Source: an optimization exercise on an open RTL-to-GDS flow (aim: small area and a short achievable clock period). Production flows keep margins and buffers that such runs may drop.
Where RTL was checked, it was by simulation tests only, not by an equivalence proof against the original.
Not every run is shown, and edits may drop behaviour that the tests do not exercise.
For run 1, only the layout was checked, not whether the RTL still works.

## design.v

```verilog
module fa (input x, y, z, output s, co);
  assign s  = x ^ y ^ z;
  assign co = (x & y) | (x & z) | (y & z);
endmodule
module han (input x, y, output s, co);
  assign s  = ~(x ^ y);
  assign co = x | y;
endmodule
module hap (input a, b, output s, co);
  assign s  = a ^ b;
  assign co = a & b;
endmodule
module ginv   (input a, output y);       assign y = ~a;              endmodule
module gnand2 (input a, b, output y);    assign y = ~(a & b);        endmodule
module gnor2  (input a, b, output y);    assign y = ~(a | b);        endmodule
module gand2  (input a, b, output y);    assign y = a & b;           endmodule
module gor2   (input a, b, output y);    assign y = a | b;           endmodule
module gxor2  (input a, b, output y);    assign y = a ^ b;           endmodule
module gxnor2 (input a, b, output y);    assign y = ~(a ^ b);        endmodule
module gaoi21 (input a, b, c, output y); assign y = ~((a & b) | c);  endmodule
module goai21 (input a, b, c, output y); assign y = ~((a | b) & c);  endmodule
module circuit (
  output [47:0] p,
  input  [17:0] a, b, d,
  input  [47:0] c,
  input  clk, rstn);
  reg [18:0] s_r;
  reg [17:0] a_r;
  reg [36:0] cn_r;
  reg [10:0] ch_r, ch_r1;
  reg v0, v1, v2;
  reg [10:0] ch_r2;
  reg [47:0] p_r;
  reg t_r_0_0;
  reg t_r_0_1;
  reg t_r_1_0;
  reg t_r_2_0;
  reg t_r_3_0;
  reg t_r_4_0;
  reg t_r_4_1;
  reg t_r_4_2;
  reg t_r_5_0;
  reg t_r_5_1;
  reg t_r_6_0;
  reg t_r_6_1;
  reg t_r_7_0;
  reg t_r_7_1;
  reg t_r_7_2;
  reg t_r_7_3;
  reg t_r_8_0;
  reg t_r_8_1;
  reg t_r_8_2;
  reg t_r_9_0;
  reg t_r_9_1;
  reg t_r_9_2;
  reg t_r_10_0;
  reg t_r_10_1;
  reg t_r_10_2;
  reg t_r_10_3;
  reg t_r_10_4;
  reg t_r_11_0;
  reg t_r_11_1;
  reg t_r_11_2;
  reg t_r_11_3;
  reg t_r_12_0;
  reg t_r_12_1;
  reg t_r_12_2;
  reg t_r_12_3;
  reg t_r_13_0;
  reg t_r_13_1;
  reg t_r_13_2;
  reg t_r_13_3;
  reg t_r_14_0;
  reg t_r_14_1;
  reg t_r_14_2;
  reg t_r_14_3;
  reg t_r_14_4;
  reg t_r_14_5;
  reg t_r_15_0;
  reg t_r_15_1;
  reg t_r_15_2;
  reg t_r_15_3;
  reg t_r_15_4;
  reg t_r_16_0;
  reg t_r_16_1;
  reg t_r_16_2;
  reg t_r_16_3;
  reg t_r_16_4;
  reg t_r_17_0;
  reg t_r_17_1;
  reg t_r_17_2;
  reg t_r_17_3;
  reg t_r_17_4;
  reg t_r_17_5;
  reg t_r_18_0;
  reg t_r_18_1;
  reg t_r_18_2;
  reg t_r_18_3;
  reg t_r_18_4;
  reg t_r_18_5;
  reg t_r_19_0;
  reg t_r_19_1;
  reg t_r_19_2;
  reg t_r_19_3;
  reg t_r_19_4;
  reg t_r_19_5;
  reg t_r_20_0;
  reg t_r_20_1;
  reg t_r_20_2;
  reg t_r_20_3;
  reg t_r_20_4;
  reg t_r_20_5;
  reg t_r_21_0;
  reg t_r_21_1;
  reg t_r_21_2;
  reg t_r_21_3;
  reg t_r_21_4;
  reg t_r_21_5;
  reg t_r_22_0;
  reg t_r_22_1;
  reg t_r_22_2;
  reg t_r_22_3;
  reg t_r_22_4;
  reg t_r_22_5;
  reg t_r_23_0;
  reg t_r_23_1;
  reg t_r_23_2;
  reg t_r_23_3;
  reg t_r_23_4;
  reg t_r_23_5;
  reg t_r_24_0;
  reg t_r_24_1;
  reg t_r_24_2;
  reg t_r_24_3;
  reg t_r_25_0;
  reg t_r_25_1;
  reg t_r_25_2;
  reg t_r_25_3;
  reg t_r_25_4;
  reg t_r_26_0;
  reg t_r_26_1;
  reg t_r_26_2;
  reg t_r_26_3;
  reg t_r_26_4;
  reg t_r_27_0;
  reg t_r_27_1;
  reg t_r_27_2;
  reg t_r_28_0;
  reg t_r_28_1;
  reg t_r_28_2;
  reg t_r_28_3;
  reg t_r_29_0;
  reg t_r_29_1;
  reg t_r_29_2;
  reg t_r_29_3;
  reg t_r_30_0;
  reg t_r_30_1;
  reg t_r_30_2;
  reg t_r_30_3;
  reg t_r_31_0;
  reg t_r_31_1;
  reg t_r_32_0;
  reg t_r_32_1;
  reg t_r_32_2;
  reg t_r_33_0;
  reg t_r_33_1;
  reg t_r_33_2;
  reg t_r_34_0;
  reg t_r_35_0;
  reg t_r_35_1;
  reg t_r_36_0;
  reg t_r_36_1;
  reg g_r_0;
  reg u_r_0;
  reg g_r_1;
  reg g_r_2;
  reg g_r_3;
  reg g_r_4;
  reg u_r_4;
  reg g_r_5;
  reg u_r_5;
  reg g_r_6;
  reg u_r_6;
  reg g_r_7;
  reg u_r_7;
  reg g_r_8;
  reg u_r_8;
  reg g_r_9;
  reg u_r_9;
  reg g_r_10;
  reg u_r_10;
  reg g_r_11;
  reg u_r_11;
  reg g_r_12;
  reg u_r_12;
  reg g_r_13;
  reg u_r_13;
  reg g_r_14;
  reg u_r_14;
  reg g_r_15;
  reg u_r_15;
  reg g_r_16;
  reg u_r_16;
  reg g_r_17;
  reg u_r_17;
  reg g_r_18;
  reg u_r_18;
  reg g_r_19;
  reg u_r_19;
  reg g_r_20;
  reg u_r_20;
  reg g_r_21;
  reg u_r_21;
  reg g_r_22;
  reg u_r_22;
  reg g_r_23;
  reg u_r_23;
  reg g_r_24;
  reg u_r_24;
  reg g_r_25;
  reg u_r_25;
  reg g_r_26;
  reg u_r_26;
  reg g_r_27;
  reg u_r_27;
  reg g_r_28;
  reg u_r_28;
  reg g_r_29;
  reg u_r_29;
  reg g_r_30;
  reg u_r_30;
  reg g_r_31;
  reg u_r_31;
  reg g_r_32;
  reg u_r_32;
  reg g_r_33;
  reg u_r_33;
  reg g_r_34;
  reg u_r_34;
  reg g_r_35;
  reg u_r_35;
  reg g_r_36;
  reg u_r_36;
  wire [18:0] s_in;
  wire [341:0] pn;
  wire [37:0] lo;
  wire [10:0] ch_inc;
  wire [47:0] p_nx;
  wire n1;
  wire n3;
  wire n5;
  wire n7;
  wire n9;
  wire n11;
  wire n13;
  wire n15;
  wire n17;
  wire n19;
  wire n21;
  wire n23;
  wire n25;
  wire n27;
  wire n29;
  wire n31;
  wire n33;
  wire n35;
  wire n37;
  wire n39;
  wire n41;
  wire n43;
  wire n45;
  wire n47;
  wire n49;
  wire n51;
  wire n53;
  wire n55;
  wire n57;
  wire n59;
  wire n61;
  wire n63;
  wire n65;
  wire n67;
  wire n69;
  wire n71;
  wire n73;
  wire n75;
  wire n77;
  wire n79;
  wire n81;
  wire n83;
  wire n85;
  wire n87;
  wire n89;
  wire n91;
  wire n93;
  wire n95;
  wire n97;
  wire n99;
  wire n101;
  wire n103;
  wire n105;
  wire n107;
  wire n109;
  wire n111;
  wire n113;
  wire n115;
  wire n117;
  wire n119;
  wire n121;
  wire n123;
  wire n125;
  wire n127;
  wire n129;
  wire n131;
  wire n133;
  wire n135;
  wire n137;
  wire n139;
  wire n141;
  wire n143;
  wire n145;
  wire n147;
  wire n149;
  wire n151;
  wire n153;
  wire n155;
  wire n157;
  wire n159;
  wire n161;
  wire n163;
  wire n165;
  wire n167;
  wire n169;
  wire n171;
  wire n173;
  wire n175;
  wire n177;
  wire n179;
  wire n181;
  wire n183;
  wire n185;
  wire n187;
  wire n189;
  wire n191;
  wire n193;
  wire n195;
  wire n197;
  wire n199;
  wire n201;
  wire n203;
  wire n205;
  wire n207;
  wire n209;
  wire n211;
  wire n213;
  wire n215;
  wire n217;
  wire n219;
  wire n221;
  wire n223;
  wire n225;
  wire n227;
  wire n229;
  wire n231;
  wire n233;
  wire n235;
  wire n237;
  wire n239;
  wire n241;
  wire n243;
  wire n245;
  wire n247;
  wire n249;
  wire n251;
  wire n253;
  wire n255;
  wire n257;
  wire n259;
  wire n261;
  wire n263;
  wire n265;
  wire n267;
  wire fs269;
  wire fc270;
  wire fs272;
  wire fc273;
  wire fs275;
  wire fc276;
  wire fs278;
  wire fc279;
  wire fs281;
  wire fc282;
  wire fs284;
  wire fc285;
  wire fs287;
  wire fc288;
  wire fs290;
  wire fc291;
  wire fs293;
  wire fc294;
  wire fs296;
  wire fc297;
  wire fs299;
  wire fc300;
  wire fs302;
  wire fc303;
  wire fs305;
  wire fc306;
  wire fs308;
  wire fc309;
  wire fs311;
  wire fc312;
  wire fs314;
  wire fc315;
  wire fs317;
  wire fc318;
  wire fs320;
  wire fc321;
  wire fs323;
  wire fc324;
  wire fs326;
  wire fc327;
  wire fs329;
  wire fc330;
  wire fs332;
  wire fc333;
  wire fs335;
  wire fc336;
  wire fs338;
  wire fc339;
  wire fs341;
  wire fc342;
  wire fs344;
  wire fc345;
  wire fs347;
  wire fc348;
  wire fs350;
  wire fc351;
  wire fs353;
  wire fc354;
  wire fs356;
  wire fc357;
  wire fs359;
  wire fc360;
  wire fs362;
  wire fc363;
  wire fs365;
  wire fc366;
  wire fs368;
  wire fc369;
  wire fs371;
  wire fc372;
  wire fs374;
  wire fc375;
  wire fs377;
  wire fc378;
  wire fs380;
  wire fc381;
  wire fs383;
  wire fc384;
  wire fs386;
  wire fc387;
  wire fs389;
  wire fc390;
  wire fs392;
  wire fc393;
  wire fs395;
  wire fc396;
  wire fs398;
  wire fc399;
  wire fs401;
  wire fc402;
  wire fs404;
  wire fc405;
  wire fs407;
  wire fc408;
  wire fs410;
  wire fc411;
  wire fs413;
  wire fc414;
  wire fs416;
  wire fc417;
  wire fs419;
  wire fc420;
  wire fs422;
  wire fc423;
  wire fs425;
  wire fc426;
  wire fs428;
  wire fc429;
  wire fs431;
  wire fc432;
  wire fs434;
  wire fc435;
  wire fs437;
  wire fc438;
  wire fs440;
  wire fc441;
  wire fs443;
  wire fc444;
  wire fs446;
  wire fc447;
  wire fs449;
  wire fc450;
  wire fs452;
  wire fc453;
  wire fs455;
  wire fc456;
  wire fs458;
  wire fc459;
  wire fs461;
  wire fc462;
  wire fs464;
  wire fc465;
  wire fs467;
  wire fc468;
  wire fs470;
  wire fc471;
  wire fs473;
  wire fc474;
  wire fs476;
  wire fc477;
  wire fs479;
  wire fc480;
  wire fs482;
  wire fc483;
  wire fs485;
  wire fc486;
  wire fs488;
  wire fc489;
  wire fs491;
  wire fc492;
  wire fs494;
  wire fc495;
  wire fs497;
  wire fc498;
  wire fs500;
  wire fc501;
  wire fs503;
  wire fc504;
  wire fs506;
  wire fc507;
  wire fs509;
  wire fc510;
  wire fs512;
  wire fc513;
  wire fs515;
  wire fc516;
  wire fs518;
  wire fc519;
  wire fs521;
  wire fc522;
  wire fs524;
  wire fc525;
  wire fs527;
  wire fc528;
  wire fs530;
  wire fc531;
  wire fs533;
  wire fc534;
  wire fs536;
  wire fc537;
  wire fs539;
  wire fc540;
  wire fs542;
  wire fc543;
  wire fs545;
  wire fc546;
  wire fs548;
  wire fc549;
  wire fs551;
  wire fc552;
  wire fs554;
  wire fc555;
  wire fs557;
  wire fc558;
  wire fs560;
  wire fc561;
  wire fs563;
  wire fc564;
  wire fs566;
  wire fc567;
  wire fs569;
  wire fc570;
  wire fs572;
  wire fc573;
  wire fs575;
  wire fc576;
  wire fs578;
  wire fc579;
  wire fs581;
  wire fc582;
  wire fs584;
  wire fc585;
  wire fs587;
  wire fc588;
  wire fs590;
  wire fc591;
  wire fs593;
  wire fc594;
  wire fs596;
  wire fc597;
  wire fs599;
  wire fc600;
  wire fs602;
  wire fc603;
  wire fs605;
  wire fc606;
  wire fs608;
  wire fc609;
  wire fs611;
  wire fc612;
  wire hs614;
  wire hc616;
  wire fs618;
  wire fc619;
  wire fs621;
  wire fc622;
  wire fs624;
  wire fc625;
  wire fs627;
  wire fc628;
  wire fs630;
  wire fc631;
  wire fs633;
  wire fc634;
  wire fs636;
  wire fc637;
  wire fs639;
  wire fc640;
  wire fs642;
  wire fc643;
  wire fs645;
  wire fc646;
  wire fs648;
  wire fc649;
  wire fs651;
  wire fc652;
  wire fs654;
  wire fc655;
  wire fs657;
  wire fc658;
  wire fs660;
  wire fc661;
  wire fs663;
  wire fc664;
  wire fs666;
  wire fc667;
  wire fs669;
  wire fc670;
  wire fs672;
  wire fc673;
  wire fs675;
  wire fc676;
  wire fs678;
  wire fc679;
  wire fs681;
  wire fc682;
  wire fs684;
  wire fc685;
  wire fs687;
  wire fc688;
  wire fs690;
  wire fc691;
  wire hs693;
  wire hc695;
  wire fs697;
  wire fc698;
  wire fs700;
  wire fc701;
  wire fs703;
  wire fc704;
  wire fs706;
  wire fc707;
  wire fs709;
  wire fc710;
  wire fs712;
  wire fc713;
  wire fs715;
  wire fc716;
  wire fs718;
  wire fc719;
  wire fs721;
  wire fc722;
  wire fs724;
  wire fc725;
  wire fs727;
  wire fc728;
  wire fs730;
  wire fc731;
  wire fs733;
  wire fc734;
  wire fs736;
  wire fc737;
  wire fs739;
  wire fc740;
  wire fs742;
  wire fc743;
  wire fs745;
  wire fc746;
  wire fs748;
  wire fc749;
  wire fs751;
  wire fc752;
  wire fs754;
  wire fc755;
  wire fs757;
  wire fc758;
  wire fs760;
  wire fc761;
  wire fs763;
  wire fc764;
  wire fs766;
  wire fc767;
  wire fs769;
  wire fc770;
  wire fs772;
  wire fc773;
  wire fs775;
  wire fc776;
  wire fs778;
  wire fc779;
  wire fs781;
  wire fc782;
  wire fs784;
  wire fc785;
  wire fs787;
  wire fc788;
  wire fs790;
  wire fc791;
  wire fs793;
  wire fc794;
  wire fs796;
  wire fc797;
  wire fs799;
  wire fc800;
  wire fs802;
  wire fc803;
  wire fs805;
  wire fc806;
  wire fs808;
  wire fc809;
  wire fs811;
  wire fc812;
  wire fs814;
  wire fc815;
  wire fs817;
  wire fc818;
  wire fs820;
  wire fc821;
  wire fs823;
  wire fc824;
  wire fs826;
  wire fc827;
  wire fs829;
  wire fc830;
  wire fs832;
  wire fc833;
  wire fs835;
  wire fc836;
  wire fs838;
  wire fc839;
  wire fs841;
  wire fc842;
  wire fs844;
  wire fc845;
  wire fs847;
  wire fc848;
  wire fs850;
  wire fc851;
  wire fs853;
  wire fc854;
  wire fs856;
  wire fc857;
  wire fs859;
  wire fc860;
  wire fs862;
  wire fc863;
  wire fs865;
  wire fc866;
  wire fs868;
  wire fc869;
  wire fs871;
  wire fc872;
  wire fs874;
  wire fc875;
  wire fs877;
  wire fc878;
  wire fs880;
  wire fc881;
  wire fs883;
  wire fc884;
  wire fs886;
  wire fc887;
  wire fs889;
  wire fc890;
  wire fs892;
  wire fc893;
  wire fs895;
  wire fc896;
  wire fs898;
  wire fc899;
  wire fs901;
  wire fc902;
  wire fs904;
  wire fc905;
  wire fs907;
  wire fc908;
  wire fs910;
  wire fc911;
  wire fs913;
  wire fc914;
  wire fs916;
  wire fc917;
  wire fs919;
  wire fc920;
  wire fs922;
  wire fc923;
  wire fs925;
  wire fc926;
  wire fs928;
  wire fc929;
  wire fs931;
  wire fc932;
  wire fs934;
  wire fc935;
  wire fs937;
  wire fc938;
  wire fs940;
  wire fc941;
  wire fs943;
  wire fc944;
  wire fs946;
  wire fc947;
  wire fs949;
  wire fc950;
  wire fs952;
  wire fc953;
  wire fs955;
  wire fc956;
  wire fs958;
  wire fc959;
  wire fs961;
  wire fc962;
  wire fs964;
  wire fc965;
  wire fs967;
  wire fc968;
  wire fs970;
  wire fc971;
  wire fs973;
  wire fc974;
  wire fs976;
  wire fc977;
  wire fs979;
  wire fc980;
  wire fs982;
  wire fc983;
  wire fs985;
  wire fc986;
  wire fs988;
  wire fc989;
  wire fs991;
  wire fc992;
  wire fs994;
  wire fc995;
  wire hs997;
  wire hc999;
  wire hs1001;
  wire hc1003;
  wire hs1005;
  wire hc1007;
  wire hs1009;
  wire hc1011;
  wire fs1013;
  wire fc1014;
  wire hs1016;
  wire hc1018;
  wire fs1020;
  wire fc1021;
  wire hs1023;
  wire hc1025;
  wire fs1027;
  wire fc1028;
  wire hs1030;
  wire hc1032;
  wire fs1034;
  wire fc1035;
  wire fs1037;
  wire fc1038;
  wire fs1040;
  wire fc1041;
  wire fs1043;
  wire fc1044;
  wire fs1046;
  wire fc1047;
  wire fs1049;
  wire fc1050;
  wire fs1052;
  wire fc1053;
  wire fs1055;
  wire fc1056;
  wire fs1058;
  wire fc1059;
  wire fs1061;
  wire fc1062;
  wire fs1064;
  wire fc1065;
  wire fs1067;
  wire fc1068;
  wire fs1070;
  wire fc1071;
  wire fs1073;
  wire fc1074;
  wire fs1076;
  wire fc1077;
  wire fs1079;
  wire fc1080;
  wire fs1082;
  wire fc1083;
  wire hs1085;
  wire hc1087;
  wire hs1089;
  wire hc1091;
  wire hs1093;
  wire hc1095;
  wire fs1097;
  wire fc1098;
  wire fs1100;
  wire fc1101;
  wire fs1103;
  wire fc1104;
  wire fs1106;
  wire fc1107;
  wire fs1109;
  wire fc1110;
  wire fs1112;
  wire fc1113;
  wire fs1115;
  wire fc1116;
  wire fs1118;
  wire fc1119;
  wire fs1121;
  wire fc1122;
  wire fs1124;
  wire fc1125;
  wire fs1127;
  wire fc1128;
  wire fs1130;
  wire fc1131;
  wire fs1133;
  wire fc1134;
  wire fs1136;
  wire fc1137;
  wire fs1139;
  wire fc1140;
  wire fs1142;
  wire fc1143;
  wire fs1145;
  wire fc1146;
  wire fs1148;
  wire fc1149;
  wire fs1151;
  wire fc1152;
  wire fs1154;
  wire fc1155;
  wire fs1157;
  wire fc1158;
  wire hs1160;
  wire hc1162;
  wire hs1164;
  wire hc1166;
  wire hs1168;
  wire hc1170;
  wire fs1172;
  wire fc1173;
  wire fs1175;
  wire fc1176;
  wire fs1178;
  wire fc1179;
  wire fs1181;
  wire fc1182;
  wire fs1184;
  wire fc1185;
  wire fs1187;
  wire fc1188;
  wire fs1190;
  wire fc1191;
  wire fs1193;
  wire fc1194;
  wire fs1196;
  wire fc1197;
  wire fs1199;
  wire fc1200;
  wire fs1202;
  wire fc1203;
  wire fs1205;
  wire fc1206;
  wire fs1208;
  wire fc1209;
  wire fs1211;
  wire fc1212;
  wire fs1214;
  wire fc1215;
  wire fs1217;
  wire fc1218;
  wire fs1220;
  wire fc1221;
  wire fs1223;
  wire fc1224;
  wire fs1226;
  wire fc1227;
  wire fs1229;
  wire fc1230;
  wire fs1232;
  wire fc1233;
  wire fs1235;
  wire fc1236;
  wire fs1238;
  wire fc1239;
  wire fs1241;
  wire fc1242;
  wire fs1244;
  wire fc1245;
  wire fs1247;
  wire fc1248;
  wire fs1250;
  wire fc1251;
  wire hg1253;
  wire hp1254;
  wire hg1256;
  wire hp1257;
  wire hg1259;
  wire hp1260;
  wire hg1262;
  wire hp1263;
  wire hg1265;
  wire hp1266;
  wire hg1268;
  wire hp1269;
  wire hg1271;
  wire hp1272;
  wire hg1274;
  wire hp1275;
  wire hg1277;
  wire hp1278;
  wire hg1280;
  wire hp1281;
  wire hg1283;
  wire hp1284;
  wire hg1286;
  wire hp1287;
  wire hg1289;
  wire hp1290;
  wire hg1292;
  wire hp1293;
  wire hg1295;
  wire hp1296;
  wire hg1298;
  wire hp1299;
  wire hg1301;
  wire hp1302;
  wire hg1304;
  wire hp1305;
  wire hg1307;
  wire hp1308;
  wire hg1310;
  wire hp1311;
  wire hg1313;
  wire hp1314;
  wire hg1316;
  wire hp1317;
  wire hg1319;
  wire hp1320;
  wire hg1322;
  wire hp1323;
  wire hg1325;
  wire hp1326;
  wire hg1328;
  wire hp1329;
  wire hg1331;
  wire hp1332;
  wire hg1334;
  wire hp1335;
  wire hg1337;
  wire hp1338;
  wire hg1340;
  wire hp1341;
  wire hg1343;
  wire hp1344;
  wire hg1346;
  wire hp1347;
  wire hg1349;
  wire hp1350;
  wire hg1352;
  wire hp1353;
  wire n1355;
  wire n1357;
  wire n1359;
  wire n1361;
  wire n1363;
  wire n1365;
  wire n1366;
  wire n1367;
  wire n1368;
  wire n1370;
  wire n1372;
  wire n1374;
  wire n1376;
  wire n1378;
  wire n1380;
  wire n1382;
  wire n1384;
  wire n1386;
  wire n1388;
  wire n1390;
  wire n1392;
  wire n1394;
  wire n1396;
  wire n1398;
  wire n1400;
  wire n1402;
  wire n1404;
  wire n1406;
  wire n1408;
  wire n1410;
  wire n1412;
  wire n1414;
  wire n1416;
  wire n1418;
  wire n1420;
  wire n1422;
  wire n1424;
  wire n1426;
  wire n1428;
  wire n1430;
  wire n1432;
  wire n1433;
  wire n1434;
  wire n1436;
  wire n1438;
  wire n1440;
  wire n1442;
  wire n1444;
  wire n1446;
  wire n1448;
  wire n1450;
  wire n1452;
  wire n1454;
  wire n1456;
  wire n1458;
  wire n1460;
  wire n1462;
  wire n1464;
  wire n1466;
  wire n1468;
  wire n1470;
  wire n1472;
  wire n1474;
  wire n1476;
  wire n1478;
  wire n1480;
  wire n1482;
  wire n1484;
  wire n1486;
  wire n1488;
  wire n1490;
  wire n1492;
  wire n1494;
  wire n1496;
  wire n1498;
  wire n1500;
  wire n1502;
  wire n1504;
  wire n1506;
  wire n1508;
  wire n1510;
  wire n1512;
  wire n1514;
  wire n1516;
  wire n1518;
  wire n1520;
  wire n1522;
  wire n1524;
  wire n1526;
  wire n1528;
  wire n1530;
  wire n1532;
  wire n1534;
  wire n1536;
  wire n1538;
  wire n1540;
  wire n1542;
  wire n1544;
  wire n1546;
  wire n1548;
  wire n1550;
  wire n1552;
  wire n1554;
  wire n1556;
  wire n1558;
  wire n1560;
  wire n1562;
  wire n1564;
  wire n1566;
  wire n1568;
  wire n1570;
  wire n1572;
  wire n1574;
  wire n1576;
  wire n1578;
  wire n1580;
  wire n1582;
  wire n1584;
  wire n1586;
  wire n1588;
  wire n1590;
  wire n1592;
  wire n1594;
  wire n1596;
  wire n1598;
  wire n1600;
  wire n1602;
  wire n1604;
  wire n1606;
  wire n1608;
  wire n1610;
  wire n1612;
  wire n1614;
  wire n1616;
  wire n1618;
  wire n1620;
  wire n1622;
  wire n1624;
  wire n1626;
  wire n1628;
  wire n1630;
  wire n1632;
  wire n1634;
  wire n1636;
  wire n1638;
  wire n1640;
  wire n1642;
  wire n1644;
  wire n1646;
  wire n1648;
  wire n1650;
  wire n1652;
  wire n1654;
  wire n1656;
  wire n1658;
  wire n1660;
  wire n1662;
  wire n1663;
  wire n1665;
  wire n1667;
  wire n1669;
  wire n1671;
  wire n1673;
  wire n1675;
  wire n1677;
  wire n1679;
  wire n1681;
  wire n1683;
  wire n1685;
  wire n1687;
  wire n1689;
  wire n1691;
  wire n1693;
  wire n1695;
  wire n1697;
  wire n1699;
  wire n1701;
  wire n1703;
  wire n1705;
  wire n1707;
  wire n1709;
  wire n1711;
  wire n1713;
  wire n1715;
  wire n1717;
  wire n1719;
  wire n1721;
  wire n1723;
  wire n1725;
  wire n1727;
  wire n1729;
  wire n1731;
  wire n1733;
  wire n1735;
  wire n1737;
  wire n1739;
  wire n1741;
  wire n1743;
  wire n1745;
  wire n1747;
  wire n1749;
  wire n1751;
  wire n1753;
  wire n1755;
  wire n1757;
  wire n1759;
  wire n1761;
  wire n1763;
  wire n1765;
  wire n1767;
  wire n1769;
  wire n1771;
  wire n1773;
  wire n1775;
  wire n1777;
  wire n1779;
  wire n1781;
  wire n1783;
  wire n1785;
  wire n1786;
  wire n1788;
  wire n1790;
  wire n1792;
  wire n1794;
  wire n1796;
  wire n1798;
  wire n1800;
  wire n1802;
  wire n1804;
  wire n1806;
  wire n1808;
  wire n1810;
  wire n1812;
  wire n1814;
  wire n1816;
  wire n1818;
  wire n1820;
  wire n1822;
  wire n1824;
  wire n1826;
  wire n1828;
  genvar gi, gj;
  generate for (gi = 0; gi < 18; gi = gi + 1) begin : g_pp
    for (gj = 0; gj < 19; gj = gj + 1) begin : g_ppj
      assign pn[gi*19+gj] = ~(s_r[gj] & a_r[gi]);
    end
  end endgenerate
  gnand2 u2 (.a(d[0]), .b(b[0]), .y(n1));
  gnand2 u4 (.a(d[1]), .b(b[1]), .y(n3));
  gnand2 u6 (.a(d[2]), .b(b[2]), .y(n5));
  gnand2 u8 (.a(d[3]), .b(b[3]), .y(n7));
  gnand2 u10 (.a(d[4]), .b(b[4]), .y(n9));
  gnand2 u12 (.a(d[5]), .b(b[5]), .y(n11));
  gnand2 u14 (.a(d[6]), .b(b[6]), .y(n13));
  gnand2 u16 (.a(d[7]), .b(b[7]), .y(n15));
  gnand2 u18 (.a(d[8]), .b(b[8]), .y(n17));
  gnand2 u20 (.a(d[9]), .b(b[9]), .y(n19));
  gnand2 u22 (.a(d[10]), .b(b[10]), .y(n21));
  gnand2 u24 (.a(d[11]), .b(b[11]), .y(n23));
  gnand2 u26 (.a(d[12]), .b(b[12]), .y(n25));
  gnand2 u28 (.a(d[13]), .b(b[13]), .y(n27));
  gnand2 u30 (.a(d[14]), .b(b[14]), .y(n29));
  gnand2 u32 (.a(d[15]), .b(b[15]), .y(n31));
  gnand2 u34 (.a(d[16]), .b(b[16]), .y(n33));
  gnand2 u36 (.a(d[17]), .b(b[17]), .y(n35));
  gnor2 u38 (.a(d[0]), .b(b[0]), .y(n37));
  gnor2 u40 (.a(d[1]), .b(b[1]), .y(n39));
  gnor2 u42 (.a(d[2]), .b(b[2]), .y(n41));
  gnor2 u44 (.a(d[3]), .b(b[3]), .y(n43));
  gnor2 u46 (.a(d[4]), .b(b[4]), .y(n45));
  gnor2 u48 (.a(d[5]), .b(b[5]), .y(n47));
  gnor2 u50 (.a(d[6]), .b(b[6]), .y(n49));
  gnor2 u52 (.a(d[7]), .b(b[7]), .y(n51));
  gnor2 u54 (.a(d[8]), .b(b[8]), .y(n53));
  gnor2 u56 (.a(d[9]), .b(b[9]), .y(n55));
  gnor2 u58 (.a(d[10]), .b(b[10]), .y(n57));
  gnor2 u60 (.a(d[11]), .b(b[11]), .y(n59));
  gnor2 u62 (.a(d[12]), .b(b[12]), .y(n61));
  gnor2 u64 (.a(d[13]), .b(b[13]), .y(n63));
  gnor2 u66 (.a(d[14]), .b(b[14]), .y(n65));
  gnor2 u68 (.a(d[15]), .b(b[15]), .y(n67));
  gnor2 u70 (.a(d[16]), .b(b[16]), .y(n69));
  gnor2 u72 (.a(d[17]), .b(b[17]), .y(n71));
  gxor2 u74 (.a(d[0]), .b(b[0]), .y(n73));
  gxor2 u76 (.a(d[1]), .b(b[1]), .y(n75));
  gxor2 u78 (.a(d[2]), .b(b[2]), .y(n77));
  gxor2 u80 (.a(d[3]), .b(b[3]), .y(n79));
  gxor2 u82 (.a(d[4]), .b(b[4]), .y(n81));
  gxor2 u84 (.a(d[5]), .b(b[5]), .y(n83));
  gxor2 u86 (.a(d[6]), .b(b[6]), .y(n85));
  gxor2 u88 (.a(d[7]), .b(b[7]), .y(n87));
  gxor2 u90 (.a(d[8]), .b(b[8]), .y(n89));
  gxor2 u92 (.a(d[9]), .b(b[9]), .y(n91));
  gxor2 u94 (.a(d[10]), .b(b[10]), .y(n93));
  gxor2 u96 (.a(d[11]), .b(b[11]), .y(n95));
  gxor2 u98 (.a(d[12]), .b(b[12]), .y(n97));
  gxor2 u100 (.a(d[13]), .b(b[13]), .y(n99));
  gxor2 u102 (.a(d[14]), .b(b[14]), .y(n101));
  gxor2 u104 (.a(d[15]), .b(b[15]), .y(n103));
  gxor2 u106 (.a(d[16]), .b(b[16]), .y(n105));
  gxor2 u108 (.a(d[17]), .b(b[17]), .y(n107));
  goai21 u110 (.a(n39), .b(n1), .c(n3), .y(n109));
  goai21 u112 (.a(n43), .b(n5), .c(n7), .y(n111));
  gnor2 u114 (.a(n43), .b(n41), .y(n113));
  goai21 u116 (.a(n47), .b(n9), .c(n11), .y(n115));
  gnor2 u118 (.a(n47), .b(n45), .y(n117));
  goai21 u120 (.a(n51), .b(n13), .c(n15), .y(n119));
  gnor2 u122 (.a(n51), .b(n49), .y(n121));
  goai21 u124 (.a(n55), .b(n17), .c(n19), .y(n123));
  gnor2 u126 (.a(n55), .b(n53), .y(n125));
  goai21 u128 (.a(n59), .b(n21), .c(n23), .y(n127));
  gnor2 u130 (.a(n59), .b(n57), .y(n129));
  goai21 u132 (.a(n63), .b(n25), .c(n27), .y(n131));
  gnor2 u134 (.a(n63), .b(n61), .y(n133));
  goai21 u136 (.a(n67), .b(n29), .c(n31), .y(n135));
  gnor2 u138 (.a(n67), .b(n65), .y(n137));
  goai21 u140 (.a(n71), .b(n33), .c(n35), .y(n139));
  gnor2 u142 (.a(n71), .b(n69), .y(n141));
  gaoi21 u144 (.a(n113), .b(n109), .c(n111), .y(n143));
  gaoi21 u146 (.a(n117), .b(n111), .c(n115), .y(n145));
  gnand2 u148 (.a(n117), .b(n113), .y(n147));
  gaoi21 u150 (.a(n121), .b(n115), .c(n119), .y(n149));
  gnand2 u152 (.a(n121), .b(n117), .y(n151));
  gaoi21 u154 (.a(n125), .b(n119), .c(n123), .y(n153));
  gnand2 u156 (.a(n125), .b(n121), .y(n155));
  gaoi21 u158 (.a(n129), .b(n123), .c(n127), .y(n157));
  gnand2 u160 (.a(n129), .b(n125), .y(n159));
  gaoi21 u162 (.a(n133), .b(n127), .c(n131), .y(n161));
  gnand2 u164 (.a(n133), .b(n129), .y(n163));
  gaoi21 u166 (.a(n137), .b(n131), .c(n135), .y(n165));
  gnand2 u168 (.a(n137), .b(n133), .y(n167));
  gaoi21 u170 (.a(n141), .b(n135), .c(n139), .y(n169));
  gnand2 u172 (.a(n141), .b(n137), .y(n171));
  ginv u174 (.a(n109), .y(n173));
  goai21 u176 (.a(n147), .b(n173), .c(n145), .y(n175));
  goai21 u178 (.a(n151), .b(n143), .c(n149), .y(n177));
  goai21 u180 (.a(n155), .b(n145), .c(n153), .y(n179));
  gnor2 u182 (.a(n155), .b(n147), .y(n181));
  goai21 u184 (.a(n159), .b(n149), .c(n157), .y(n183));
  gnor2 u186 (.a(n159), .b(n151), .y(n185));
  goai21 u188 (.a(n163), .b(n153), .c(n161), .y(n187));
  gnor2 u190 (.a(n163), .b(n155), .y(n189));
  goai21 u192 (.a(n167), .b(n157), .c(n165), .y(n191));
  gnor2 u194 (.a(n167), .b(n159), .y(n193));
  goai21 u196 (.a(n171), .b(n161), .c(n169), .y(n195));
  gnor2 u198 (.a(n171), .b(n163), .y(n197));
  gaoi21 u200 (.a(n181), .b(n109), .c(n179), .y(n199));
  ginv u202 (.a(n143), .y(n201));
  gaoi21 u204 (.a(n185), .b(n201), .c(n183), .y(n203));
  gaoi21 u206 (.a(n189), .b(n175), .c(n187), .y(n205));
  gaoi21 u208 (.a(n193), .b(n177), .c(n191), .y(n207));
  gaoi21 u210 (.a(n197), .b(n179), .c(n195), .y(n209));
  gnand2 u212 (.a(n197), .b(n181), .y(n211));
  goai21 u214 (.a(n211), .b(n173), .c(n209), .y(n213));
  goai21 u216 (.a(n41), .b(n173), .c(n5), .y(n215));
  goai21 u218 (.a(n45), .b(n143), .c(n9), .y(n217));
  ginv u220 (.a(n175), .y(n219));
  goai21 u222 (.a(n49), .b(n219), .c(n13), .y(n221));
  ginv u224 (.a(n177), .y(n223));
  goai21 u226 (.a(n53), .b(n223), .c(n17), .y(n225));
  goai21 u228 (.a(n57), .b(n199), .c(n21), .y(n227));
  goai21 u230 (.a(n61), .b(n203), .c(n25), .y(n229));
  goai21 u232 (.a(n65), .b(n205), .c(n29), .y(n231));
  goai21 u234 (.a(n69), .b(n207), .c(n33), .y(n233));
  gxnor2 u236 (.a(n75), .b(n1), .y(n235));
  gxor2 u238 (.a(n77), .b(n109), .y(n237));
  gxor2 u240 (.a(n79), .b(n215), .y(n239));
  gxnor2 u242 (.a(n81), .b(n143), .y(n241));
  gxor2 u244 (.a(n83), .b(n217), .y(n243));
  gxor2 u246 (.a(n85), .b(n175), .y(n245));
  gxor2 u248 (.a(n87), .b(n221), .y(n247));
  gxor2 u250 (.a(n89), .b(n177), .y(n249));
  gxor2 u252 (.a(n91), .b(n225), .y(n251));
  gxnor2 u254 (.a(n93), .b(n199), .y(n253));
  gxor2 u256 (.a(n95), .b(n227), .y(n255));
  gxnor2 u258 (.a(n97), .b(n203), .y(n257));
  gxor2 u260 (.a(n99), .b(n229), .y(n259));
  gxnor2 u262 (.a(n101), .b(n205), .y(n261));
  gxor2 u264 (.a(n103), .b(n231), .y(n263));
  gxnor2 u266 (.a(n105), .b(n207), .y(n265));
  gxor2 u268 (.a(n107), .b(n233), .y(n267));
  assign s_in = {n213, n267, n265, n263, n261, n259, n257, n255, n253, n251, n249, n247, n245, n243, n241, n239, n237, n235, n73};
  fa u271 (.x(pn[1]), .y(cn_r[1]), .z(pn[19]), .s(fs269), .co(fc270));
  fa u274 (.x(pn[2]), .y(cn_r[2]), .z(pn[20]), .s(fs272), .co(fc273));
  fa u277 (.x(fs272), .y(pn[38]), .z(fc270), .s(fs275), .co(fc276));
  fa u280 (.x(pn[39]), .y(cn_r[3]), .z(pn[21]), .s(fs278), .co(fc279));
  fa u283 (.x(fc273), .y(pn[3]), .z(pn[57]), .s(fs281), .co(fc282));
  fa u286 (.x(fc276), .y(fs278), .z(fs281), .s(fs284), .co(fc285));
  fa u289 (.x(pn[40]), .y(cn_r[4]), .z(pn[22]), .s(fs287), .co(fc288));
  fa u292 (.x(pn[76]), .y(pn[4]), .z(pn[58]), .s(fs290), .co(fc291));
  fa u295 (.x(fs290), .y(fc279), .z(fs287), .s(fs293), .co(fc294));
  fa u298 (.x(pn[41]), .y(cn_r[5]), .z(pn[23]), .s(fs296), .co(fc297));
  fa u301 (.x(pn[77]), .y(pn[59]), .z(pn[5]), .s(fs299), .co(fc300));
  fa u304 (.x(fc291), .y(pn[95]), .z(fc288), .s(fs302), .co(fc303));
  fa u307 (.x(fs302), .y(fs296), .z(fs299), .s(fs305), .co(fc306));
  fa u310 (.x(pn[24]), .y(cn_r[6]), .z(pn[114]), .s(fs308), .co(fc309));
  fa u313 (.x(pn[6]), .y(pn[42]), .z(pn[60]), .s(fs311), .co(fc312));
  fa u316 (.x(fc297), .y(pn[78]), .z(pn[96]), .s(fs314), .co(fc315));
  fa u319 (.x(fs311), .y(fc300), .z(fs308), .s(fs317), .co(fc318));
  fa u322 (.x(fs317), .y(fc303), .z(fs314), .s(fs320), .co(fc321));
  fa u325 (.x(pn[133]), .y(cn_r[7]), .z(pn[115]), .s(fs323), .co(fc324));
  fa u328 (.x(pn[61]), .y(pn[25]), .z(pn[43]), .s(fs326), .co(fc327));
  fa u331 (.x(pn[97]), .y(pn[79]), .z(pn[7]), .s(fs329), .co(fc330));
  fa u334 (.x(fs323), .y(fc309), .z(fc312), .s(fs332), .co(fc333));
  fa u337 (.x(fc315), .y(fs326), .z(fs329), .s(fs335), .co(fc336));
  fa u340 (.x(pn[134]), .y(cn_r[8]), .z(pn[116]), .s(fs338), .co(fc339));
  fa u343 (.x(pn[44]), .y(pn[152]), .z(pn[26]), .s(fs341), .co(fc342));
  fa u346 (.x(pn[8]), .y(pn[62]), .z(pn[80]), .s(fs344), .co(fc345));
  fa u349 (.x(fc327), .y(pn[98]), .z(fc324), .s(fs347), .co(fc348));
  fa u352 (.x(fs341), .y(fc330), .z(fs338), .s(fs350), .co(fc351));
  fa u355 (.x(fs347), .y(fs344), .z(fc333), .s(fs353), .co(fc354));
  fa u358 (.x(pn[135]), .y(cn_r[9]), .z(pn[117]), .s(fs356), .co(fc357));
  fa u361 (.x(pn[27]), .y(pn[153]), .z(pn[171]), .s(fs359), .co(fc360));
  fa u364 (.x(pn[81]), .y(pn[45]), .z(pn[63]), .s(fs362), .co(fc363));
  fa u367 (.x(fc339), .y(pn[99]), .z(pn[9]), .s(fs365), .co(fc366));
  fa u370 (.x(fs356), .y(fc342), .z(fc345), .s(fs368), .co(fc369));
  fa u373 (.x(fc348), .y(fs359), .z(fs362), .s(fs371), .co(fc372));
  fa u376 (.x(fs368), .y(fs365), .z(fc351), .s(fs374), .co(fc375));
  fa u379 (.x(pn[10]), .y(cn_r[10]), .z(pn[100]), .s(fs377), .co(fc378));
  fa u382 (.x(pn[154]), .y(pn[118]), .z(pn[136]), .s(fs380), .co(fc381));
  fa u385 (.x(pn[28]), .y(pn[172]), .z(pn[190]), .s(fs383), .co(fc384));
  fa u388 (.x(pn[82]), .y(pn[46]), .z(pn[64]), .s(fs386), .co(fc387));
  fa u391 (.x(fc363), .y(fc357), .z(fc360), .s(fs389), .co(fc390));
  fa u394 (.x(fs383), .y(fs377), .z(fs380), .s(fs392), .co(fc393));
  fa u397 (.x(fc369), .y(fs386), .z(fc366), .s(fs395), .co(fc396));
  fa u400 (.x(pn[119]), .y(cn_r[11]), .z(pn[101]), .s(fs398), .co(fc399));
  fa u403 (.x(pn[155]), .y(pn[11]), .z(pn[137]), .s(fs401), .co(fc402));
  fa u406 (.x(pn[209]), .y(pn[173]), .z(pn[191]), .s(fs404), .co(fc405));
  fa u409 (.x(pn[65]), .y(pn[29]), .z(pn[47]), .s(fs407), .co(fc408));
  fa u412 (.x(fc381), .y(pn[83]), .z(fc378), .s(fs410), .co(fc411));
  fa u415 (.x(fs398), .y(fc384), .z(fc387), .s(fs413), .co(fc414));
  fa u418 (.x(fs407), .y(fs401), .z(fs404), .s(fs416), .co(fc417));
  fa u421 (.x(fc393), .y(fc390), .z(fs410), .s(fs419), .co(fc420));
  fa u424 (.x(pn[120]), .y(cn_r[12]), .z(pn[102]), .s(fs422), .co(fc423));
  fa u427 (.x(pn[156]), .y(pn[12]), .z(pn[138]), .s(fs425), .co(fc426));
  fa u430 (.x(pn[210]), .y(pn[174]), .z(pn[192]), .s(fs428), .co(fc429));
  fa u433 (.x(pn[48]), .y(pn[228]), .z(pn[30]), .s(fs431), .co(fc432));
  fa u436 (.x(fc399), .y(pn[66]), .z(pn[84]), .s(fs434), .co(fc435));
  fa u439 (.x(fc408), .y(fc402), .z(fc405), .s(fs437), .co(fc438));
  fa u442 (.x(fs428), .y(fs422), .z(fs425), .s(fs440), .co(fc441));
  fa u445 (.x(fs434), .y(fs431), .z(fc411), .s(fs443), .co(fc444));
  fa u448 (.x(fs437), .y(fc414), .z(fc417), .s(fs446), .co(fc447));
  fa u451 (.x(pn[121]), .y(cn_r[13]), .z(pn[103]), .s(fs449), .co(fc450));
  fa u454 (.x(pn[157]), .y(pn[139]), .z(pn[13]), .s(fs452), .co(fc453));
  fa u457 (.x(pn[211]), .y(pn[175]), .z(pn[193]), .s(fs455), .co(fc456));
  fa u460 (.x(pn[31]), .y(pn[229]), .z(pn[247]), .s(fs458), .co(fc459));
  fa u463 (.x(pn[85]), .y(pn[49]), .z(pn[67]), .s(fs461), .co(fc462));
  fa u466 (.x(fc429), .y(fc423), .z(fc426), .s(fs464), .co(fc465));
  fa u469 (.x(fs452), .y(fc432), .z(fs449), .s(fs467), .co(fc468));
  fa u472 (.x(fs461), .y(fs455), .z(fs458), .s(fs470), .co(fc471));
  fa u475 (.x(fc441), .y(fc435), .z(fc438), .s(fs473), .co(fc474));
  fa u478 (.x(fs470), .y(fs464), .z(fs467), .s(fs476), .co(fc477));
  fa u481 (.x(pn[122]), .y(cn_r[14]), .z(pn[104]), .s(fs479), .co(fc480));
  fa u484 (.x(pn[158]), .y(pn[140]), .z(pn[14]), .s(fs482), .co(fc483));
  fa u487 (.x(pn[212]), .y(pn[176]), .z(pn[194]), .s(fs485), .co(fc486));
  fa u490 (.x(pn[266]), .y(pn[230]), .z(pn[248]), .s(fs488), .co(fc489));
  fa u493 (.x(pn[68]), .y(pn[32]), .z(pn[50]), .s(fs491), .co(fc492));
  fa u496 (.x(fc453), .y(pn[86]), .z(fc450), .s(fs494), .co(fc495));
  fa u499 (.x(fc462), .y(fc456), .z(fc459), .s(fs497), .co(fc498));
  fa u502 (.x(fs485), .y(fs479), .z(fs482), .s(fs500), .co(fc501));
  fa u505 (.x(fc465), .y(fs488), .z(fs491), .s(fs503), .co(fc504));
  fa u508 (.x(fc471), .y(fs494), .z(fc468), .s(fs506), .co(fc507));
  fa u511 (.x(pn[123]), .y(cn_r[15]), .z(pn[105]), .s(fs509), .co(fc510));
  fa u514 (.x(pn[15]), .y(pn[141]), .z(pn[159]), .s(fs512), .co(fc513));
  fa u517 (.x(pn[213]), .y(pn[177]), .z(pn[195]), .s(fs515), .co(fc516));
  fa u520 (.x(pn[267]), .y(pn[231]), .z(pn[249]), .s(fs518), .co(fc519));
  fa u523 (.x(pn[51]), .y(pn[285]), .z(pn[33]), .s(fs521), .co(fc522));
  fa u526 (.x(fc480), .y(pn[69]), .z(pn[87]), .s(fs524), .co(fc525));
  fa u529 (.x(fc489), .y(fc483), .z(fc486), .s(fs527), .co(fc528));
  fa u532 (.x(fs512), .y(fc492), .z(fs509), .s(fs530), .co(fc531));
  fa u535 (.x(fs521), .y(fs515), .z(fs518), .s(fs533), .co(fc534));
  fa u538 (.x(fs524), .y(fc495), .z(fc498), .s(fs536), .co(fc537));
  fa u541 (.x(fs530), .y(fc501), .z(fs527), .s(fs539), .co(fc540));
  fa u544 (.x(pn[124]), .y(cn_r[16]), .z(pn[106]), .s(fs542), .co(fc543));
  fa u547 (.x(pn[16]), .y(pn[142]), .z(pn[160]), .s(fs545), .co(fc546));
  fa u550 (.x(pn[214]), .y(pn[178]), .z(pn[196]), .s(fs548), .co(fc549));
  fa u553 (.x(pn[268]), .y(pn[232]), .z(pn[250]), .s(fs551), .co(fc552));
  fa u556 (.x(pn[34]), .y(pn[286]), .z(pn[304]), .s(fs554), .co(fc555));
  fa u559 (.x(pn[88]), .y(pn[52]), .z(pn[70]), .s(fs557), .co(fc558));
  fa u562 (.x(fc516), .y(fc510), .z(fc513), .s(fs560), .co(fc561));
  fa u565 (.x(fs542), .y(fc519), .z(fc522), .s(fs563), .co(fc564));
  fa u568 (.x(fs551), .y(fs545), .z(fs548), .s(fs566), .co(fc567));
  fa u571 (.x(fc525), .y(fs554), .z(fs557), .s(fs569), .co(fc570));
  fa u574 (.x(fs560), .y(fc528), .z(fc531), .s(fs572), .co(fc573));
  fa u577 (.x(fs566), .y(fc534), .z(fs563), .s(fs575), .co(fc576));
  fa u580 (.x(pn[125]), .y(cn_r[17]), .z(pn[107]), .s(fs578), .co(fc579));
  fa u583 (.x(pn[179]), .y(pn[143]), .z(pn[161]), .s(fs581), .co(fc582));
  fa u586 (.x(pn[215]), .y(pn[17]), .z(pn[197]), .s(fs584), .co(fc585));
  fa u589 (.x(pn[269]), .y(pn[233]), .z(pn[251]), .s(fs587), .co(fc588));
  fa u592 (.x(pn[323]), .y(pn[287]), .z(pn[305]), .s(fs590), .co(fc591));
  fa u595 (.x(pn[71]), .y(pn[35]), .z(pn[53]), .s(fs593), .co(fc594));
  fa u598 (.x(fc546), .y(pn[89]), .z(fc543), .s(fs596), .co(fc597));
  fa u601 (.x(fc555), .y(fc549), .z(fc552), .s(fs599), .co(fc600));
  fa u604 (.x(fs581), .y(fc558), .z(fs578), .s(fs602), .co(fc603));
  fa u607 (.x(fs590), .y(fs584), .z(fs587), .s(fs605), .co(fc606));
  fa u610 (.x(fc564), .y(fs593), .z(fc561), .s(fs608), .co(fc609));
  fa u613 (.x(fs599), .y(fs596), .z(fc567), .s(fs611), .co(fc612));
  gxnor2 u615 (.a(fs602), .b(fs605), .y(hs614));
  gor2 u617 (.a(fs602), .b(fs605), .y(hc616));
  fa u620 (.x(pn[126]), .y(cn_r[18]), .z(pn[108]), .s(fs618), .co(fc619));
  fa u623 (.x(pn[180]), .y(pn[144]), .z(pn[162]), .s(fs621), .co(fc622));
  fa u626 (.x(pn[216]), .y(pn[18]), .z(pn[198]), .s(fs624), .co(fc625));
  fa u629 (.x(pn[270]), .y(pn[234]), .z(pn[252]), .s(fs627), .co(fc628));
  fa u632 (.x(pn[324]), .y(pn[288]), .z(pn[306]), .s(fs630), .co(fc631));
  fa u635 (.x(pn[72]), .y(pn[36]), .z(pn[54]), .s(fs633), .co(fc634));
  fa u638 (.x(fc582), .y(pn[90]), .z(fc579), .s(fs636), .co(fc637));
  fa u641 (.x(fc591), .y(fc585), .z(fc588), .s(fs639), .co(fc640));
  fa u644 (.x(fs621), .y(fc594), .z(fs618), .s(fs642), .co(fc643));
  fa u647 (.x(fs630), .y(fs624), .z(fs627), .s(fs645), .co(fc646));
  fa u650 (.x(fc600), .y(fs633), .z(fc597), .s(fs648), .co(fc649));
  fa u653 (.x(fc606), .y(fs636), .z(fc603), .s(fs651), .co(fc652));
  fa u656 (.x(fs645), .y(fs639), .z(fs642), .s(fs654), .co(fc655));
  fa u659 (.x(pn[127]), .y(cn_r[19]), .z(pn[109]), .s(fs657), .co(fc658));
  fa u662 (.x(pn[181]), .y(pn[145]), .z(pn[163]), .s(fs660), .co(fc661));
  fa u665 (.x(pn[235]), .y(pn[199]), .z(pn[217]), .s(fs663), .co(fc664));
  fa u668 (.x(pn[289]), .y(pn[253]), .z(pn[271]), .s(fs666), .co(fc667));
  fa u671 (.x(pn[37]), .y(pn[307]), .z(pn[325]), .s(fs669), .co(fc670));
  fa u674 (.x(pn[91]), .y(pn[55]), .z(pn[73]), .s(fs672), .co(fc673));
  fa u677 (.x(fc625), .y(fc619), .z(fc622), .s(fs675), .co(fc676));
  fa u680 (.x(fc634), .y(fc628), .z(fc631), .s(fs678), .co(fc679));
  fa u683 (.x(fs663), .y(fs657), .z(fs660), .s(fs681), .co(fc682));
  fa u686 (.x(fs672), .y(fs666), .z(fs669), .s(fs684), .co(fc685));
  fa u689 (.x(fc643), .y(fc637), .z(fc640), .s(fs687), .co(fc688));
  fa u692 (.x(fs678), .y(fs675), .z(fc646), .s(fs690), .co(fc691));
  gxnor2 u694 (.a(fs681), .b(fs684), .y(hs693));
  gor2 u696 (.a(fs681), .b(fs684), .y(hc695));
  fa u699 (.x(pn[128]), .y(cn_r[20]), .z(pn[110]), .s(fs697), .co(fc698));
  fa u702 (.x(pn[182]), .y(pn[146]), .z(pn[164]), .s(fs700), .co(fc701));
  fa u705 (.x(pn[236]), .y(pn[200]), .z(pn[218]), .s(fs703), .co(fc704));
  fa u708 (.x(pn[290]), .y(pn[254]), .z(pn[272]), .s(fs706), .co(fc707));
  fa u711 (.x(pn[56]), .y(pn[308]), .z(pn[326]), .s(fs709), .co(fc710));
  fa u714 (.x(fc658), .y(pn[74]), .z(pn[92]), .s(fs712), .co(fc713));
  fa u717 (.x(fc667), .y(fc661), .z(fc664), .s(fs715), .co(fc716));
  fa u720 (.x(fs697), .y(fc670), .z(fc673), .s(fs718), .co(fc719));
  fa u723 (.x(fs706), .y(fs700), .z(fs703), .s(fs721), .co(fc722));
  fa u726 (.x(fc679), .y(fs709), .z(fc676), .s(fs724), .co(fc725));
  fa u729 (.x(fc685), .y(fs712), .z(fc682), .s(fs727), .co(fc728));
  fa u732 (.x(fs721), .y(fs715), .z(fs718), .s(fs730), .co(fc731));
  fa u735 (.x(pn[129]), .y(cn_r[21]), .z(pn[111]), .s(fs733), .co(fc734));
  fa u738 (.x(pn[183]), .y(pn[147]), .z(pn[165]), .s(fs736), .co(fc737));
  fa u741 (.x(pn[237]), .y(pn[201]), .z(pn[219]), .s(fs739), .co(fc740));
  fa u744 (.x(pn[291]), .y(pn[255]), .z(pn[273]), .s(fs742), .co(fc743));
  fa u747 (.x(pn[75]), .y(pn[309]), .z(pn[327]), .s(fs745), .co(fc746));
  fa u750 (.x(fc701), .y(pn[93]), .z(fc698), .s(fs748), .co(fc749));
  fa u753 (.x(fc710), .y(fc704), .z(fc707), .s(fs751), .co(fc752));
  fa u756 (.x(fs739), .y(fs733), .z(fs736), .s(fs754), .co(fc755));
  fa u759 (.x(fc713), .y(fs742), .z(fs745), .s(fs757), .co(fc758));
  fa u762 (.x(fs748), .y(fc716), .z(fc719), .s(fs760), .co(fc761));
  fa u765 (.x(fs754), .y(fc722), .z(fs751), .s(fs763), .co(fc764));
  fa u768 (.x(pn[130]), .y(cn_r[22]), .z(pn[112]), .s(fs766), .co(fc767));
  fa u771 (.x(pn[184]), .y(pn[148]), .z(pn[166]), .s(fs769), .co(fc770));
  fa u774 (.x(pn[238]), .y(pn[202]), .z(pn[220]), .s(fs772), .co(fc773));
  fa u777 (.x(pn[292]), .y(pn[256]), .z(pn[274]), .s(fs775), .co(fc776));
  fa u780 (.x(pn[94]), .y(pn[310]), .z(pn[328]), .s(fs778), .co(fc779));
  fa u783 (.x(fc740), .y(fc734), .z(fc737), .s(fs781), .co(fc782));
  fa u786 (.x(fs766), .y(fc743), .z(fc746), .s(fs784), .co(fc785));
  fa u789 (.x(fs775), .y(fs769), .z(fs772), .s(fs787), .co(fc788));
  fa u792 (.x(fc752), .y(fs778), .z(fc749), .s(fs790), .co(fc791));
  fa u795 (.x(fs784), .y(fc755), .z(fs781), .s(fs793), .co(fc794));
  fa u798 (.x(pn[131]), .y(cn_r[23]), .z(pn[113]), .s(fs796), .co(fc797));
  fa u801 (.x(pn[185]), .y(pn[149]), .z(pn[167]), .s(fs799), .co(fc800));
  fa u804 (.x(pn[239]), .y(pn[203]), .z(pn[221]), .s(fs802), .co(fc803));
  fa u807 (.x(pn[293]), .y(pn[257]), .z(pn[275]), .s(fs805), .co(fc806));
  fa u810 (.x(fc767), .y(pn[311]), .z(pn[329]), .s(fs808), .co(fc809));
  fa u813 (.x(fc776), .y(fc770), .z(fc773), .s(fs811), .co(fc812));
  fa u816 (.x(fs799), .y(fc779), .z(fs796), .s(fs814), .co(fc815));
  fa u819 (.x(fc782), .y(fs802), .z(fs805), .s(fs817), .co(fc818));
  fa u822 (.x(fc788), .y(fs808), .z(fc785), .s(fs820), .co(fc821));
  fa u825 (.x(pn[150]), .y(cn_r[24]), .z(pn[132]), .s(fs823), .co(fc824));
  fa u828 (.x(pn[204]), .y(pn[168]), .z(pn[186]), .s(fs826), .co(fc827));
  fa u831 (.x(pn[258]), .y(pn[222]), .z(pn[240]), .s(fs829), .co(fc830));
  fa u834 (.x(pn[312]), .y(pn[276]), .z(pn[294]), .s(fs832), .co(fc833));
  fa u837 (.x(fc800), .y(pn[330]), .z(fc797), .s(fs835), .co(fc836));
  fa u840 (.x(fs823), .y(fc803), .z(fc806), .s(fs838), .co(fc839));
  fa u843 (.x(fs832), .y(fs826), .z(fs829), .s(fs841), .co(fc842));
  fa u846 (.x(fs835), .y(fc809), .z(fc812), .s(fs844), .co(fc845));
  fa u849 (.x(fs841), .y(fc815), .z(fs838), .s(fs847), .co(fc848));
  fa u852 (.x(pn[169]), .y(cn_r[25]), .z(pn[151]), .s(fs850), .co(fc851));
  fa u855 (.x(pn[223]), .y(pn[187]), .z(pn[205]), .s(fs853), .co(fc854));
  fa u858 (.x(pn[277]), .y(pn[241]), .z(pn[259]), .s(fs856), .co(fc857));
  fa u861 (.x(pn[331]), .y(pn[295]), .z(pn[313]), .s(fs859), .co(fc860));
  fa u864 (.x(fc830), .y(fc824), .z(fc827), .s(fs862), .co(fc863));
  fa u867 (.x(fs853), .y(fc833), .z(fs850), .s(fs865), .co(fc866));
  fa u870 (.x(fc836), .y(fs856), .z(fs859), .s(fs868), .co(fc869));
  fa u873 (.x(fc842), .y(fc839), .z(fs862), .s(fs871), .co(fc872));
  fa u876 (.x(pn[188]), .y(cn_r[26]), .z(pn[170]), .s(fs874), .co(fc875));
  fa u879 (.x(pn[242]), .y(pn[206]), .z(pn[224]), .s(fs877), .co(fc878));
  fa u882 (.x(pn[296]), .y(pn[260]), .z(pn[278]), .s(fs880), .co(fc881));
  fa u885 (.x(fc851), .y(pn[314]), .z(pn[332]), .s(fs883), .co(fc884));
  fa u888 (.x(fc860), .y(fc854), .z(fc857), .s(fs886), .co(fc887));
  fa u891 (.x(fs880), .y(fs874), .z(fs877), .s(fs889), .co(fc890));
  fa u894 (.x(fc866), .y(fc863), .z(fs883), .s(fs892), .co(fc893));
  fa u897 (.x(pn[207]), .y(cn_r[27]), .z(pn[189]), .s(fs895), .co(fc896));
  fa u900 (.x(pn[261]), .y(pn[225]), .z(pn[243]), .s(fs898), .co(fc899));
  fa u903 (.x(pn[315]), .y(pn[279]), .z(pn[297]), .s(fs901), .co(fc902));
  fa u906 (.x(fc878), .y(pn[333]), .z(fc875), .s(fs904), .co(fc905));
  fa u909 (.x(fs898), .y(fc881), .z(fs895), .s(fs907), .co(fc908));
  fa u912 (.x(fc887), .y(fs901), .z(fc884), .s(fs910), .co(fc911));
  fa u915 (.x(fs907), .y(fs904), .z(fc890), .s(fs913), .co(fc914));
  fa u918 (.x(pn[226]), .y(cn_r[28]), .z(pn[208]), .s(fs916), .co(fc917));
  fa u921 (.x(pn[280]), .y(pn[244]), .z(pn[262]), .s(fs919), .co(fc920));
  fa u924 (.x(pn[334]), .y(pn[298]), .z(pn[316]), .s(fs922), .co(fc923));
  fa u927 (.x(fc902), .y(fc896), .z(fc899), .s(fs925), .co(fc926));
  fa u930 (.x(fs922), .y(fs916), .z(fs919), .s(fs928), .co(fc929));
  fa u933 (.x(fs925), .y(fc905), .z(fc908), .s(fs931), .co(fc932));
  fa u936 (.x(pn[245]), .y(cn_r[29]), .z(pn[227]), .s(fs934), .co(fc935));
  fa u939 (.x(pn[299]), .y(pn[263]), .z(pn[281]), .s(fs937), .co(fc938));
  fa u942 (.x(fc917), .y(pn[317]), .z(pn[335]), .s(fs940), .co(fc941));
  fa u945 (.x(fs934), .y(fc920), .z(fc923), .s(fs943), .co(fc944));
  fa u948 (.x(fs940), .y(fs937), .z(fc926), .s(fs946), .co(fc947));
  fa u951 (.x(pn[264]), .y(cn_r[30]), .z(pn[246]), .s(fs949), .co(fc950));
  fa u954 (.x(pn[318]), .y(pn[282]), .z(pn[300]), .s(fs952), .co(fc953));
  fa u957 (.x(fc938), .y(pn[336]), .z(fc935), .s(fs955), .co(fc956));
  fa u960 (.x(fc941), .y(fs949), .z(fs952), .s(fs958), .co(fc959));
  fa u963 (.x(pn[283]), .y(cn_r[31]), .z(pn[265]), .s(fs961), .co(fc962));
  fa u966 (.x(pn[337]), .y(pn[301]), .z(pn[319]), .s(fs964), .co(fc965));
  fa u969 (.x(fs961), .y(fc950), .z(fc953), .s(fs967), .co(fc968));
  fa u972 (.x(fs967), .y(fs964), .z(fc956), .s(fs970), .co(fc971));
  fa u975 (.x(pn[302]), .y(cn_r[32]), .z(pn[284]), .s(fs973), .co(fc974));
  fa u978 (.x(fc962), .y(pn[320]), .z(pn[338]), .s(fs976), .co(fc977));
  fa u981 (.x(fs976), .y(fc965), .z(fs973), .s(fs979), .co(fc980));
  fa u984 (.x(pn[321]), .y(cn_r[33]), .z(pn[303]), .s(fs982), .co(fc983));
  fa u987 (.x(fs982), .y(pn[339]), .z(fc974), .s(fs985), .co(fc986));
  fa u990 (.x(pn[340]), .y(cn_r[34]), .z(pn[322]), .s(fs988), .co(fc989));
  fa u993 (.x(fc986), .y(fc983), .z(fs988), .s(fs991), .co(fc992));
  fa u996 (.x(fc989), .y(cn_r[35]), .z(pn[341]), .s(fs994), .co(fc995));
  gxnor2 u998 (.a(t_r_10_0), .b(t_r_10_1), .y(hs997));
  gor2 u1000 (.a(t_r_10_0), .b(t_r_10_1), .y(hc999));
  gxnor2 u1002 (.a(t_r_11_0), .b(t_r_11_1), .y(hs1001));
  gor2 u1004 (.a(t_r_11_0), .b(t_r_11_1), .y(hc1003));
  gxnor2 u1006 (.a(t_r_12_0), .b(t_r_12_1), .y(hs1005));
  gor2 u1008 (.a(t_r_12_0), .b(t_r_12_1), .y(hc1007));
  gxnor2 u1010 (.a(t_r_13_0), .b(t_r_13_1), .y(hs1009));
  gor2 u1012 (.a(t_r_13_0), .b(t_r_13_1), .y(hc1011));
  fa u1015 (.x(t_r_14_2), .y(t_r_14_0), .z(t_r_14_1), .s(fs1013), .co(fc1014));
  gxnor2 u1017 (.a(t_r_14_3), .b(t_r_14_4), .y(hs1016));
  gor2 u1019 (.a(t_r_14_3), .b(t_r_14_4), .y(hc1018));
  fa u1022 (.x(t_r_15_2), .y(t_r_15_0), .z(t_r_15_1), .s(fs1020), .co(fc1021));
  gxnor2 u1024 (.a(t_r_15_3), .b(t_r_15_4), .y(hs1023));
  gor2 u1026 (.a(t_r_15_3), .b(t_r_15_4), .y(hc1025));
  fa u1029 (.x(t_r_16_2), .y(t_r_16_0), .z(t_r_16_1), .s(fs1027), .co(fc1028));
  gxnor2 u1031 (.a(t_r_16_3), .b(t_r_16_4), .y(hs1030));
  gor2 u1033 (.a(t_r_16_3), .b(t_r_16_4), .y(hc1032));
  fa u1036 (.x(t_r_17_2), .y(t_r_17_0), .z(t_r_17_1), .s(fs1034), .co(fc1035));
  fa u1039 (.x(t_r_17_5), .y(t_r_17_3), .z(t_r_17_4), .s(fs1037), .co(fc1038));
  fa u1042 (.x(t_r_18_2), .y(t_r_18_0), .z(t_r_18_1), .s(fs1040), .co(fc1041));
  fa u1045 (.x(t_r_18_5), .y(t_r_18_3), .z(t_r_18_4), .s(fs1043), .co(fc1044));
  fa u1048 (.x(t_r_19_2), .y(t_r_19_0), .z(t_r_19_1), .s(fs1046), .co(fc1047));
  fa u1051 (.x(t_r_19_5), .y(t_r_19_3), .z(t_r_19_4), .s(fs1049), .co(fc1050));
  fa u1054 (.x(t_r_20_2), .y(t_r_20_0), .z(t_r_20_1), .s(fs1052), .co(fc1053));
  fa u1057 (.x(t_r_20_5), .y(t_r_20_3), .z(t_r_20_4), .s(fs1055), .co(fc1056));
  fa u1060 (.x(t_r_21_2), .y(t_r_21_0), .z(t_r_21_1), .s(fs1058), .co(fc1059));
  fa u1063 (.x(t_r_21_5), .y(t_r_21_3), .z(t_r_21_4), .s(fs1061), .co(fc1062));
  fa u1066 (.x(t_r_22_2), .y(t_r_22_0), .z(t_r_22_1), .s(fs1064), .co(fc1065));
  fa u1069 (.x(t_r_22_5), .y(t_r_22_3), .z(t_r_22_4), .s(fs1067), .co(fc1068));
  fa u1072 (.x(t_r_23_2), .y(t_r_23_0), .z(t_r_23_1), .s(fs1070), .co(fc1071));
  fa u1075 (.x(t_r_23_5), .y(t_r_23_3), .z(t_r_23_4), .s(fs1073), .co(fc1074));
  fa u1078 (.x(t_r_24_2), .y(t_r_24_0), .z(t_r_24_1), .s(fs1076), .co(fc1077));
  fa u1081 (.x(t_r_25_2), .y(t_r_25_0), .z(t_r_25_1), .s(fs1079), .co(fc1080));
  fa u1084 (.x(t_r_26_2), .y(t_r_26_0), .z(t_r_26_1), .s(fs1082), .co(fc1083));
  gxnor2 u1086 (.a(t_r_7_0), .b(t_r_7_1), .y(hs1085));
  gor2 u1088 (.a(t_r_7_0), .b(t_r_7_1), .y(hc1087));
  gxnor2 u1090 (.a(t_r_8_0), .b(t_r_8_1), .y(hs1089));
  gor2 u1092 (.a(t_r_8_0), .b(t_r_8_1), .y(hc1091));
  gxnor2 u1094 (.a(t_r_9_0), .b(t_r_9_1), .y(hs1093));
  gor2 u1096 (.a(t_r_9_0), .b(t_r_9_1), .y(hc1095));
  fa u1099 (.x(t_r_10_4), .y(t_r_10_2), .z(t_r_10_3), .s(fs1097), .co(fc1098));
  fa u1102 (.x(hc999), .y(t_r_11_2), .z(t_r_11_3), .s(fs1100), .co(fc1101));
  fa u1105 (.x(hc1003), .y(t_r_12_2), .z(t_r_12_3), .s(fs1103), .co(fc1104));
  fa u1108 (.x(hc1007), .y(t_r_13_2), .z(t_r_13_3), .s(fs1106), .co(fc1107));
  fa u1111 (.x(hs1016), .y(t_r_14_5), .z(hc1011), .s(fs1109), .co(fc1110));
  fa u1114 (.x(fc1014), .y(hc1018), .z(hs1023), .s(fs1112), .co(fc1113));
  fa u1117 (.x(fc1021), .y(hc1025), .z(hs1030), .s(fs1115), .co(fc1116));
  fa u1120 (.x(fs1034), .y(hc1032), .z(fc1028), .s(fs1118), .co(fc1119));
  fa u1123 (.x(fs1040), .y(fc1035), .z(fc1038), .s(fs1121), .co(fc1122));
  fa u1126 (.x(fs1046), .y(fc1041), .z(fc1044), .s(fs1124), .co(fc1125));
  fa u1129 (.x(fs1052), .y(fc1047), .z(fc1050), .s(fs1127), .co(fc1128));
  fa u1132 (.x(fs1058), .y(fc1053), .z(fc1056), .s(fs1130), .co(fc1131));
  fa u1135 (.x(fs1064), .y(fc1059), .z(fc1062), .s(fs1133), .co(fc1134));
  fa u1138 (.x(fs1070), .y(fc1065), .z(fc1068), .s(fs1136), .co(fc1137));
  fa u1141 (.x(fc1074), .y(t_r_24_3), .z(fc1071), .s(fs1139), .co(fc1140));
  fa u1144 (.x(fc1077), .y(t_r_25_3), .z(t_r_25_4), .s(fs1142), .co(fc1143));
  fa u1147 (.x(fc1080), .y(t_r_26_3), .z(t_r_26_4), .s(fs1145), .co(fc1146));
  fa u1150 (.x(t_r_27_2), .y(t_r_27_0), .z(t_r_27_1), .s(fs1148), .co(fc1149));
  fa u1153 (.x(t_r_28_2), .y(t_r_28_0), .z(t_r_28_1), .s(fs1151), .co(fc1152));
  fa u1156 (.x(t_r_29_2), .y(t_r_29_0), .z(t_r_29_1), .s(fs1154), .co(fc1155));
  fa u1159 (.x(t_r_30_2), .y(t_r_30_0), .z(t_r_30_1), .s(fs1157), .co(fc1158));
  gxnor2 u1161 (.a(t_r_4_0), .b(t_r_4_1), .y(hs1160));
  gor2 u1163 (.a(t_r_4_0), .b(t_r_4_1), .y(hc1162));
  gxnor2 u1165 (.a(t_r_5_0), .b(t_r_5_1), .y(hs1164));
  gor2 u1167 (.a(t_r_5_0), .b(t_r_5_1), .y(hc1166));
  gxnor2 u1169 (.a(t_r_6_0), .b(t_r_6_1), .y(hs1168));
  gor2 u1171 (.a(t_r_6_0), .b(t_r_6_1), .y(hc1170));
  fa u1174 (.x(hs1085), .y(t_r_7_2), .z(t_r_7_3), .s(fs1172), .co(fc1173));
  fa u1177 (.x(hs1089), .y(t_r_8_2), .z(hc1087), .s(fs1175), .co(fc1176));
  fa u1180 (.x(hs1093), .y(t_r_9_2), .z(hc1091), .s(fs1178), .co(fc1179));
  fa u1183 (.x(fs1097), .y(hc1095), .z(hs997), .s(fs1181), .co(fc1182));
  fa u1186 (.x(fs1100), .y(hs1001), .z(fc1098), .s(fs1184), .co(fc1185));
  fa u1189 (.x(fs1103), .y(hs1005), .z(fc1101), .s(fs1187), .co(fc1188));
  fa u1192 (.x(fs1106), .y(hs1009), .z(fc1104), .s(fs1190), .co(fc1191));
  fa u1195 (.x(fs1109), .y(fs1013), .z(fc1107), .s(fs1193), .co(fc1194));
  fa u1198 (.x(fs1112), .y(fs1020), .z(fc1110), .s(fs1196), .co(fc1197));
  fa u1201 (.x(fs1115), .y(fs1027), .z(fc1113), .s(fs1199), .co(fc1200));
  fa u1204 (.x(fs1118), .y(fs1037), .z(fc1116), .s(fs1202), .co(fc1203));
  fa u1207 (.x(fs1121), .y(fs1043), .z(fc1119), .s(fs1205), .co(fc1206));
  fa u1210 (.x(fs1124), .y(fs1049), .z(fc1122), .s(fs1208), .co(fc1209));
  fa u1213 (.x(fs1127), .y(fs1055), .z(fc1125), .s(fs1211), .co(fc1212));
  fa u1216 (.x(fs1130), .y(fs1061), .z(fc1128), .s(fs1214), .co(fc1215));
  fa u1219 (.x(fs1133), .y(fs1067), .z(fc1131), .s(fs1217), .co(fc1218));
  fa u1222 (.x(fs1136), .y(fs1073), .z(fc1134), .s(fs1220), .co(fc1221));
  fa u1225 (.x(fs1139), .y(fs1076), .z(fc1137), .s(fs1223), .co(fc1224));
  fa u1228 (.x(fs1142), .y(fs1079), .z(fc1140), .s(fs1226), .co(fc1227));
  fa u1231 (.x(fs1145), .y(fs1082), .z(fc1143), .s(fs1229), .co(fc1230));
  fa u1234 (.x(fc1146), .y(fc1083), .z(fs1148), .s(fs1232), .co(fc1233));
  fa u1237 (.x(fs1151), .y(t_r_28_3), .z(fc1149), .s(fs1235), .co(fc1236));
  fa u1240 (.x(fs1154), .y(t_r_29_3), .z(fc1152), .s(fs1238), .co(fc1239));
  fa u1243 (.x(fs1157), .y(t_r_30_3), .z(fc1155), .s(fs1241), .co(fc1242));
  fa u1246 (.x(fc1158), .y(t_r_31_0), .z(t_r_31_1), .s(fs1244), .co(fc1245));
  fa u1249 (.x(t_r_32_2), .y(t_r_32_0), .z(t_r_32_1), .s(fs1247), .co(fc1248));
  fa u1252 (.x(t_r_33_2), .y(t_r_33_0), .z(t_r_33_1), .s(fs1250), .co(fc1251));
  hap u1255 (.a(t_r_0_0), .b(t_r_0_1), .s(hp1254), .co(hg1253));
  hap u1258 (.a(hs1160), .b(t_r_4_2), .s(hp1257), .co(hg1256));
  hap u1261 (.a(hc1162), .b(hs1164), .s(hp1260), .co(hg1259));
  hap u1264 (.a(hc1166), .b(hs1168), .s(hp1263), .co(hg1262));
  hap u1267 (.a(hc1170), .b(fs1172), .s(hp1266), .co(hg1265));
  hap u1270 (.a(fc1173), .b(fs1175), .s(hp1269), .co(hg1268));
  hap u1273 (.a(fc1176), .b(fs1178), .s(hp1272), .co(hg1271));
  hap u1276 (.a(fc1179), .b(fs1181), .s(hp1275), .co(hg1274));
  hap u1279 (.a(fc1182), .b(fs1184), .s(hp1278), .co(hg1277));
  hap u1282 (.a(fc1185), .b(fs1187), .s(hp1281), .co(hg1280));
  hap u1285 (.a(fc1188), .b(fs1190), .s(hp1284), .co(hg1283));
  hap u1288 (.a(fc1191), .b(fs1193), .s(hp1287), .co(hg1286));
  hap u1291 (.a(fc1194), .b(fs1196), .s(hp1290), .co(hg1289));
  hap u1294 (.a(fc1197), .b(fs1199), .s(hp1293), .co(hg1292));
  hap u1297 (.a(fc1200), .b(fs1202), .s(hp1296), .co(hg1295));
  hap u1300 (.a(fc1203), .b(fs1205), .s(hp1299), .co(hg1298));
  hap u1303 (.a(fc1206), .b(fs1208), .s(hp1302), .co(hg1301));
  hap u1306 (.a(fc1209), .b(fs1211), .s(hp1305), .co(hg1304));
  hap u1309 (.a(fc1212), .b(fs1214), .s(hp1308), .co(hg1307));
  hap u1312 (.a(fc1215), .b(fs1217), .s(hp1311), .co(hg1310));
  hap u1315 (.a(fc1218), .b(fs1220), .s(hp1314), .co(hg1313));
  hap u1318 (.a(fc1221), .b(fs1223), .s(hp1317), .co(hg1316));
  hap u1321 (.a(fc1224), .b(fs1226), .s(hp1320), .co(hg1319));
  hap u1324 (.a(fc1227), .b(fs1229), .s(hp1323), .co(hg1322));
  hap u1327 (.a(fc1230), .b(fs1232), .s(hp1326), .co(hg1325));
  hap u1330 (.a(fc1233), .b(fs1235), .s(hp1329), .co(hg1328));
  hap u1333 (.a(fc1236), .b(fs1238), .s(hp1332), .co(hg1331));
  hap u1336 (.a(fc1239), .b(fs1241), .s(hp1335), .co(hg1334));
  hap u1339 (.a(fc1242), .b(fs1244), .s(hp1338), .co(hg1337));
  hap u1342 (.a(fc1245), .b(fs1247), .s(hp1341), .co(hg1340));
  hap u1345 (.a(fc1248), .b(fs1250), .s(hp1344), .co(hg1343));
  hap u1348 (.a(fc1251), .b(t_r_34_0), .s(hp1347), .co(hg1346));
  hap u1351 (.a(t_r_35_0), .b(t_r_35_1), .s(hp1350), .co(hg1349));
  hap u1354 (.a(t_r_36_0), .b(t_r_36_1), .s(hp1353), .co(hg1352));
  ginv u1356 (.a(g_r_1), .y(n1355));
  ginv u1358 (.a(g_r_2), .y(n1357));
  ginv u1360 (.a(g_r_3), .y(n1359));
  gnor2 u1362 (.a(g_r_0), .b(u_r_0), .y(n1361));
  ginv u1364 (.a(n1361), .y(n1363));
  assign n1365 = ~((1'b1 & n1363) | g_r_1);
  assign n1366 = ~((1'b1 & g_r_2) | g_r_3);
  assign n1367 = ~(1'b1 & 1'b1);
  gaoi21 u1369 (.a(u_r_5), .b(g_r_4), .c(g_r_5), .y(n1368));
  gnand2 u1371 (.a(u_r_5), .b(u_r_4), .y(n1370));
  gaoi21 u1373 (.a(u_r_7), .b(g_r_6), .c(g_r_7), .y(n1372));
  gnand2 u1375 (.a(u_r_7), .b(u_r_6), .y(n1374));
  gaoi21 u1377 (.a(u_r_9), .b(g_r_8), .c(g_r_9), .y(n1376));
  gnand2 u1379 (.a(u_r_9), .b(u_r_8), .y(n1378));
  gaoi21 u1381 (.a(u_r_11), .b(g_r_10), .c(g_r_11), .y(n1380));
  gnand2 u1383 (.a(u_r_11), .b(u_r_10), .y(n1382));
  gaoi21 u1385 (.a(u_r_13), .b(g_r_12), .c(g_r_13), .y(n1384));
  gnand2 u1387 (.a(u_r_13), .b(u_r_12), .y(n1386));
  gaoi21 u1389 (.a(u_r_15), .b(g_r_14), .c(g_r_15), .y(n1388));
  gnand2 u1391 (.a(u_r_15), .b(u_r_14), .y(n1390));
  gaoi21 u1393 (.a(u_r_17), .b(g_r_16), .c(g_r_17), .y(n1392));
  gnand2 u1395 (.a(u_r_17), .b(u_r_16), .y(n1394));
  gaoi21 u1397 (.a(u_r_19), .b(g_r_18), .c(g_r_19), .y(n1396));
  gnand2 u1399 (.a(u_r_19), .b(u_r_18), .y(n1398));
  gaoi21 u1401 (.a(u_r_21), .b(g_r_20), .c(g_r_21), .y(n1400));
  gnand2 u1403 (.a(u_r_21), .b(u_r_20), .y(n1402));
  gaoi21 u1405 (.a(u_r_23), .b(g_r_22), .c(g_r_23), .y(n1404));
  gnand2 u1407 (.a(u_r_23), .b(u_r_22), .y(n1406));
  gaoi21 u1409 (.a(u_r_25), .b(g_r_24), .c(g_r_25), .y(n1408));
  gnand2 u1411 (.a(u_r_25), .b(u_r_24), .y(n1410));
  gaoi21 u1413 (.a(u_r_27), .b(g_r_26), .c(g_r_27), .y(n1412));
  gnand2 u1415 (.a(u_r_27), .b(u_r_26), .y(n1414));
  gaoi21 u1417 (.a(u_r_29), .b(g_r_28), .c(g_r_29), .y(n1416));
  gnand2 u1419 (.a(u_r_29), .b(u_r_28), .y(n1418));
  gaoi21 u1421 (.a(u_r_31), .b(g_r_30), .c(g_r_31), .y(n1420));
  gnand2 u1423 (.a(u_r_31), .b(u_r_30), .y(n1422));
  gaoi21 u1425 (.a(u_r_33), .b(g_r_32), .c(g_r_33), .y(n1424));
  gnand2 u1427 (.a(u_r_33), .b(u_r_32), .y(n1426));
  gaoi21 u1429 (.a(u_r_35), .b(g_r_34), .c(g_r_35), .y(n1428));
  gnand2 u1431 (.a(u_r_35), .b(u_r_34), .y(n1430));
  assign n1432 = ~((1'b1 & g_r_36) | 1'b1);
  assign n1433 = ~(1'b1 & u_r_36);
  goai21 u1435 (.a(n1367), .b(n1365), .c(n1366), .y(n1434));
  goai21 u1437 (.a(n1370), .b(n1366), .c(n1368), .y(n1436));
  gnor2 u1439 (.a(n1370), .b(n1367), .y(n1438));
  goai21 u1441 (.a(n1374), .b(n1368), .c(n1372), .y(n1440));
  gnor2 u1443 (.a(n1374), .b(n1370), .y(n1442));
  goai21 u1445 (.a(n1378), .b(n1372), .c(n1376), .y(n1444));
  gnor2 u1447 (.a(n1378), .b(n1374), .y(n1446));
  goai21 u1449 (.a(n1382), .b(n1376), .c(n1380), .y(n1448));
  gnor2 u1451 (.a(n1382), .b(n1378), .y(n1450));
  goai21 u1453 (.a(n1386), .b(n1380), .c(n1384), .y(n1452));
  gnor2 u1455 (.a(n1386), .b(n1382), .y(n1454));
  goai21 u1457 (.a(n1390), .b(n1384), .c(n1388), .y(n1456));
  gnor2 u1459 (.a(n1390), .b(n1386), .y(n1458));
  goai21 u1461 (.a(n1394), .b(n1388), .c(n1392), .y(n1460));
  gnor2 u1463 (.a(n1394), .b(n1390), .y(n1462));
  goai21 u1465 (.a(n1398), .b(n1392), .c(n1396), .y(n1464));
  gnor2 u1467 (.a(n1398), .b(n1394), .y(n1466));
  goai21 u1469 (.a(n1402), .b(n1396), .c(n1400), .y(n1468));
  gnor2 u1471 (.a(n1402), .b(n1398), .y(n1470));
  goai21 u1473 (.a(n1406), .b(n1400), .c(n1404), .y(n1472));
  gnor2 u1475 (.a(n1406), .b(n1402), .y(n1474));
  goai21 u1477 (.a(n1410), .b(n1404), .c(n1408), .y(n1476));
  gnor2 u1479 (.a(n1410), .b(n1406), .y(n1478));
  goai21 u1481 (.a(n1414), .b(n1408), .c(n1412), .y(n1480));
  gnor2 u1483 (.a(n1414), .b(n1410), .y(n1482));
  goai21 u1485 (.a(n1418), .b(n1412), .c(n1416), .y(n1484));
  gnor2 u1487 (.a(n1418), .b(n1414), .y(n1486));
  goai21 u1489 (.a(n1422), .b(n1416), .c(n1420), .y(n1488));
  gnor2 u1491 (.a(n1422), .b(n1418), .y(n1490));
  goai21 u1493 (.a(n1426), .b(n1420), .c(n1424), .y(n1492));
  gnor2 u1495 (.a(n1426), .b(n1422), .y(n1494));
  goai21 u1497 (.a(n1430), .b(n1424), .c(n1428), .y(n1496));
  gnor2 u1499 (.a(n1430), .b(n1426), .y(n1498));
  goai21 u1501 (.a(n1433), .b(n1428), .c(n1432), .y(n1500));
  gnor2 u1503 (.a(n1433), .b(n1430), .y(n1502));
  ginv u1505 (.a(n1365), .y(n1504));
  gaoi21 u1507 (.a(n1438), .b(n1504), .c(n1436), .y(n1506));
  gaoi21 u1509 (.a(n1442), .b(n1434), .c(n1440), .y(n1508));
  gaoi21 u1511 (.a(n1446), .b(n1436), .c(n1444), .y(n1510));
  gnand2 u1513 (.a(n1446), .b(n1438), .y(n1512));
  gaoi21 u1515 (.a(n1450), .b(n1440), .c(n1448), .y(n1514));
  gnand2 u1517 (.a(n1450), .b(n1442), .y(n1516));
  gaoi21 u1519 (.a(n1454), .b(n1444), .c(n1452), .y(n1518));
  gnand2 u1521 (.a(n1454), .b(n1446), .y(n1520));
  gaoi21 u1523 (.a(n1458), .b(n1448), .c(n1456), .y(n1522));
  gnand2 u1525 (.a(n1458), .b(n1450), .y(n1524));
  gaoi21 u1527 (.a(n1462), .b(n1452), .c(n1460), .y(n1526));
  gnand2 u1529 (.a(n1462), .b(n1454), .y(n1528));
  gaoi21 u1531 (.a(n1466), .b(n1456), .c(n1464), .y(n1530));
  gnand2 u1533 (.a(n1466), .b(n1458), .y(n1532));
  gaoi21 u1535 (.a(n1470), .b(n1460), .c(n1468), .y(n1534));
  gnand2 u1537 (.a(n1470), .b(n1462), .y(n1536));
  gaoi21 u1539 (.a(n1474), .b(n1464), .c(n1472), .y(n1538));
  gnand2 u1541 (.a(n1474), .b(n1466), .y(n1540));
  gaoi21 u1543 (.a(n1478), .b(n1468), .c(n1476), .y(n1542));
  gnand2 u1545 (.a(n1478), .b(n1470), .y(n1544));
  gaoi21 u1547 (.a(n1482), .b(n1472), .c(n1480), .y(n1546));
  gnand2 u1549 (.a(n1482), .b(n1474), .y(n1548));
  gaoi21 u1551 (.a(n1486), .b(n1476), .c(n1484), .y(n1550));
  gnand2 u1553 (.a(n1486), .b(n1478), .y(n1552));
  gaoi21 u1555 (.a(n1490), .b(n1480), .c(n1488), .y(n1554));
  gnand2 u1557 (.a(n1490), .b(n1482), .y(n1556));
  gaoi21 u1559 (.a(n1494), .b(n1484), .c(n1492), .y(n1558));
  gnand2 u1561 (.a(n1494), .b(n1486), .y(n1560));
  gaoi21 u1563 (.a(n1498), .b(n1488), .c(n1496), .y(n1562));
  gnand2 u1565 (.a(n1498), .b(n1490), .y(n1564));
  gaoi21 u1567 (.a(n1502), .b(n1492), .c(n1500), .y(n1566));
  gnand2 u1569 (.a(n1502), .b(n1494), .y(n1568));
  goai21 u1571 (.a(n1512), .b(n1365), .c(n1510), .y(n1570));
  ginv u1573 (.a(n1434), .y(n1572));
  goai21 u1575 (.a(n1516), .b(n1572), .c(n1514), .y(n1574));
  goai21 u1577 (.a(n1520), .b(n1506), .c(n1518), .y(n1576));
  goai21 u1579 (.a(n1524), .b(n1508), .c(n1522), .y(n1578));
  goai21 u1581 (.a(n1528), .b(n1510), .c(n1526), .y(n1580));
  gnor2 u1583 (.a(n1528), .b(n1512), .y(n1582));
  goai21 u1585 (.a(n1532), .b(n1514), .c(n1530), .y(n1584));
  gnor2 u1587 (.a(n1532), .b(n1516), .y(n1586));
  goai21 u1589 (.a(n1536), .b(n1518), .c(n1534), .y(n1588));
  gnor2 u1591 (.a(n1536), .b(n1520), .y(n1590));
  goai21 u1593 (.a(n1540), .b(n1522), .c(n1538), .y(n1592));
  gnor2 u1595 (.a(n1540), .b(n1524), .y(n1594));
  goai21 u1597 (.a(n1544), .b(n1526), .c(n1542), .y(n1596));
  gnor2 u1599 (.a(n1544), .b(n1528), .y(n1598));
  goai21 u1601 (.a(n1548), .b(n1530), .c(n1546), .y(n1600));
  gnor2 u1603 (.a(n1548), .b(n1532), .y(n1602));
  goai21 u1605 (.a(n1552), .b(n1534), .c(n1550), .y(n1604));
  gnor2 u1607 (.a(n1552), .b(n1536), .y(n1606));
  goai21 u1609 (.a(n1556), .b(n1538), .c(n1554), .y(n1608));
  gnor2 u1611 (.a(n1556), .b(n1540), .y(n1610));
  goai21 u1613 (.a(n1560), .b(n1542), .c(n1558), .y(n1612));
  gnor2 u1615 (.a(n1560), .b(n1544), .y(n1614));
  goai21 u1617 (.a(n1564), .b(n1546), .c(n1562), .y(n1616));
  gnor2 u1619 (.a(n1564), .b(n1548), .y(n1618));
  goai21 u1621 (.a(n1568), .b(n1550), .c(n1566), .y(n1620));
  gnor2 u1623 (.a(n1568), .b(n1552), .y(n1622));
  gaoi21 u1625 (.a(n1582), .b(n1504), .c(n1580), .y(n1624));
  gaoi21 u1627 (.a(n1586), .b(n1434), .c(n1584), .y(n1626));
  ginv u1629 (.a(n1506), .y(n1628));
  gaoi21 u1631 (.a(n1590), .b(n1628), .c(n1588), .y(n1630));
  ginv u1633 (.a(n1508), .y(n1632));
  gaoi21 u1635 (.a(n1594), .b(n1632), .c(n1592), .y(n1634));
  gaoi21 u1637 (.a(n1598), .b(n1570), .c(n1596), .y(n1636));
  gaoi21 u1639 (.a(n1602), .b(n1574), .c(n1600), .y(n1638));
  gaoi21 u1641 (.a(n1606), .b(n1576), .c(n1604), .y(n1640));
  gaoi21 u1643 (.a(n1610), .b(n1578), .c(n1608), .y(n1642));
  gaoi21 u1645 (.a(n1614), .b(n1580), .c(n1612), .y(n1644));
  gnand2 u1647 (.a(n1614), .b(n1582), .y(n1646));
  gaoi21 u1649 (.a(n1618), .b(n1584), .c(n1616), .y(n1648));
  gnand2 u1651 (.a(n1618), .b(n1586), .y(n1650));
  gaoi21 u1653 (.a(n1622), .b(n1588), .c(n1620), .y(n1652));
  gnand2 u1655 (.a(n1622), .b(n1590), .y(n1654));
  goai21 u1657 (.a(n1646), .b(n1365), .c(n1644), .y(n1656));
  goai21 u1659 (.a(n1650), .b(n1572), .c(n1648), .y(n1658));
  goai21 u1661 (.a(n1654), .b(n1506), .c(n1652), .y(n1660));
  assign n1662 = ~((1'b1 & n1504) | g_r_2);
  gaoi21 u1664 (.a(u_r_4), .b(n1434), .c(g_r_4), .y(n1663));
  gaoi21 u1666 (.a(u_r_6), .b(n1628), .c(g_r_6), .y(n1665));
  gaoi21 u1668 (.a(u_r_8), .b(n1632), .c(g_r_8), .y(n1667));
  gaoi21 u1670 (.a(u_r_10), .b(n1570), .c(g_r_10), .y(n1669));
  gaoi21 u1672 (.a(u_r_12), .b(n1574), .c(g_r_12), .y(n1671));
  gaoi21 u1674 (.a(u_r_14), .b(n1576), .c(g_r_14), .y(n1673));
  gaoi21 u1676 (.a(u_r_16), .b(n1578), .c(g_r_16), .y(n1675));
  ginv u1678 (.a(n1624), .y(n1677));
  gaoi21 u1680 (.a(u_r_18), .b(n1677), .c(g_r_18), .y(n1679));
  ginv u1682 (.a(n1626), .y(n1681));
  gaoi21 u1684 (.a(u_r_20), .b(n1681), .c(g_r_20), .y(n1683));
  ginv u1686 (.a(n1630), .y(n1685));
  gaoi21 u1688 (.a(u_r_22), .b(n1685), .c(g_r_22), .y(n1687));
  ginv u1690 (.a(n1634), .y(n1689));
  gaoi21 u1692 (.a(u_r_24), .b(n1689), .c(g_r_24), .y(n1691));
  ginv u1694 (.a(n1636), .y(n1693));
  gaoi21 u1696 (.a(u_r_26), .b(n1693), .c(g_r_26), .y(n1695));
  ginv u1698 (.a(n1638), .y(n1697));
  gaoi21 u1700 (.a(u_r_28), .b(n1697), .c(g_r_28), .y(n1699));
  ginv u1702 (.a(n1640), .y(n1701));
  gaoi21 u1704 (.a(u_r_30), .b(n1701), .c(g_r_30), .y(n1703));
  ginv u1706 (.a(n1642), .y(n1705));
  gaoi21 u1708 (.a(u_r_32), .b(n1705), .c(g_r_32), .y(n1707));
  gaoi21 u1710 (.a(u_r_34), .b(n1656), .c(g_r_34), .y(n1709));
  gaoi21 u1712 (.a(u_r_36), .b(n1658), .c(g_r_36), .y(n1711));
  gxor2 u1714 (.a(n1355), .b(n1361), .y(n1713));
  gxor2 u1716 (.a(n1357), .b(n1365), .y(n1715));
  gxor2 u1718 (.a(n1359), .b(n1662), .y(n1717));
  gxnor2 u1720 (.a(u_r_4), .b(n1434), .y(n1719));
  gxor2 u1722 (.a(u_r_5), .b(n1663), .y(n1721));
  gxor2 u1724 (.a(u_r_6), .b(n1506), .y(n1723));
  gxor2 u1726 (.a(u_r_7), .b(n1665), .y(n1725));
  gxor2 u1728 (.a(u_r_8), .b(n1508), .y(n1727));
  gxor2 u1730 (.a(u_r_9), .b(n1667), .y(n1729));
  gxnor2 u1732 (.a(u_r_10), .b(n1570), .y(n1731));
  gxor2 u1734 (.a(u_r_11), .b(n1669), .y(n1733));
  gxnor2 u1736 (.a(u_r_12), .b(n1574), .y(n1735));
  gxor2 u1738 (.a(u_r_13), .b(n1671), .y(n1737));
  gxnor2 u1740 (.a(u_r_14), .b(n1576), .y(n1739));
  gxor2 u1742 (.a(u_r_15), .b(n1673), .y(n1741));
  gxnor2 u1744 (.a(u_r_16), .b(n1578), .y(n1743));
  gxor2 u1746 (.a(u_r_17), .b(n1675), .y(n1745));
  gxor2 u1748 (.a(u_r_18), .b(n1624), .y(n1747));
  gxor2 u1750 (.a(u_r_19), .b(n1679), .y(n1749));
  gxor2 u1752 (.a(u_r_20), .b(n1626), .y(n1751));
  gxor2 u1754 (.a(u_r_21), .b(n1683), .y(n1753));
  gxor2 u1756 (.a(u_r_22), .b(n1630), .y(n1755));
  gxor2 u1758 (.a(u_r_23), .b(n1687), .y(n1757));
  gxor2 u1760 (.a(u_r_24), .b(n1634), .y(n1759));
  gxor2 u1762 (.a(u_r_25), .b(n1691), .y(n1761));
  gxor2 u1764 (.a(u_r_26), .b(n1636), .y(n1763));
  gxor2 u1766 (.a(u_r_27), .b(n1695), .y(n1765));
  gxor2 u1768 (.a(u_r_28), .b(n1638), .y(n1767));
  gxor2 u1770 (.a(u_r_29), .b(n1699), .y(n1769));
  gxor2 u1772 (.a(u_r_30), .b(n1640), .y(n1771));
  gxor2 u1774 (.a(u_r_31), .b(n1703), .y(n1773));
  gxor2 u1776 (.a(u_r_32), .b(n1642), .y(n1775));
  gxor2 u1778 (.a(u_r_33), .b(n1707), .y(n1777));
  gxnor2 u1780 (.a(u_r_34), .b(n1656), .y(n1779));
  gxor2 u1782 (.a(u_r_35), .b(n1709), .y(n1781));
  gxnor2 u1784 (.a(u_r_36), .b(n1658), .y(n1783));
  assign n1785 = 1'b0 ^ n1711;
  gnand2 u1787 (.a(ch_r2[1]), .b(ch_r2[0]), .y(n1786));
  gnand2 u1789 (.a(ch_r2[3]), .b(ch_r2[2]), .y(n1788));
  gnand2 u1791 (.a(ch_r2[5]), .b(ch_r2[4]), .y(n1790));
  gnand2 u1793 (.a(ch_r2[7]), .b(ch_r2[6]), .y(n1792));
  gnand2 u1795 (.a(ch_r2[9]), .b(ch_r2[8]), .y(n1794));
  ginv u1797 (.a(n1786), .y(n1796));
  gnand2 u1799 (.a(ch_r2[2]), .b(n1796), .y(n1798));
  gnor2 u1801 (.a(n1788), .b(n1786), .y(n1800));
  ginv u1803 (.a(n1790), .y(n1802));
  gnand2 u1805 (.a(ch_r2[6]), .b(n1802), .y(n1804));
  gnor2 u1807 (.a(n1792), .b(n1790), .y(n1806));
  ginv u1809 (.a(n1794), .y(n1808));
  gnand2 u1811 (.a(ch_r2[10]), .b(n1808), .y(n1810));
  gnand2 u1813 (.a(ch_r2[4]), .b(n1800), .y(n1812));
  gnand2 u1815 (.a(n1802), .b(n1800), .y(n1814));
  ginv u1817 (.a(n1804), .y(n1816));
  gnand2 u1819 (.a(n1816), .b(n1800), .y(n1818));
  gnand2 u1821 (.a(n1806), .b(n1800), .y(n1820));
  ginv u1823 (.a(n1820), .y(n1822));
  gnand2 u1825 (.a(ch_r2[8]), .b(n1822), .y(n1824));
  gnor2 u1827 (.a(n1794), .b(n1820), .y(n1826));
  gnor2 u1829 (.a(n1810), .b(n1820), .y(n1828));
  assign lo = {n1785, n1783, n1781, n1779, n1777, n1775, n1773, n1771, n1769, n1767, n1765, n1763, n1761, n1759, n1757, n1755, n1753, n1751, n1749, n1747, n1745, n1743, n1741, n1739, n1737, n1735, n1733, n1731, n1729, n1727, n1725, n1723, n1721, n1719, n1717, n1715, n1713, u_r_0};
  assign ch_inc = {(ch_r2[10] ^ (lo[37] & n1826)), (ch_r2[9] ^ (lo[37] & ~n1824)), (ch_r2[8] ^ (lo[37] & ~n1820)), (ch_r2[7] ^ (lo[37] & ~n1818)), (ch_r2[6] ^ (lo[37] & ~n1814)), (ch_r2[5] ^ (lo[37] & ~n1812)), (ch_r2[4] ^ (lo[37] & n1800)), (ch_r2[3] ^ (lo[37] & ~n1798)), (ch_r2[2] ^ (lo[37] & ~n1786)), (ch_r2[1] ^ (lo[37] & ch_r2[0])), (ch_r2[0] ^ lo[37])};
  assign p_nx = {ch_inc, lo[36:0]};
  always @(posedge clk) begin
    s_r <= s_in;
    a_r <= a;
    cn_r <= ~c[36:0];
    ch_r <= c[47:37];
    v0 <= rstn;
    v1 <= v0 & rstn;
    v2 <= v1 & rstn;
    t_r_0_0 <= cn_r[0];
    t_r_0_1 <= pn[0];
    t_r_1_0 <= fs269;
    t_r_2_0 <= fs275;
    t_r_3_0 <= fs284;
    t_r_4_0 <= fc282;
    t_r_4_1 <= fs293;
    t_r_4_2 <= fc285;
    t_r_5_0 <= fc294;
    t_r_5_1 <= fs305;
    t_r_6_0 <= fc306;
    t_r_6_1 <= fs320;
    t_r_7_0 <= fc318;
    t_r_7_1 <= fs332;
    t_r_7_2 <= fs335;
    t_r_7_3 <= fc321;
    t_r_8_0 <= fs350;
    t_r_8_1 <= fc336;
    t_r_8_2 <= fs353;
    t_r_9_0 <= fs371;
    t_r_9_1 <= fc354;
    t_r_9_2 <= fs374;
    t_r_10_0 <= fs389;
    t_r_10_1 <= fs392;
    t_r_10_2 <= fc372;
    t_r_10_3 <= fc375;
    t_r_10_4 <= fs395;
    t_r_11_0 <= fs413;
    t_r_11_1 <= fs416;
    t_r_11_2 <= fc396;
    t_r_11_3 <= fs419;
    t_r_12_0 <= fs440;
    t_r_12_1 <= fc420;
    t_r_12_2 <= fs443;
    t_r_12_3 <= fs446;
    t_r_13_0 <= fc444;
    t_r_13_1 <= fc447;
    t_r_13_2 <= fs473;
    t_r_13_3 <= fs476;
    t_r_14_0 <= fs497;
    t_r_14_1 <= fs500;
    t_r_14_2 <= fs503;
    t_r_14_3 <= fc474;
    t_r_14_4 <= fs506;
    t_r_14_5 <= fc477;
    t_r_15_0 <= fs533;
    t_r_15_1 <= fc504;
    t_r_15_2 <= fc507;
    t_r_15_3 <= fs536;
    t_r_15_4 <= fs539;
    t_r_16_0 <= fc537;
    t_r_16_1 <= fs569;
    t_r_16_2 <= fc540;
    t_r_16_3 <= fs572;
    t_r_16_4 <= fs575;
    t_r_17_0 <= fc570;
    t_r_17_1 <= fc573;
    t_r_17_2 <= fs608;
    t_r_17_3 <= fc576;
    t_r_17_4 <= fs611;
    t_r_17_5 <= hs614;
    t_r_18_0 <= fc609;
    t_r_18_1 <= fs648;
    t_r_18_2 <= hc616;
    t_r_18_3 <= fc612;
    t_r_18_4 <= fs651;
    t_r_18_5 <= fs654;
    t_r_19_0 <= fc649;
    t_r_19_1 <= fc652;
    t_r_19_2 <= fs687;
    t_r_19_3 <= fc655;
    t_r_19_4 <= fs690;
    t_r_19_5 <= hs693;
    t_r_20_0 <= fc688;
    t_r_20_1 <= fs724;
    t_r_20_2 <= hc695;
    t_r_20_3 <= fc691;
    t_r_20_4 <= fs727;
    t_r_20_5 <= fs730;
    t_r_21_0 <= fc725;
    t_r_21_1 <= fs757;
    t_r_21_2 <= fc728;
    t_r_21_3 <= fs760;
    t_r_21_4 <= fc731;
    t_r_21_5 <= fs763;
    t_r_22_0 <= fs787;
    t_r_22_1 <= fc758;
    t_r_22_2 <= fc761;
    t_r_22_3 <= fs790;
    t_r_22_4 <= fc764;
    t_r_22_5 <= fs793;
    t_r_23_0 <= fs811;
    t_r_23_1 <= fs814;
    t_r_23_2 <= fc791;
    t_r_23_3 <= fs817;
    t_r_23_4 <= fc794;
    t_r_23_5 <= fs820;
    t_r_24_0 <= fc818;
    t_r_24_1 <= fc821;
    t_r_24_2 <= fs844;
    t_r_24_3 <= fs847;
    t_r_25_0 <= fs865;
    t_r_25_1 <= fs868;
    t_r_25_2 <= fc845;
    t_r_25_3 <= fs871;
    t_r_25_4 <= fc848;
    t_r_26_0 <= fs886;
    t_r_26_1 <= fs889;
    t_r_26_2 <= fc869;
    t_r_26_3 <= fc872;
    t_r_26_4 <= fs892;
    t_r_27_0 <= fc893;
    t_r_27_1 <= fs910;
    t_r_27_2 <= fs913;
    t_r_28_0 <= fs928;
    t_r_28_1 <= fc911;
    t_r_28_2 <= fc914;
    t_r_28_3 <= fs931;
    t_r_29_0 <= fc929;
    t_r_29_1 <= fs943;
    t_r_29_2 <= fc932;
    t_r_29_3 <= fs946;
    t_r_30_0 <= fc944;
    t_r_30_1 <= fs955;
    t_r_30_2 <= fc947;
    t_r_30_3 <= fs958;
    t_r_31_0 <= fc959;
    t_r_31_1 <= fs970;
    t_r_32_0 <= fc968;
    t_r_32_1 <= fs979;
    t_r_32_2 <= fc971;
    t_r_33_0 <= fc977;
    t_r_33_1 <= fs985;
    t_r_33_2 <= fc980;
    t_r_34_0 <= fs991;
    t_r_35_0 <= fs994;
    t_r_35_1 <= fc992;
    t_r_36_0 <= cn_r[36];
    t_r_36_1 <= fc995;
    g_r_0 <= hg1253;
    u_r_0 <= hp1254;
    g_r_1 <= t_r_1_0;
    g_r_2 <= t_r_2_0;
    g_r_3 <= t_r_3_0;
    g_r_4 <= hg1256;
    u_r_4 <= hp1257;
    g_r_5 <= hg1259;
    u_r_5 <= hp1260;
    g_r_6 <= hg1262;
    u_r_6 <= hp1263;
    g_r_7 <= hg1265;
    u_r_7 <= hp1266;
    g_r_8 <= hg1268;
    u_r_8 <= hp1269;
    g_r_9 <= hg1271;
    u_r_9 <= hp1272;
    g_r_10 <= hg1274;
    u_r_10 <= hp1275;
    g_r_11 <= hg1277;
    u_r_11 <= hp1278;
    g_r_12 <= hg1280;
    u_r_12 <= hp1281;
    g_r_13 <= hg1283;
    u_r_13 <= hp1284;
    g_r_14 <= hg1286;
    u_r_14 <= hp1287;
    g_r_15 <= hg1289;
    u_r_15 <= hp1290;
    g_r_16 <= hg1292;
    u_r_16 <= hp1293;
    g_r_17 <= hg1295;
    u_r_17 <= hp1296;
    g_r_18 <= hg1298;
    u_r_18 <= hp1299;
    g_r_19 <= hg1301;
    u_r_19 <= hp1302;
    g_r_20 <= hg1304;
    u_r_20 <= hp1305;
    g_r_21 <= hg1307;
    u_r_21 <= hp1308;
    g_r_22 <= hg1310;
    u_r_22 <= hp1311;
    g_r_23 <= hg1313;
    u_r_23 <= hp1314;
    g_r_24 <= hg1316;
    u_r_24 <= hp1317;
    g_r_25 <= hg1319;
    u_r_25 <= hp1320;
    g_r_26 <= hg1322;
    u_r_26 <= hp1323;
    g_r_27 <= hg1325;
    u_r_27 <= hp1326;
    g_r_28 <= hg1328;
    u_r_28 <= hp1329;
    g_r_29 <= hg1331;
    u_r_29 <= hp1332;
    g_r_30 <= hg1334;
    u_r_30 <= hp1335;
    g_r_31 <= hg1337;
    u_r_31 <= hp1338;
    g_r_32 <= hg1340;
    u_r_32 <= hp1341;
    g_r_33 <= hg1343;
    u_r_33 <= hp1344;
    g_r_34 <= hg1346;
    u_r_34 <= hp1347;
    g_r_35 <= hg1349;
    u_r_35 <= hp1350;
    g_r_36 <= hg1352;
    u_r_36 <= hp1353;
    ch_r1 <= ch_r;
    ch_r2 <= ch_r1;
    if (rstn && v2) p_r <= p_nx;
    else p_r <= 48'd0;
  end
  assign p = p_r;
endmodule
```

## flow/run.sh

```bash
#!/bin/bash
# Standard layout, with the port buffers made of buf_2 cells instead of the default delay buffer.
set -euo pipefail
export BUFFER_PORTS_ARGS="-buffer_cell sky130_fd_sc_hd__buf_2"
bash standard.sh > standard.log 2>&1
```

## standard.sh

```bash
#!/bin/bash
# synth_recipe.tcl (not shown) runs the flow's synth.tcl, then flattens the netlist and writes it again
# the make line also repeats each setting of config.mk as NAME=value (left out here)
make -C /OpenROAD-flow-scripts/flow DESIGN_CONFIG=/design/flow/config.mk WORK_HOME=/design/flow/orfs CLKGATE_MAP_FILE= SYNTH_SCRIPT=/design/flow/synth_recipe.tcl "${@:-finish}"
```

## config.mk

```make
export PLATFORM = sky130hd
export DESIGN_NAME = circuit
export DESIGN_NICKNAME = circuit
export VERILOG_FILES = /design/flow/design.v
export SDC_FILE = /design/flow/constraint.sdc
export NUM_CORES = 4
export LEC_CHECK = 0
export CAP_MARGIN = 20
export CORE_MARGIN = 2
export CORE_UTILIZATION = 65
export CTS_CLUSTER_DIAMETER = 80
export CTS_CLUSTER_SIZE = 25
export SETUP_SLACK_MARGIN = 4.6
export SLEW_MARGIN = 20
export SYNTH_HIERARCHICAL = 1
```

## constraint.sdc

```tcl
create_clock -name core_clock -period 7.0 [get_ports {clk}]
set_input_delay 1.4000 -clock core_clock [delete_from_list [all_inputs] [get_ports {clk}]]
set_output_delay 1.4000 -clock core_clock [all_outputs]
set_load 0.01 [all_outputs]
```

run_1/route_heat.png
(2 px per µm) The die is cut into 35 by 35 equal tiles; black is low, pale yellow is high, scaled to the fullest tile. Values are wire area over tile area, all layers added.
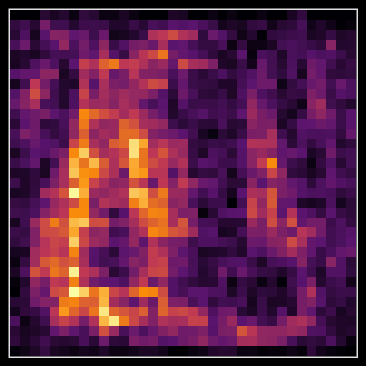
tiles over half the peak = 14%
densest ninth of the die = west
emptiest ninth of the die = north-east
fullest tile = 0.80
mean over tiles = 0.23
nearly empty tiles = 2.8%
DR vias: 11,500
Total GRT Usage: 27.9%
Routed WL: 40.4 mm

run_1/pinout.png
(2 px per µm) Pins as bars across the die edge, other pins in grey.
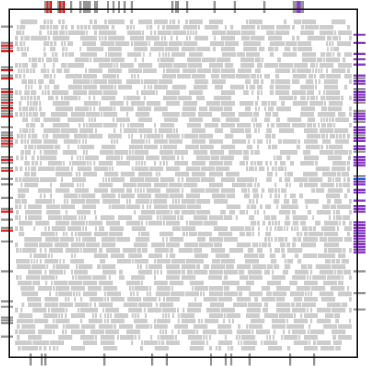
p -> purple  # pins 48, direction output, edge 46 east, 2 north
b -> red  # pins 18, direction input, edge 14 west, 4 north
rstn -> blue  # pins 1, direction input, edge east
all pins by edge = 58 east, 48 west, 34 north, 12 south
IO Port Bufs: 151
Die Wd: 173 µm
Die Y-Extent: 173 µm

run_1/placed.png
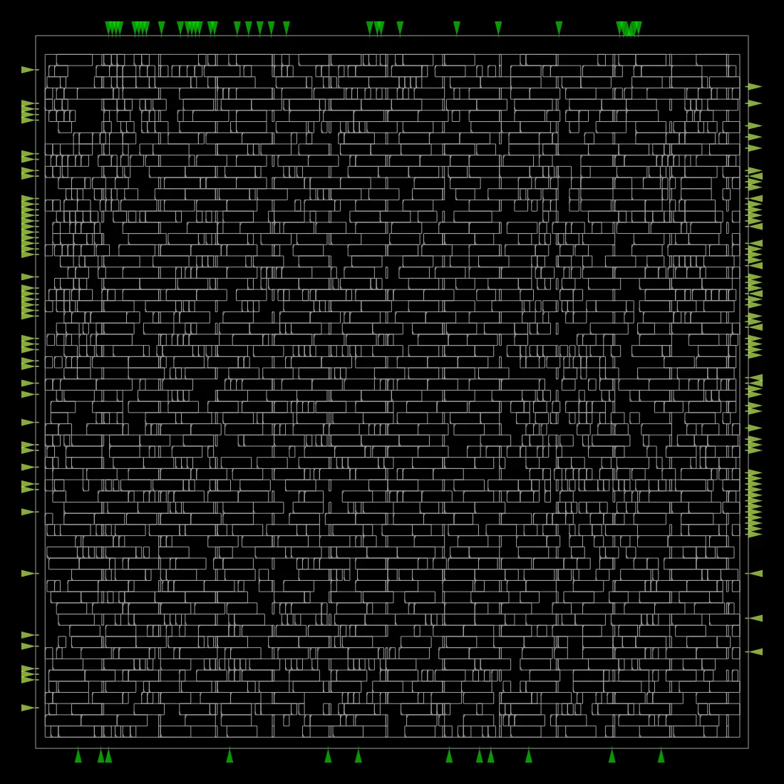
# rows: 61
Seq area share: 37.0%
num sequential: 368
tapcells inserted: 378
Finished Layout Cells: 2,107

==> results.json, run 1 <==
{
  "setup_viol": 0,
  "place_inst": 2079,
  "critPathMaxStageDelay_ps": 320,
  "reg2reg_depth": 4,
  "yosysTopAreaCell": "dfxtp_1",
  "cp.arrival_ps": 990,
  "hp-class": "reg2reg",
  "wl_met1_mm": 16.1,
  "wl_met2_mm": 19.0,
  "grt_util_met3_pct": 6.22,
  "fin_area_um2": 20300,
  "wl_met3_mm": 3.78,
  "ios": 152,
  "core-area_um2": 28000,
  "crit_type": "reg2out",
  "synth_top_area_share_pct": 39.6,
  "cp-end-kind": "output pin",
  "rsz0062_at_grt": "yes",
  "cts_buffers": 19,
  "clk_pin_slew_ps": 90,
  "gp_congestion": 0.874,
  "top_layer_used": "met5",
  "maxSlewHeadroom_pct": 60.6,
  "period_needed_ps": 2390,
  "path_depth": 1,
  "critPathBufInv": 1,
  "fin_skew_ps": 13.6,
  "cts-hold-fix-buffers": 0,
  "fill_cells": 2028,
  "ys_seq_area_share_pct": 39.6,
  "cpLargestDelayFamily": "flip-flops",
  "fin_nets": 2171,
  "overflow": 0,
  "drive_gt1_share_pct": 18.4,
  "holdPathStages": 0,
  "cts-htree-levels": 1,
  "holdWs_ps": 333,
  "final.setup.tns_ps": 0,
  "status": "complete, no violations",
  "place_area_um2": 19500,
  "clockBufferDepth": 3,
  "ys_types": 20,
  "max_freq_mhz": 419,
  "cp_max_fo": 1,
  "ant_nets": 0,
  "utilization_pct": 72.6,
  "post_cts_buffers": 0,
  "drt_pass1_iterations": 6,
  "areaGrowthSynthToFinish_pct": 9.29,
  "antenna_found_initial": 1,
  "cts_root_buffer": "clkbuf_16",
  "ys.warnings.count": 7,
  "grt.met1_usage_pct": 37.3,
  "critPathRequiredTime_ps": 5600,
  "cap_violations": 0,
  "vias_per_cell": 5.47,
  "seq_area_um2": 7530,
  "cts_tree": "built",
  "post-route-period-util_pct": 34.1,
  "ys_ff_latch": 368,
  "worstSetupStartpointType": "register",
  "clkSinkCount": 368,
  "cts_resized": 73,
  "reg2reg_setup_slack_ps": 4680,
  "crit_chain": "buf_2",
  "drc": 0,
  "worst_slew_pin_slew_ps": 591,
  "met2_usage_pct": 45.9,
  "slew_violations": 0,
  "post-dp-hpwl_mm": 29.4,
  "synth_area_um2": 18600,
  "die_area_um2": 30000,
  "synth_area_leaders": "dfxtp_1 (40%), fa_1 (33%), nand2_1 (8.4%), a21oi_2 (3.4%), xor2_1 (2.8%)",
  "drtIter0Drc": 893,
  "multi_input_comb_area_um2": 10700,
  "synth_cells": 1631,
  "post-place-ws_ps": 4170,
  "grt_max_degree": 43,
  "initial_core_util_pct": 66.4
}
## run 1: cells by family after synthesis
family,share of synthesized area [%]
flops,39.6
xor+xnor,4.52
buf+inv,3.45
simple gates,12.0
compound gates,4.95
other cells,0.0202
fa+ha+maj,35.5
## run 1: per-module statistics from Yosys (local to each module, per instance)
module   copies in the design  area, µm²  flops+latches  cells inside
hap                        34       12.5              0             1
gxnor2                     28       8.76              0             1
gor2                       15       6.26              0             1
circuit                     1       9670            368           904
ginv                       24       3.75              0             1
gxor2                      58       8.76              0             1
gaoi21                     72       8.76              0             1
fa                        308       20.0              0             1
gnand2                     70       3.75              0             1
gnor2                      60       3.75              0             1
goai21                     58       5.00              0             1
## run 1: synth_stat cells (all sizes together)
library cell,instances
dfxtp,368
a21oi,72
buf,74
o21ai,58
and2b,7
inv,61
or2,15
and2,2
xnor2,36
nor2,73
clkbuf,8
conb,1
xor2,60
and3,38
fa,308
nand2,415
ha,35
## run 1: worst paths after layout
kind,from,to
hold reg to reg,t_r_3_0,g_r_3
hold / removal,t_r_3_0,g_r_3
setup reg to reg,s_r[16],t_r_18_5
setup / recovery,p_r[30],p[30]
## run 1: state kept, by name, summed over array words and instances, names as in the netlist, 11 cells and up
name,flops
p_r,48
cn_r,37
s_r,19
a_r,18
ch_r1,11
ch_r2,11
ch_r,11
## run 1: layout make-up
class	count	area share (%)
Multi-Input combinational cell	1121	52.5
Sequential cell	368	37.0
Timing Repair Buffer	153	4.44
Clock buffer	21	2.37
Tap cell	378	2.33
Inverter	61	1.13
Clock inverter	5	0.246
## run 1: placed cells by master (no fill, tap or decap), types with 2 or more instances in the layout
cell type,synthesis,layout
fa_1,308,308
conb_1,1,2
dfxtp_1,368,310
o21ai_1,58,52
and2b_1,7,7
nor2_4,0,2
nand2_1,414,413
clkbuf_1,2,2
inv_1,61,61
a21oi_2,72,70
a21oi_4,0,2
dfxtp_4,0,37
nor2_1,73,70
dfxtp_2,0,21
ha_1,35,35
nand2_2,1,2
and2_1,2,2
o21ai_2,0,5
inv_6,0,2
xnor2_1,36,36
buf_2,72,132
and3_1,38,38
or2_1,15,15
buf_6,0,19
clkbuf_16,0,19
xor2_1,60,60
## Run 2: large edit since run 1, in outline
design.v: 2319 -> 2312 lines; modules unchanged: 12
  circuit: edited, 2298 -> 2291 lines
--- a/config.mk
+++ b/config.mk
@@ -8,5 +8,5 @@
 export CAP_MARGIN = 20
 export CORE_MARGIN = 2
-export CORE_UTILIZATION = 65
+export CORE_UTILIZATION = 70
 export CTS_CLUSTER_DIAMETER = 80
 export CTS_CLUSTER_SIZE = 25
run_2/pinout.png
(2 px per µm) Pins as bars across the die edge, other pins in grey.
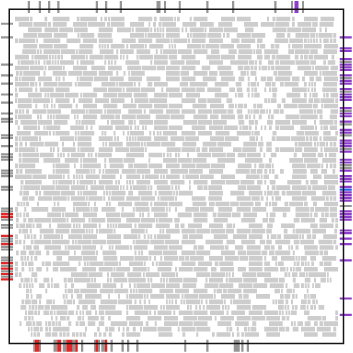
rstn -> blue  # pins 1, direction input, edge east
p -> purple  # pins 48, direction output, edge 46 east, 2 north
b -> red  # pins 18, direction input, edge 10 south, 8 west
Die Y-Extent: 166 µm
Die Wd: 166 µm

run_2/m1.png
(3 px per µm) Supply wires on this layer in grey. Cells faint in the background.
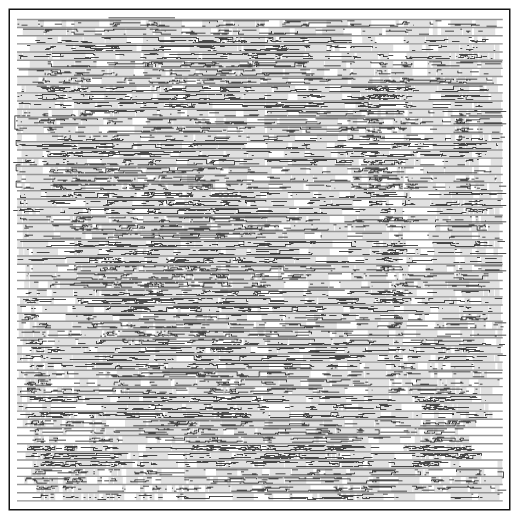
nets with wire on the layer = 1,938
longest straight run = 43.7 µm
wire length on this layer = 15,800 µm
Routed WL: 40.3 mm
DR vias: 11,700
M1 GR Usage: 40.2%

run_2/route_heat.png
(2 px per µm) The die is cut into 33 by 33 equal tiles; black is low, pale yellow is high, scaled to the fullest tile. Values are wire area over tile area, all layers added.
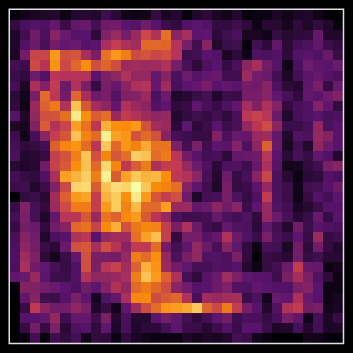
fullest tile = 0.78
nearly empty tiles = 1.7%
mean over tiles = 0.25
tiles over half the peak = 19%
WL/cell: 19.5 µm
Total GRT Usage: 30.0%

==> run 2 against run 1 <==
  * Critical endpoint is now p[22]
  * Core utilization grew 4.9 points
  * Largest cell class unchanged
  * Clock skew increased by 12 ps
  * Via count grew 1.6%
==> results.json, run 2 <==
{
  "rows": 59,
  "period_needed_ps": 2370,
  "drive_gt1_share_pct": 18.0,
  "hp-class": "reg2reg",
  "antenna_found_initial": 1,
  "overflow": 0,
  "synth_top_area_share_pct": 39.3,
  "fin_skew_ps": 25.4,
  "ys_ff_latch": 362,
  "clkSinkCount": 362,
  "reg2reg_setup_slack_ps": 4660,
  "ys_seq_area_share_pct": 39.3,
  "cts_tree": "built",
  "cp.arrival_ps": 970,
  "cts-hold-fix-buffers": 0,
  "synth_area_leaders": "dfxtp_1 (39%), fa_1 (33%), nand2_1 (8.5%), a21oi_2 (3.1%), xor2_1 (2.9%)",
  "status": "complete, no violations",
  "ant_nets": 0,
  "layout_commonest_cell": "nand2_1",
  "worst_slew_pin_slew_ps": 516,
  "die_area_um2": 27700,
  "final.setup.tns_ps": 0,
  "cts_buffers": 18,
  "synth.area.mux_share_pct": 0,
  "drtIter0Drc": 1040,
  "setup_viol": 0,
  "largest_reg_flops": 48,
  "critPathRequiredTime_ps": 5600,
  "synthXorXnorAreaFrac_pct": 4.89,
  "fin_nets": 2173,
  "instances_no_fill": 2069,
  "areaGrowthSynthToFinish_pct": 9.18,
  "ios": 152,
  "crit_chain": "buf_2",
  "critPathMaxStageDelay_ps": 320,
  "layout_common_cells": "nand2_1 (416), fa_1 (308), dfxtp_1 (306)",
  "worstSetupStartpointType": "register",
  "synth_cells": 1628,
  "synth-edff-count": 0,
  "clk_pin_slew_ps": 90,
  "place_inst": 2040,
  "core-area_um2": 26000,
  "ys_top_cells_by_count": "nand2_1 (417), dfxtp_1 (362), fa_1 (308), nor2_1 (76), buf_2 (72)",
  "cp_max_fo": 1,
  "rsz0062_at_grt": "yes",
  "yosys.area_share.simple_pct": 12.2,
  "cts-htree-levels": 1,
  "top_register": "p_r",
  "cpLargestDelayFamily": "flip-flops",
  "ys_types": 20,
  "gp_congestion": 0.907,
  "grt_max_degree": 43,
  "vias_per_cell": 5.66,
  "max_freq_mhz": 422
}
==> run 2: cell type report <==
| type | instances | area (µm²) |
|---|---|---|
| multi-input cells | 1130 | 10600 |
| flip-flops and latches | 362 | 7410 |
| fillers | 1677 | 5840 |
| repair buffers | 160 | 961 |
| clock buffers | 18 | 450 |
| well taps | 335 | 419 |
| inverters | 61 | 229 |
| clock inverters | 3 | 32.5 |
==> run 2: worst paths after layout <==
| kind | start | end | cells past startpoint |
|---|---|---|---|
| setup / recovery | p_r[22] | p[22] | 1 |
| hold / removal | ch_r[3] | ch_r1[3] | 0 |
| setup reg to reg | a_r[7] | t_r_20_5 | 4 |
| hold reg to reg | ch_r[3] | ch_r1[3] | 0 |
==> run 2: through the flow <==
stage                     worst slack, ps  area (µm²)  util, %  hold WS, ps
after floorplan                      4610       18500        -          310
after global placement               4270       19300     74.2          310
after detailed placement             4230       19300     74.2          312
after CTS                            4600       19900     76.5          333
after global routing                 4590       20100     77.5          337
final                                4630       20100     77.5          328
==> run 2: timing repair <==
item / in CTS / in global routing
gates resized for setup: 65 / 50
endpoints found under the hold margin: 0 / 0
endpoints found under the setup margin: 112 / 71
setup buffers: 0 / 8
==> run 2: routing by layer <==
metal  up-vias  global-route usage, %  part of all wire (%)
li1       5168                      -                     -
met1      5735                   40.2                    39
met2       677                   49.4                    47
met3       123                   7.24                    11
met4         0                   8.85                   3.3
met5         -                      0                     0
==> run 2: per-module statistics from Yosys (local to each module, per instance) <==
module / area (µm²) / flops+latches / times used
circuit: 9550 / 362 / 1
fa: 20.0 / 0 / 308
gaoi21: 8.76 / 0 / 66
ginv: 3.75 / 0 / 21
gnand2: 3.75 / 0 / 73
gnor2: 3.75 / 0 / 66
goai21: 5.00 / 0 / 61
gor2: 6.26 / 0 / 15
gxnor2: 8.76 / 0 / 33
gxor2: 8.76 / 0 / 60
hap: 12.5 / 0 / 27
==> run 3: changes to the inputs <==
--- a/config.mk
+++ b/config.mk
@@ -7,7 +7,7 @@
 export LEC_CHECK = 0
 export CAP_MARGIN = 20
 export CORE_MARGIN = 2
-export CORE_UTILIZATION = 70
+export CORE_UTILIZATION = 65
 export CTS_CLUSTER_DIAMETER = 80
 export CTS_CLUSTER_SIZE = 25
 export SETUP_SLACK_MARGIN = 4.6
run_3/ff_map.png
(3 px per µm) Other sequential cells in the stronger grey, the rest of the logic in the fainter grey.
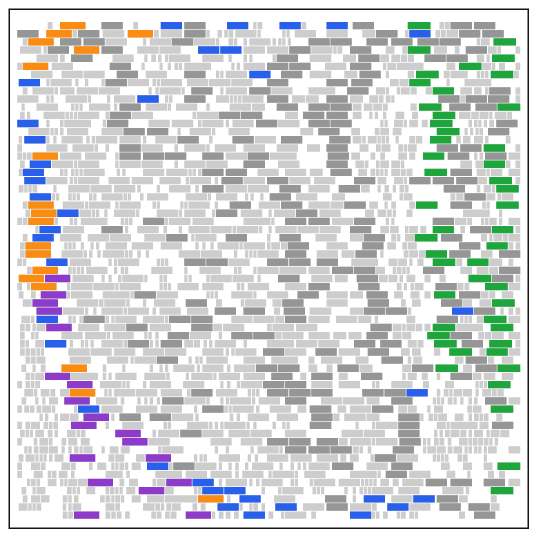
a_r -> orange  # placed flops 18
p_r -> green  # placed flops 48
s_r -> purple  # placed flops 19, where south-west
cn_r -> blue  # placed flops 37, where widely spread
not coloured = 240
post-layout util: 72.8%
storage element area: 7430 µm²

run_3/pinout.png
(2 px per µm) Pins as bars across the die edge, other pins in grey.
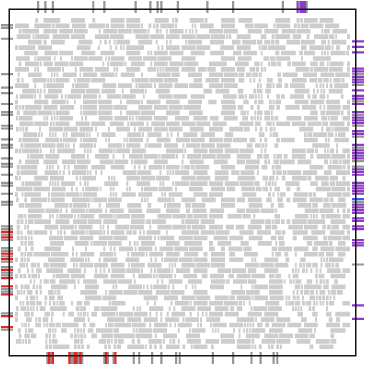
p -> purple  # pins 48, direction output, edge 44 east, 4 north
rstn -> blue  # pins 1, direction input, edge east
b -> red  # pins 18, direction input, edge 10 west, 8 south
Die Y-Extent: 172 µm
Die Wd: 172 µm

run_3/placed.png
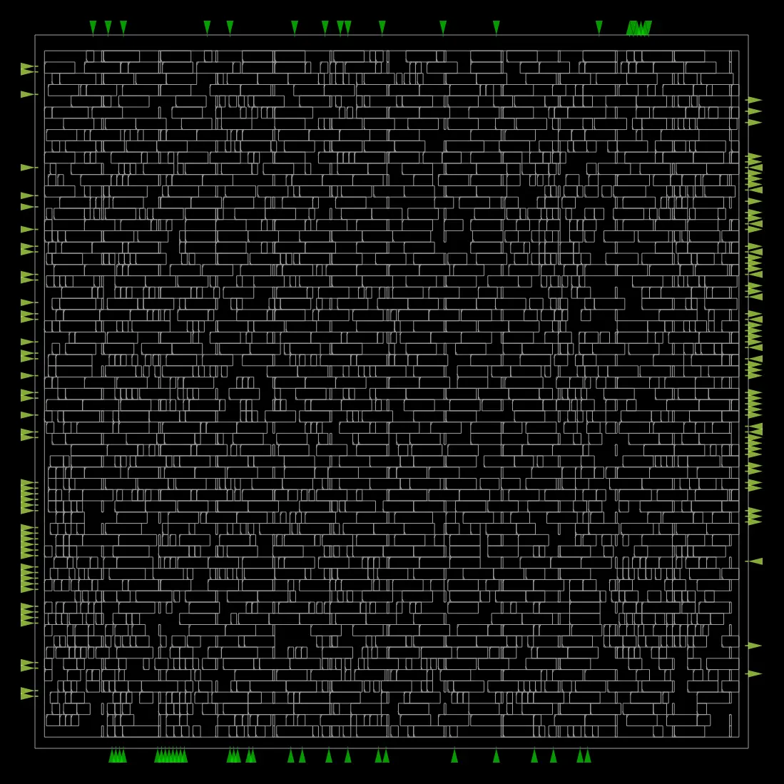
Core ar.: 27,900 µm²
Seq area share: 36.6%
num sequential: 362
Finished Layout Cells: 2,108

==> run 3 against run 2 <==
  * Highest routed layer is now met5
  * Die area grew 7.5%
  * Sequential cell count is the same
  * Cell count grew 1.9%
  * Clock-buffer cell count grew 2
  * First-iteration DRC count shrank 32%
==> results.json, run 3 <==
{
  "ant_nets": 0,
  "crit_type": "reg2out",
  "synthArstFlopShare_pct": 0,
  "slew_violations": 0,
  "drt_pass1_iterations": 5,
  "vias": 11500,
  "cts_root_buffer": "clkbuf_16",
  "cts_tree": "built",
  "yosys.cell_count.top_type": "nand2_1",
  "top_register": "p_r",
  "portBuffers": 151,
  "status": "complete, no violations",
  "maxSlewHeadroom_pct": 62.2,
  "yosysTopAreaCell": "dfxtp_1",
  "wire_per_inst_um": 18.8,
  "critPathRequiredTime_ps": 5600,
  "die_area_um2": 29700,
  "worst_slew_pin_slew_ps": 567,
  "post-route-period-util_pct": 33.9,
  "cp_max_fo": 1,
  "clk_pin_slew_ps": 90,
  "ys.warnings.count": 7,
  "gp_congestion": 0.857,
  "ys_ff_latch": 362,
  "post_cts_buffers": 0,
  "vias_per_cell": 5.45,
  "synth_top_area_share_pct": 39.3,
  "cpLargestDelayFamily": "flip-flops",
  "critPathBufInv": 1,
  "clkSinkCount": 362,
  "drtIter0Drc": 709,
  "wirelength_mm": 39.7,
  "layout_common_cells": "nand2_1 (416), fa_1 (308), dfxtp_1 (291)",
  "crit_slowest_cell": "dfxtp_2",
  "syn_area_per_cell_um2": 11.3,
  "ios": 152,
  "cp.arrival_ps": 970,
  "antenna_found_initial": 0,
  "synth_top_family_by_area": "adder cells",
  "yosys.area_share.simple_pct": 12.2,
  "period_needed_ps": 2370,
  "layout_commonest_cell": "nand2_1",
  "fin_nets": 2166,
  "synth_cells": 1628,
  "ys_seq_area_share_pct": 39.3,
  "synth.area.mux_share_pct": 0,
  "drc": 0,
  "cts_buffers": 19,
  "critPathMaxStageDelay_ps": 320,
  "diodes": 0,
  "setup_viol": 0,
  "final.setup.tns_ps": 0,
  "cp-end-kind": "output pin",
  "ys_types": 20,
  "fin_skew_ps": 20.9,
  "hold_violations": 0,
  "reg2reg_depth": 4,
  "post-dp-hpwl_mm": 29.2,
  "path_depth": 1,
  "max_freq_mhz": 422,
  "top_regs": "p_r: 48 flops, cn_r: 37 flops, s_r: 19 flops",
  "grt_max_degree": 43,
  "overflow": 0,
  "synth_area_leaders": "dfxtp_1 (39%), fa_1 (33%), nand2_1 (8.5%), a21oi_2 (3.1%), xor2_1 (2.9%)",
  "grt_use_total_pct": 28.4,
  "synth_compound_area_share_pct": 4.79,
  "clock_latency_ps": 530,
  "drive_gt1_share_pct": 18.7,
  "hp-class": "reg2reg",
  "synthAdderAreaFrac_pct": 35.3,
  "holdPathStages": 0,
  "worstSetupStartpointType": "register",
  "ys_top_cells_by_count": "nand2_1 (417), dfxtp_1 (362), fa_1 (308), nor2_1 (76), buf_2 (72)",
  "fill_cells": 1996,
  "initial_core_util_pct": 66.2,
  "areaGrowthSynthToFinish_pct": 9.88,
  "synthXorXnorAreaFrac_pct": 4.89,
  "rsz0062_at_grt": "yes",
  "synth_area_um2": 18400,
  "clockBufferDepth": 3,
  "largest_reg_flops": 48,
  "crit_chain": "buf_2",
  "rows": 61,
  "cts-htree-levels": 1,
  "synth_top_flop_cell": "dfxtp_1",
  "grt_pass1_vias": 12400,
  "synth-edff-count": 0,
  "cap_violations": 0,
  "grt_pass1_wl_mm": 63.7
}
## run 3: changes by cell type in the layout (fill, tap and decap cells not counted), moves of 2 or more
cell,delta
buf_2,-9
buf_4,-6
buf_6,+8
clkinv_2,+2
dfxtp_1,-15
dfxtp_2,+15
## run 3: path summary, 6_finish.rpt
kind                                from   endpoint  slack [ps]
worst max-delay path             p_r[28]      p[28]        4630
worst min register to register  ch_r[10]  ch_r1[10]         330
worst min-delay path            ch_r[10]  ch_r1[10]         330
worst max register to register   s_r[16]   t_r_22_5        4670
## run 3: metal layers
metal	vias to the layer above	part of all wire, %	track usage, %	routed length [µm]
li1	5173	-	-	-
met1	5592	40	37.4	15900
met2	613	45	44.8	18100
met3	107	11	8.74	4380
met4	2	3.3	10.0	1300
met5	-	0.13	1.39	51
## run 3: timing repair
action                                  in CTS  in global routing
hold buffers                                 0                  0
resized for setup                           62                 77
pin swaps                                    0                  0
endpoints found under the setup margin     107                 90
## run 3: modules after synthesis, one instance, submodules excluded, a selection
| module | cells | flip-flops and latches | area, µm² | copies in the design |
|---|---|---|---|---|
| goai21 | 1 | 0 | 5.00 | 61 |
| gnor2 | 1 | 0 | 3.75 | 66 |
| hap | 1 | 0 | 12.5 | 27 |
| gaoi21 | 1 | 0 | 8.76 | 66 |
| gxnor2 | 1 | 0 | 8.76 | 33 |
| ginv | 1 | 0 | 3.75 | 21 |
| circuit | 898 | 362 | 9550 | 1 |
## run 3: final cells by class
type	count	area, µm²	share of cell area (%)
clock inverters	5	71.3	0.352
clock buffers	20	489	2.41
flip-flops and latches	362	7430	36.6
repair buffers	152	941	4.64
inverters	61	229	1.13
multi-input cells	1130	10600	52.5
well taps	378	473	2.33
## run 3: metrics by stage
stage,worst slack (ps),instances,hold slack [ps],cell area (µm²)
finish,4630,2108,330,20300
global route,4600,2108,336,20300
CTS,4590,2108,333,20000
detailed placement,4190,2083,312,19300
global placement,4230,2083,310,19300
floorplan,4610,1635,310,18500
## run 3: worst reg2reg max path: stages (launching register included)
cell and delay, ps:
dfxtp_4 540, nand2_1 130, fa_1 450, fa_1 660, fa_1 450
==> run 4: too many edits to list; what changed since run 3 <==
design.v: 2312 -> 2302 lines; modules unchanged: 12
  circuit: edited, 2291 -> 2281 lines
--- a/config.mk
+++ b/config.mk
@@ -9,6 +9,6 @@
 export CORE_MARGIN = 2
 export CORE_UTILIZATION = 65
-export CTS_CLUSTER_DIAMETER = 80
-export CTS_CLUSTER_SIZE = 25
+export CTS_CLUSTER_DIAMETER = 50
+export CTS_CLUSTER_SIZE = 20
 export SETUP_SLACK_MARGIN = 4.6
 export SLEW_MARGIN = 20
run_4/ff_map.png
(3 px per µm) Other sequential cells in the stronger grey, the rest of the logic in the fainter grey.
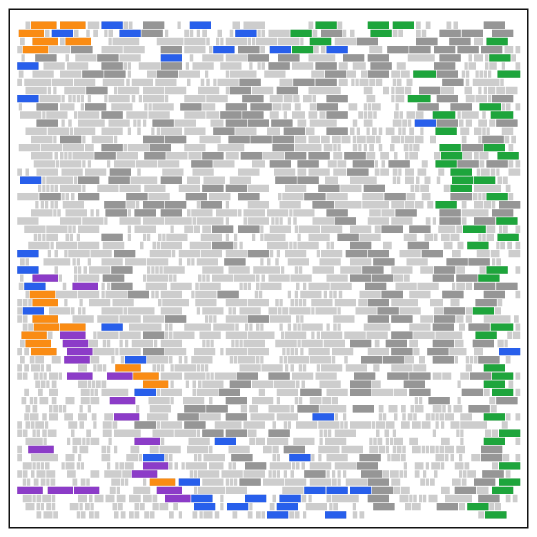
cn_r -> blue  # placed flops 37
s_r -> purple  # placed flops 19, where south-west
a_r -> orange  # placed flops 18
p_r -> green  # placed flops 48, where a column on the right
Seq area share: 35.3%
post-layout util: 74.7%
storage element area: 7350 µm²

run_4/m1.png
(3 px per µm) Supply wires on this layer in grey. Cells faint in the background.
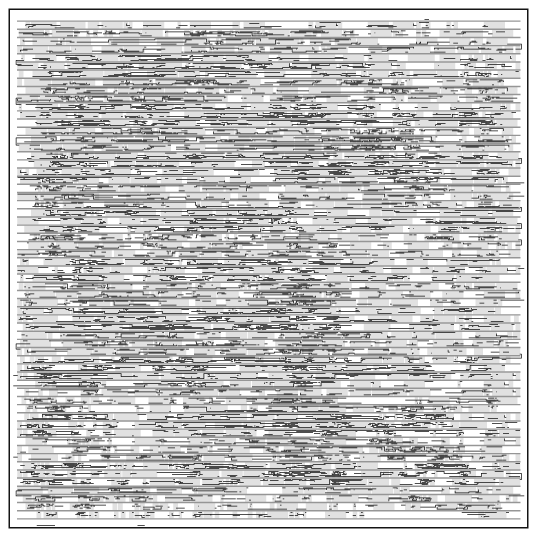
nets with wire on the layer = 1,942
wire length on this layer = 16,600 µm
share of all routed wire = 41%
main direction = horizontal
longest straight run = 63.9 µm
M1 GR Usage: 38.8%
DR vias: 11,600
Routed WL: 40.5 mm

run_4/route_heat.png
(2 px per µm) The die is cut into 34 by 34 equal tiles; black is low, pale yellow is high, scaled to the fullest tile. Values are wire area over tile area, all layers added.
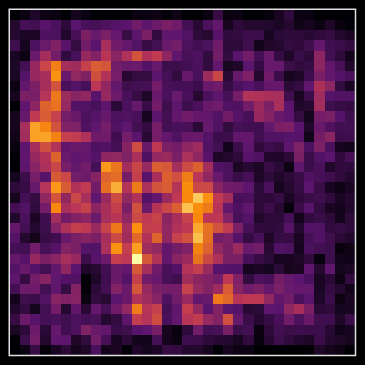
densest ninth of the die = centre
fullest tile = 0.88
mean over tiles = 0.23
WL/cell: 18.8 µm
Total GRT Usage: 28.7%

==> run 4 against run 3 <==
  * Critical endpoint is now p[24]
  * Non-clock buffer count rose by 2
  * Still clean
  * Highest routed layer is now met4
  * Register-to-register slack improved by 20 ps
  * Synthesized cell count increased by 0.43%
  * Critical path type unchanged
==> results.json, run 4 <==
{
  "status": "complete, no violations",
  "diodes": 0,
  "min_from": "ch_r1[1]",
  "maxSlewHeadroom_pct": 60.4,
  "cp-end-kind": "output pin",
  "synth_cells": 1635,
  "rr_endpoint": "t_r_13_3",
  "die_x_um": 172,
  "core-area_um2": 27900,
  "reg2reg_depth": 4,
  "cts_buffers": 37,
  "critPathMaxStageDelay_ps": 330,
  "yosys.cell_count.top_type": "nand2_1",
  "largest_reg_flops": 48,
  "synth_area_leaders": "dfxtp_1 (39%), fa_1 (33%), nand2_1 (8.6%), a21oi_2 (3.0%), xor2_1 (3.0%)",
  "synth-edff-count": 0,
  "critPathLaunch": "p_r[24]",
  "top_register": "p_r",
  "synth_top_area_share_pct": 39.1,
  "critPathBufInv": 1,
  "areaGrowthSynthToFinish_pct": 13.0,
  "cap_violations": 0,
  "cp.arrival_ps": 970,
  "ys_types": 19,
  "setup_viol": 0,
  "holdWs_ps": 320,
  "rsz0062_at_grt": "no",
  "crit_slowest_cell": "dfxtp_1",
  "drtIter0Drc": 826,
  "vias_per_cell": 5.38,
  "clock_latency_ps": 530,
  "gp_congestion": 0.863,
  "grt_pass1_wl_mm": 64.2,
  "hold_violations": 0,
  "layout_commonest_cell": "nand2_1",
  "crit_type": "reg2out",
  "fin_skew_ps": 16.3,
  "drive_gt1_share_pct": 19.3,
  "holdPathStages": 0,
  "ys_top_cells_by_count": "nand2_1 (420), dfxtp_1 (360), fa_1 (308), nor2_1 (79), buf_2 (72)",
  "critPathRequiredTime_ps": 5600,
  "max_freq_mhz": 421,
  "cts_root_buffer": "clkbuf_16",
  "reg2reg_setup_slack_ps": 4690,
  "ys_ff_latch": 360,
  "drc": 0,
  "synth_top_flop_cell": "dfxtp_1",
  "fp.dieH_um": 172,
  "cts_tree": "built",
  "overflow": 0,
  "post-route-period-util_pct": 33.9,
  "layout_common_cells": "nand2_1 (419), dfxtp_1 (316), fa_1 (307)",
  "cpLargestDelayFamily": "flip-flops",
  "cts-htree-levels": 2,
  "crit_chain": "buf_2",
  "hp-class": "reg2reg",
  "synth_area_um2": 18400,
  "cts-hold-fix-buffers": 0,
  "syn_area_per_cell_um2": 11.3,
  "grt_pass1_vias": 12400,
  "antenna_found_initial": 0,
  "path_depth": 1,
  "worstSetupStartpointType": "register",
  "ant_nets": 0,
  "portBuffers": 151,
  "initial_core_util_pct": 66.1,
  "rows": 61,
  "clockBufferDepth": 3,
  "drt_pass1_iterations": 5,
  "ys.warnings.count": 7,
  "slew_violations": 0,
  "synthArstFlopShare_pct": 0,
  "fin_nets": 2185,
  "grt_max_degree": 43,
  "critPathCapture": "p[24]",
  "yosysTopAreaCell": "dfxtp_1",
  "hold_end": "ch_r2[1]",
  "ys_seq_area_share_pct": 39.1
}
## run 4: changes by cell type after synthesis, sizes merged
cell,before,now
inv,61,68
nand2,418,421
nor2,76,79
o21ai,61,60
a21oi,66,64
dfxtp,362,360
ha,28,26
conb,1,0
xor2,62,64
## run 4: stage by stage
stage,std cells,area (µm²),worst slack [ps]
detailed placement,2083,19300,4190
floorplan,1635,18500,4610
finish,2153,20800,4630
global placement,2083,19300,4190
global route,2153,20800,4590
CTS,2152,20700,4600
## run 4: per-layer routing
metal	part of all wire (%)	GRT usage, %	up-vias
li1	-	-	5242
met1	41	38.8	5596
met2	46	46.3	601
met3	8.9	5.29	141
met4	4.3	11.7	0
met5	0	0	-
## run 4: repair_timing
action	4_1_cts	5_1_grt
pin swaps	3	4
resized for setup	58	35
hold endpoints to repair	0	0
buffers inserted	1	1
endpoints found under the setup margin	118	60
cloned	1	0
## run 4: final cells by class
| class | count | area [µm²] |
|---|---|---|
| sequential | 360 | 7350 |
| tap | 378 | 473 |
| inverter | 68 | 255 |
| timing repair buffer | 154 | 810 |
| clock inverter | 26 | 295 |
| fill | 1866 | 7040 |
| clock buffer | 41 | 1000 |
| multi-input combinational | 1126 | 10600 |
## run 4: logic make-up after synthesis
kind of cell	count (synthesis)	share of synthesized area, %
and+or+nand+nor	562	12.4
DFF	360	39.1
adders and majority gates	334	35.2
buffers and inverters	150	3.63
AOI/OAI and AO/OA	124	4.67
xor gates and xnor gates	105	4.99
## run 4: modules after synthesis (local to each module, per instance)
module	area, µm²	times used	cells inside	flip-flops and latches
gxor2	8.76	62	1	0
hap	12.5	25	1	0
gxnor2	8.76	33	1	0
circuit	9520	1	897	360
fa	20.0	308	1	0
ginv	3.75	31	1	0
gaoi21	8.76	64	1	0
gor2	6.26	15	1	0
goai21	5.00	60	1	0
gnand2	3.75	73	1	0
gnor2	3.75	67	1	0
==> run 5: changes to the inputs <==
--- a/config.mk
+++ b/config.mk
@@ -8,8 +8,8 @@
 export CAP_MARGIN = 20
 export CORE_MARGIN = 2
 export CORE_UTILIZATION = 65
-export CTS_CLUSTER_DIAMETER = 50
-export CTS_CLUSTER_SIZE = 20
+export CTS_CLUSTER_DIAMETER = 80
+export CTS_CLUSTER_SIZE = 25
 export SETUP_SLACK_MARGIN = 4.6
 export SLEW_MARGIN = 20
 export SYNTH_HIERARCHICAL = 1
run_5/pinout.png
(2 px per µm) Pins as bars across the die edge, other pins in grey.
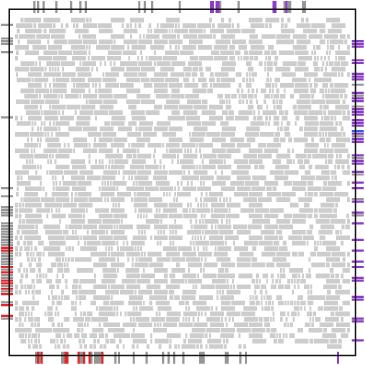
b -> red  # pins 18, direction input, edge 10 west, 8 south
rstn -> blue  # pins 1, direction input, edge east
p -> purple  # pins 48, direction output, edge 40 east, 7 north, 1 south
all pins by edge = 49 east, 43 west, 35 south, 25 north
Die Wd: 172 µm
Die Y-Extent: 172 µm

run_5/m1.png
(3 px per µm) Supply wires on this layer in grey. Cells faint in the background.
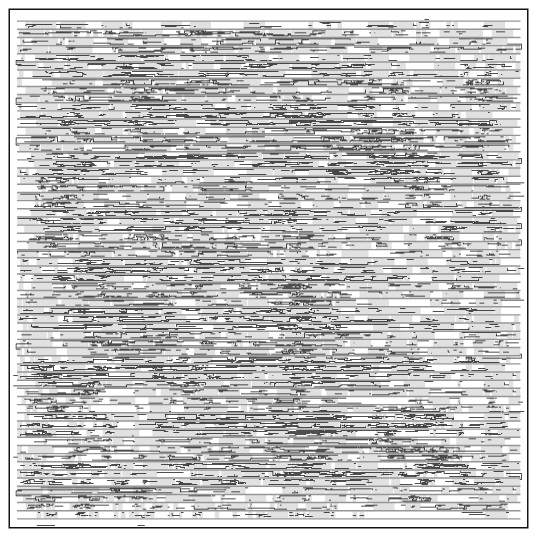
share of all routed wire = 41%
longest straight run = 60.7 µm
wire length on this layer = 16,600 µm
main direction = horizontal
nets with wire on the layer = 1,908
DR vias: 11,500
Routed WL: 40.1 mm
M1 GR Usage: 38.4%

run_5/route_heat.png
(2 px per µm) The die is cut into 34 by 34 equal tiles; black is low, pale yellow is high, scaled to the fullest tile. Values are wire area over tile area, all layers added.
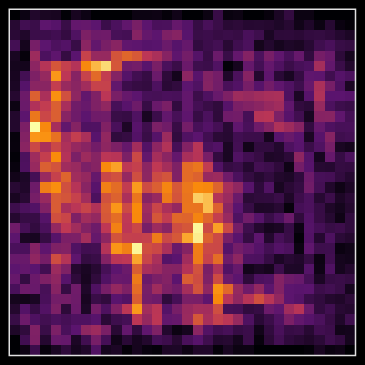
tiles over half the peak = 14%
mean over tiles = 0.23
fullest tile = 0.81
densest ninth of the die = centre
nearly empty tiles = 3.0%
Total GRT Usage: 28.3%
WL/cell: 19.0 µm

==> run 5 against run 4 <==
  * Sequential share of layout area grew 1.3 points
  * Non-clock buffer count stayed put
  * Register-to-register slack got worse by 30 ps
  * Critical path depth did not move
==> results.json, run 5 <==
{
  "largest_reg_flops": 48,
  "drive_gt1_share_pct": 17.6,
  "portBuffers": 151,
  "synth_area_um2": 18400,
  "fin_nets": 2167,
  "critPathBufInv": 1,
  "yosys.cell_count.top_type": "nand2_1",
  "cts-hold-fix-buffers": 0,
  "antenna_found_initial": 0,
  "worstSetupStartpointType": "register",
  "ys_seq_area_share_pct": 39.1,
  "critPathMaxStageDelay_ps": 330,
  "synth_cells": 1635,
  "utilization_pct": 72.1,
  "synth_top_flop_cell": "dfxtp_1",
  "place_area_um2": 19300,
  "top_register": "p_r",
  "clockBufferDepth": 3,
  "status": "complete, no violations",
  "cp.arrival_ps": 960,
  "cts_root_buffer": "clkbuf_16",
  "critPathRequiredTime_ps": 5600,
  "syn_area_per_cell_um2": 11.3,
  "holdWs_ps": 329,
  "cpLargestDelayFamily": "flip-flops",
  "yosysTopAreaCell": "dfxtp_1",
  "hp-class": "reg2reg",
  "instances_no_fill": 2111,
  "drc": 0,
  "clkSinkCount": 360,
  "ys_ff_latch": 360,
  "setup_slack_ps": 4640,
  "worst_slew_pin_slew_ps": 600,
  "areaGrowthSynthToFinish_pct": 9.06,
  "crit_type": "reg2out",
  "cp_max_fo": 1,
  "cts_tree": "built",
  "period_needed_ps": 2360,
  "synth-edff-count": 0,
  "layout_common_cells": "nand2_1 (419), dfxtp_1 (310), fa_1 (308)",
  "drt_pass1_iterations": 6,
  "cap_violations": 0,
  "crit_slowest_cell": "dfxtp_2",
  "layout_commonest_cell": "nand2_1",
  "rows": 61,
  "ys_top_cells_by_count": "nand2_1 (420), dfxtp_1 (360), fa_1 (308), nor2_1 (79), buf_2 (72)",
  "synthArstFlopShare_pct": 0,
  "fin_skew_ps": 15.4,
  "slew_violations": 0,
  "ant_nets": 0,
  "hold_violations": 0,
  "grt_max_degree": 43,
  "rsz0062_at_grt": "yes",
  "overflow": 0,
  "crit_chain": "buf_2",
  "post-route-period-util_pct": 33.8,
  "core-area_um2": 27900,
  "fin_area_um2": 20100,
  "top_regs": "p_r: 48 flops, cn_r: 37 flops, s_r: 19 flops",
  "vias_per_cell": 5.43,
  "synth_area_leaders": "dfxtp_1 (39%), fa_1 (33%), nand2_1 (8.6%), a21oi_2 (3.0%), xor2_1 (3.0%)",
  "die_area_um2": 29700,
  "place_inst": 2083,
  "setup_viol": 0,
  "clk_pin_slew_ps": 90,
  "cp-end-kind": "output pin"
}
run 5: area by class of cell:
cell class                      count  area, µm²
Clock buffer                       20        489
Fill cell                        1969       7770
Antenna cell                        1       2.50
Inverter                           68        255
Timing Repair Buffer              154        835
Tap cell                          378        473
Multi-Input combinational cell   1126      10600
Clock inverter                      4       45.0
Sequential cell                   360       7360
run 5: final timing paths:
| kind | slack [ps] | endpoint | depth (start not counted) | startpoint |
|---|---|---|---|---|
| worst max-delay path | 4640 | p[24] | 1 | p_r[24] |
| worst min-delay path | 330 | t_r_36_0 | 0 | cn_r[36] |
| worst max register to register | 4660 | lo_r_11 | 8 | t_r_10_2 |
| worst min register to register | 330 | t_r_36_0 | 0 | cn_r[36] |
run 5: routing by layer:
layer  share of wire (%)  track usage (%)
met1                  41             38.4
met2                  46             45.7
met4                 4.0             10.5
met3                 8.6             5.40
met5                   0                0
run 5: cell families (layout without fill, tap and decap cells):
logic type / count (synthesis) / after routing / share of synthesized area [%]
AO/OA/AOI/OAI: 124 / 125 / 4.67
AND/OR/NAND/NOR: 562 / 562 / 12.4
XOR/XNOR: 105 / 105 / 4.99
adder cells (fa/ha/maj): 334 / 334 / 35.2
flip-flops: 360 / 360 / 39.1
other: 0 / 1 / 0
buffers and inverters: 150 / 246 / 3.63
run 5: modules after synthesis, one instance, submodules excluded:
| module | area [µm²] | copies in the design | cells inside |
|---|---|---|---|
| gor2 | 6.26 | 15 | 1 |
| ginv | 3.75 | 31 | 1 |
| fa | 20.0 | 308 | 1 |
| goai21 | 5.00 | 60 | 1 |
| gnor2 | 3.75 | 67 | 1 |
| circuit | 9520 | 1 | 897 |
| gnand2 | 3.75 | 73 | 1 |
| gxor2 | 8.76 | 62 | 1 |
| gaoi21 | 8.76 | 64 | 1 |
| hap | 12.5 | 25 | 1 |
| gxnor2 | 8.76 | 33 | 1 |
run 5: repair_timing:
action | in CTS | in global routing
pin swaps | 3 | 1
setup endpoints to repair | 116 | 69
gates cloned | 1 | 0
gates resized for setup | 55 | 47
buffers inserted | 2 | 0
==> run 6: changes to the inputs <==
--- a/design.v
+++ b/design.v
@@ -1322,6 +1322,7 @@
   wire n1825;
   wire n1827;
   wire n1829;
+  wire n1831;
   genvar gi, gj;
   generate for (gi = 0; gi < 18; gi = gi + 1) begin : g_pp
     for (gj = 0; gj < 19; gj = gj + 1) begin : g_ppj
@@ -2033,55 +2034,56 @@
   gaoi21 u1732 (.a(u_r_34), .b(n1729), .c(g_r_34), .y(n1731));
   ginv u1734 (.a(n1703), .y(n1733));
   gaoi21 u1736 (.a(u_r_36), .b(n1733), .c(g_r_36), .y(n1735));
-  gxnor2 u1738 (.a(u_r_12), .b(ck_r), .y(n1737));
-  gxor2 u1740 (.a(u_r_13), .b(n1529), .y(n1739));
-  gxor2 u1742 (.a(u_r_14), .b(n1533), .y(n1741));
-  gxor2 u1744 (.a(u_r_15), .b(n1705), .y(n1743));
-  gxnor2 u1746 (.a(u_r_16), .b(n1581), .y(n1745));
-  gxor2 u1748 (.a(u_r_17), .b(n1707), .y(n1747));
-  gxor2 u1750 (.a(u_r_18), .b(n1627), .y(n1749));
-  gxor2 u1752 (.a(u_r_19), .b(n1709), .y(n1751));
-  gxor2 u1754 (.a(u_r_20), .b(n1629), .y(n1753));
-  gxor2 u1756 (.a(u_r_21), .b(n1711), .y(n1755));
-  gxnor2 u1758 (.a(u_r_22), .b(n1665), .y(n1757));
-  gxor2 u1760 (.a(u_r_23), .b(n1713), .y(n1759));
-  gxnor2 u1762 (.a(u_r_24), .b(n1669), .y(n1761));
-  gxor2 u1764 (.a(u_r_25), .b(n1715), .y(n1763));
-  gxnor2 u1766 (.a(u_r_26), .b(n1671), .y(n1765));
-  gxor2 u1768 (.a(u_r_27), .b(n1717), .y(n1767));
-  gxnor2 u1770 (.a(u_r_28), .b(n1673), .y(n1769));
-  gxor2 u1772 (.a(u_r_29), .b(n1719), .y(n1771));
-  gxor2 u1774 (.a(u_r_30), .b(n1693), .y(n1773));
-  gxor2 u1776 (.a(u_r_31), .b(n1723), .y(n1775));
-  gxor2 u1778 (.a(u_r_32), .b(n1695), .y(n1777));
-  gxor2 u1780 (.a(u_r_33), .b(n1727), .y(n1779));
-  gxor2 u1782 (.a(u_r_34), .b(n1699), .y(n1781));
-  gxor2 u1784 (.a(u_r_35), .b(n1731), .y(n1783));
-  gxor2 u1786 (.a(u_r_36), .b(n1703), .y(n1785));
-  gnand2 u1788 (.a(ch_r2[1]), .b(ch_r2[0]), .y(n1787));
-  gnand2 u1790 (.a(ch_r2[3]), .b(ch_r2[2]), .y(n1789));
-  gnand2 u1792 (.a(ch_r2[5]), .b(ch_r2[4]), .y(n1791));
-  gnand2 u1794 (.a(ch_r2[7]), .b(ch_r2[6]), .y(n1793));
-  gnand2 u1796 (.a(ch_r2[9]), .b(ch_r2[8]), .y(n1795));
-  ginv u1798 (.a(n1787), .y(n1797));
-  gnand2 u1800 (.a(ch_r2[2]), .b(n1797), .y(n1799));
-  gnor2 u1802 (.a(n1789), .b(n1787), .y(n1801));
-  ginv u1804 (.a(n1791), .y(n1803));
-  gnand2 u1806 (.a(ch_r2[6]), .b(n1803), .y(n1805));
-  gnor2 u1808 (.a(n1793), .b(n1791), .y(n1807));
-  ginv u1810 (.a(n1795), .y(n1809));
-  gnand2 u1812 (.a(ch_r2[10]), .b(n1809), .y(n1811));
-  gnand2 u1814 (.a(ch_r2[4]), .b(n1801), .y(n1813));
-  gnand2 u1816 (.a(n1803), .b(n1801), .y(n1815));
-  ginv u1818 (.a(n1805), .y(n1817));
-  gnand2 u1820 (.a(n1817), .b(n1801), .y(n1819));
-  gnand2 u1822 (.a(n1807), .b(n1801), .y(n1821));
-  ginv u1824 (.a(n1821), .y(n1823));
-  gnand2 u1826 (.a(ch_r2[8]), .b(n1823), .y(n1825));
-  gnor2 u1828 (.a(n1795), .b(n1821), .y(n1827));
-  gnor2 u1830 (.a(n1811), .b(n1821), .y(n1829));
-  assign lo = {n1735, n1785, n1783, n1781, n1779, n1777, n1775, n1773, n1771, n1769, n1767, n1765, n1763, n1761, n1759, n1757, n1755, n1753, n1751, n1749, n1747, n1745, n1743, n1741, n1739, n1737, lo_r_11, lo_r_10, lo_r_9, lo_r_8, lo_r_7, lo_r_6, lo_r_5, lo_r_4, lo_r_3, lo_r_2, lo_r_1, lo_r_0};
-  assign ch_inc = {(ch_r2[10] ^ (lo[37] & n1827)), (ch_r2[9] ^ (lo[37] & ~n1825)), (ch_r2[8] ^ (lo[37] & ~n1821)), (ch_r2[7] ^ (lo[37] & ~n1819)), (ch_r2[6] ^ (lo[37] & ~n1815)), (ch_r2[5] ^ (lo[37] & ~n1813)), (ch_r2[4] ^ (lo[37] & n1801)), (ch_r2[3] ^ (lo[37] & ~n1799)), (ch_r2[2] ^ (lo[37] & ~n1787)), (ch_r2[1] ^ (lo[37] & ch_r2[0])), (ch_r2[0] ^ lo[37])};
+  gxor2 u1738 (.a(u_r_12), .b(ck_r), .y(n1737));
+  gxnor2 u1740 (.a(u_r_13), .b(n1529), .y(n1739));
+  gxnor2 u1742 (.a(u_r_14), .b(n1533), .y(n1741));
+  gxnor2 u1744 (.a(u_r_15), .b(n1705), .y(n1743));
+  gxor2 u1746 (.a(u_r_16), .b(n1581), .y(n1745));
+  gxnor2 u1748 (.a(u_r_17), .b(n1707), .y(n1747));
+  gxnor2 u1750 (.a(u_r_18), .b(n1627), .y(n1749));
+  gxnor2 u1752 (.a(u_r_19), .b(n1709), .y(n1751));
+  gxnor2 u1754 (.a(u_r_20), .b(n1629), .y(n1753));
+  gxnor2 u1756 (.a(u_r_21), .b(n1711), .y(n1755));
+  gxor2 u1758 (.a(u_r_22), .b(n1665), .y(n1757));
+  gxnor2 u1760 (.a(u_r_23), .b(n1713), .y(n1759));
+  gxor2 u1762 (.a(u_r_24), .b(n1669), .y(n1761));
+  gxnor2 u1764 (.a(u_r_25), .b(n1715), .y(n1763));
+  gxor2 u1766 (.a(u_r_26), .b(n1671), .y(n1765));
+  gxnor2 u1768 (.a(u_r_27), .b(n1717), .y(n1767));
+  gxor2 u1770 (.a(u_r_28), .b(n1673), .y(n1769));
+  gxnor2 u1772 (.a(u_r_29), .b(n1719), .y(n1771));
+  gxnor2 u1774 (.a(u_r_30), .b(n1693), .y(n1773));
+  gxnor2 u1776 (.a(u_r_31), .b(n1723), .y(n1775));
+  gxnor2 u1778 (.a(u_r_32), .b(n1695), .y(n1777));
+  gxnor2 u1780 (.a(u_r_33), .b(n1727), .y(n1779));
+  gxnor2 u1782 (.a(u_r_34), .b(n1699), .y(n1781));
+  gxnor2 u1784 (.a(u_r_35), .b(n1731), .y(n1783));
+  gxnor2 u1786 (.a(u_r_36), .b(n1703), .y(n1785));
+  ginv u1788 (.a(n1735), .y(n1787));
+  gnand2 u1790 (.a(ch_r2[1]), .b(ch_r2[0]), .y(n1789));
+  gnand2 u1792 (.a(ch_r2[3]), .b(ch_r2[2]), .y(n1791));
+  gnand2 u1794 (.a(ch_r2[5]), .b(ch_r2[4]), .y(n1793));
+  gnand2 u1796 (.a(ch_r2[7]), .b(ch_r2[6]), .y(n1795));
+  gnand2 u1798 (.a(ch_r2[9]), .b(ch_r2[8]), .y(n1797));
+  ginv u1800 (.a(n1789), .y(n1799));
+  gnand2 u1802 (.a(ch_r2[2]), .b(n1799), .y(n1801));
+  gnor2 u1804 (.a(n1791), .b(n1789), .y(n1803));
+  ginv u1806 (.a(n1793), .y(n1805));
+  gnand2 u1808 (.a(ch_r2[6]), .b(n1805), .y(n1807));
+  gnor2 u1810 (.a(n1795), .b(n1793), .y(n1809));
+  ginv u1812 (.a(n1797), .y(n1811));
+  gnand2 u1814 (.a(ch_r2[10]), .b(n1811), .y(n1813));
+  gnand2 u1816 (.a(ch_r2[4]), .b(n1803), .y(n1815));
+  gnand2 u1818 (.a(n1805), .b(n1803), .y(n1817));
+  ginv u1820 (.a(n1807), .y(n1819));
+  gnand2 u1822 (.a(n1819), .b(n1803), .y(n1821));
+  gnand2 u1824 (.a(n1809), .b(n1803), .y(n1823));
+  ginv u1826 (.a(n1823), .y(n1825));
+  gnand2 u1828 (.a(ch_r2[8]), .b(n1825), .y(n1827));
+  gnor2 u1830 (.a(n1797), .b(n1823), .y(n1829));
+  gnor2 u1832 (.a(n1813), .b(n1823), .y(n1831));
+  assign lo = {~n1787, ~n1785, ~n1783, ~n1781, ~n1779, ~n1777, ~n1775, ~n1773, ~n1771, ~n1769, ~n1767, ~n1765, ~n1763, ~n1761, ~n1759, ~n1757, ~n1755, ~n1753, ~n1751, ~n1749, ~n1747, ~n1745, ~n1743, ~n1741, ~n1739, ~n1737, lo_r_11, lo_r_10, lo_r_9, lo_r_8, lo_r_7, lo_r_6, lo_r_5, lo_r_4, lo_r_3, lo_r_2, lo_r_1, lo_r_0};
+  assign ch_inc = {(ch_r2[10] ^ (lo[37] & n1829)), (ch_r2[9] ^ (lo[37] & ~n1827)), (ch_r2[8] ^ (lo[37] & ~n1823)), (ch_r2[7] ^ (lo[37] & ~n1821)), (ch_r2[6] ^ (lo[37] & ~n1817)), (ch_r2[5] ^ (lo[37] & ~n1815)), (ch_r2[4] ^ (lo[37] & n1803)), (ch_r2[3] ^ (lo[37] & ~n1801)), (ch_r2[2] ^ (lo[37] & ~n1789)), (ch_r2[1] ^ (lo[37] & ch_r2[0])), (ch_r2[0] ^ lo[37])};
   assign p_nx = {ch_inc, lo[36:0]};
   always @(posedge clk) begin
     s_r <= s_in;
--- a/config.mk
+++ b/config.mk
@@ -10,6 +10,7 @@
 export CORE_UTILIZATION = 65
 export CTS_CLUSTER_DIAMETER = 80
 export CTS_CLUSTER_SIZE = 25
+export PLACE_DENSITY = 0.75
 export SETUP_SLACK_MARGIN = 4.6
 export SLEW_MARGIN = 20
 export SYNTH_HIERARCHICAL = 1
run_6/ff_map.png
(3 px per µm) Other sequential cells in the stronger grey, the rest of the logic in the fainter grey.
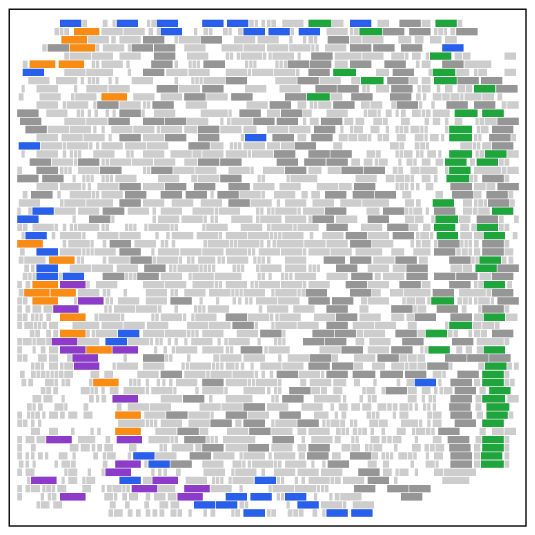
s_r -> purple  # placed flops 19, where south-west
p_r -> green  # placed flops 48, where a column on the right
a_r -> orange  # placed flops 18
cn_r -> blue  # placed flops 37
Seq area share: 36.3%
post-layout util: 73.2%

run_6/m1.png
(3 px per µm) Supply wires on this layer in grey. Cells faint in the background.
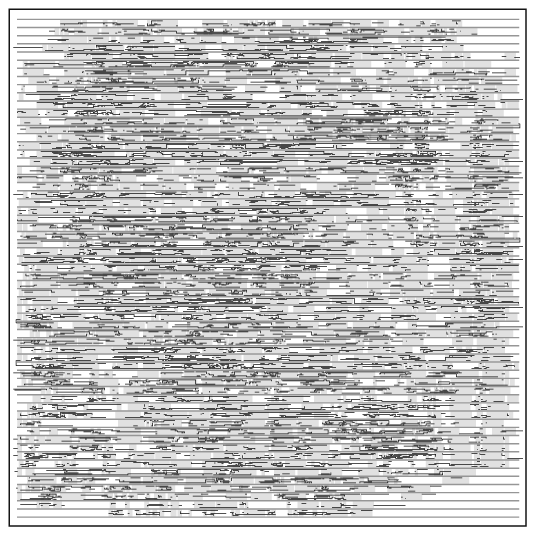
wire length on this layer = 16,200 µm
main direction = horizontal
share of all routed wire = 39%
nets with wire on the layer = 1,957
Routed WL: 41.7 mm
DR vias: 11,800
M1 GR Usage: 38.1%

run_6/placed.png
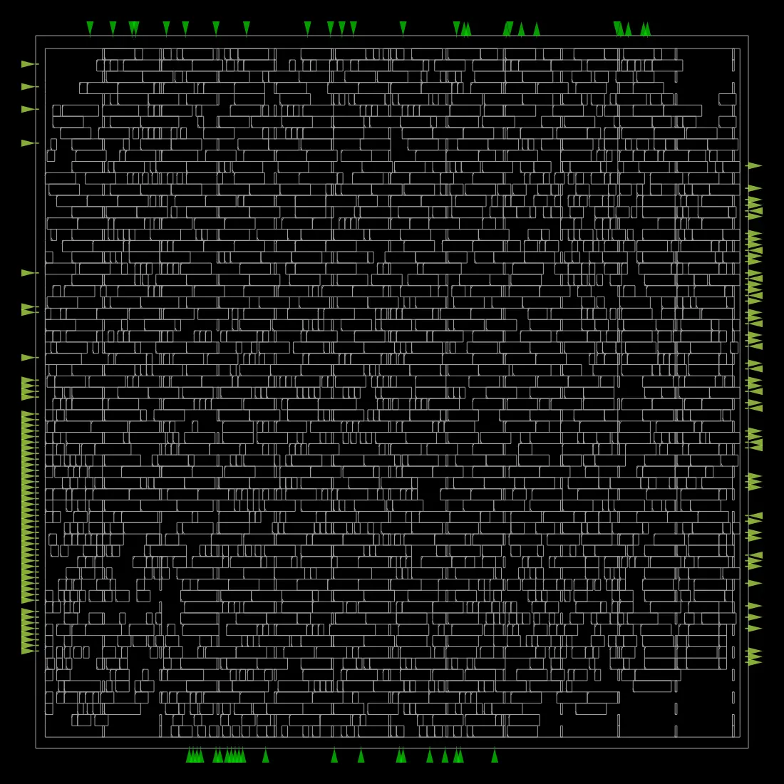
num sequential: 360
Fillers: 1,934
Finished Layout Cells: 2,127
Core ar.: 27,800 µm²

==> run 6 against run 5 <==
  * Still clean
  * Synthesized cell count stayed put
  * Worst setup slack got worse by 15 ps
  * Routed wire length increased by 4.1%
  * Maximum frequency fell by 0.62%
  * Clock-buffer cell count shrank 1
  * Via count up 2.6%
  * First-iteration DRC count increased by 5.8%
  * Final area grew 1.2%
  * Highest routed layer unchanged
==> results.json, run 6 <==
{
  "cts_tree": "built",
  "cpLargestDelayFamily": "flip-flops",
  "vias_per_cell": 5.53,
  "initial_core_util_pct": 65.8,
  "rsz0062_at_grt": "yes",
  "setup_viol": 0,
  "synth_top_flop_cell": "dfxtp_1",
  "synth_area_leaders": "dfxtp_1 (39%), fa_1 (34%), nand2_1 (8.6%), a21oi_2 (3.1%), xnor2_1 (2.3%)",
  "layout_common_cells": "nand2_1 (417), fa_1 (308), dfxtp_1 (303)",
  "clkSinkCount": 360,
  "worst_slew_pin_slew_ps": 784,
  "cts_buffers": 18,
  "synth_top_family_by_area": "adder cells",
  "ys.warnings.count": 7,
  "cts-htree-levels": 1,
  "synth_area_um2": 18300,
  "critPathMaxStageDelay_ps": 350,
  "cp_max_fo": 1,
  "ys_ff_latch": 360,
  "drive_gt1_share_pct": 19.9,
  "die_area_um2": 29500,
  "grt_use_total_pct": 29.3,
  "synth_top_area_share_pct": 39.4,
  "synthAdderAreaFrac_pct": 35.5,
  "grt_pass1_wl_mm": 65.5,
  "ios": 152,
  "ys_seq_area_share_pct": 39.4,
  "hp-class": "reg2reg",
  "max_freq_mhz": 421,
  "fp.dieH_um": 172,
  "areaGrowthSynthToFinish_pct": 11.1,
  "drt_pass1_iterations": 6,
  "clockBufferDepth": 3,
  "critPathRequiredTime_ps": 5600,
  "die_x_um": 172,
  "rows": 61,
  "crit_slowest_cell": "dfxtp_1",
  "maxSlewHeadroom_pct": 47.6,
  "slew_violations": 0,
  "fin_skew_ps": 12.7,
  "gp_congestion": 0.867,
  "post-dp-hpwl_mm": 29.3,
  "cts_root_buffer": "clkbuf_16",
  "synth-edff-count": 0,
  "status": "complete, no violations",
  "synthArstFlopShare_pct": 0,
  "cp.arrival_ps": 980,
  "yosysTopAreaCell": "dfxtp_1",
  "worstSetupStartpointType": "register",
  "clock_latency_ps": 530,
  "top_register": "p_r",
  "fin_nets": 2184,
  "largest_reg_flops": 48,
  "hold_violations": 0,
  "synth.area.mux_share_pct": 0,
  "period_needed_ps": 2380,
  "drtIter0Drc": 891,
  "synth_cells": 1635,
  "cp-end-kind": "output pin",
  "antenna_found_initial": 1,
  "portBuffers": 151,
  "critPathBufInv": 1,
  "final.setup.tns_ps": 0
}
run 6: layout make-up:
cell class | count | area, µm²
clock buffers | 19 | 464
repair buffers | 169 | 1030
multi-input cells | 1125 | 10600
well taps | 378 | 473
clock inverters | 4 | 83.8
inverters | 70 | 265
flip-flops and latches | 360 | 7370
fillers | 1934 | 7460
repair inverters | 2 | 15.0
run 6: path summary, 6_finish.rpt:
| kind | depth (start not counted) | start | end |
|---|---|---|---|
| min reg2reg | 0 | ch_r[1] | ch_r1[1] |
| min | 0 | ch_r[1] | ch_r1[1] |
| max | 1 | p_r[43] | p[43] |
| max reg2reg | 4 | a_r[16] | t_r_24_3 |
run 6: logic make-up after synthesis:
| group | count (synthesis) |
|---|---|
| adders and majority gates | 334 |
| buffers and inverters | 150 |
| AOI/OAI and AO/OA | 138 |
| and+or+nand+nor | 555 |
| DFF | 360 |
| xor gates and xnor gates | 98 |
run 6: metal layers:
metal	global-route usage (%)	wire length (µm)	up-vias	share of wire (%)
met5	0	0	-	0
met2	48.1	19600	700	47
met1	38.1	16200	5713	39
met3	7.69	4390	147	11
met4	10.4	1540	0	3.7
li1	-	-	5192	-
run 6: through the flow:
| stage | instances | setup slack (ps) | hold WS [ps] | utilization (%) | instance area, µm² |
|---|---|---|---|---|---|
| CTS | 2125 | 4580 | 337 | 72.3 | 20100 |
| global placement | 2084 | 4180 | 312 | 69.1 | 19200 |
| detailed placement | 2084 | 4170 | 315 | 69.2 | 19200 |
| finish | 2127 | 4620 | 333 | 73.2 | 20300 |
| global route | 2127 | 4520 | 341 | 73.2 | 20300 |
| floorplan | 1635 | 4600 | 310 | - | 18300 |
run 6: what timing repair did:
item,in CTS,in global routing
setup endpoints to repair,124,87
pin swaps,10,7
gates resized for setup,84,61
endpoints found under the hold margin,0,0
cloned,2,0
buffers inserted,16,2
==> run 7: changes to the inputs <==
--- a/config.mk
+++ b/config.mk
@@ -10,7 +10,6 @@
 export CORE_UTILIZATION = 65
 export CTS_CLUSTER_DIAMETER = 80
 export CTS_CLUSTER_SIZE = 25
-export PLACE_DENSITY = 0.75
-export SETUP_SLACK_MARGIN = 4.6
+export SETUP_SLACK_MARGIN = 4.55
 export SLEW_MARGIN = 20
 export SYNTH_HIERARCHICAL = 1
run_7/pinout.png
(2 px per µm) Pins as bars across the die edge, other pins in grey.
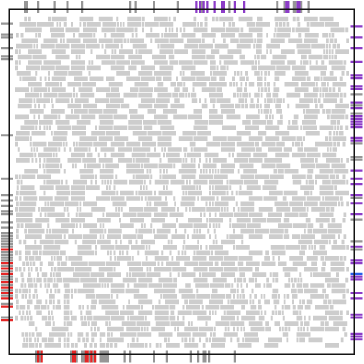
b -> red  # pins 18, direction input, edge 10 west, 8 south
rstn -> blue  # pins 1, direction input, edge east
p -> purple  # pins 48, direction output, edge 35 east, 13 north
Die Y-Extent: 172 µm
Die Wd: 172 µm

run_7/route_heat.png
(2 px per µm) The die is cut into 34 by 34 equal tiles; black is low, pale yellow is high, scaled to the fullest tile. Values are wire area over tile area, all layers added.
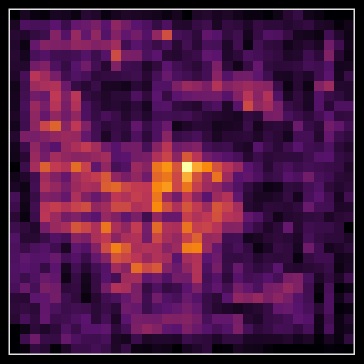
tiles over half the peak = 6.7%
fullest tile = 0.97
densest ninth of the die = centre
mean over tiles = 0.22
WL/cell: 18.6 µm
DR vias: 11,500
Total GRT Usage: 28.3%
Routed WL: 39.4 mm

run_7/m1.png
(3 px per µm) Supply wires on this layer in grey. Cells faint in the background.
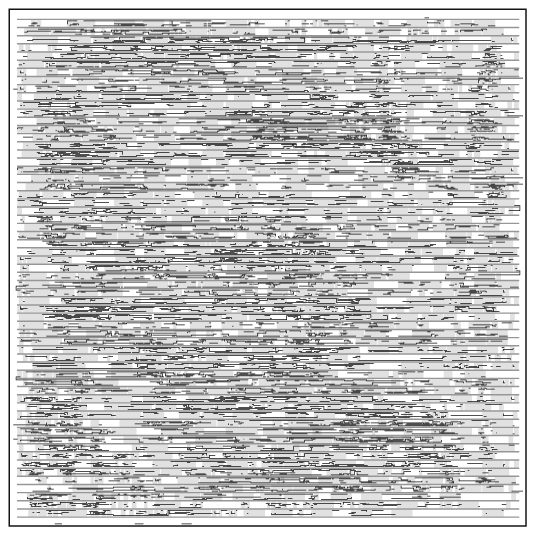
main direction = horizontal
longest straight run = 51.5 µm
M1 GR Usage: 39.6%

==> run 7 against run 6 <==
  * Still clean
  * Worst setup slack worse by 42 ps
  * Synthesized area stayed put
  * Worst hold slack hardly changed
  * Non-clock buffer count is 11 lower
  * Sequential cell count stayed put
  * First-iteration DRC count is 5.9% higher
  * Clock skew is 23 ps higher
  * Maximum frequency is 1.7% lower
  * Cell count is 0.56% lower
  * Global-route usage is 1.1 points lower
  * Register-to-register slack worse by 30 ps
  * Highest routed layer unchanged
==> results.json, run 7 <==
{
  "cp-end-kind": "output pin",
  "syn_area_per_cell_um2": 11.2,
  "ys_seq_area_share_pct": 39.4,
  "fin_area_um2": 20000,
  "synth_cells": 1635,
  "post-route-period-util_pct": 34.6,
  "maxSlewHeadroom_pct": 50.0,
  "cts_tree": "built",
  "portBuffers": 151,
  "core-area_um2": 27800,
  "cap_violations": 0,
  "cp.arrival_ps": 1020,
  "ys_ff_latch": 360,
  "status": "complete, no violations",
  "hold_violations": 0,
  "setup_viol": 0,
  "drt_pass1_iterations": 6,
  "final.setup.tns_ps": 0,
  "drtIter0Drc": 944,
  "die_area_um2": 29500,
  "holdWs_ps": 333,
  "cts-htree-levels": 1,
  "top_regs": "p_r: 48 flops, cn_r: 37 flops, s_r: 19 flops",
  "post-dp-hpwl_mm": 28.5,
  "slew_violations": 0,
  "period_needed_ps": 2420,
  "ios": 152,
  "critPathBufInv": 1,
  "cts_buffers": 18,
  "critPathRequiredTime_ps": 5600,
  "drive_gt1_share_pct": 17.2,
  "grt_pass1_wl_mm": 63.7,
  "antenna_found_initial": 0,
  "layout_commonest_cell": "nand2_1",
  "setup_slack_ps": 4580,
  "crit_type": "reg2out",
  "vias_per_cell": 5.45,
  "largest_reg_flops": 48,
  "clockBufferDepth": 3,
  "yosysTopAreaCell": "dfxtp_1",
  "crit_chain": "buf_2",
  "hp-class": "reg2reg",
  "yosys.cell_count.top_type": "nand2_1",
  "top_register": "p_r",
  "worstSetupStartpointType": "register",
  "clkSinkCount": 360,
  "initial_core_util_pct": 65.8,
  "synth_area_um2": 18300,
  "instances_no_fill": 2115,
  "place_inst": 2084,
  "synth-edff-count": 0,
  "diodes": 0,
  "synth_top_area_share_pct": 39.4
}
-- run 7: what timing repair did --
item	in CTS	in global routing
setup endpoints to repair	114	39
setup buffers	2	5
pin swaps	2	6
hold endpoints to repair	0	0
resized for setup	53	31
-- run 7: per-layer routing --
metal | GRT usage, % | vias up | share of wire, %
met2 | 45.2 | 577 | 46
met3 | 4.97 | 122 | 9.0
met4 | 9.72 | 0 | 3.8
li1 | - | 5175 | -
met5 | 0 | - | 0
met1 | 39.6 | 5652 | 41
-- run 7: kinds of logic after synthesis --
kind of cell	synth area share, %
compound gates	5.09
fa+ha+maj	35.5
flops	39.4
buf+inv	3.37
simple gates	12.0
xor+xnor	4.69
-- run 7: modules after synthesis (local to each module, per instance) --
module	cell area, µm²	times used	cells inside	flip-flops and latches
gaoi21	8.76	64	1	0
ginv	3.75	32	1	0
goai21	5.00	60	1	0
circuit	9380	1	896	360
gxnor2	8.76	46	1	0
hap	12.5	25	1	0
gor2	6.26	15	1	0
gnor2	3.75	67	1	0
fa	20.0	308	1	0
gxor2	8.76	49	1	0
gnand2	3.75	73	1	0
-- run 7: worst reg2reg max path, cell delays in order, from the launching register on --
cell,delay [ps]
dfxtp_2,620
nand2_1,150
fa_1,460
fa_1,590
fa_1,440
-- run 7: final timing paths --
check                           slack [ps]  startpoint  depth (start not counted)  endpoint
worst max-delay path                  4580     p_r[28]                          1     p[28]
worst min-delay path                   330    ch_r1[7]                          0  ch_r2[7]
worst max register to register        4630     a_r[17]                          4  t_r_20_5
worst min register to register         330    ch_r1[7]                          0  ch_r2[7]
-- run 7: area by class of cell --
class | instances | area [µm²]
repair buffers | 158 | 808
fillers | 2109 | 7830
clock inverters | 2 | 38.8
flip-flops and latches | 360 | 7350
inverters | 70 | 265
well taps | 378 | 473
multi-input cells | 1125 | 10500
clock buffers | 22 | 507
==> run 8: changes to the inputs <==
--- a/config.mk
+++ b/config.mk
@@ -10,6 +10,6 @@
 export CORE_UTILIZATION = 65
 export CTS_CLUSTER_DIAMETER = 80
 export CTS_CLUSTER_SIZE = 25
-export SETUP_SLACK_MARGIN = 4.55
+export SETUP_SLACK_MARGIN = 4.65
 export SLEW_MARGIN = 20
 export SYNTH_HIERARCHICAL = 1
run_8/m1.png
(3 px per µm) Supply wires on this layer in grey. Cells faint in the background.
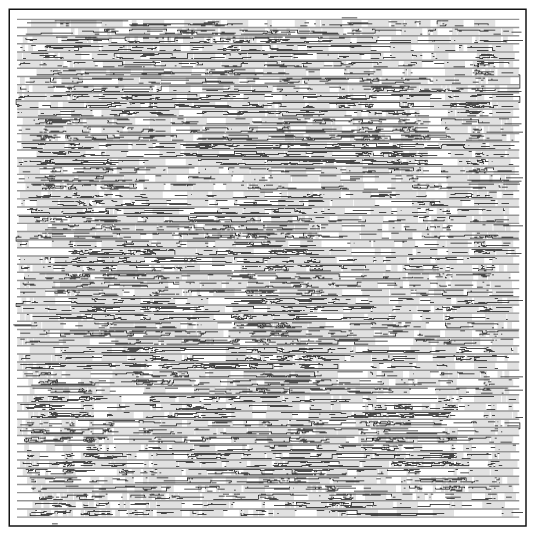
longest straight run = 38.6 µm
share of all routed wire = 40%
wire length on this layer = 16,300 µm
nets with wire on the layer = 1,912
Routed WL: 40.4 mm
DR vias: 11,600
M1 GR Usage: 38.5%

run_8/placed.png
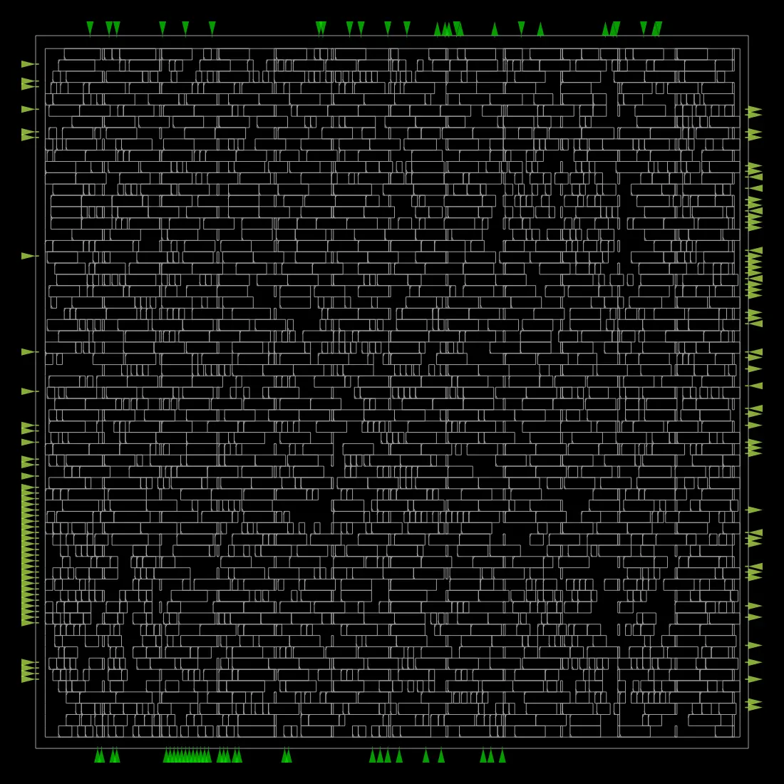
Seq area share: 36.2%
Fillers: 1,970
post-layout util: 73.4%
Finished Layout Cells: 2,124

run_8/route_heat.png
(2 px per µm) The die is cut into 34 by 34 equal tiles; black is low, pale yellow is high, scaled to the fullest tile. Values are wire area over tile area, all layers added.
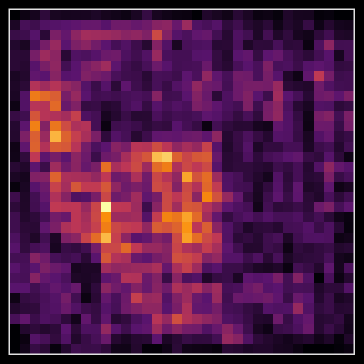
tiles over half the peak = 8.9%
mean over tiles = 0.23
nearly empty tiles = 1.5%
densest ninth of the die = centre
fullest tile = 0.92
WL/cell: 19.0 µm
Total GRT Usage: 28.1%

==> run 8 against run 7 <==
  * Still clean
  * Sequential cell count unchanged
  * Clock-buffer cell count is 2 lower
  * Sequential share of layout area shrank 0.59 points
  * Register-to-register slack better by 40 ps
  * Non-clock buffer count grew 8
  * Critical path type unchanged
==> results.json, run 8 <==
{
  "overflow": 0,
  "die_x_um": 172,
  "seq_area_um2": 7390,
  "antenna_found_initial": 1,
  "clock_latency_ps": 540,
  "final.setup.tns_ps": 0,
  "top_regs": "p_r: 48 flops, cn_r: 37 flops, s_r: 19 flops",
  "grt_pass1_wl_mm": 62.9,
  "diodes": 0,
  "cts_root_buffer": "clkbuf_16",
  "ys_types": 22,
  "place_inst": 2085,
  "ant_nets": 0,
  "cp-end-kind": "output pin",
  "ys_ff_latch": 360,
  "grt_pass1_vias": 12200,
  "vias_per_cell": 5.44,
  "hp-class": "reg2reg",
  "slew_violations": 0,
  "max_freq_mhz": 420,
  "synth_cells": 1635,
  "ys.warnings.count": 7,
  "areaGrowthSynthToFinish_pct": 11.5,
  "critPathMaxStageDelay_ps": 340,
  "rsz0062_at_grt": "yes",
  "worstSetupStartpointType": "register",
  "gp_congestion": 0.884,
  "worst_slew_pin_slew_ps": 413,
  "initial_core_util_pct": 65.8,
  "synth_top_area_share_pct": 39.4,
  "synth_top_flop_cell": "dfxtp_1",
  "synth_area_um2": 18300,
  "top_register": "p_r",
  "cts-htree-levels": 1,
  "hold_violations": 0,
  "place_area_um2": 19200,
  "cap_violations": 0,
  "fin_skew_ps": 18.3,
  "grt_max_degree": 36,
  "ios": 152,
  "yosysTopAreaCell": "dfxtp_1",
  "cpLargestDelayFamily": "flip-flops",
  "largest_reg_flops": 48,
  "fin_nets": 2180,
  "status": "complete, no violations",
  "portBuffers": 151,
  "clkSinkCount": 360,
  "crit_slowest_cell": "dfxtp_2",
  "cts-hold-fix-buffers": 0,
  "drt_pass1_iterations": 7,
  "multi_input_comb_area_um2": 10600,
  "fp.dieH_um": 172,
  "cp.arrival_ps": 980,
  "crit_chain": "buf_6",
  "ys_top_cells_by_count": "nand2_1 (419), dfxtp_1 (360), fa_1 (308), nor2_1 (97), inv_1 (70)",
  "post-route-period-util_pct": 34.0,
  "cp_max_fo": 1,
  "critPathBufInv": 1,
  "clockBufferDepth": 3,
  "period_needed_ps": 2380,
  "clk_pin_slew_ps": 90,
  "drive_gt1_share_pct": 20.2,
  "synth_area_leaders": "dfxtp_1 (39%), fa_1 (34%), nand2_1 (8.6%), a21oi_2 (3.1%), xnor2_1 (2.3%)",
  "drc": 0,
  "die_area_um2": 29500,
  "post_cts_buffers": 5,
  "syn_area_per_cell_um2": 11.2,
  "synth-edff-count": 0,
  "crit_type": "reg2out",
  "ys_seq_area_share_pct": 39.4,
  "rows": 61,
  "yosys.cell_count.top_type": "nand2_1",
  "drtIter0Drc": 791,
  "cts_tree": "built"
}
-- run 8: path summary, 6_finish.rpt --
check           from  endpoint  slack, ps  cells after the start
max          p_r[23]     p[23]       4620                      1
min          ch_r[6]  ch_r1[6]        330                      0
min reg2reg  ch_r[6]  ch_r1[6]        330                      0
max reg2reg   s_r[7]  t_r_15_4       4670                      4
-- run 8: metal layers --
metal / GRT usage, % / share of wire, %
met1: 38.5 / 40
met2: 45.5 / 47
met3: 5.68 / 8.8
met4: 8.99 / 3.4
met5: 0 / 0
-- run 8: logic make-up (layout without fill, tap and decap cells) --
group,after synthesis,in the layout,share of synthesized area [%]
and+or+nand+nor,555,555,12.0
adders and majority gates,334,334,35.5
DFF,360,360,39.4
buffers and inverters,150,261,3.37
xor gates and xnor gates,98,98,4.69
AOI/OAI and AO/OA,138,138,5.09
-- run 8: cell type report --
class | count | share of cell area, %
clock buffer | 20 | 2.25
clock inverter | 4 | 0.411
inverter | 70 | 1.30
multi-input combinational | 1125 | 52.1
sequential | 360 | 36.2
tap | 378 | 2.32
timing repair buffer | 166 | 5.39
timing repair inverter | 1 | 0.0368
-- run 8: through the flow --
step	setup slack, ps	hold WS, ps	utilization, %
5_1_grt	4580	340	73.4
3_5_place_dp	4140	313	69.3
3_3_place_gp	4180	311	69.3
4_1_cts	4600	334	72.3
6_report	4620	332	73.4
2_1_floorplan	4620	310	-
-- run 8: Yosys stat by module (local to each module, per instance) --
| module | times used | cells inside | flip-flops and latches | cell area [µm²] |
|---|---|---|---|---|
| gnor2 | 67 | 1 | 0 | 3.75 |
| gxnor2 | 46 | 1 | 0 | 8.76 |
| goai21 | 60 | 1 | 0 | 5.00 |
| gnand2 | 73 | 1 | 0 | 3.75 |
| ginv | 32 | 1 | 0 | 3.75 |
| gxor2 | 49 | 1 | 0 | 8.76 |
| gaoi21 | 64 | 1 | 0 | 8.76 |
| circuit | 1 | 896 | 360 | 9380 |
| gor2 | 15 | 1 | 0 | 6.26 |
| hap | 25 | 1 | 0 | 12.5 |
| fa | 308 | 1 | 0 | 20.0 |
==> run 9: changes to the inputs <==
--- a/config.mk
+++ b/config.mk
@@ -7,9 +7,9 @@
 export LEC_CHECK = 0
 export CAP_MARGIN = 20
 export CORE_MARGIN = 2
-export CORE_UTILIZATION = 65
+export CORE_UTILIZATION = 70
 export CTS_CLUSTER_DIAMETER = 80
 export CTS_CLUSTER_SIZE = 25
-export SETUP_SLACK_MARGIN = 4.65
+export SETUP_SLACK_MARGIN = 4.6
 export SLEW_MARGIN = 20
 export SYNTH_HIERARCHICAL = 1
run_9/ff_map.png
(3 px per µm) Other sequential cells in the stronger grey, the rest of the logic in the fainter grey.
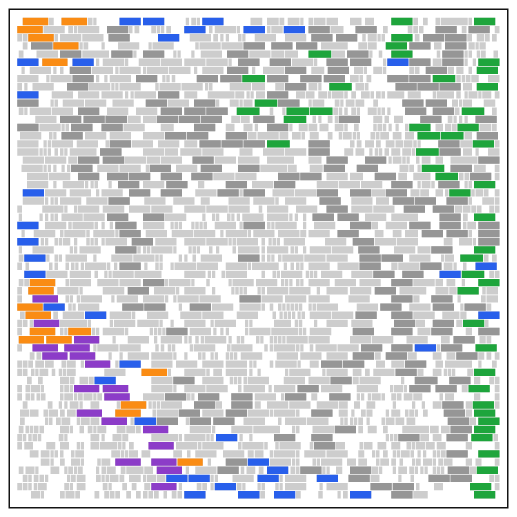
p_r -> green  # placed flops 48
s_r -> purple  # placed flops 19, where south-west
a_r -> orange  # placed flops 18
cn_r -> blue  # placed flops 37, where widely spread
not coloured = 238
storage element area: 7370 µm²
post-layout util: 77.9%
Seq area share: 36.6%

run_9/pinout.png
(2 px per µm) Pins as bars across the die edge, other pins in grey.
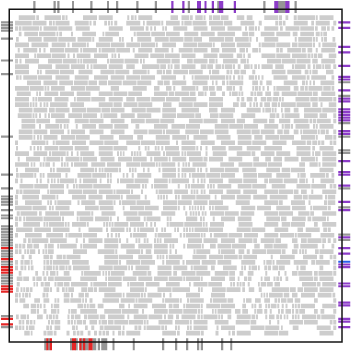
rstn -> blue  # pins 1, direction input, edge east
b -> red  # pins 18, direction input, edge 10 west, 8 south
p -> purple  # pins 48, direction output, edge 35 east, 13 north
Die Y-Extent: 166 µm
Die Wd: 166 µm

run_9/m1.png
(3 px per µm) Supply wires on this layer in grey. Cells faint in the background.
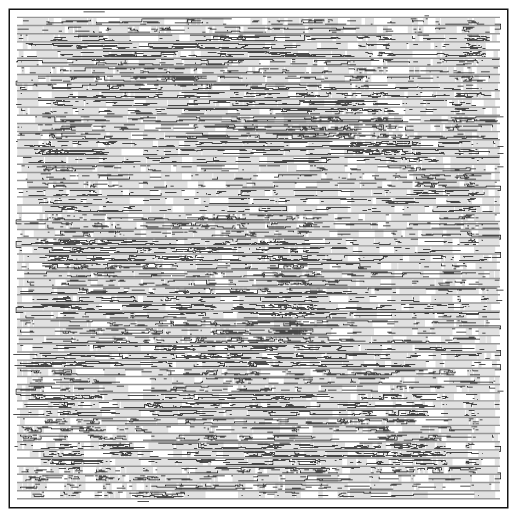
wire length on this layer = 15,800 µm
nets with wire on the layer = 1,925
main direction = horizontal
Routed WL: 39.9 mm
M1 GR Usage: 40.4%
DR vias: 11,700

==> run 9 against run 8 <==
  * Sequential share of layout area up 0.40 points
  * Worst hold slack improved by 0.60 ps
  * Die area down 7.0%
  * First-iteration DRC count increased by 35%
  * Clock skew grew 17 ps
  * Final area down 1.4%
  * Non-clock buffer count fell by 1
  * Synthesized cell count is the same
  * Critical path type unchanged
  * Highest routed layer unchanged
==> results.json, run 9 <==
{
  "status": "complete, no violations",
  "synth_area_leaders": "dfxtp_1 (39%), fa_1 (34%), nand2_1 (8.6%), a21oi_2 (3.1%), xnor2_1 (2.3%)",
  "crit_type": "reg2out",
  "fin_nets": 2179,
  "worst_slew_pin_slew_ps": 705,
  "final.setup.tns_ps": 0,
  "critPathMaxStageDelay_ps": 340,
  "synth_area_um2": 18300,
  "rsz0062_at_grt": "yes",
  "ys.warnings.count": 7,
  "wl_met1_mm": 15.8,
  "met2_usage_pct": 49.1,
  "post-dp-hpwl_mm": 29.2,
  "reg2reg_setup_slack_ps": 4660,
  "grt_max_degree": 36,
  "drt_pass1_iterations": 5,
  "vias_per_cell": 5.63,
  "critPathBufInv": 1,
  "die_area_um2": 27400,
  "syn_area_per_cell_um2": 11.2,
  "grt_pass1_wl_mm": 64.7,
  "largest_reg_flops": 48,
  "layout_commonest_cell": "nand2_1",
  "areaGrowthSynthToFinish_pct": 9.97,
  "maxSlewHeadroom_pct": 52.9,
  "drtIter0Drc": 1066,
  "yosysTopAreaCell": "dfxtp_1",
  "cts-hold-fix-buffers": 0,
  "core-area_um2": 25800,
  "synth_top_flop_cell": "dfxtp_1",
  "drc": 0,
  "ys_seq_area_share_pct": 39.4,
  "hold_violations": 0,
  "cts_buffers": 18,
  "setup_viol": 0,
  "cts-htree-levels": 1,
  "portBuffers": 151,
  "synth_cells": 1635,
  "wire_per_inst_um": 19.2,
  "top_regs": "p_r: 48 flops, cn_r: 37 flops, s_r: 19 flops",
  "top_layer_used": "met4",
  "cp-end-kind": "output pin",
  "place_area_um2": 19200,
  "fin_area_um2": 20100,
  "post-route-period-util_pct": 34.2,
  "clk_pin_slew_ps": 90,
  "crit_slowest_cell": "dfxtp_2",
  "fill_cells": 1682,
  "ys_ff_latch": 360,
  "top_register": "p_r",
  "hp-class": "reg2reg",
  "wl_met3_mm": 3.70,
  "slew_violations": 0,
  "max_freq_mhz": 418,
  "overflow": 0,
  "holdWs_ps": 332,
  "ant_nets": 0,
  "layout_common_cells": "nand2_1 (417), fa_1 (308), dfxtp_1 (304)",
  "grt_util_met3_pct": 5.85,
  "ios": 152,
  "cp_max_fo": 1,
  "grt_pass1_vias": 12800,
  "ys_types": 22,
  "yosys.cell_count.top_type": "nand2_1",
  "cpLargestDelayFamily": "flip-flops",
  "initial_core_util_pct": 70.8,
  "cap_violations": 0,
  "fin_skew_ps": 35.1,
  "grt_use_total_pct": 30.0,
  "antenna_found_initial": 0,
  "synthArstFlopShare_pct": 0,
  "ys_top_cells_by_count": "nand2_1 (419), dfxtp_1 (360), fa_1 (308), nor2_1 (97), inv_1 (70)",
  "worstSetupStartpointType": "register",
  "synth_top_area_share_pct": 39.4,
  "rows": 59,
  "cts_tree": "built",
  "wl_met2_mm": 18.8,
  "clock_latency_ps": 550,
  "diodes": 0,
  "period_needed_ps": 2390,
  "top_usage_layer": "met2",
  "drive_gt1_share_pct": 18.9,
  "cp.arrival_ps": 990,
  "critPathRequiredTime_ps": 5600
}
[run 9: layout make-up]
cell class	count	area, µm²	share of cell area (%)
clock buffers	20	468	2.33
clock inverters	3	33.8	0.168
inverters	70	265	1.32
multi-input cells	1125	10600	52.5
flip-flops and latches	360	7370	36.6
well taps	335	419	2.08
repair buffers	165	998	4.96
repair inverters	1	7.51	0.0373
[run 9: modules after synthesis, one instance, submodules excluded]
module | cells | flip-flops and latches | cell area, µm²
gor2 | 1 | 0 | 6.26
gxor2 | 1 | 0 | 8.76
hap | 1 | 0 | 12.5
gnor2 | 1 | 0 | 3.75
ginv | 1 | 0 | 3.75
gaoi21 | 1 | 0 | 8.76
goai21 | 1 | 0 | 5.00
gxnor2 | 1 | 0 | 8.76
circuit | 896 | 360 | 9380
fa | 1 | 0 | 20.0
gnand2 | 1 | 0 | 3.75
[run 9: final timing paths]
kind / from / endpoint / cells past startpoint
worst max-delay path: p_r[24] / p[24] / 1
worst min register to register: ch_r[4] / ch_r1[4] / 0
worst max register to register: a_r[4] / t_r_6_1 / 4
worst min-delay path: ch_r[4] / ch_r1[4] / 0
[run 9: kinds of logic (layout without fill, tap and decap cells)]
logic type / count (synthesis) / in the layout / share of synthesized area, %
and+or+nand+nor: 555 / 555 / 12.0
DFF: 360 / 360 / 39.4
adders and majority gates: 334 / 334 / 35.5
buffers and inverters: 150 / 259 / 3.37
AOI/OAI and AO/OA: 138 / 138 / 5.09
xor gates and xnor gates: 98 / 98 / 4.69
[run 9: through the flow]
step / setup WS, ps / std cells
6_report: 4610 / 2079
4_1_cts: 4580 / 2067
3_5_place_dp: 4160 / 2041
3_3_place_gp: 4190 / 2041
5_1_grt: 4540 / 2079
2_1_floorplan: 4600 / 1635
[run 9: worst reg2reg max path, stage by stage (launching register included)]
cell and delay, ps:
dfxtp_2 650, nand2_1 160, fa_1 420, fa_1 590, fa_1 430
[run 9: what timing repair did]
action,in CTS,in global routing
buffers inserted,3,11
resized for setup,69,54
cloned,0,1
setup endpoints to repair,125,83
pin swaps,3,7
==> run 10: changes to the inputs <==
--- a/config.mk
+++ b/config.mk
@@ -7,9 +7,10 @@
 export LEC_CHECK = 0
 export CAP_MARGIN = 20
 export CORE_MARGIN = 2
-export CORE_UTILIZATION = 70
+export CORE_UTILIZATION = 65
 export CTS_CLUSTER_DIAMETER = 80
 export CTS_CLUSTER_SIZE = 25
+export GPL_TIMING_DRIVEN = 0
 export SETUP_SLACK_MARGIN = 4.6
 export SLEW_MARGIN = 20
 export SYNTH_HIERARCHICAL = 1
run_10/ff_map.png
(3 px per µm) Other sequential cells in the stronger grey, the rest of the logic in the fainter grey.
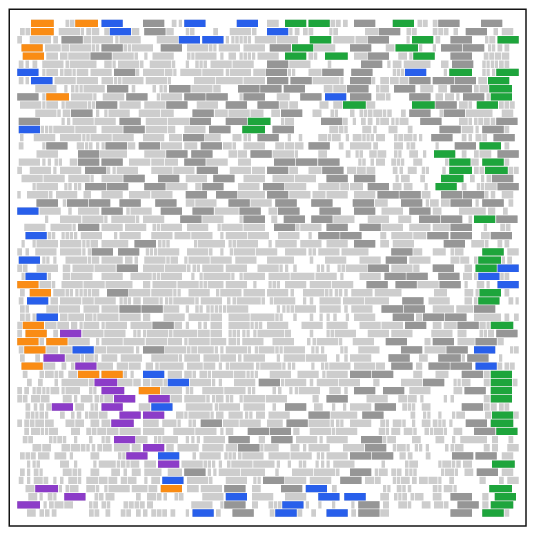
cn_r -> blue  # placed flops 37, where widely spread
a_r -> orange  # placed flops 18
p_r -> green  # placed flops 48
s_r -> purple  # placed flops 19, where south-west
not coloured = 238
storage element area: 7240 µm²
Seq area share: 33.7%
post-layout util: 77.4%

run_10/placed.png
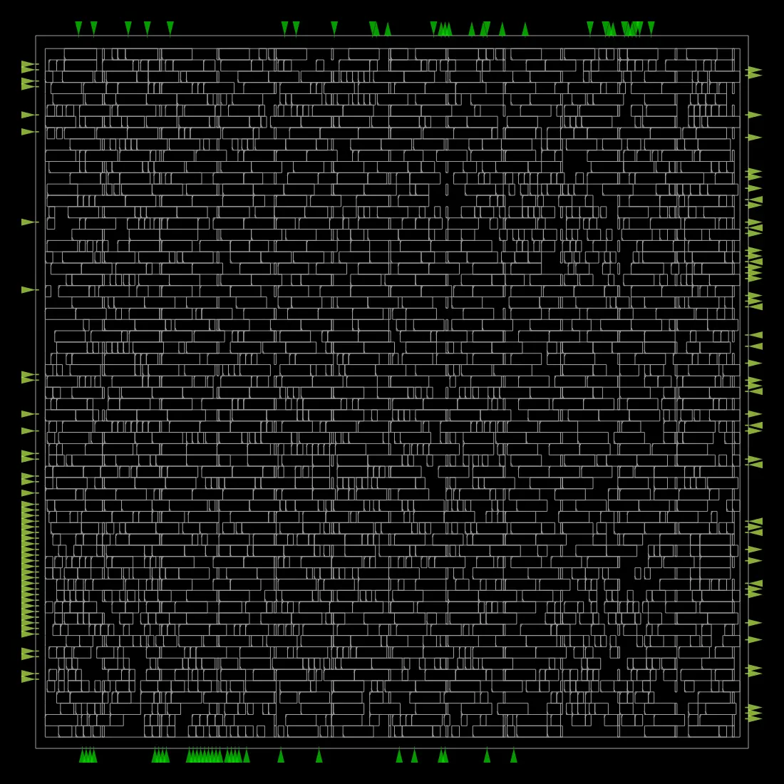
Finished Layout Cells: 2,243
Fillers: 1,897

run_10/route_heat.png
(2 px per µm) The die is cut into 34 by 34 equal tiles; black is low, pale yellow is high, scaled to the fullest tile. Values are wire area over tile area, all layers added.
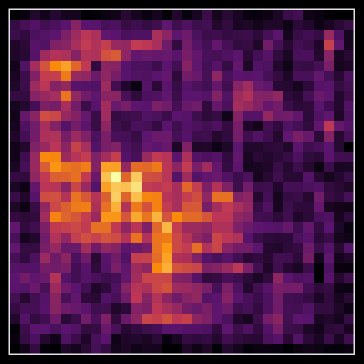
tiles over half the peak = 12%
nearly empty tiles = 1.9%
mean over tiles = 0.24
Total GRT Usage: 29.3%
Routed WL: 42.6 mm
DR vias: 12,200
WL/cell: 19.0 µm

==> run 10 against run 9 <==
  * Global-route usage decreased by 0.65 points
  * Largest cell class unchanged
  * Sequential cell count unchanged
  * Critical path depth up 5
  * Clock-buffer cell count is 1 lower
  * Core utilization shrank 0.42 points
  * Still clean
==> results.json, run 10 <==
{
  "cts-htree-levels": 1,
  "grt_pass1_vias": 12500,
  "portBuffers": 151,
  "synthAdderAreaFrac_pct": 35.5,
  "top_regs": "p_r: 48 flops, cn_r: 37 flops, s_r: 19 flops",
  "ys_seq_area_share_pct": 39.4,
  "grt_pass1_wl_mm": 65.1,
  "place_inst": 2164,
  "path_depth": 6,
  "critPathBufInv": 2,
  "ys.warnings.count": 7,
  "yosysTopAreaCell": "dfxtp_1",
  "ys_ff_latch": 360,
  "cp.arrival_ps": 2790,
  "top_register": "p_r",
  "crit_type": "reg2reg",
  "hold_violations": 0,
  "synth_area_leaders": "dfxtp_1 (39%), fa_1 (34%), nand2_1 (8.6%), a21oi_2 (3.1%), xnor2_1 (2.3%)",
  "gp_congestion": 0.903,
  "multi_input_comb_area_um2": 10600,
  "critPathRequiredTime_ps": 7380,
  "synth.area.mux_share_pct": 0,
  "cap_violations": 0,
  "grt_max_degree": 26,
  "ys_types": 22,
  "post-dp-hpwl_mm": 31.0,
  "fin_skew_ps": 19.1,
  "critPathLaunch": "a_r[14]",
  "synth_top_area_share_pct": 39.4,
  "crit_slowest_cell": "fa_1",
  "fin_nets": 2302,
  "crit_chain": "buf_6 -> buf_8 -> nand2_1 -> fa_1 -> fa_1 -> fa_1",
  "cp-end-kind": "register",
  "synthArstFlopShare_pct": 0,
  "diodes": 0,
  "critPathCapture": "t_r_20_5",
  "synth_cells": 1635,
  "synth-edff-count": 0,
  "final.setup.tns_ps": 0,
  "status": "complete, no violations",
  "initial_core_util_pct": 65.8
}
## run 10: cell counts after synthesis
Identical to the previous run, type by type.
## run 10: per-module statistics from Yosys (local to each module, per instance)
module | times used | cell area (µm²)
goai21 | 60 | 5.00
gor2 | 15 | 6.26
gxnor2 | 46 | 8.76
fa | 308 | 20.0
circuit | 1 | 9380
ginv | 32 | 3.75
hap | 25 | 12.5
gnor2 | 67 | 3.75
gaoi21 | 64 | 8.76
gnand2 | 73 | 3.75
gxor2 | 49 | 8.76
## run 10: worst min-delay path by stage
stage,from,endpoint
finish,ch_r[4],ch_r1[4]
global route,ch_r[4],ch_r1[4]
CTS,ch_r[4],ch_r1[4]
detailed placement,cn_r[0],t_r_0_0
global placement,ch_r1[10],ch_r2[10]
floorplan,ch_r[0],ch_r1[0]
## run 10: routing by layer
| layer | vias up | routed length [µm] | GRT usage, % |
|---|---|---|---|
| met2 | 653 | 20000 | 47.6 |
| li1 | 5439 | - | - |
| met5 | - | 0 | 0 |
| met1 | 5948 | 17100 | 39.8 |
| met4 | 0 | 1700 | 9.72 |
| met3 | 121 | 3850 | 6.30 |
## run 10: layout make-up
class                   instances  share of cell area (%)
multi-input cells            1125                    49.2
flip-flops and latches        360                    33.7
repair buffers                209                    6.42
plain buffers                  80                    4.99
clock buffers                  19                    2.21
well taps                     378                    2.20
inverters                      70                    1.22
clock inverters                 2                  0.0989
## run 10: what timing repair did
action,in CTS,in global routing
pin swaps,6,30
cloned,0,2
buffers inserted,12,44
setup endpoints to repair,128,61
resized for setup,187,103
## run 10: cell families (layout without fill, tap and decap cells)
group,after synthesis,count (layout)
and+or+nand+nor,555,555
DFF,360,360
adders and majority gates,334,334
buffers and inverters,150,380
AOI/OAI and AO/OA,138,138
xor gates and xnor gates,98,98
## run 10: worst reg2reg max path, stage by stage (launching register included)
cell and delay (ps):
dfxtp_1 350, buf_6 150, buf_8 170, nand2_1 90
fa_1 470, fa_1 580, fa_1 460
## run 10: stage by stage
stage	hold WS (ps)	utilization (%)
after global routing	335	77.4
after detailed placement	313	70.5
final	330	77.4
after global placement	310	70.5
after CTS	329	74.7
after floorplan	310	-
==> run 11: changes to the inputs <==
--- a/config.mk
+++ b/config.mk
@@ -10,7 +10,6 @@
 export CORE_UTILIZATION = 65
 export CTS_CLUSTER_DIAMETER = 80
 export CTS_CLUSTER_SIZE = 25
-export GPL_TIMING_DRIVEN = 0
 export SETUP_SLACK_MARGIN = 4.6
 export SLEW_MARGIN = 20
 export SYNTH_HIERARCHICAL = 1
run_11/placed.png
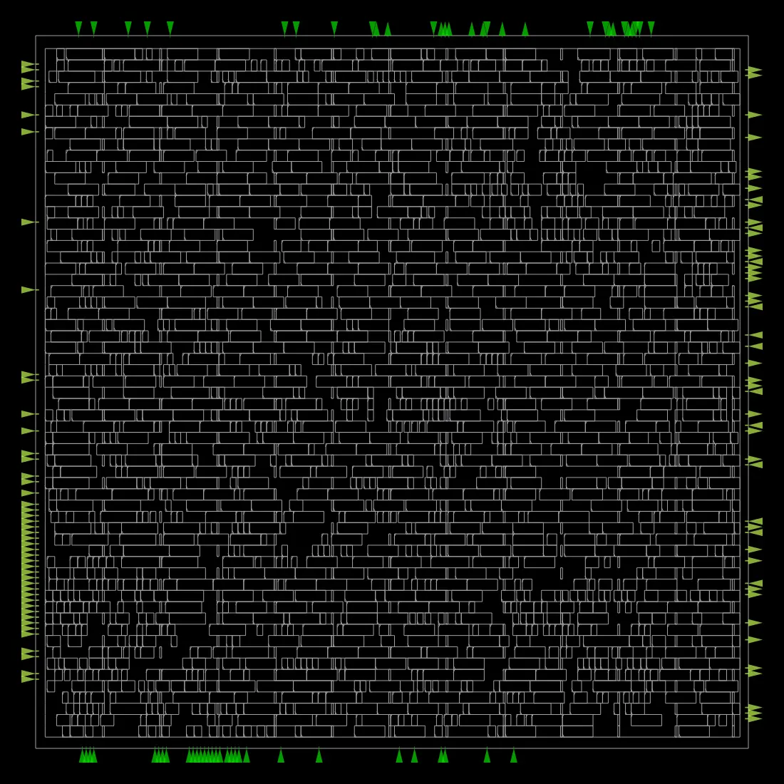
Fillers: 2,038
Finished Layout Cells: 2,116
Seq area share: 36.5%
post-layout util: 72.7%

run_11/pinout.png
(2 px per µm) Pins as bars across the die edge, other pins in grey.
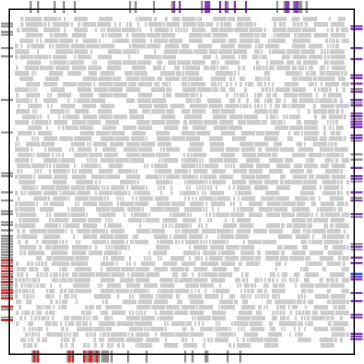
rstn -> blue  # pins 1, direction input, edge east
p -> purple  # pins 48, direction output, edge 35 east, 13 north
b -> red  # pins 18, direction input, edge 10 west, 8 south
all pins by edge = 47 east, 45 west, 30 south, 30 north
Die Y-Extent: 172 µm
Die Wd: 172 µm

run_11/ff_map.png
(3 px per µm) Other sequential cells in the stronger grey, the rest of the logic in the fainter grey.
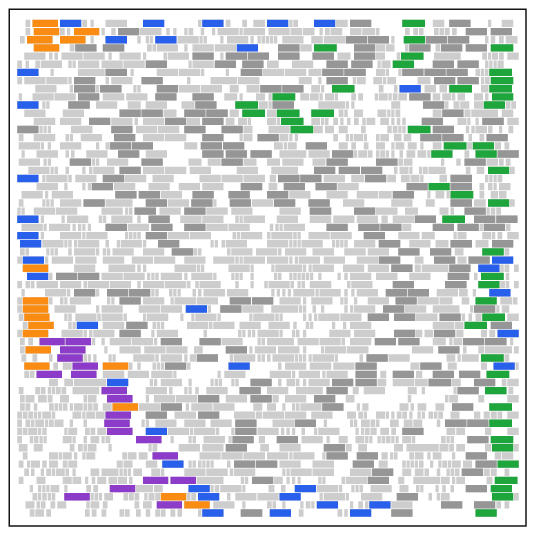
p_r -> green  # placed flops 48
s_r -> purple  # placed flops 19, where south-west
a_r -> orange  # placed flops 18
cn_r -> blue  # placed flops 37, where widely spread
storage element area: 7380 µm²

==> run 11 against run 10 <==
  * Clock skew rose by 5.7 ps
  * Routed wire length fell by 6.8%
  * Critical path depth fell by 5
  * Synthesized cell count did not move
  * Die area did not move
  * Global-route usage fell by 1.1 points
  * Final area fell by 6.1%
  * Cell count fell by 5.7%
  * Non-clock buffer count fell by 128
  * Sequential cell count did not move
  * Still clean on timing, DRC and antenna
  * Synthesized area did not move
==> results.json, run 11 <==
{
  "clkSinkCount": 360,
  "antenna_found_initial": 0,
  "critPathMaxStageDelay_ps": 330,
  "ys_seq_area_share_pct": 39.4,
  "synth-edff-count": 0,
  "ys.warnings.count": 7,
  "wire_per_inst_um": 18.7,
  "cts_buffers": 18,
  "wirelength_mm": 39.7,
  "diodes": 0,
  "hp-class": "reg2reg",
  "worstSetupStartpointType": "register",
  "synth_cells": 1635,
  "grt_pass1_wl_mm": 63.5,
  "ys_types": 22,
  "drc": 0,
  "top_regs": "p_r: 48 flops, cn_r: 37 flops, s_r: 19 flops",
  "ys_ff_latch": 360,
  "synthArstFlopShare_pct": 0,
  "rsz0062_at_grt": "yes",
  "clock_latency_ps": 530,
  "synth_top_flop_cell": "dfxtp_1",
  "cp-end-kind": "output pin",
  "cts_root_buffer": "clkbuf_16",
  "top_usage_layer": "met2",
  "rows": 61,
  "ant_nets": 0,
  "synthAdderAreaFrac_pct": 35.5,
  "wl_met3_mm": 3.12,
  "ios": 152,
  "layout_commonest_cell": "nand2_1",
  "grt_util_met3_pct": 5.22,
  "gp_congestion": 0.871,
  "grt_use_total_pct": 28.2,
  "layout_common_cells": "nand2_1 (418), fa_1 (308), dfxtp_1 (293)",
  "cpLargestDelayFamily": "flip-flops",
  "critPathRequiredTime_ps": 5600,
  "critPathBufInv": 1,
  "maxSlewHeadroom_pct": 69.5,
  "vias_per_cell": 5.42,
  "synth_area_leaders": "dfxtp_1 (39%), fa_1 (34%), nand2_1 (8.6%), a21oi_2 (3.1%), xnor2_1 (2.3%)",
  "place_area_um2": 19200,
  "status": "complete, no violations",
  "grt.met1_usage_pct": 39.5,
  "synth_top_area_share_pct": 39.4,
  "drive_gt1_share_pct": 19.1,
  "met2_usage_pct": 45.9,
  "yosys.cell_count.top_type": "nand2_1",
  "syn_area_per_cell_um2": 11.2,
  "crit_chain": "buf_6",
  "yosysTopAreaCell": "dfxtp_1",
  "synth.area.mux_share_pct": 0,
  "final.setup.tns_ps": 0,
  "crit_type": "reg2out",
  "grt_max_degree": 36,
  "post-dp-hpwl_mm": 28.6,
  "synth_compound_area_share_pct": 5.09,
  "ys_top_cells_by_count": "nand2_1 (419), dfxtp_1 (360), fa_1 (308), nor2_1 (97), inv_1 (70)",
  "overflow": 0,
  "fin_nets": 2174,
  "clk_pin_slew_ps": 90,
  "hold_violations": 0,
  "fin_skew_ps": 24.8,
  "drt_pass1_iterations": 6,
  "vias": 11500,
  "synthXorXnorAreaFrac_pct": 4.69,
  "cap_violations": 0,
  "synth_top_family_by_area": "adder cells",
  "crit_slowest_cell": "dfxtp_2",
  "slew_violations": 0,
  "wl_met2_mm": 18.7,
  "core-area_um2": 27800,
  "initial_core_util_pct": 65.8,
  "die_area_um2": 29500,
  "setup_viol": 0,
  "clockBufferDepth": 3,
  "wl_met1_mm": 16.7,
  "synth_area_um2": 18300,
  "cts-htree-levels": 1,
  "cp_max_fo": 1,
  "top_register": "p_r",
  "top_layer_used": "met4",
  "post-route-period-util_pct": 33.8,
  "areaGrowthSynthToFinish_pct": 10.5
}
==> run 11: cell counts after synthesis <==
Identical to the previous run, type by type.
==> run 11: worst paths after layout <==
path / slack (ps) / endpoint / start / cells past startpoint
worst max-delay path: 4630 / p[5] / p_r[5] / 1
worst max register to register: 4670 / t_r_16_4 / s_r[6] / 4
worst min-delay path: 330 / ch_r2[10] / ch_r1[10] / 0
worst min register to register: 330 / ch_r2[10] / ch_r1[10] / 0
==> run 11: layout make-up <==
cell class              count  area [µm²]
flip-flops and latches    360        7380
well taps                 378         473
fillers                  2038        7570
inverters                  70         265
clock inverters             3        68.8
clock buffers              19         475
multi-input cells        1125       10500
repair buffers            161        1010
==> run 11: worst reg2reg max path, cell delays in order, from the launching register on <==
cell     delay (ps)
dfxtp_4         550
nand2_1         150
fa_1            520
fa_1            480
fa_1            500
==> run 11: per-stage QoR <==
stage	cells	hold slack (ps)	utilization (%)	setup WS (ps)
global placement	2085	310	69.2	4210
global route	2116	344	72.7	4560
detailed placement	2085	312	69.2	4130
CTS	2111	333	71.8	4590
finish	2116	331	72.7	4630
floorplan	1635	310	-	4600
==> run 11: repair_timing <==
item | CTS | global route
buffers inserted | 4 | 5
gates cloned | 0 | 0
hold endpoints to repair | 0 | 0
gates resized for setup | 77 | 66
pin swaps | 6 | 5
endpoints found under the setup margin | 121 | 87
==> run 11: cell families (layout without fill, tap and decap cells) <==
kind of cell	after synthesis	count (layout)
fa+ha+maj	334	334
xor+xnor	98	98
compound gates	138	138
buf+inv	150	253
flops	360	360
simple gates	555	555
==> run 11: modules after synthesis (local to each module, per instance) <==
| module | flip-flops and latches | area [µm²] |
|---|---|---|
| gxnor2 | 0 | 8.76 |
| gxor2 | 0 | 8.76 |
| gaoi21 | 0 | 8.76 |
| hap | 0 | 12.5 |
| fa | 0 | 20.0 |
| circuit | 360 | 9380 |
| gnand2 | 0 | 3.75 |
| goai21 | 0 | 5.00 |
| gnor2 | 0 | 3.75 |
| ginv | 0 | 3.75 |
| gor2 | 0 | 6.26 |

==> notes/layouts.md <==
Pictures saved along the way, in no particular order.

Placed standard cells.
image #1
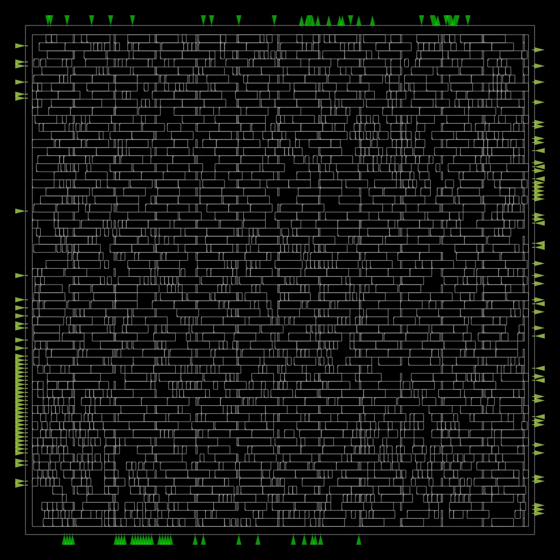
image #2
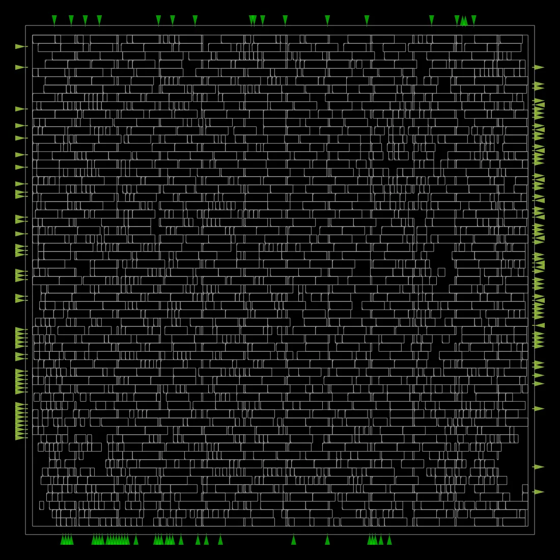
- image #1 = run 7
- image #2 = run 2

[port drivers added, routing unchanged]
How much do the figures lean on ideal ports? The routed layouts below were timed once more, with nothing changed but the port constraints. Step 1 assumes that a clkbuf_16 drives the clock port and a buf_2 every other input. Step 2 adds t to the input delays and takes it off the output delays; t is the mean of the earliest and latest rising clock arrival at the registers after step 1. Input paths then give back, and output paths get back, about the clock's delay inside the block. a / b / c = no drivers / after step 1 / after step 2; a / b = the first two.
run | t (ns) | setup WS [ns] | worst setup path at the end | worst register clock-pin slew, ns | worst data-port slew with drivers (ns)
run 1 | 0.585 | 4.612 / 4.559 / 4.275 | input to register | 0.10 / 0.10 | 0.05
run 2 | 0.576 | 4.628 / 4.578 / 4.236 | input to register | 0.11 / 0.11 | 0.04
run 3 | 0.572 | 4.629 / 4.575 / 4.258 | input to register | 0.10 / 0.10 | 0.04
run 4 | 0.569 | 4.625 / 4.574 / 4.227 | input to register | 0.07 / 0.07 | 0.05
run 5 | 0.565 | 4.637 / 4.584 / 4.168 | input to register | 0.10 / 0.10 | 0.05
run 6 | 0.575 | 4.622 / 4.569 / 4.281 | input to register | 0.10 / 0.10 | 0.05
run 7 | 0.567 | 4.581 / 4.531 / 4.222 | input to register | 0.10 / 0.10 | 0.04
run 8 | 0.577 | 4.619 / 4.569 / 4.261 | input to register | 0.10 / 0.10 | 0.05
run 9 | 0.581 | 4.606 / 4.556 / 4.263 | input to register | 0.11 / 0.11 | 0.04
run 10 | 0.569 | 4.593 / 4.580 / 4.264 | input to register | 0.10 / 0.10 | 0.04
run 11 | 0.572 | 4.633 / 4.578 / 4.252 | input to register | 0.10 / 0.10 | 0.04
After both steps setup and hold are still met in every run listed. The setup slack of run 5, which loses most, moves by -0.053 ns with the drivers and by -0.469 ns with both steps.
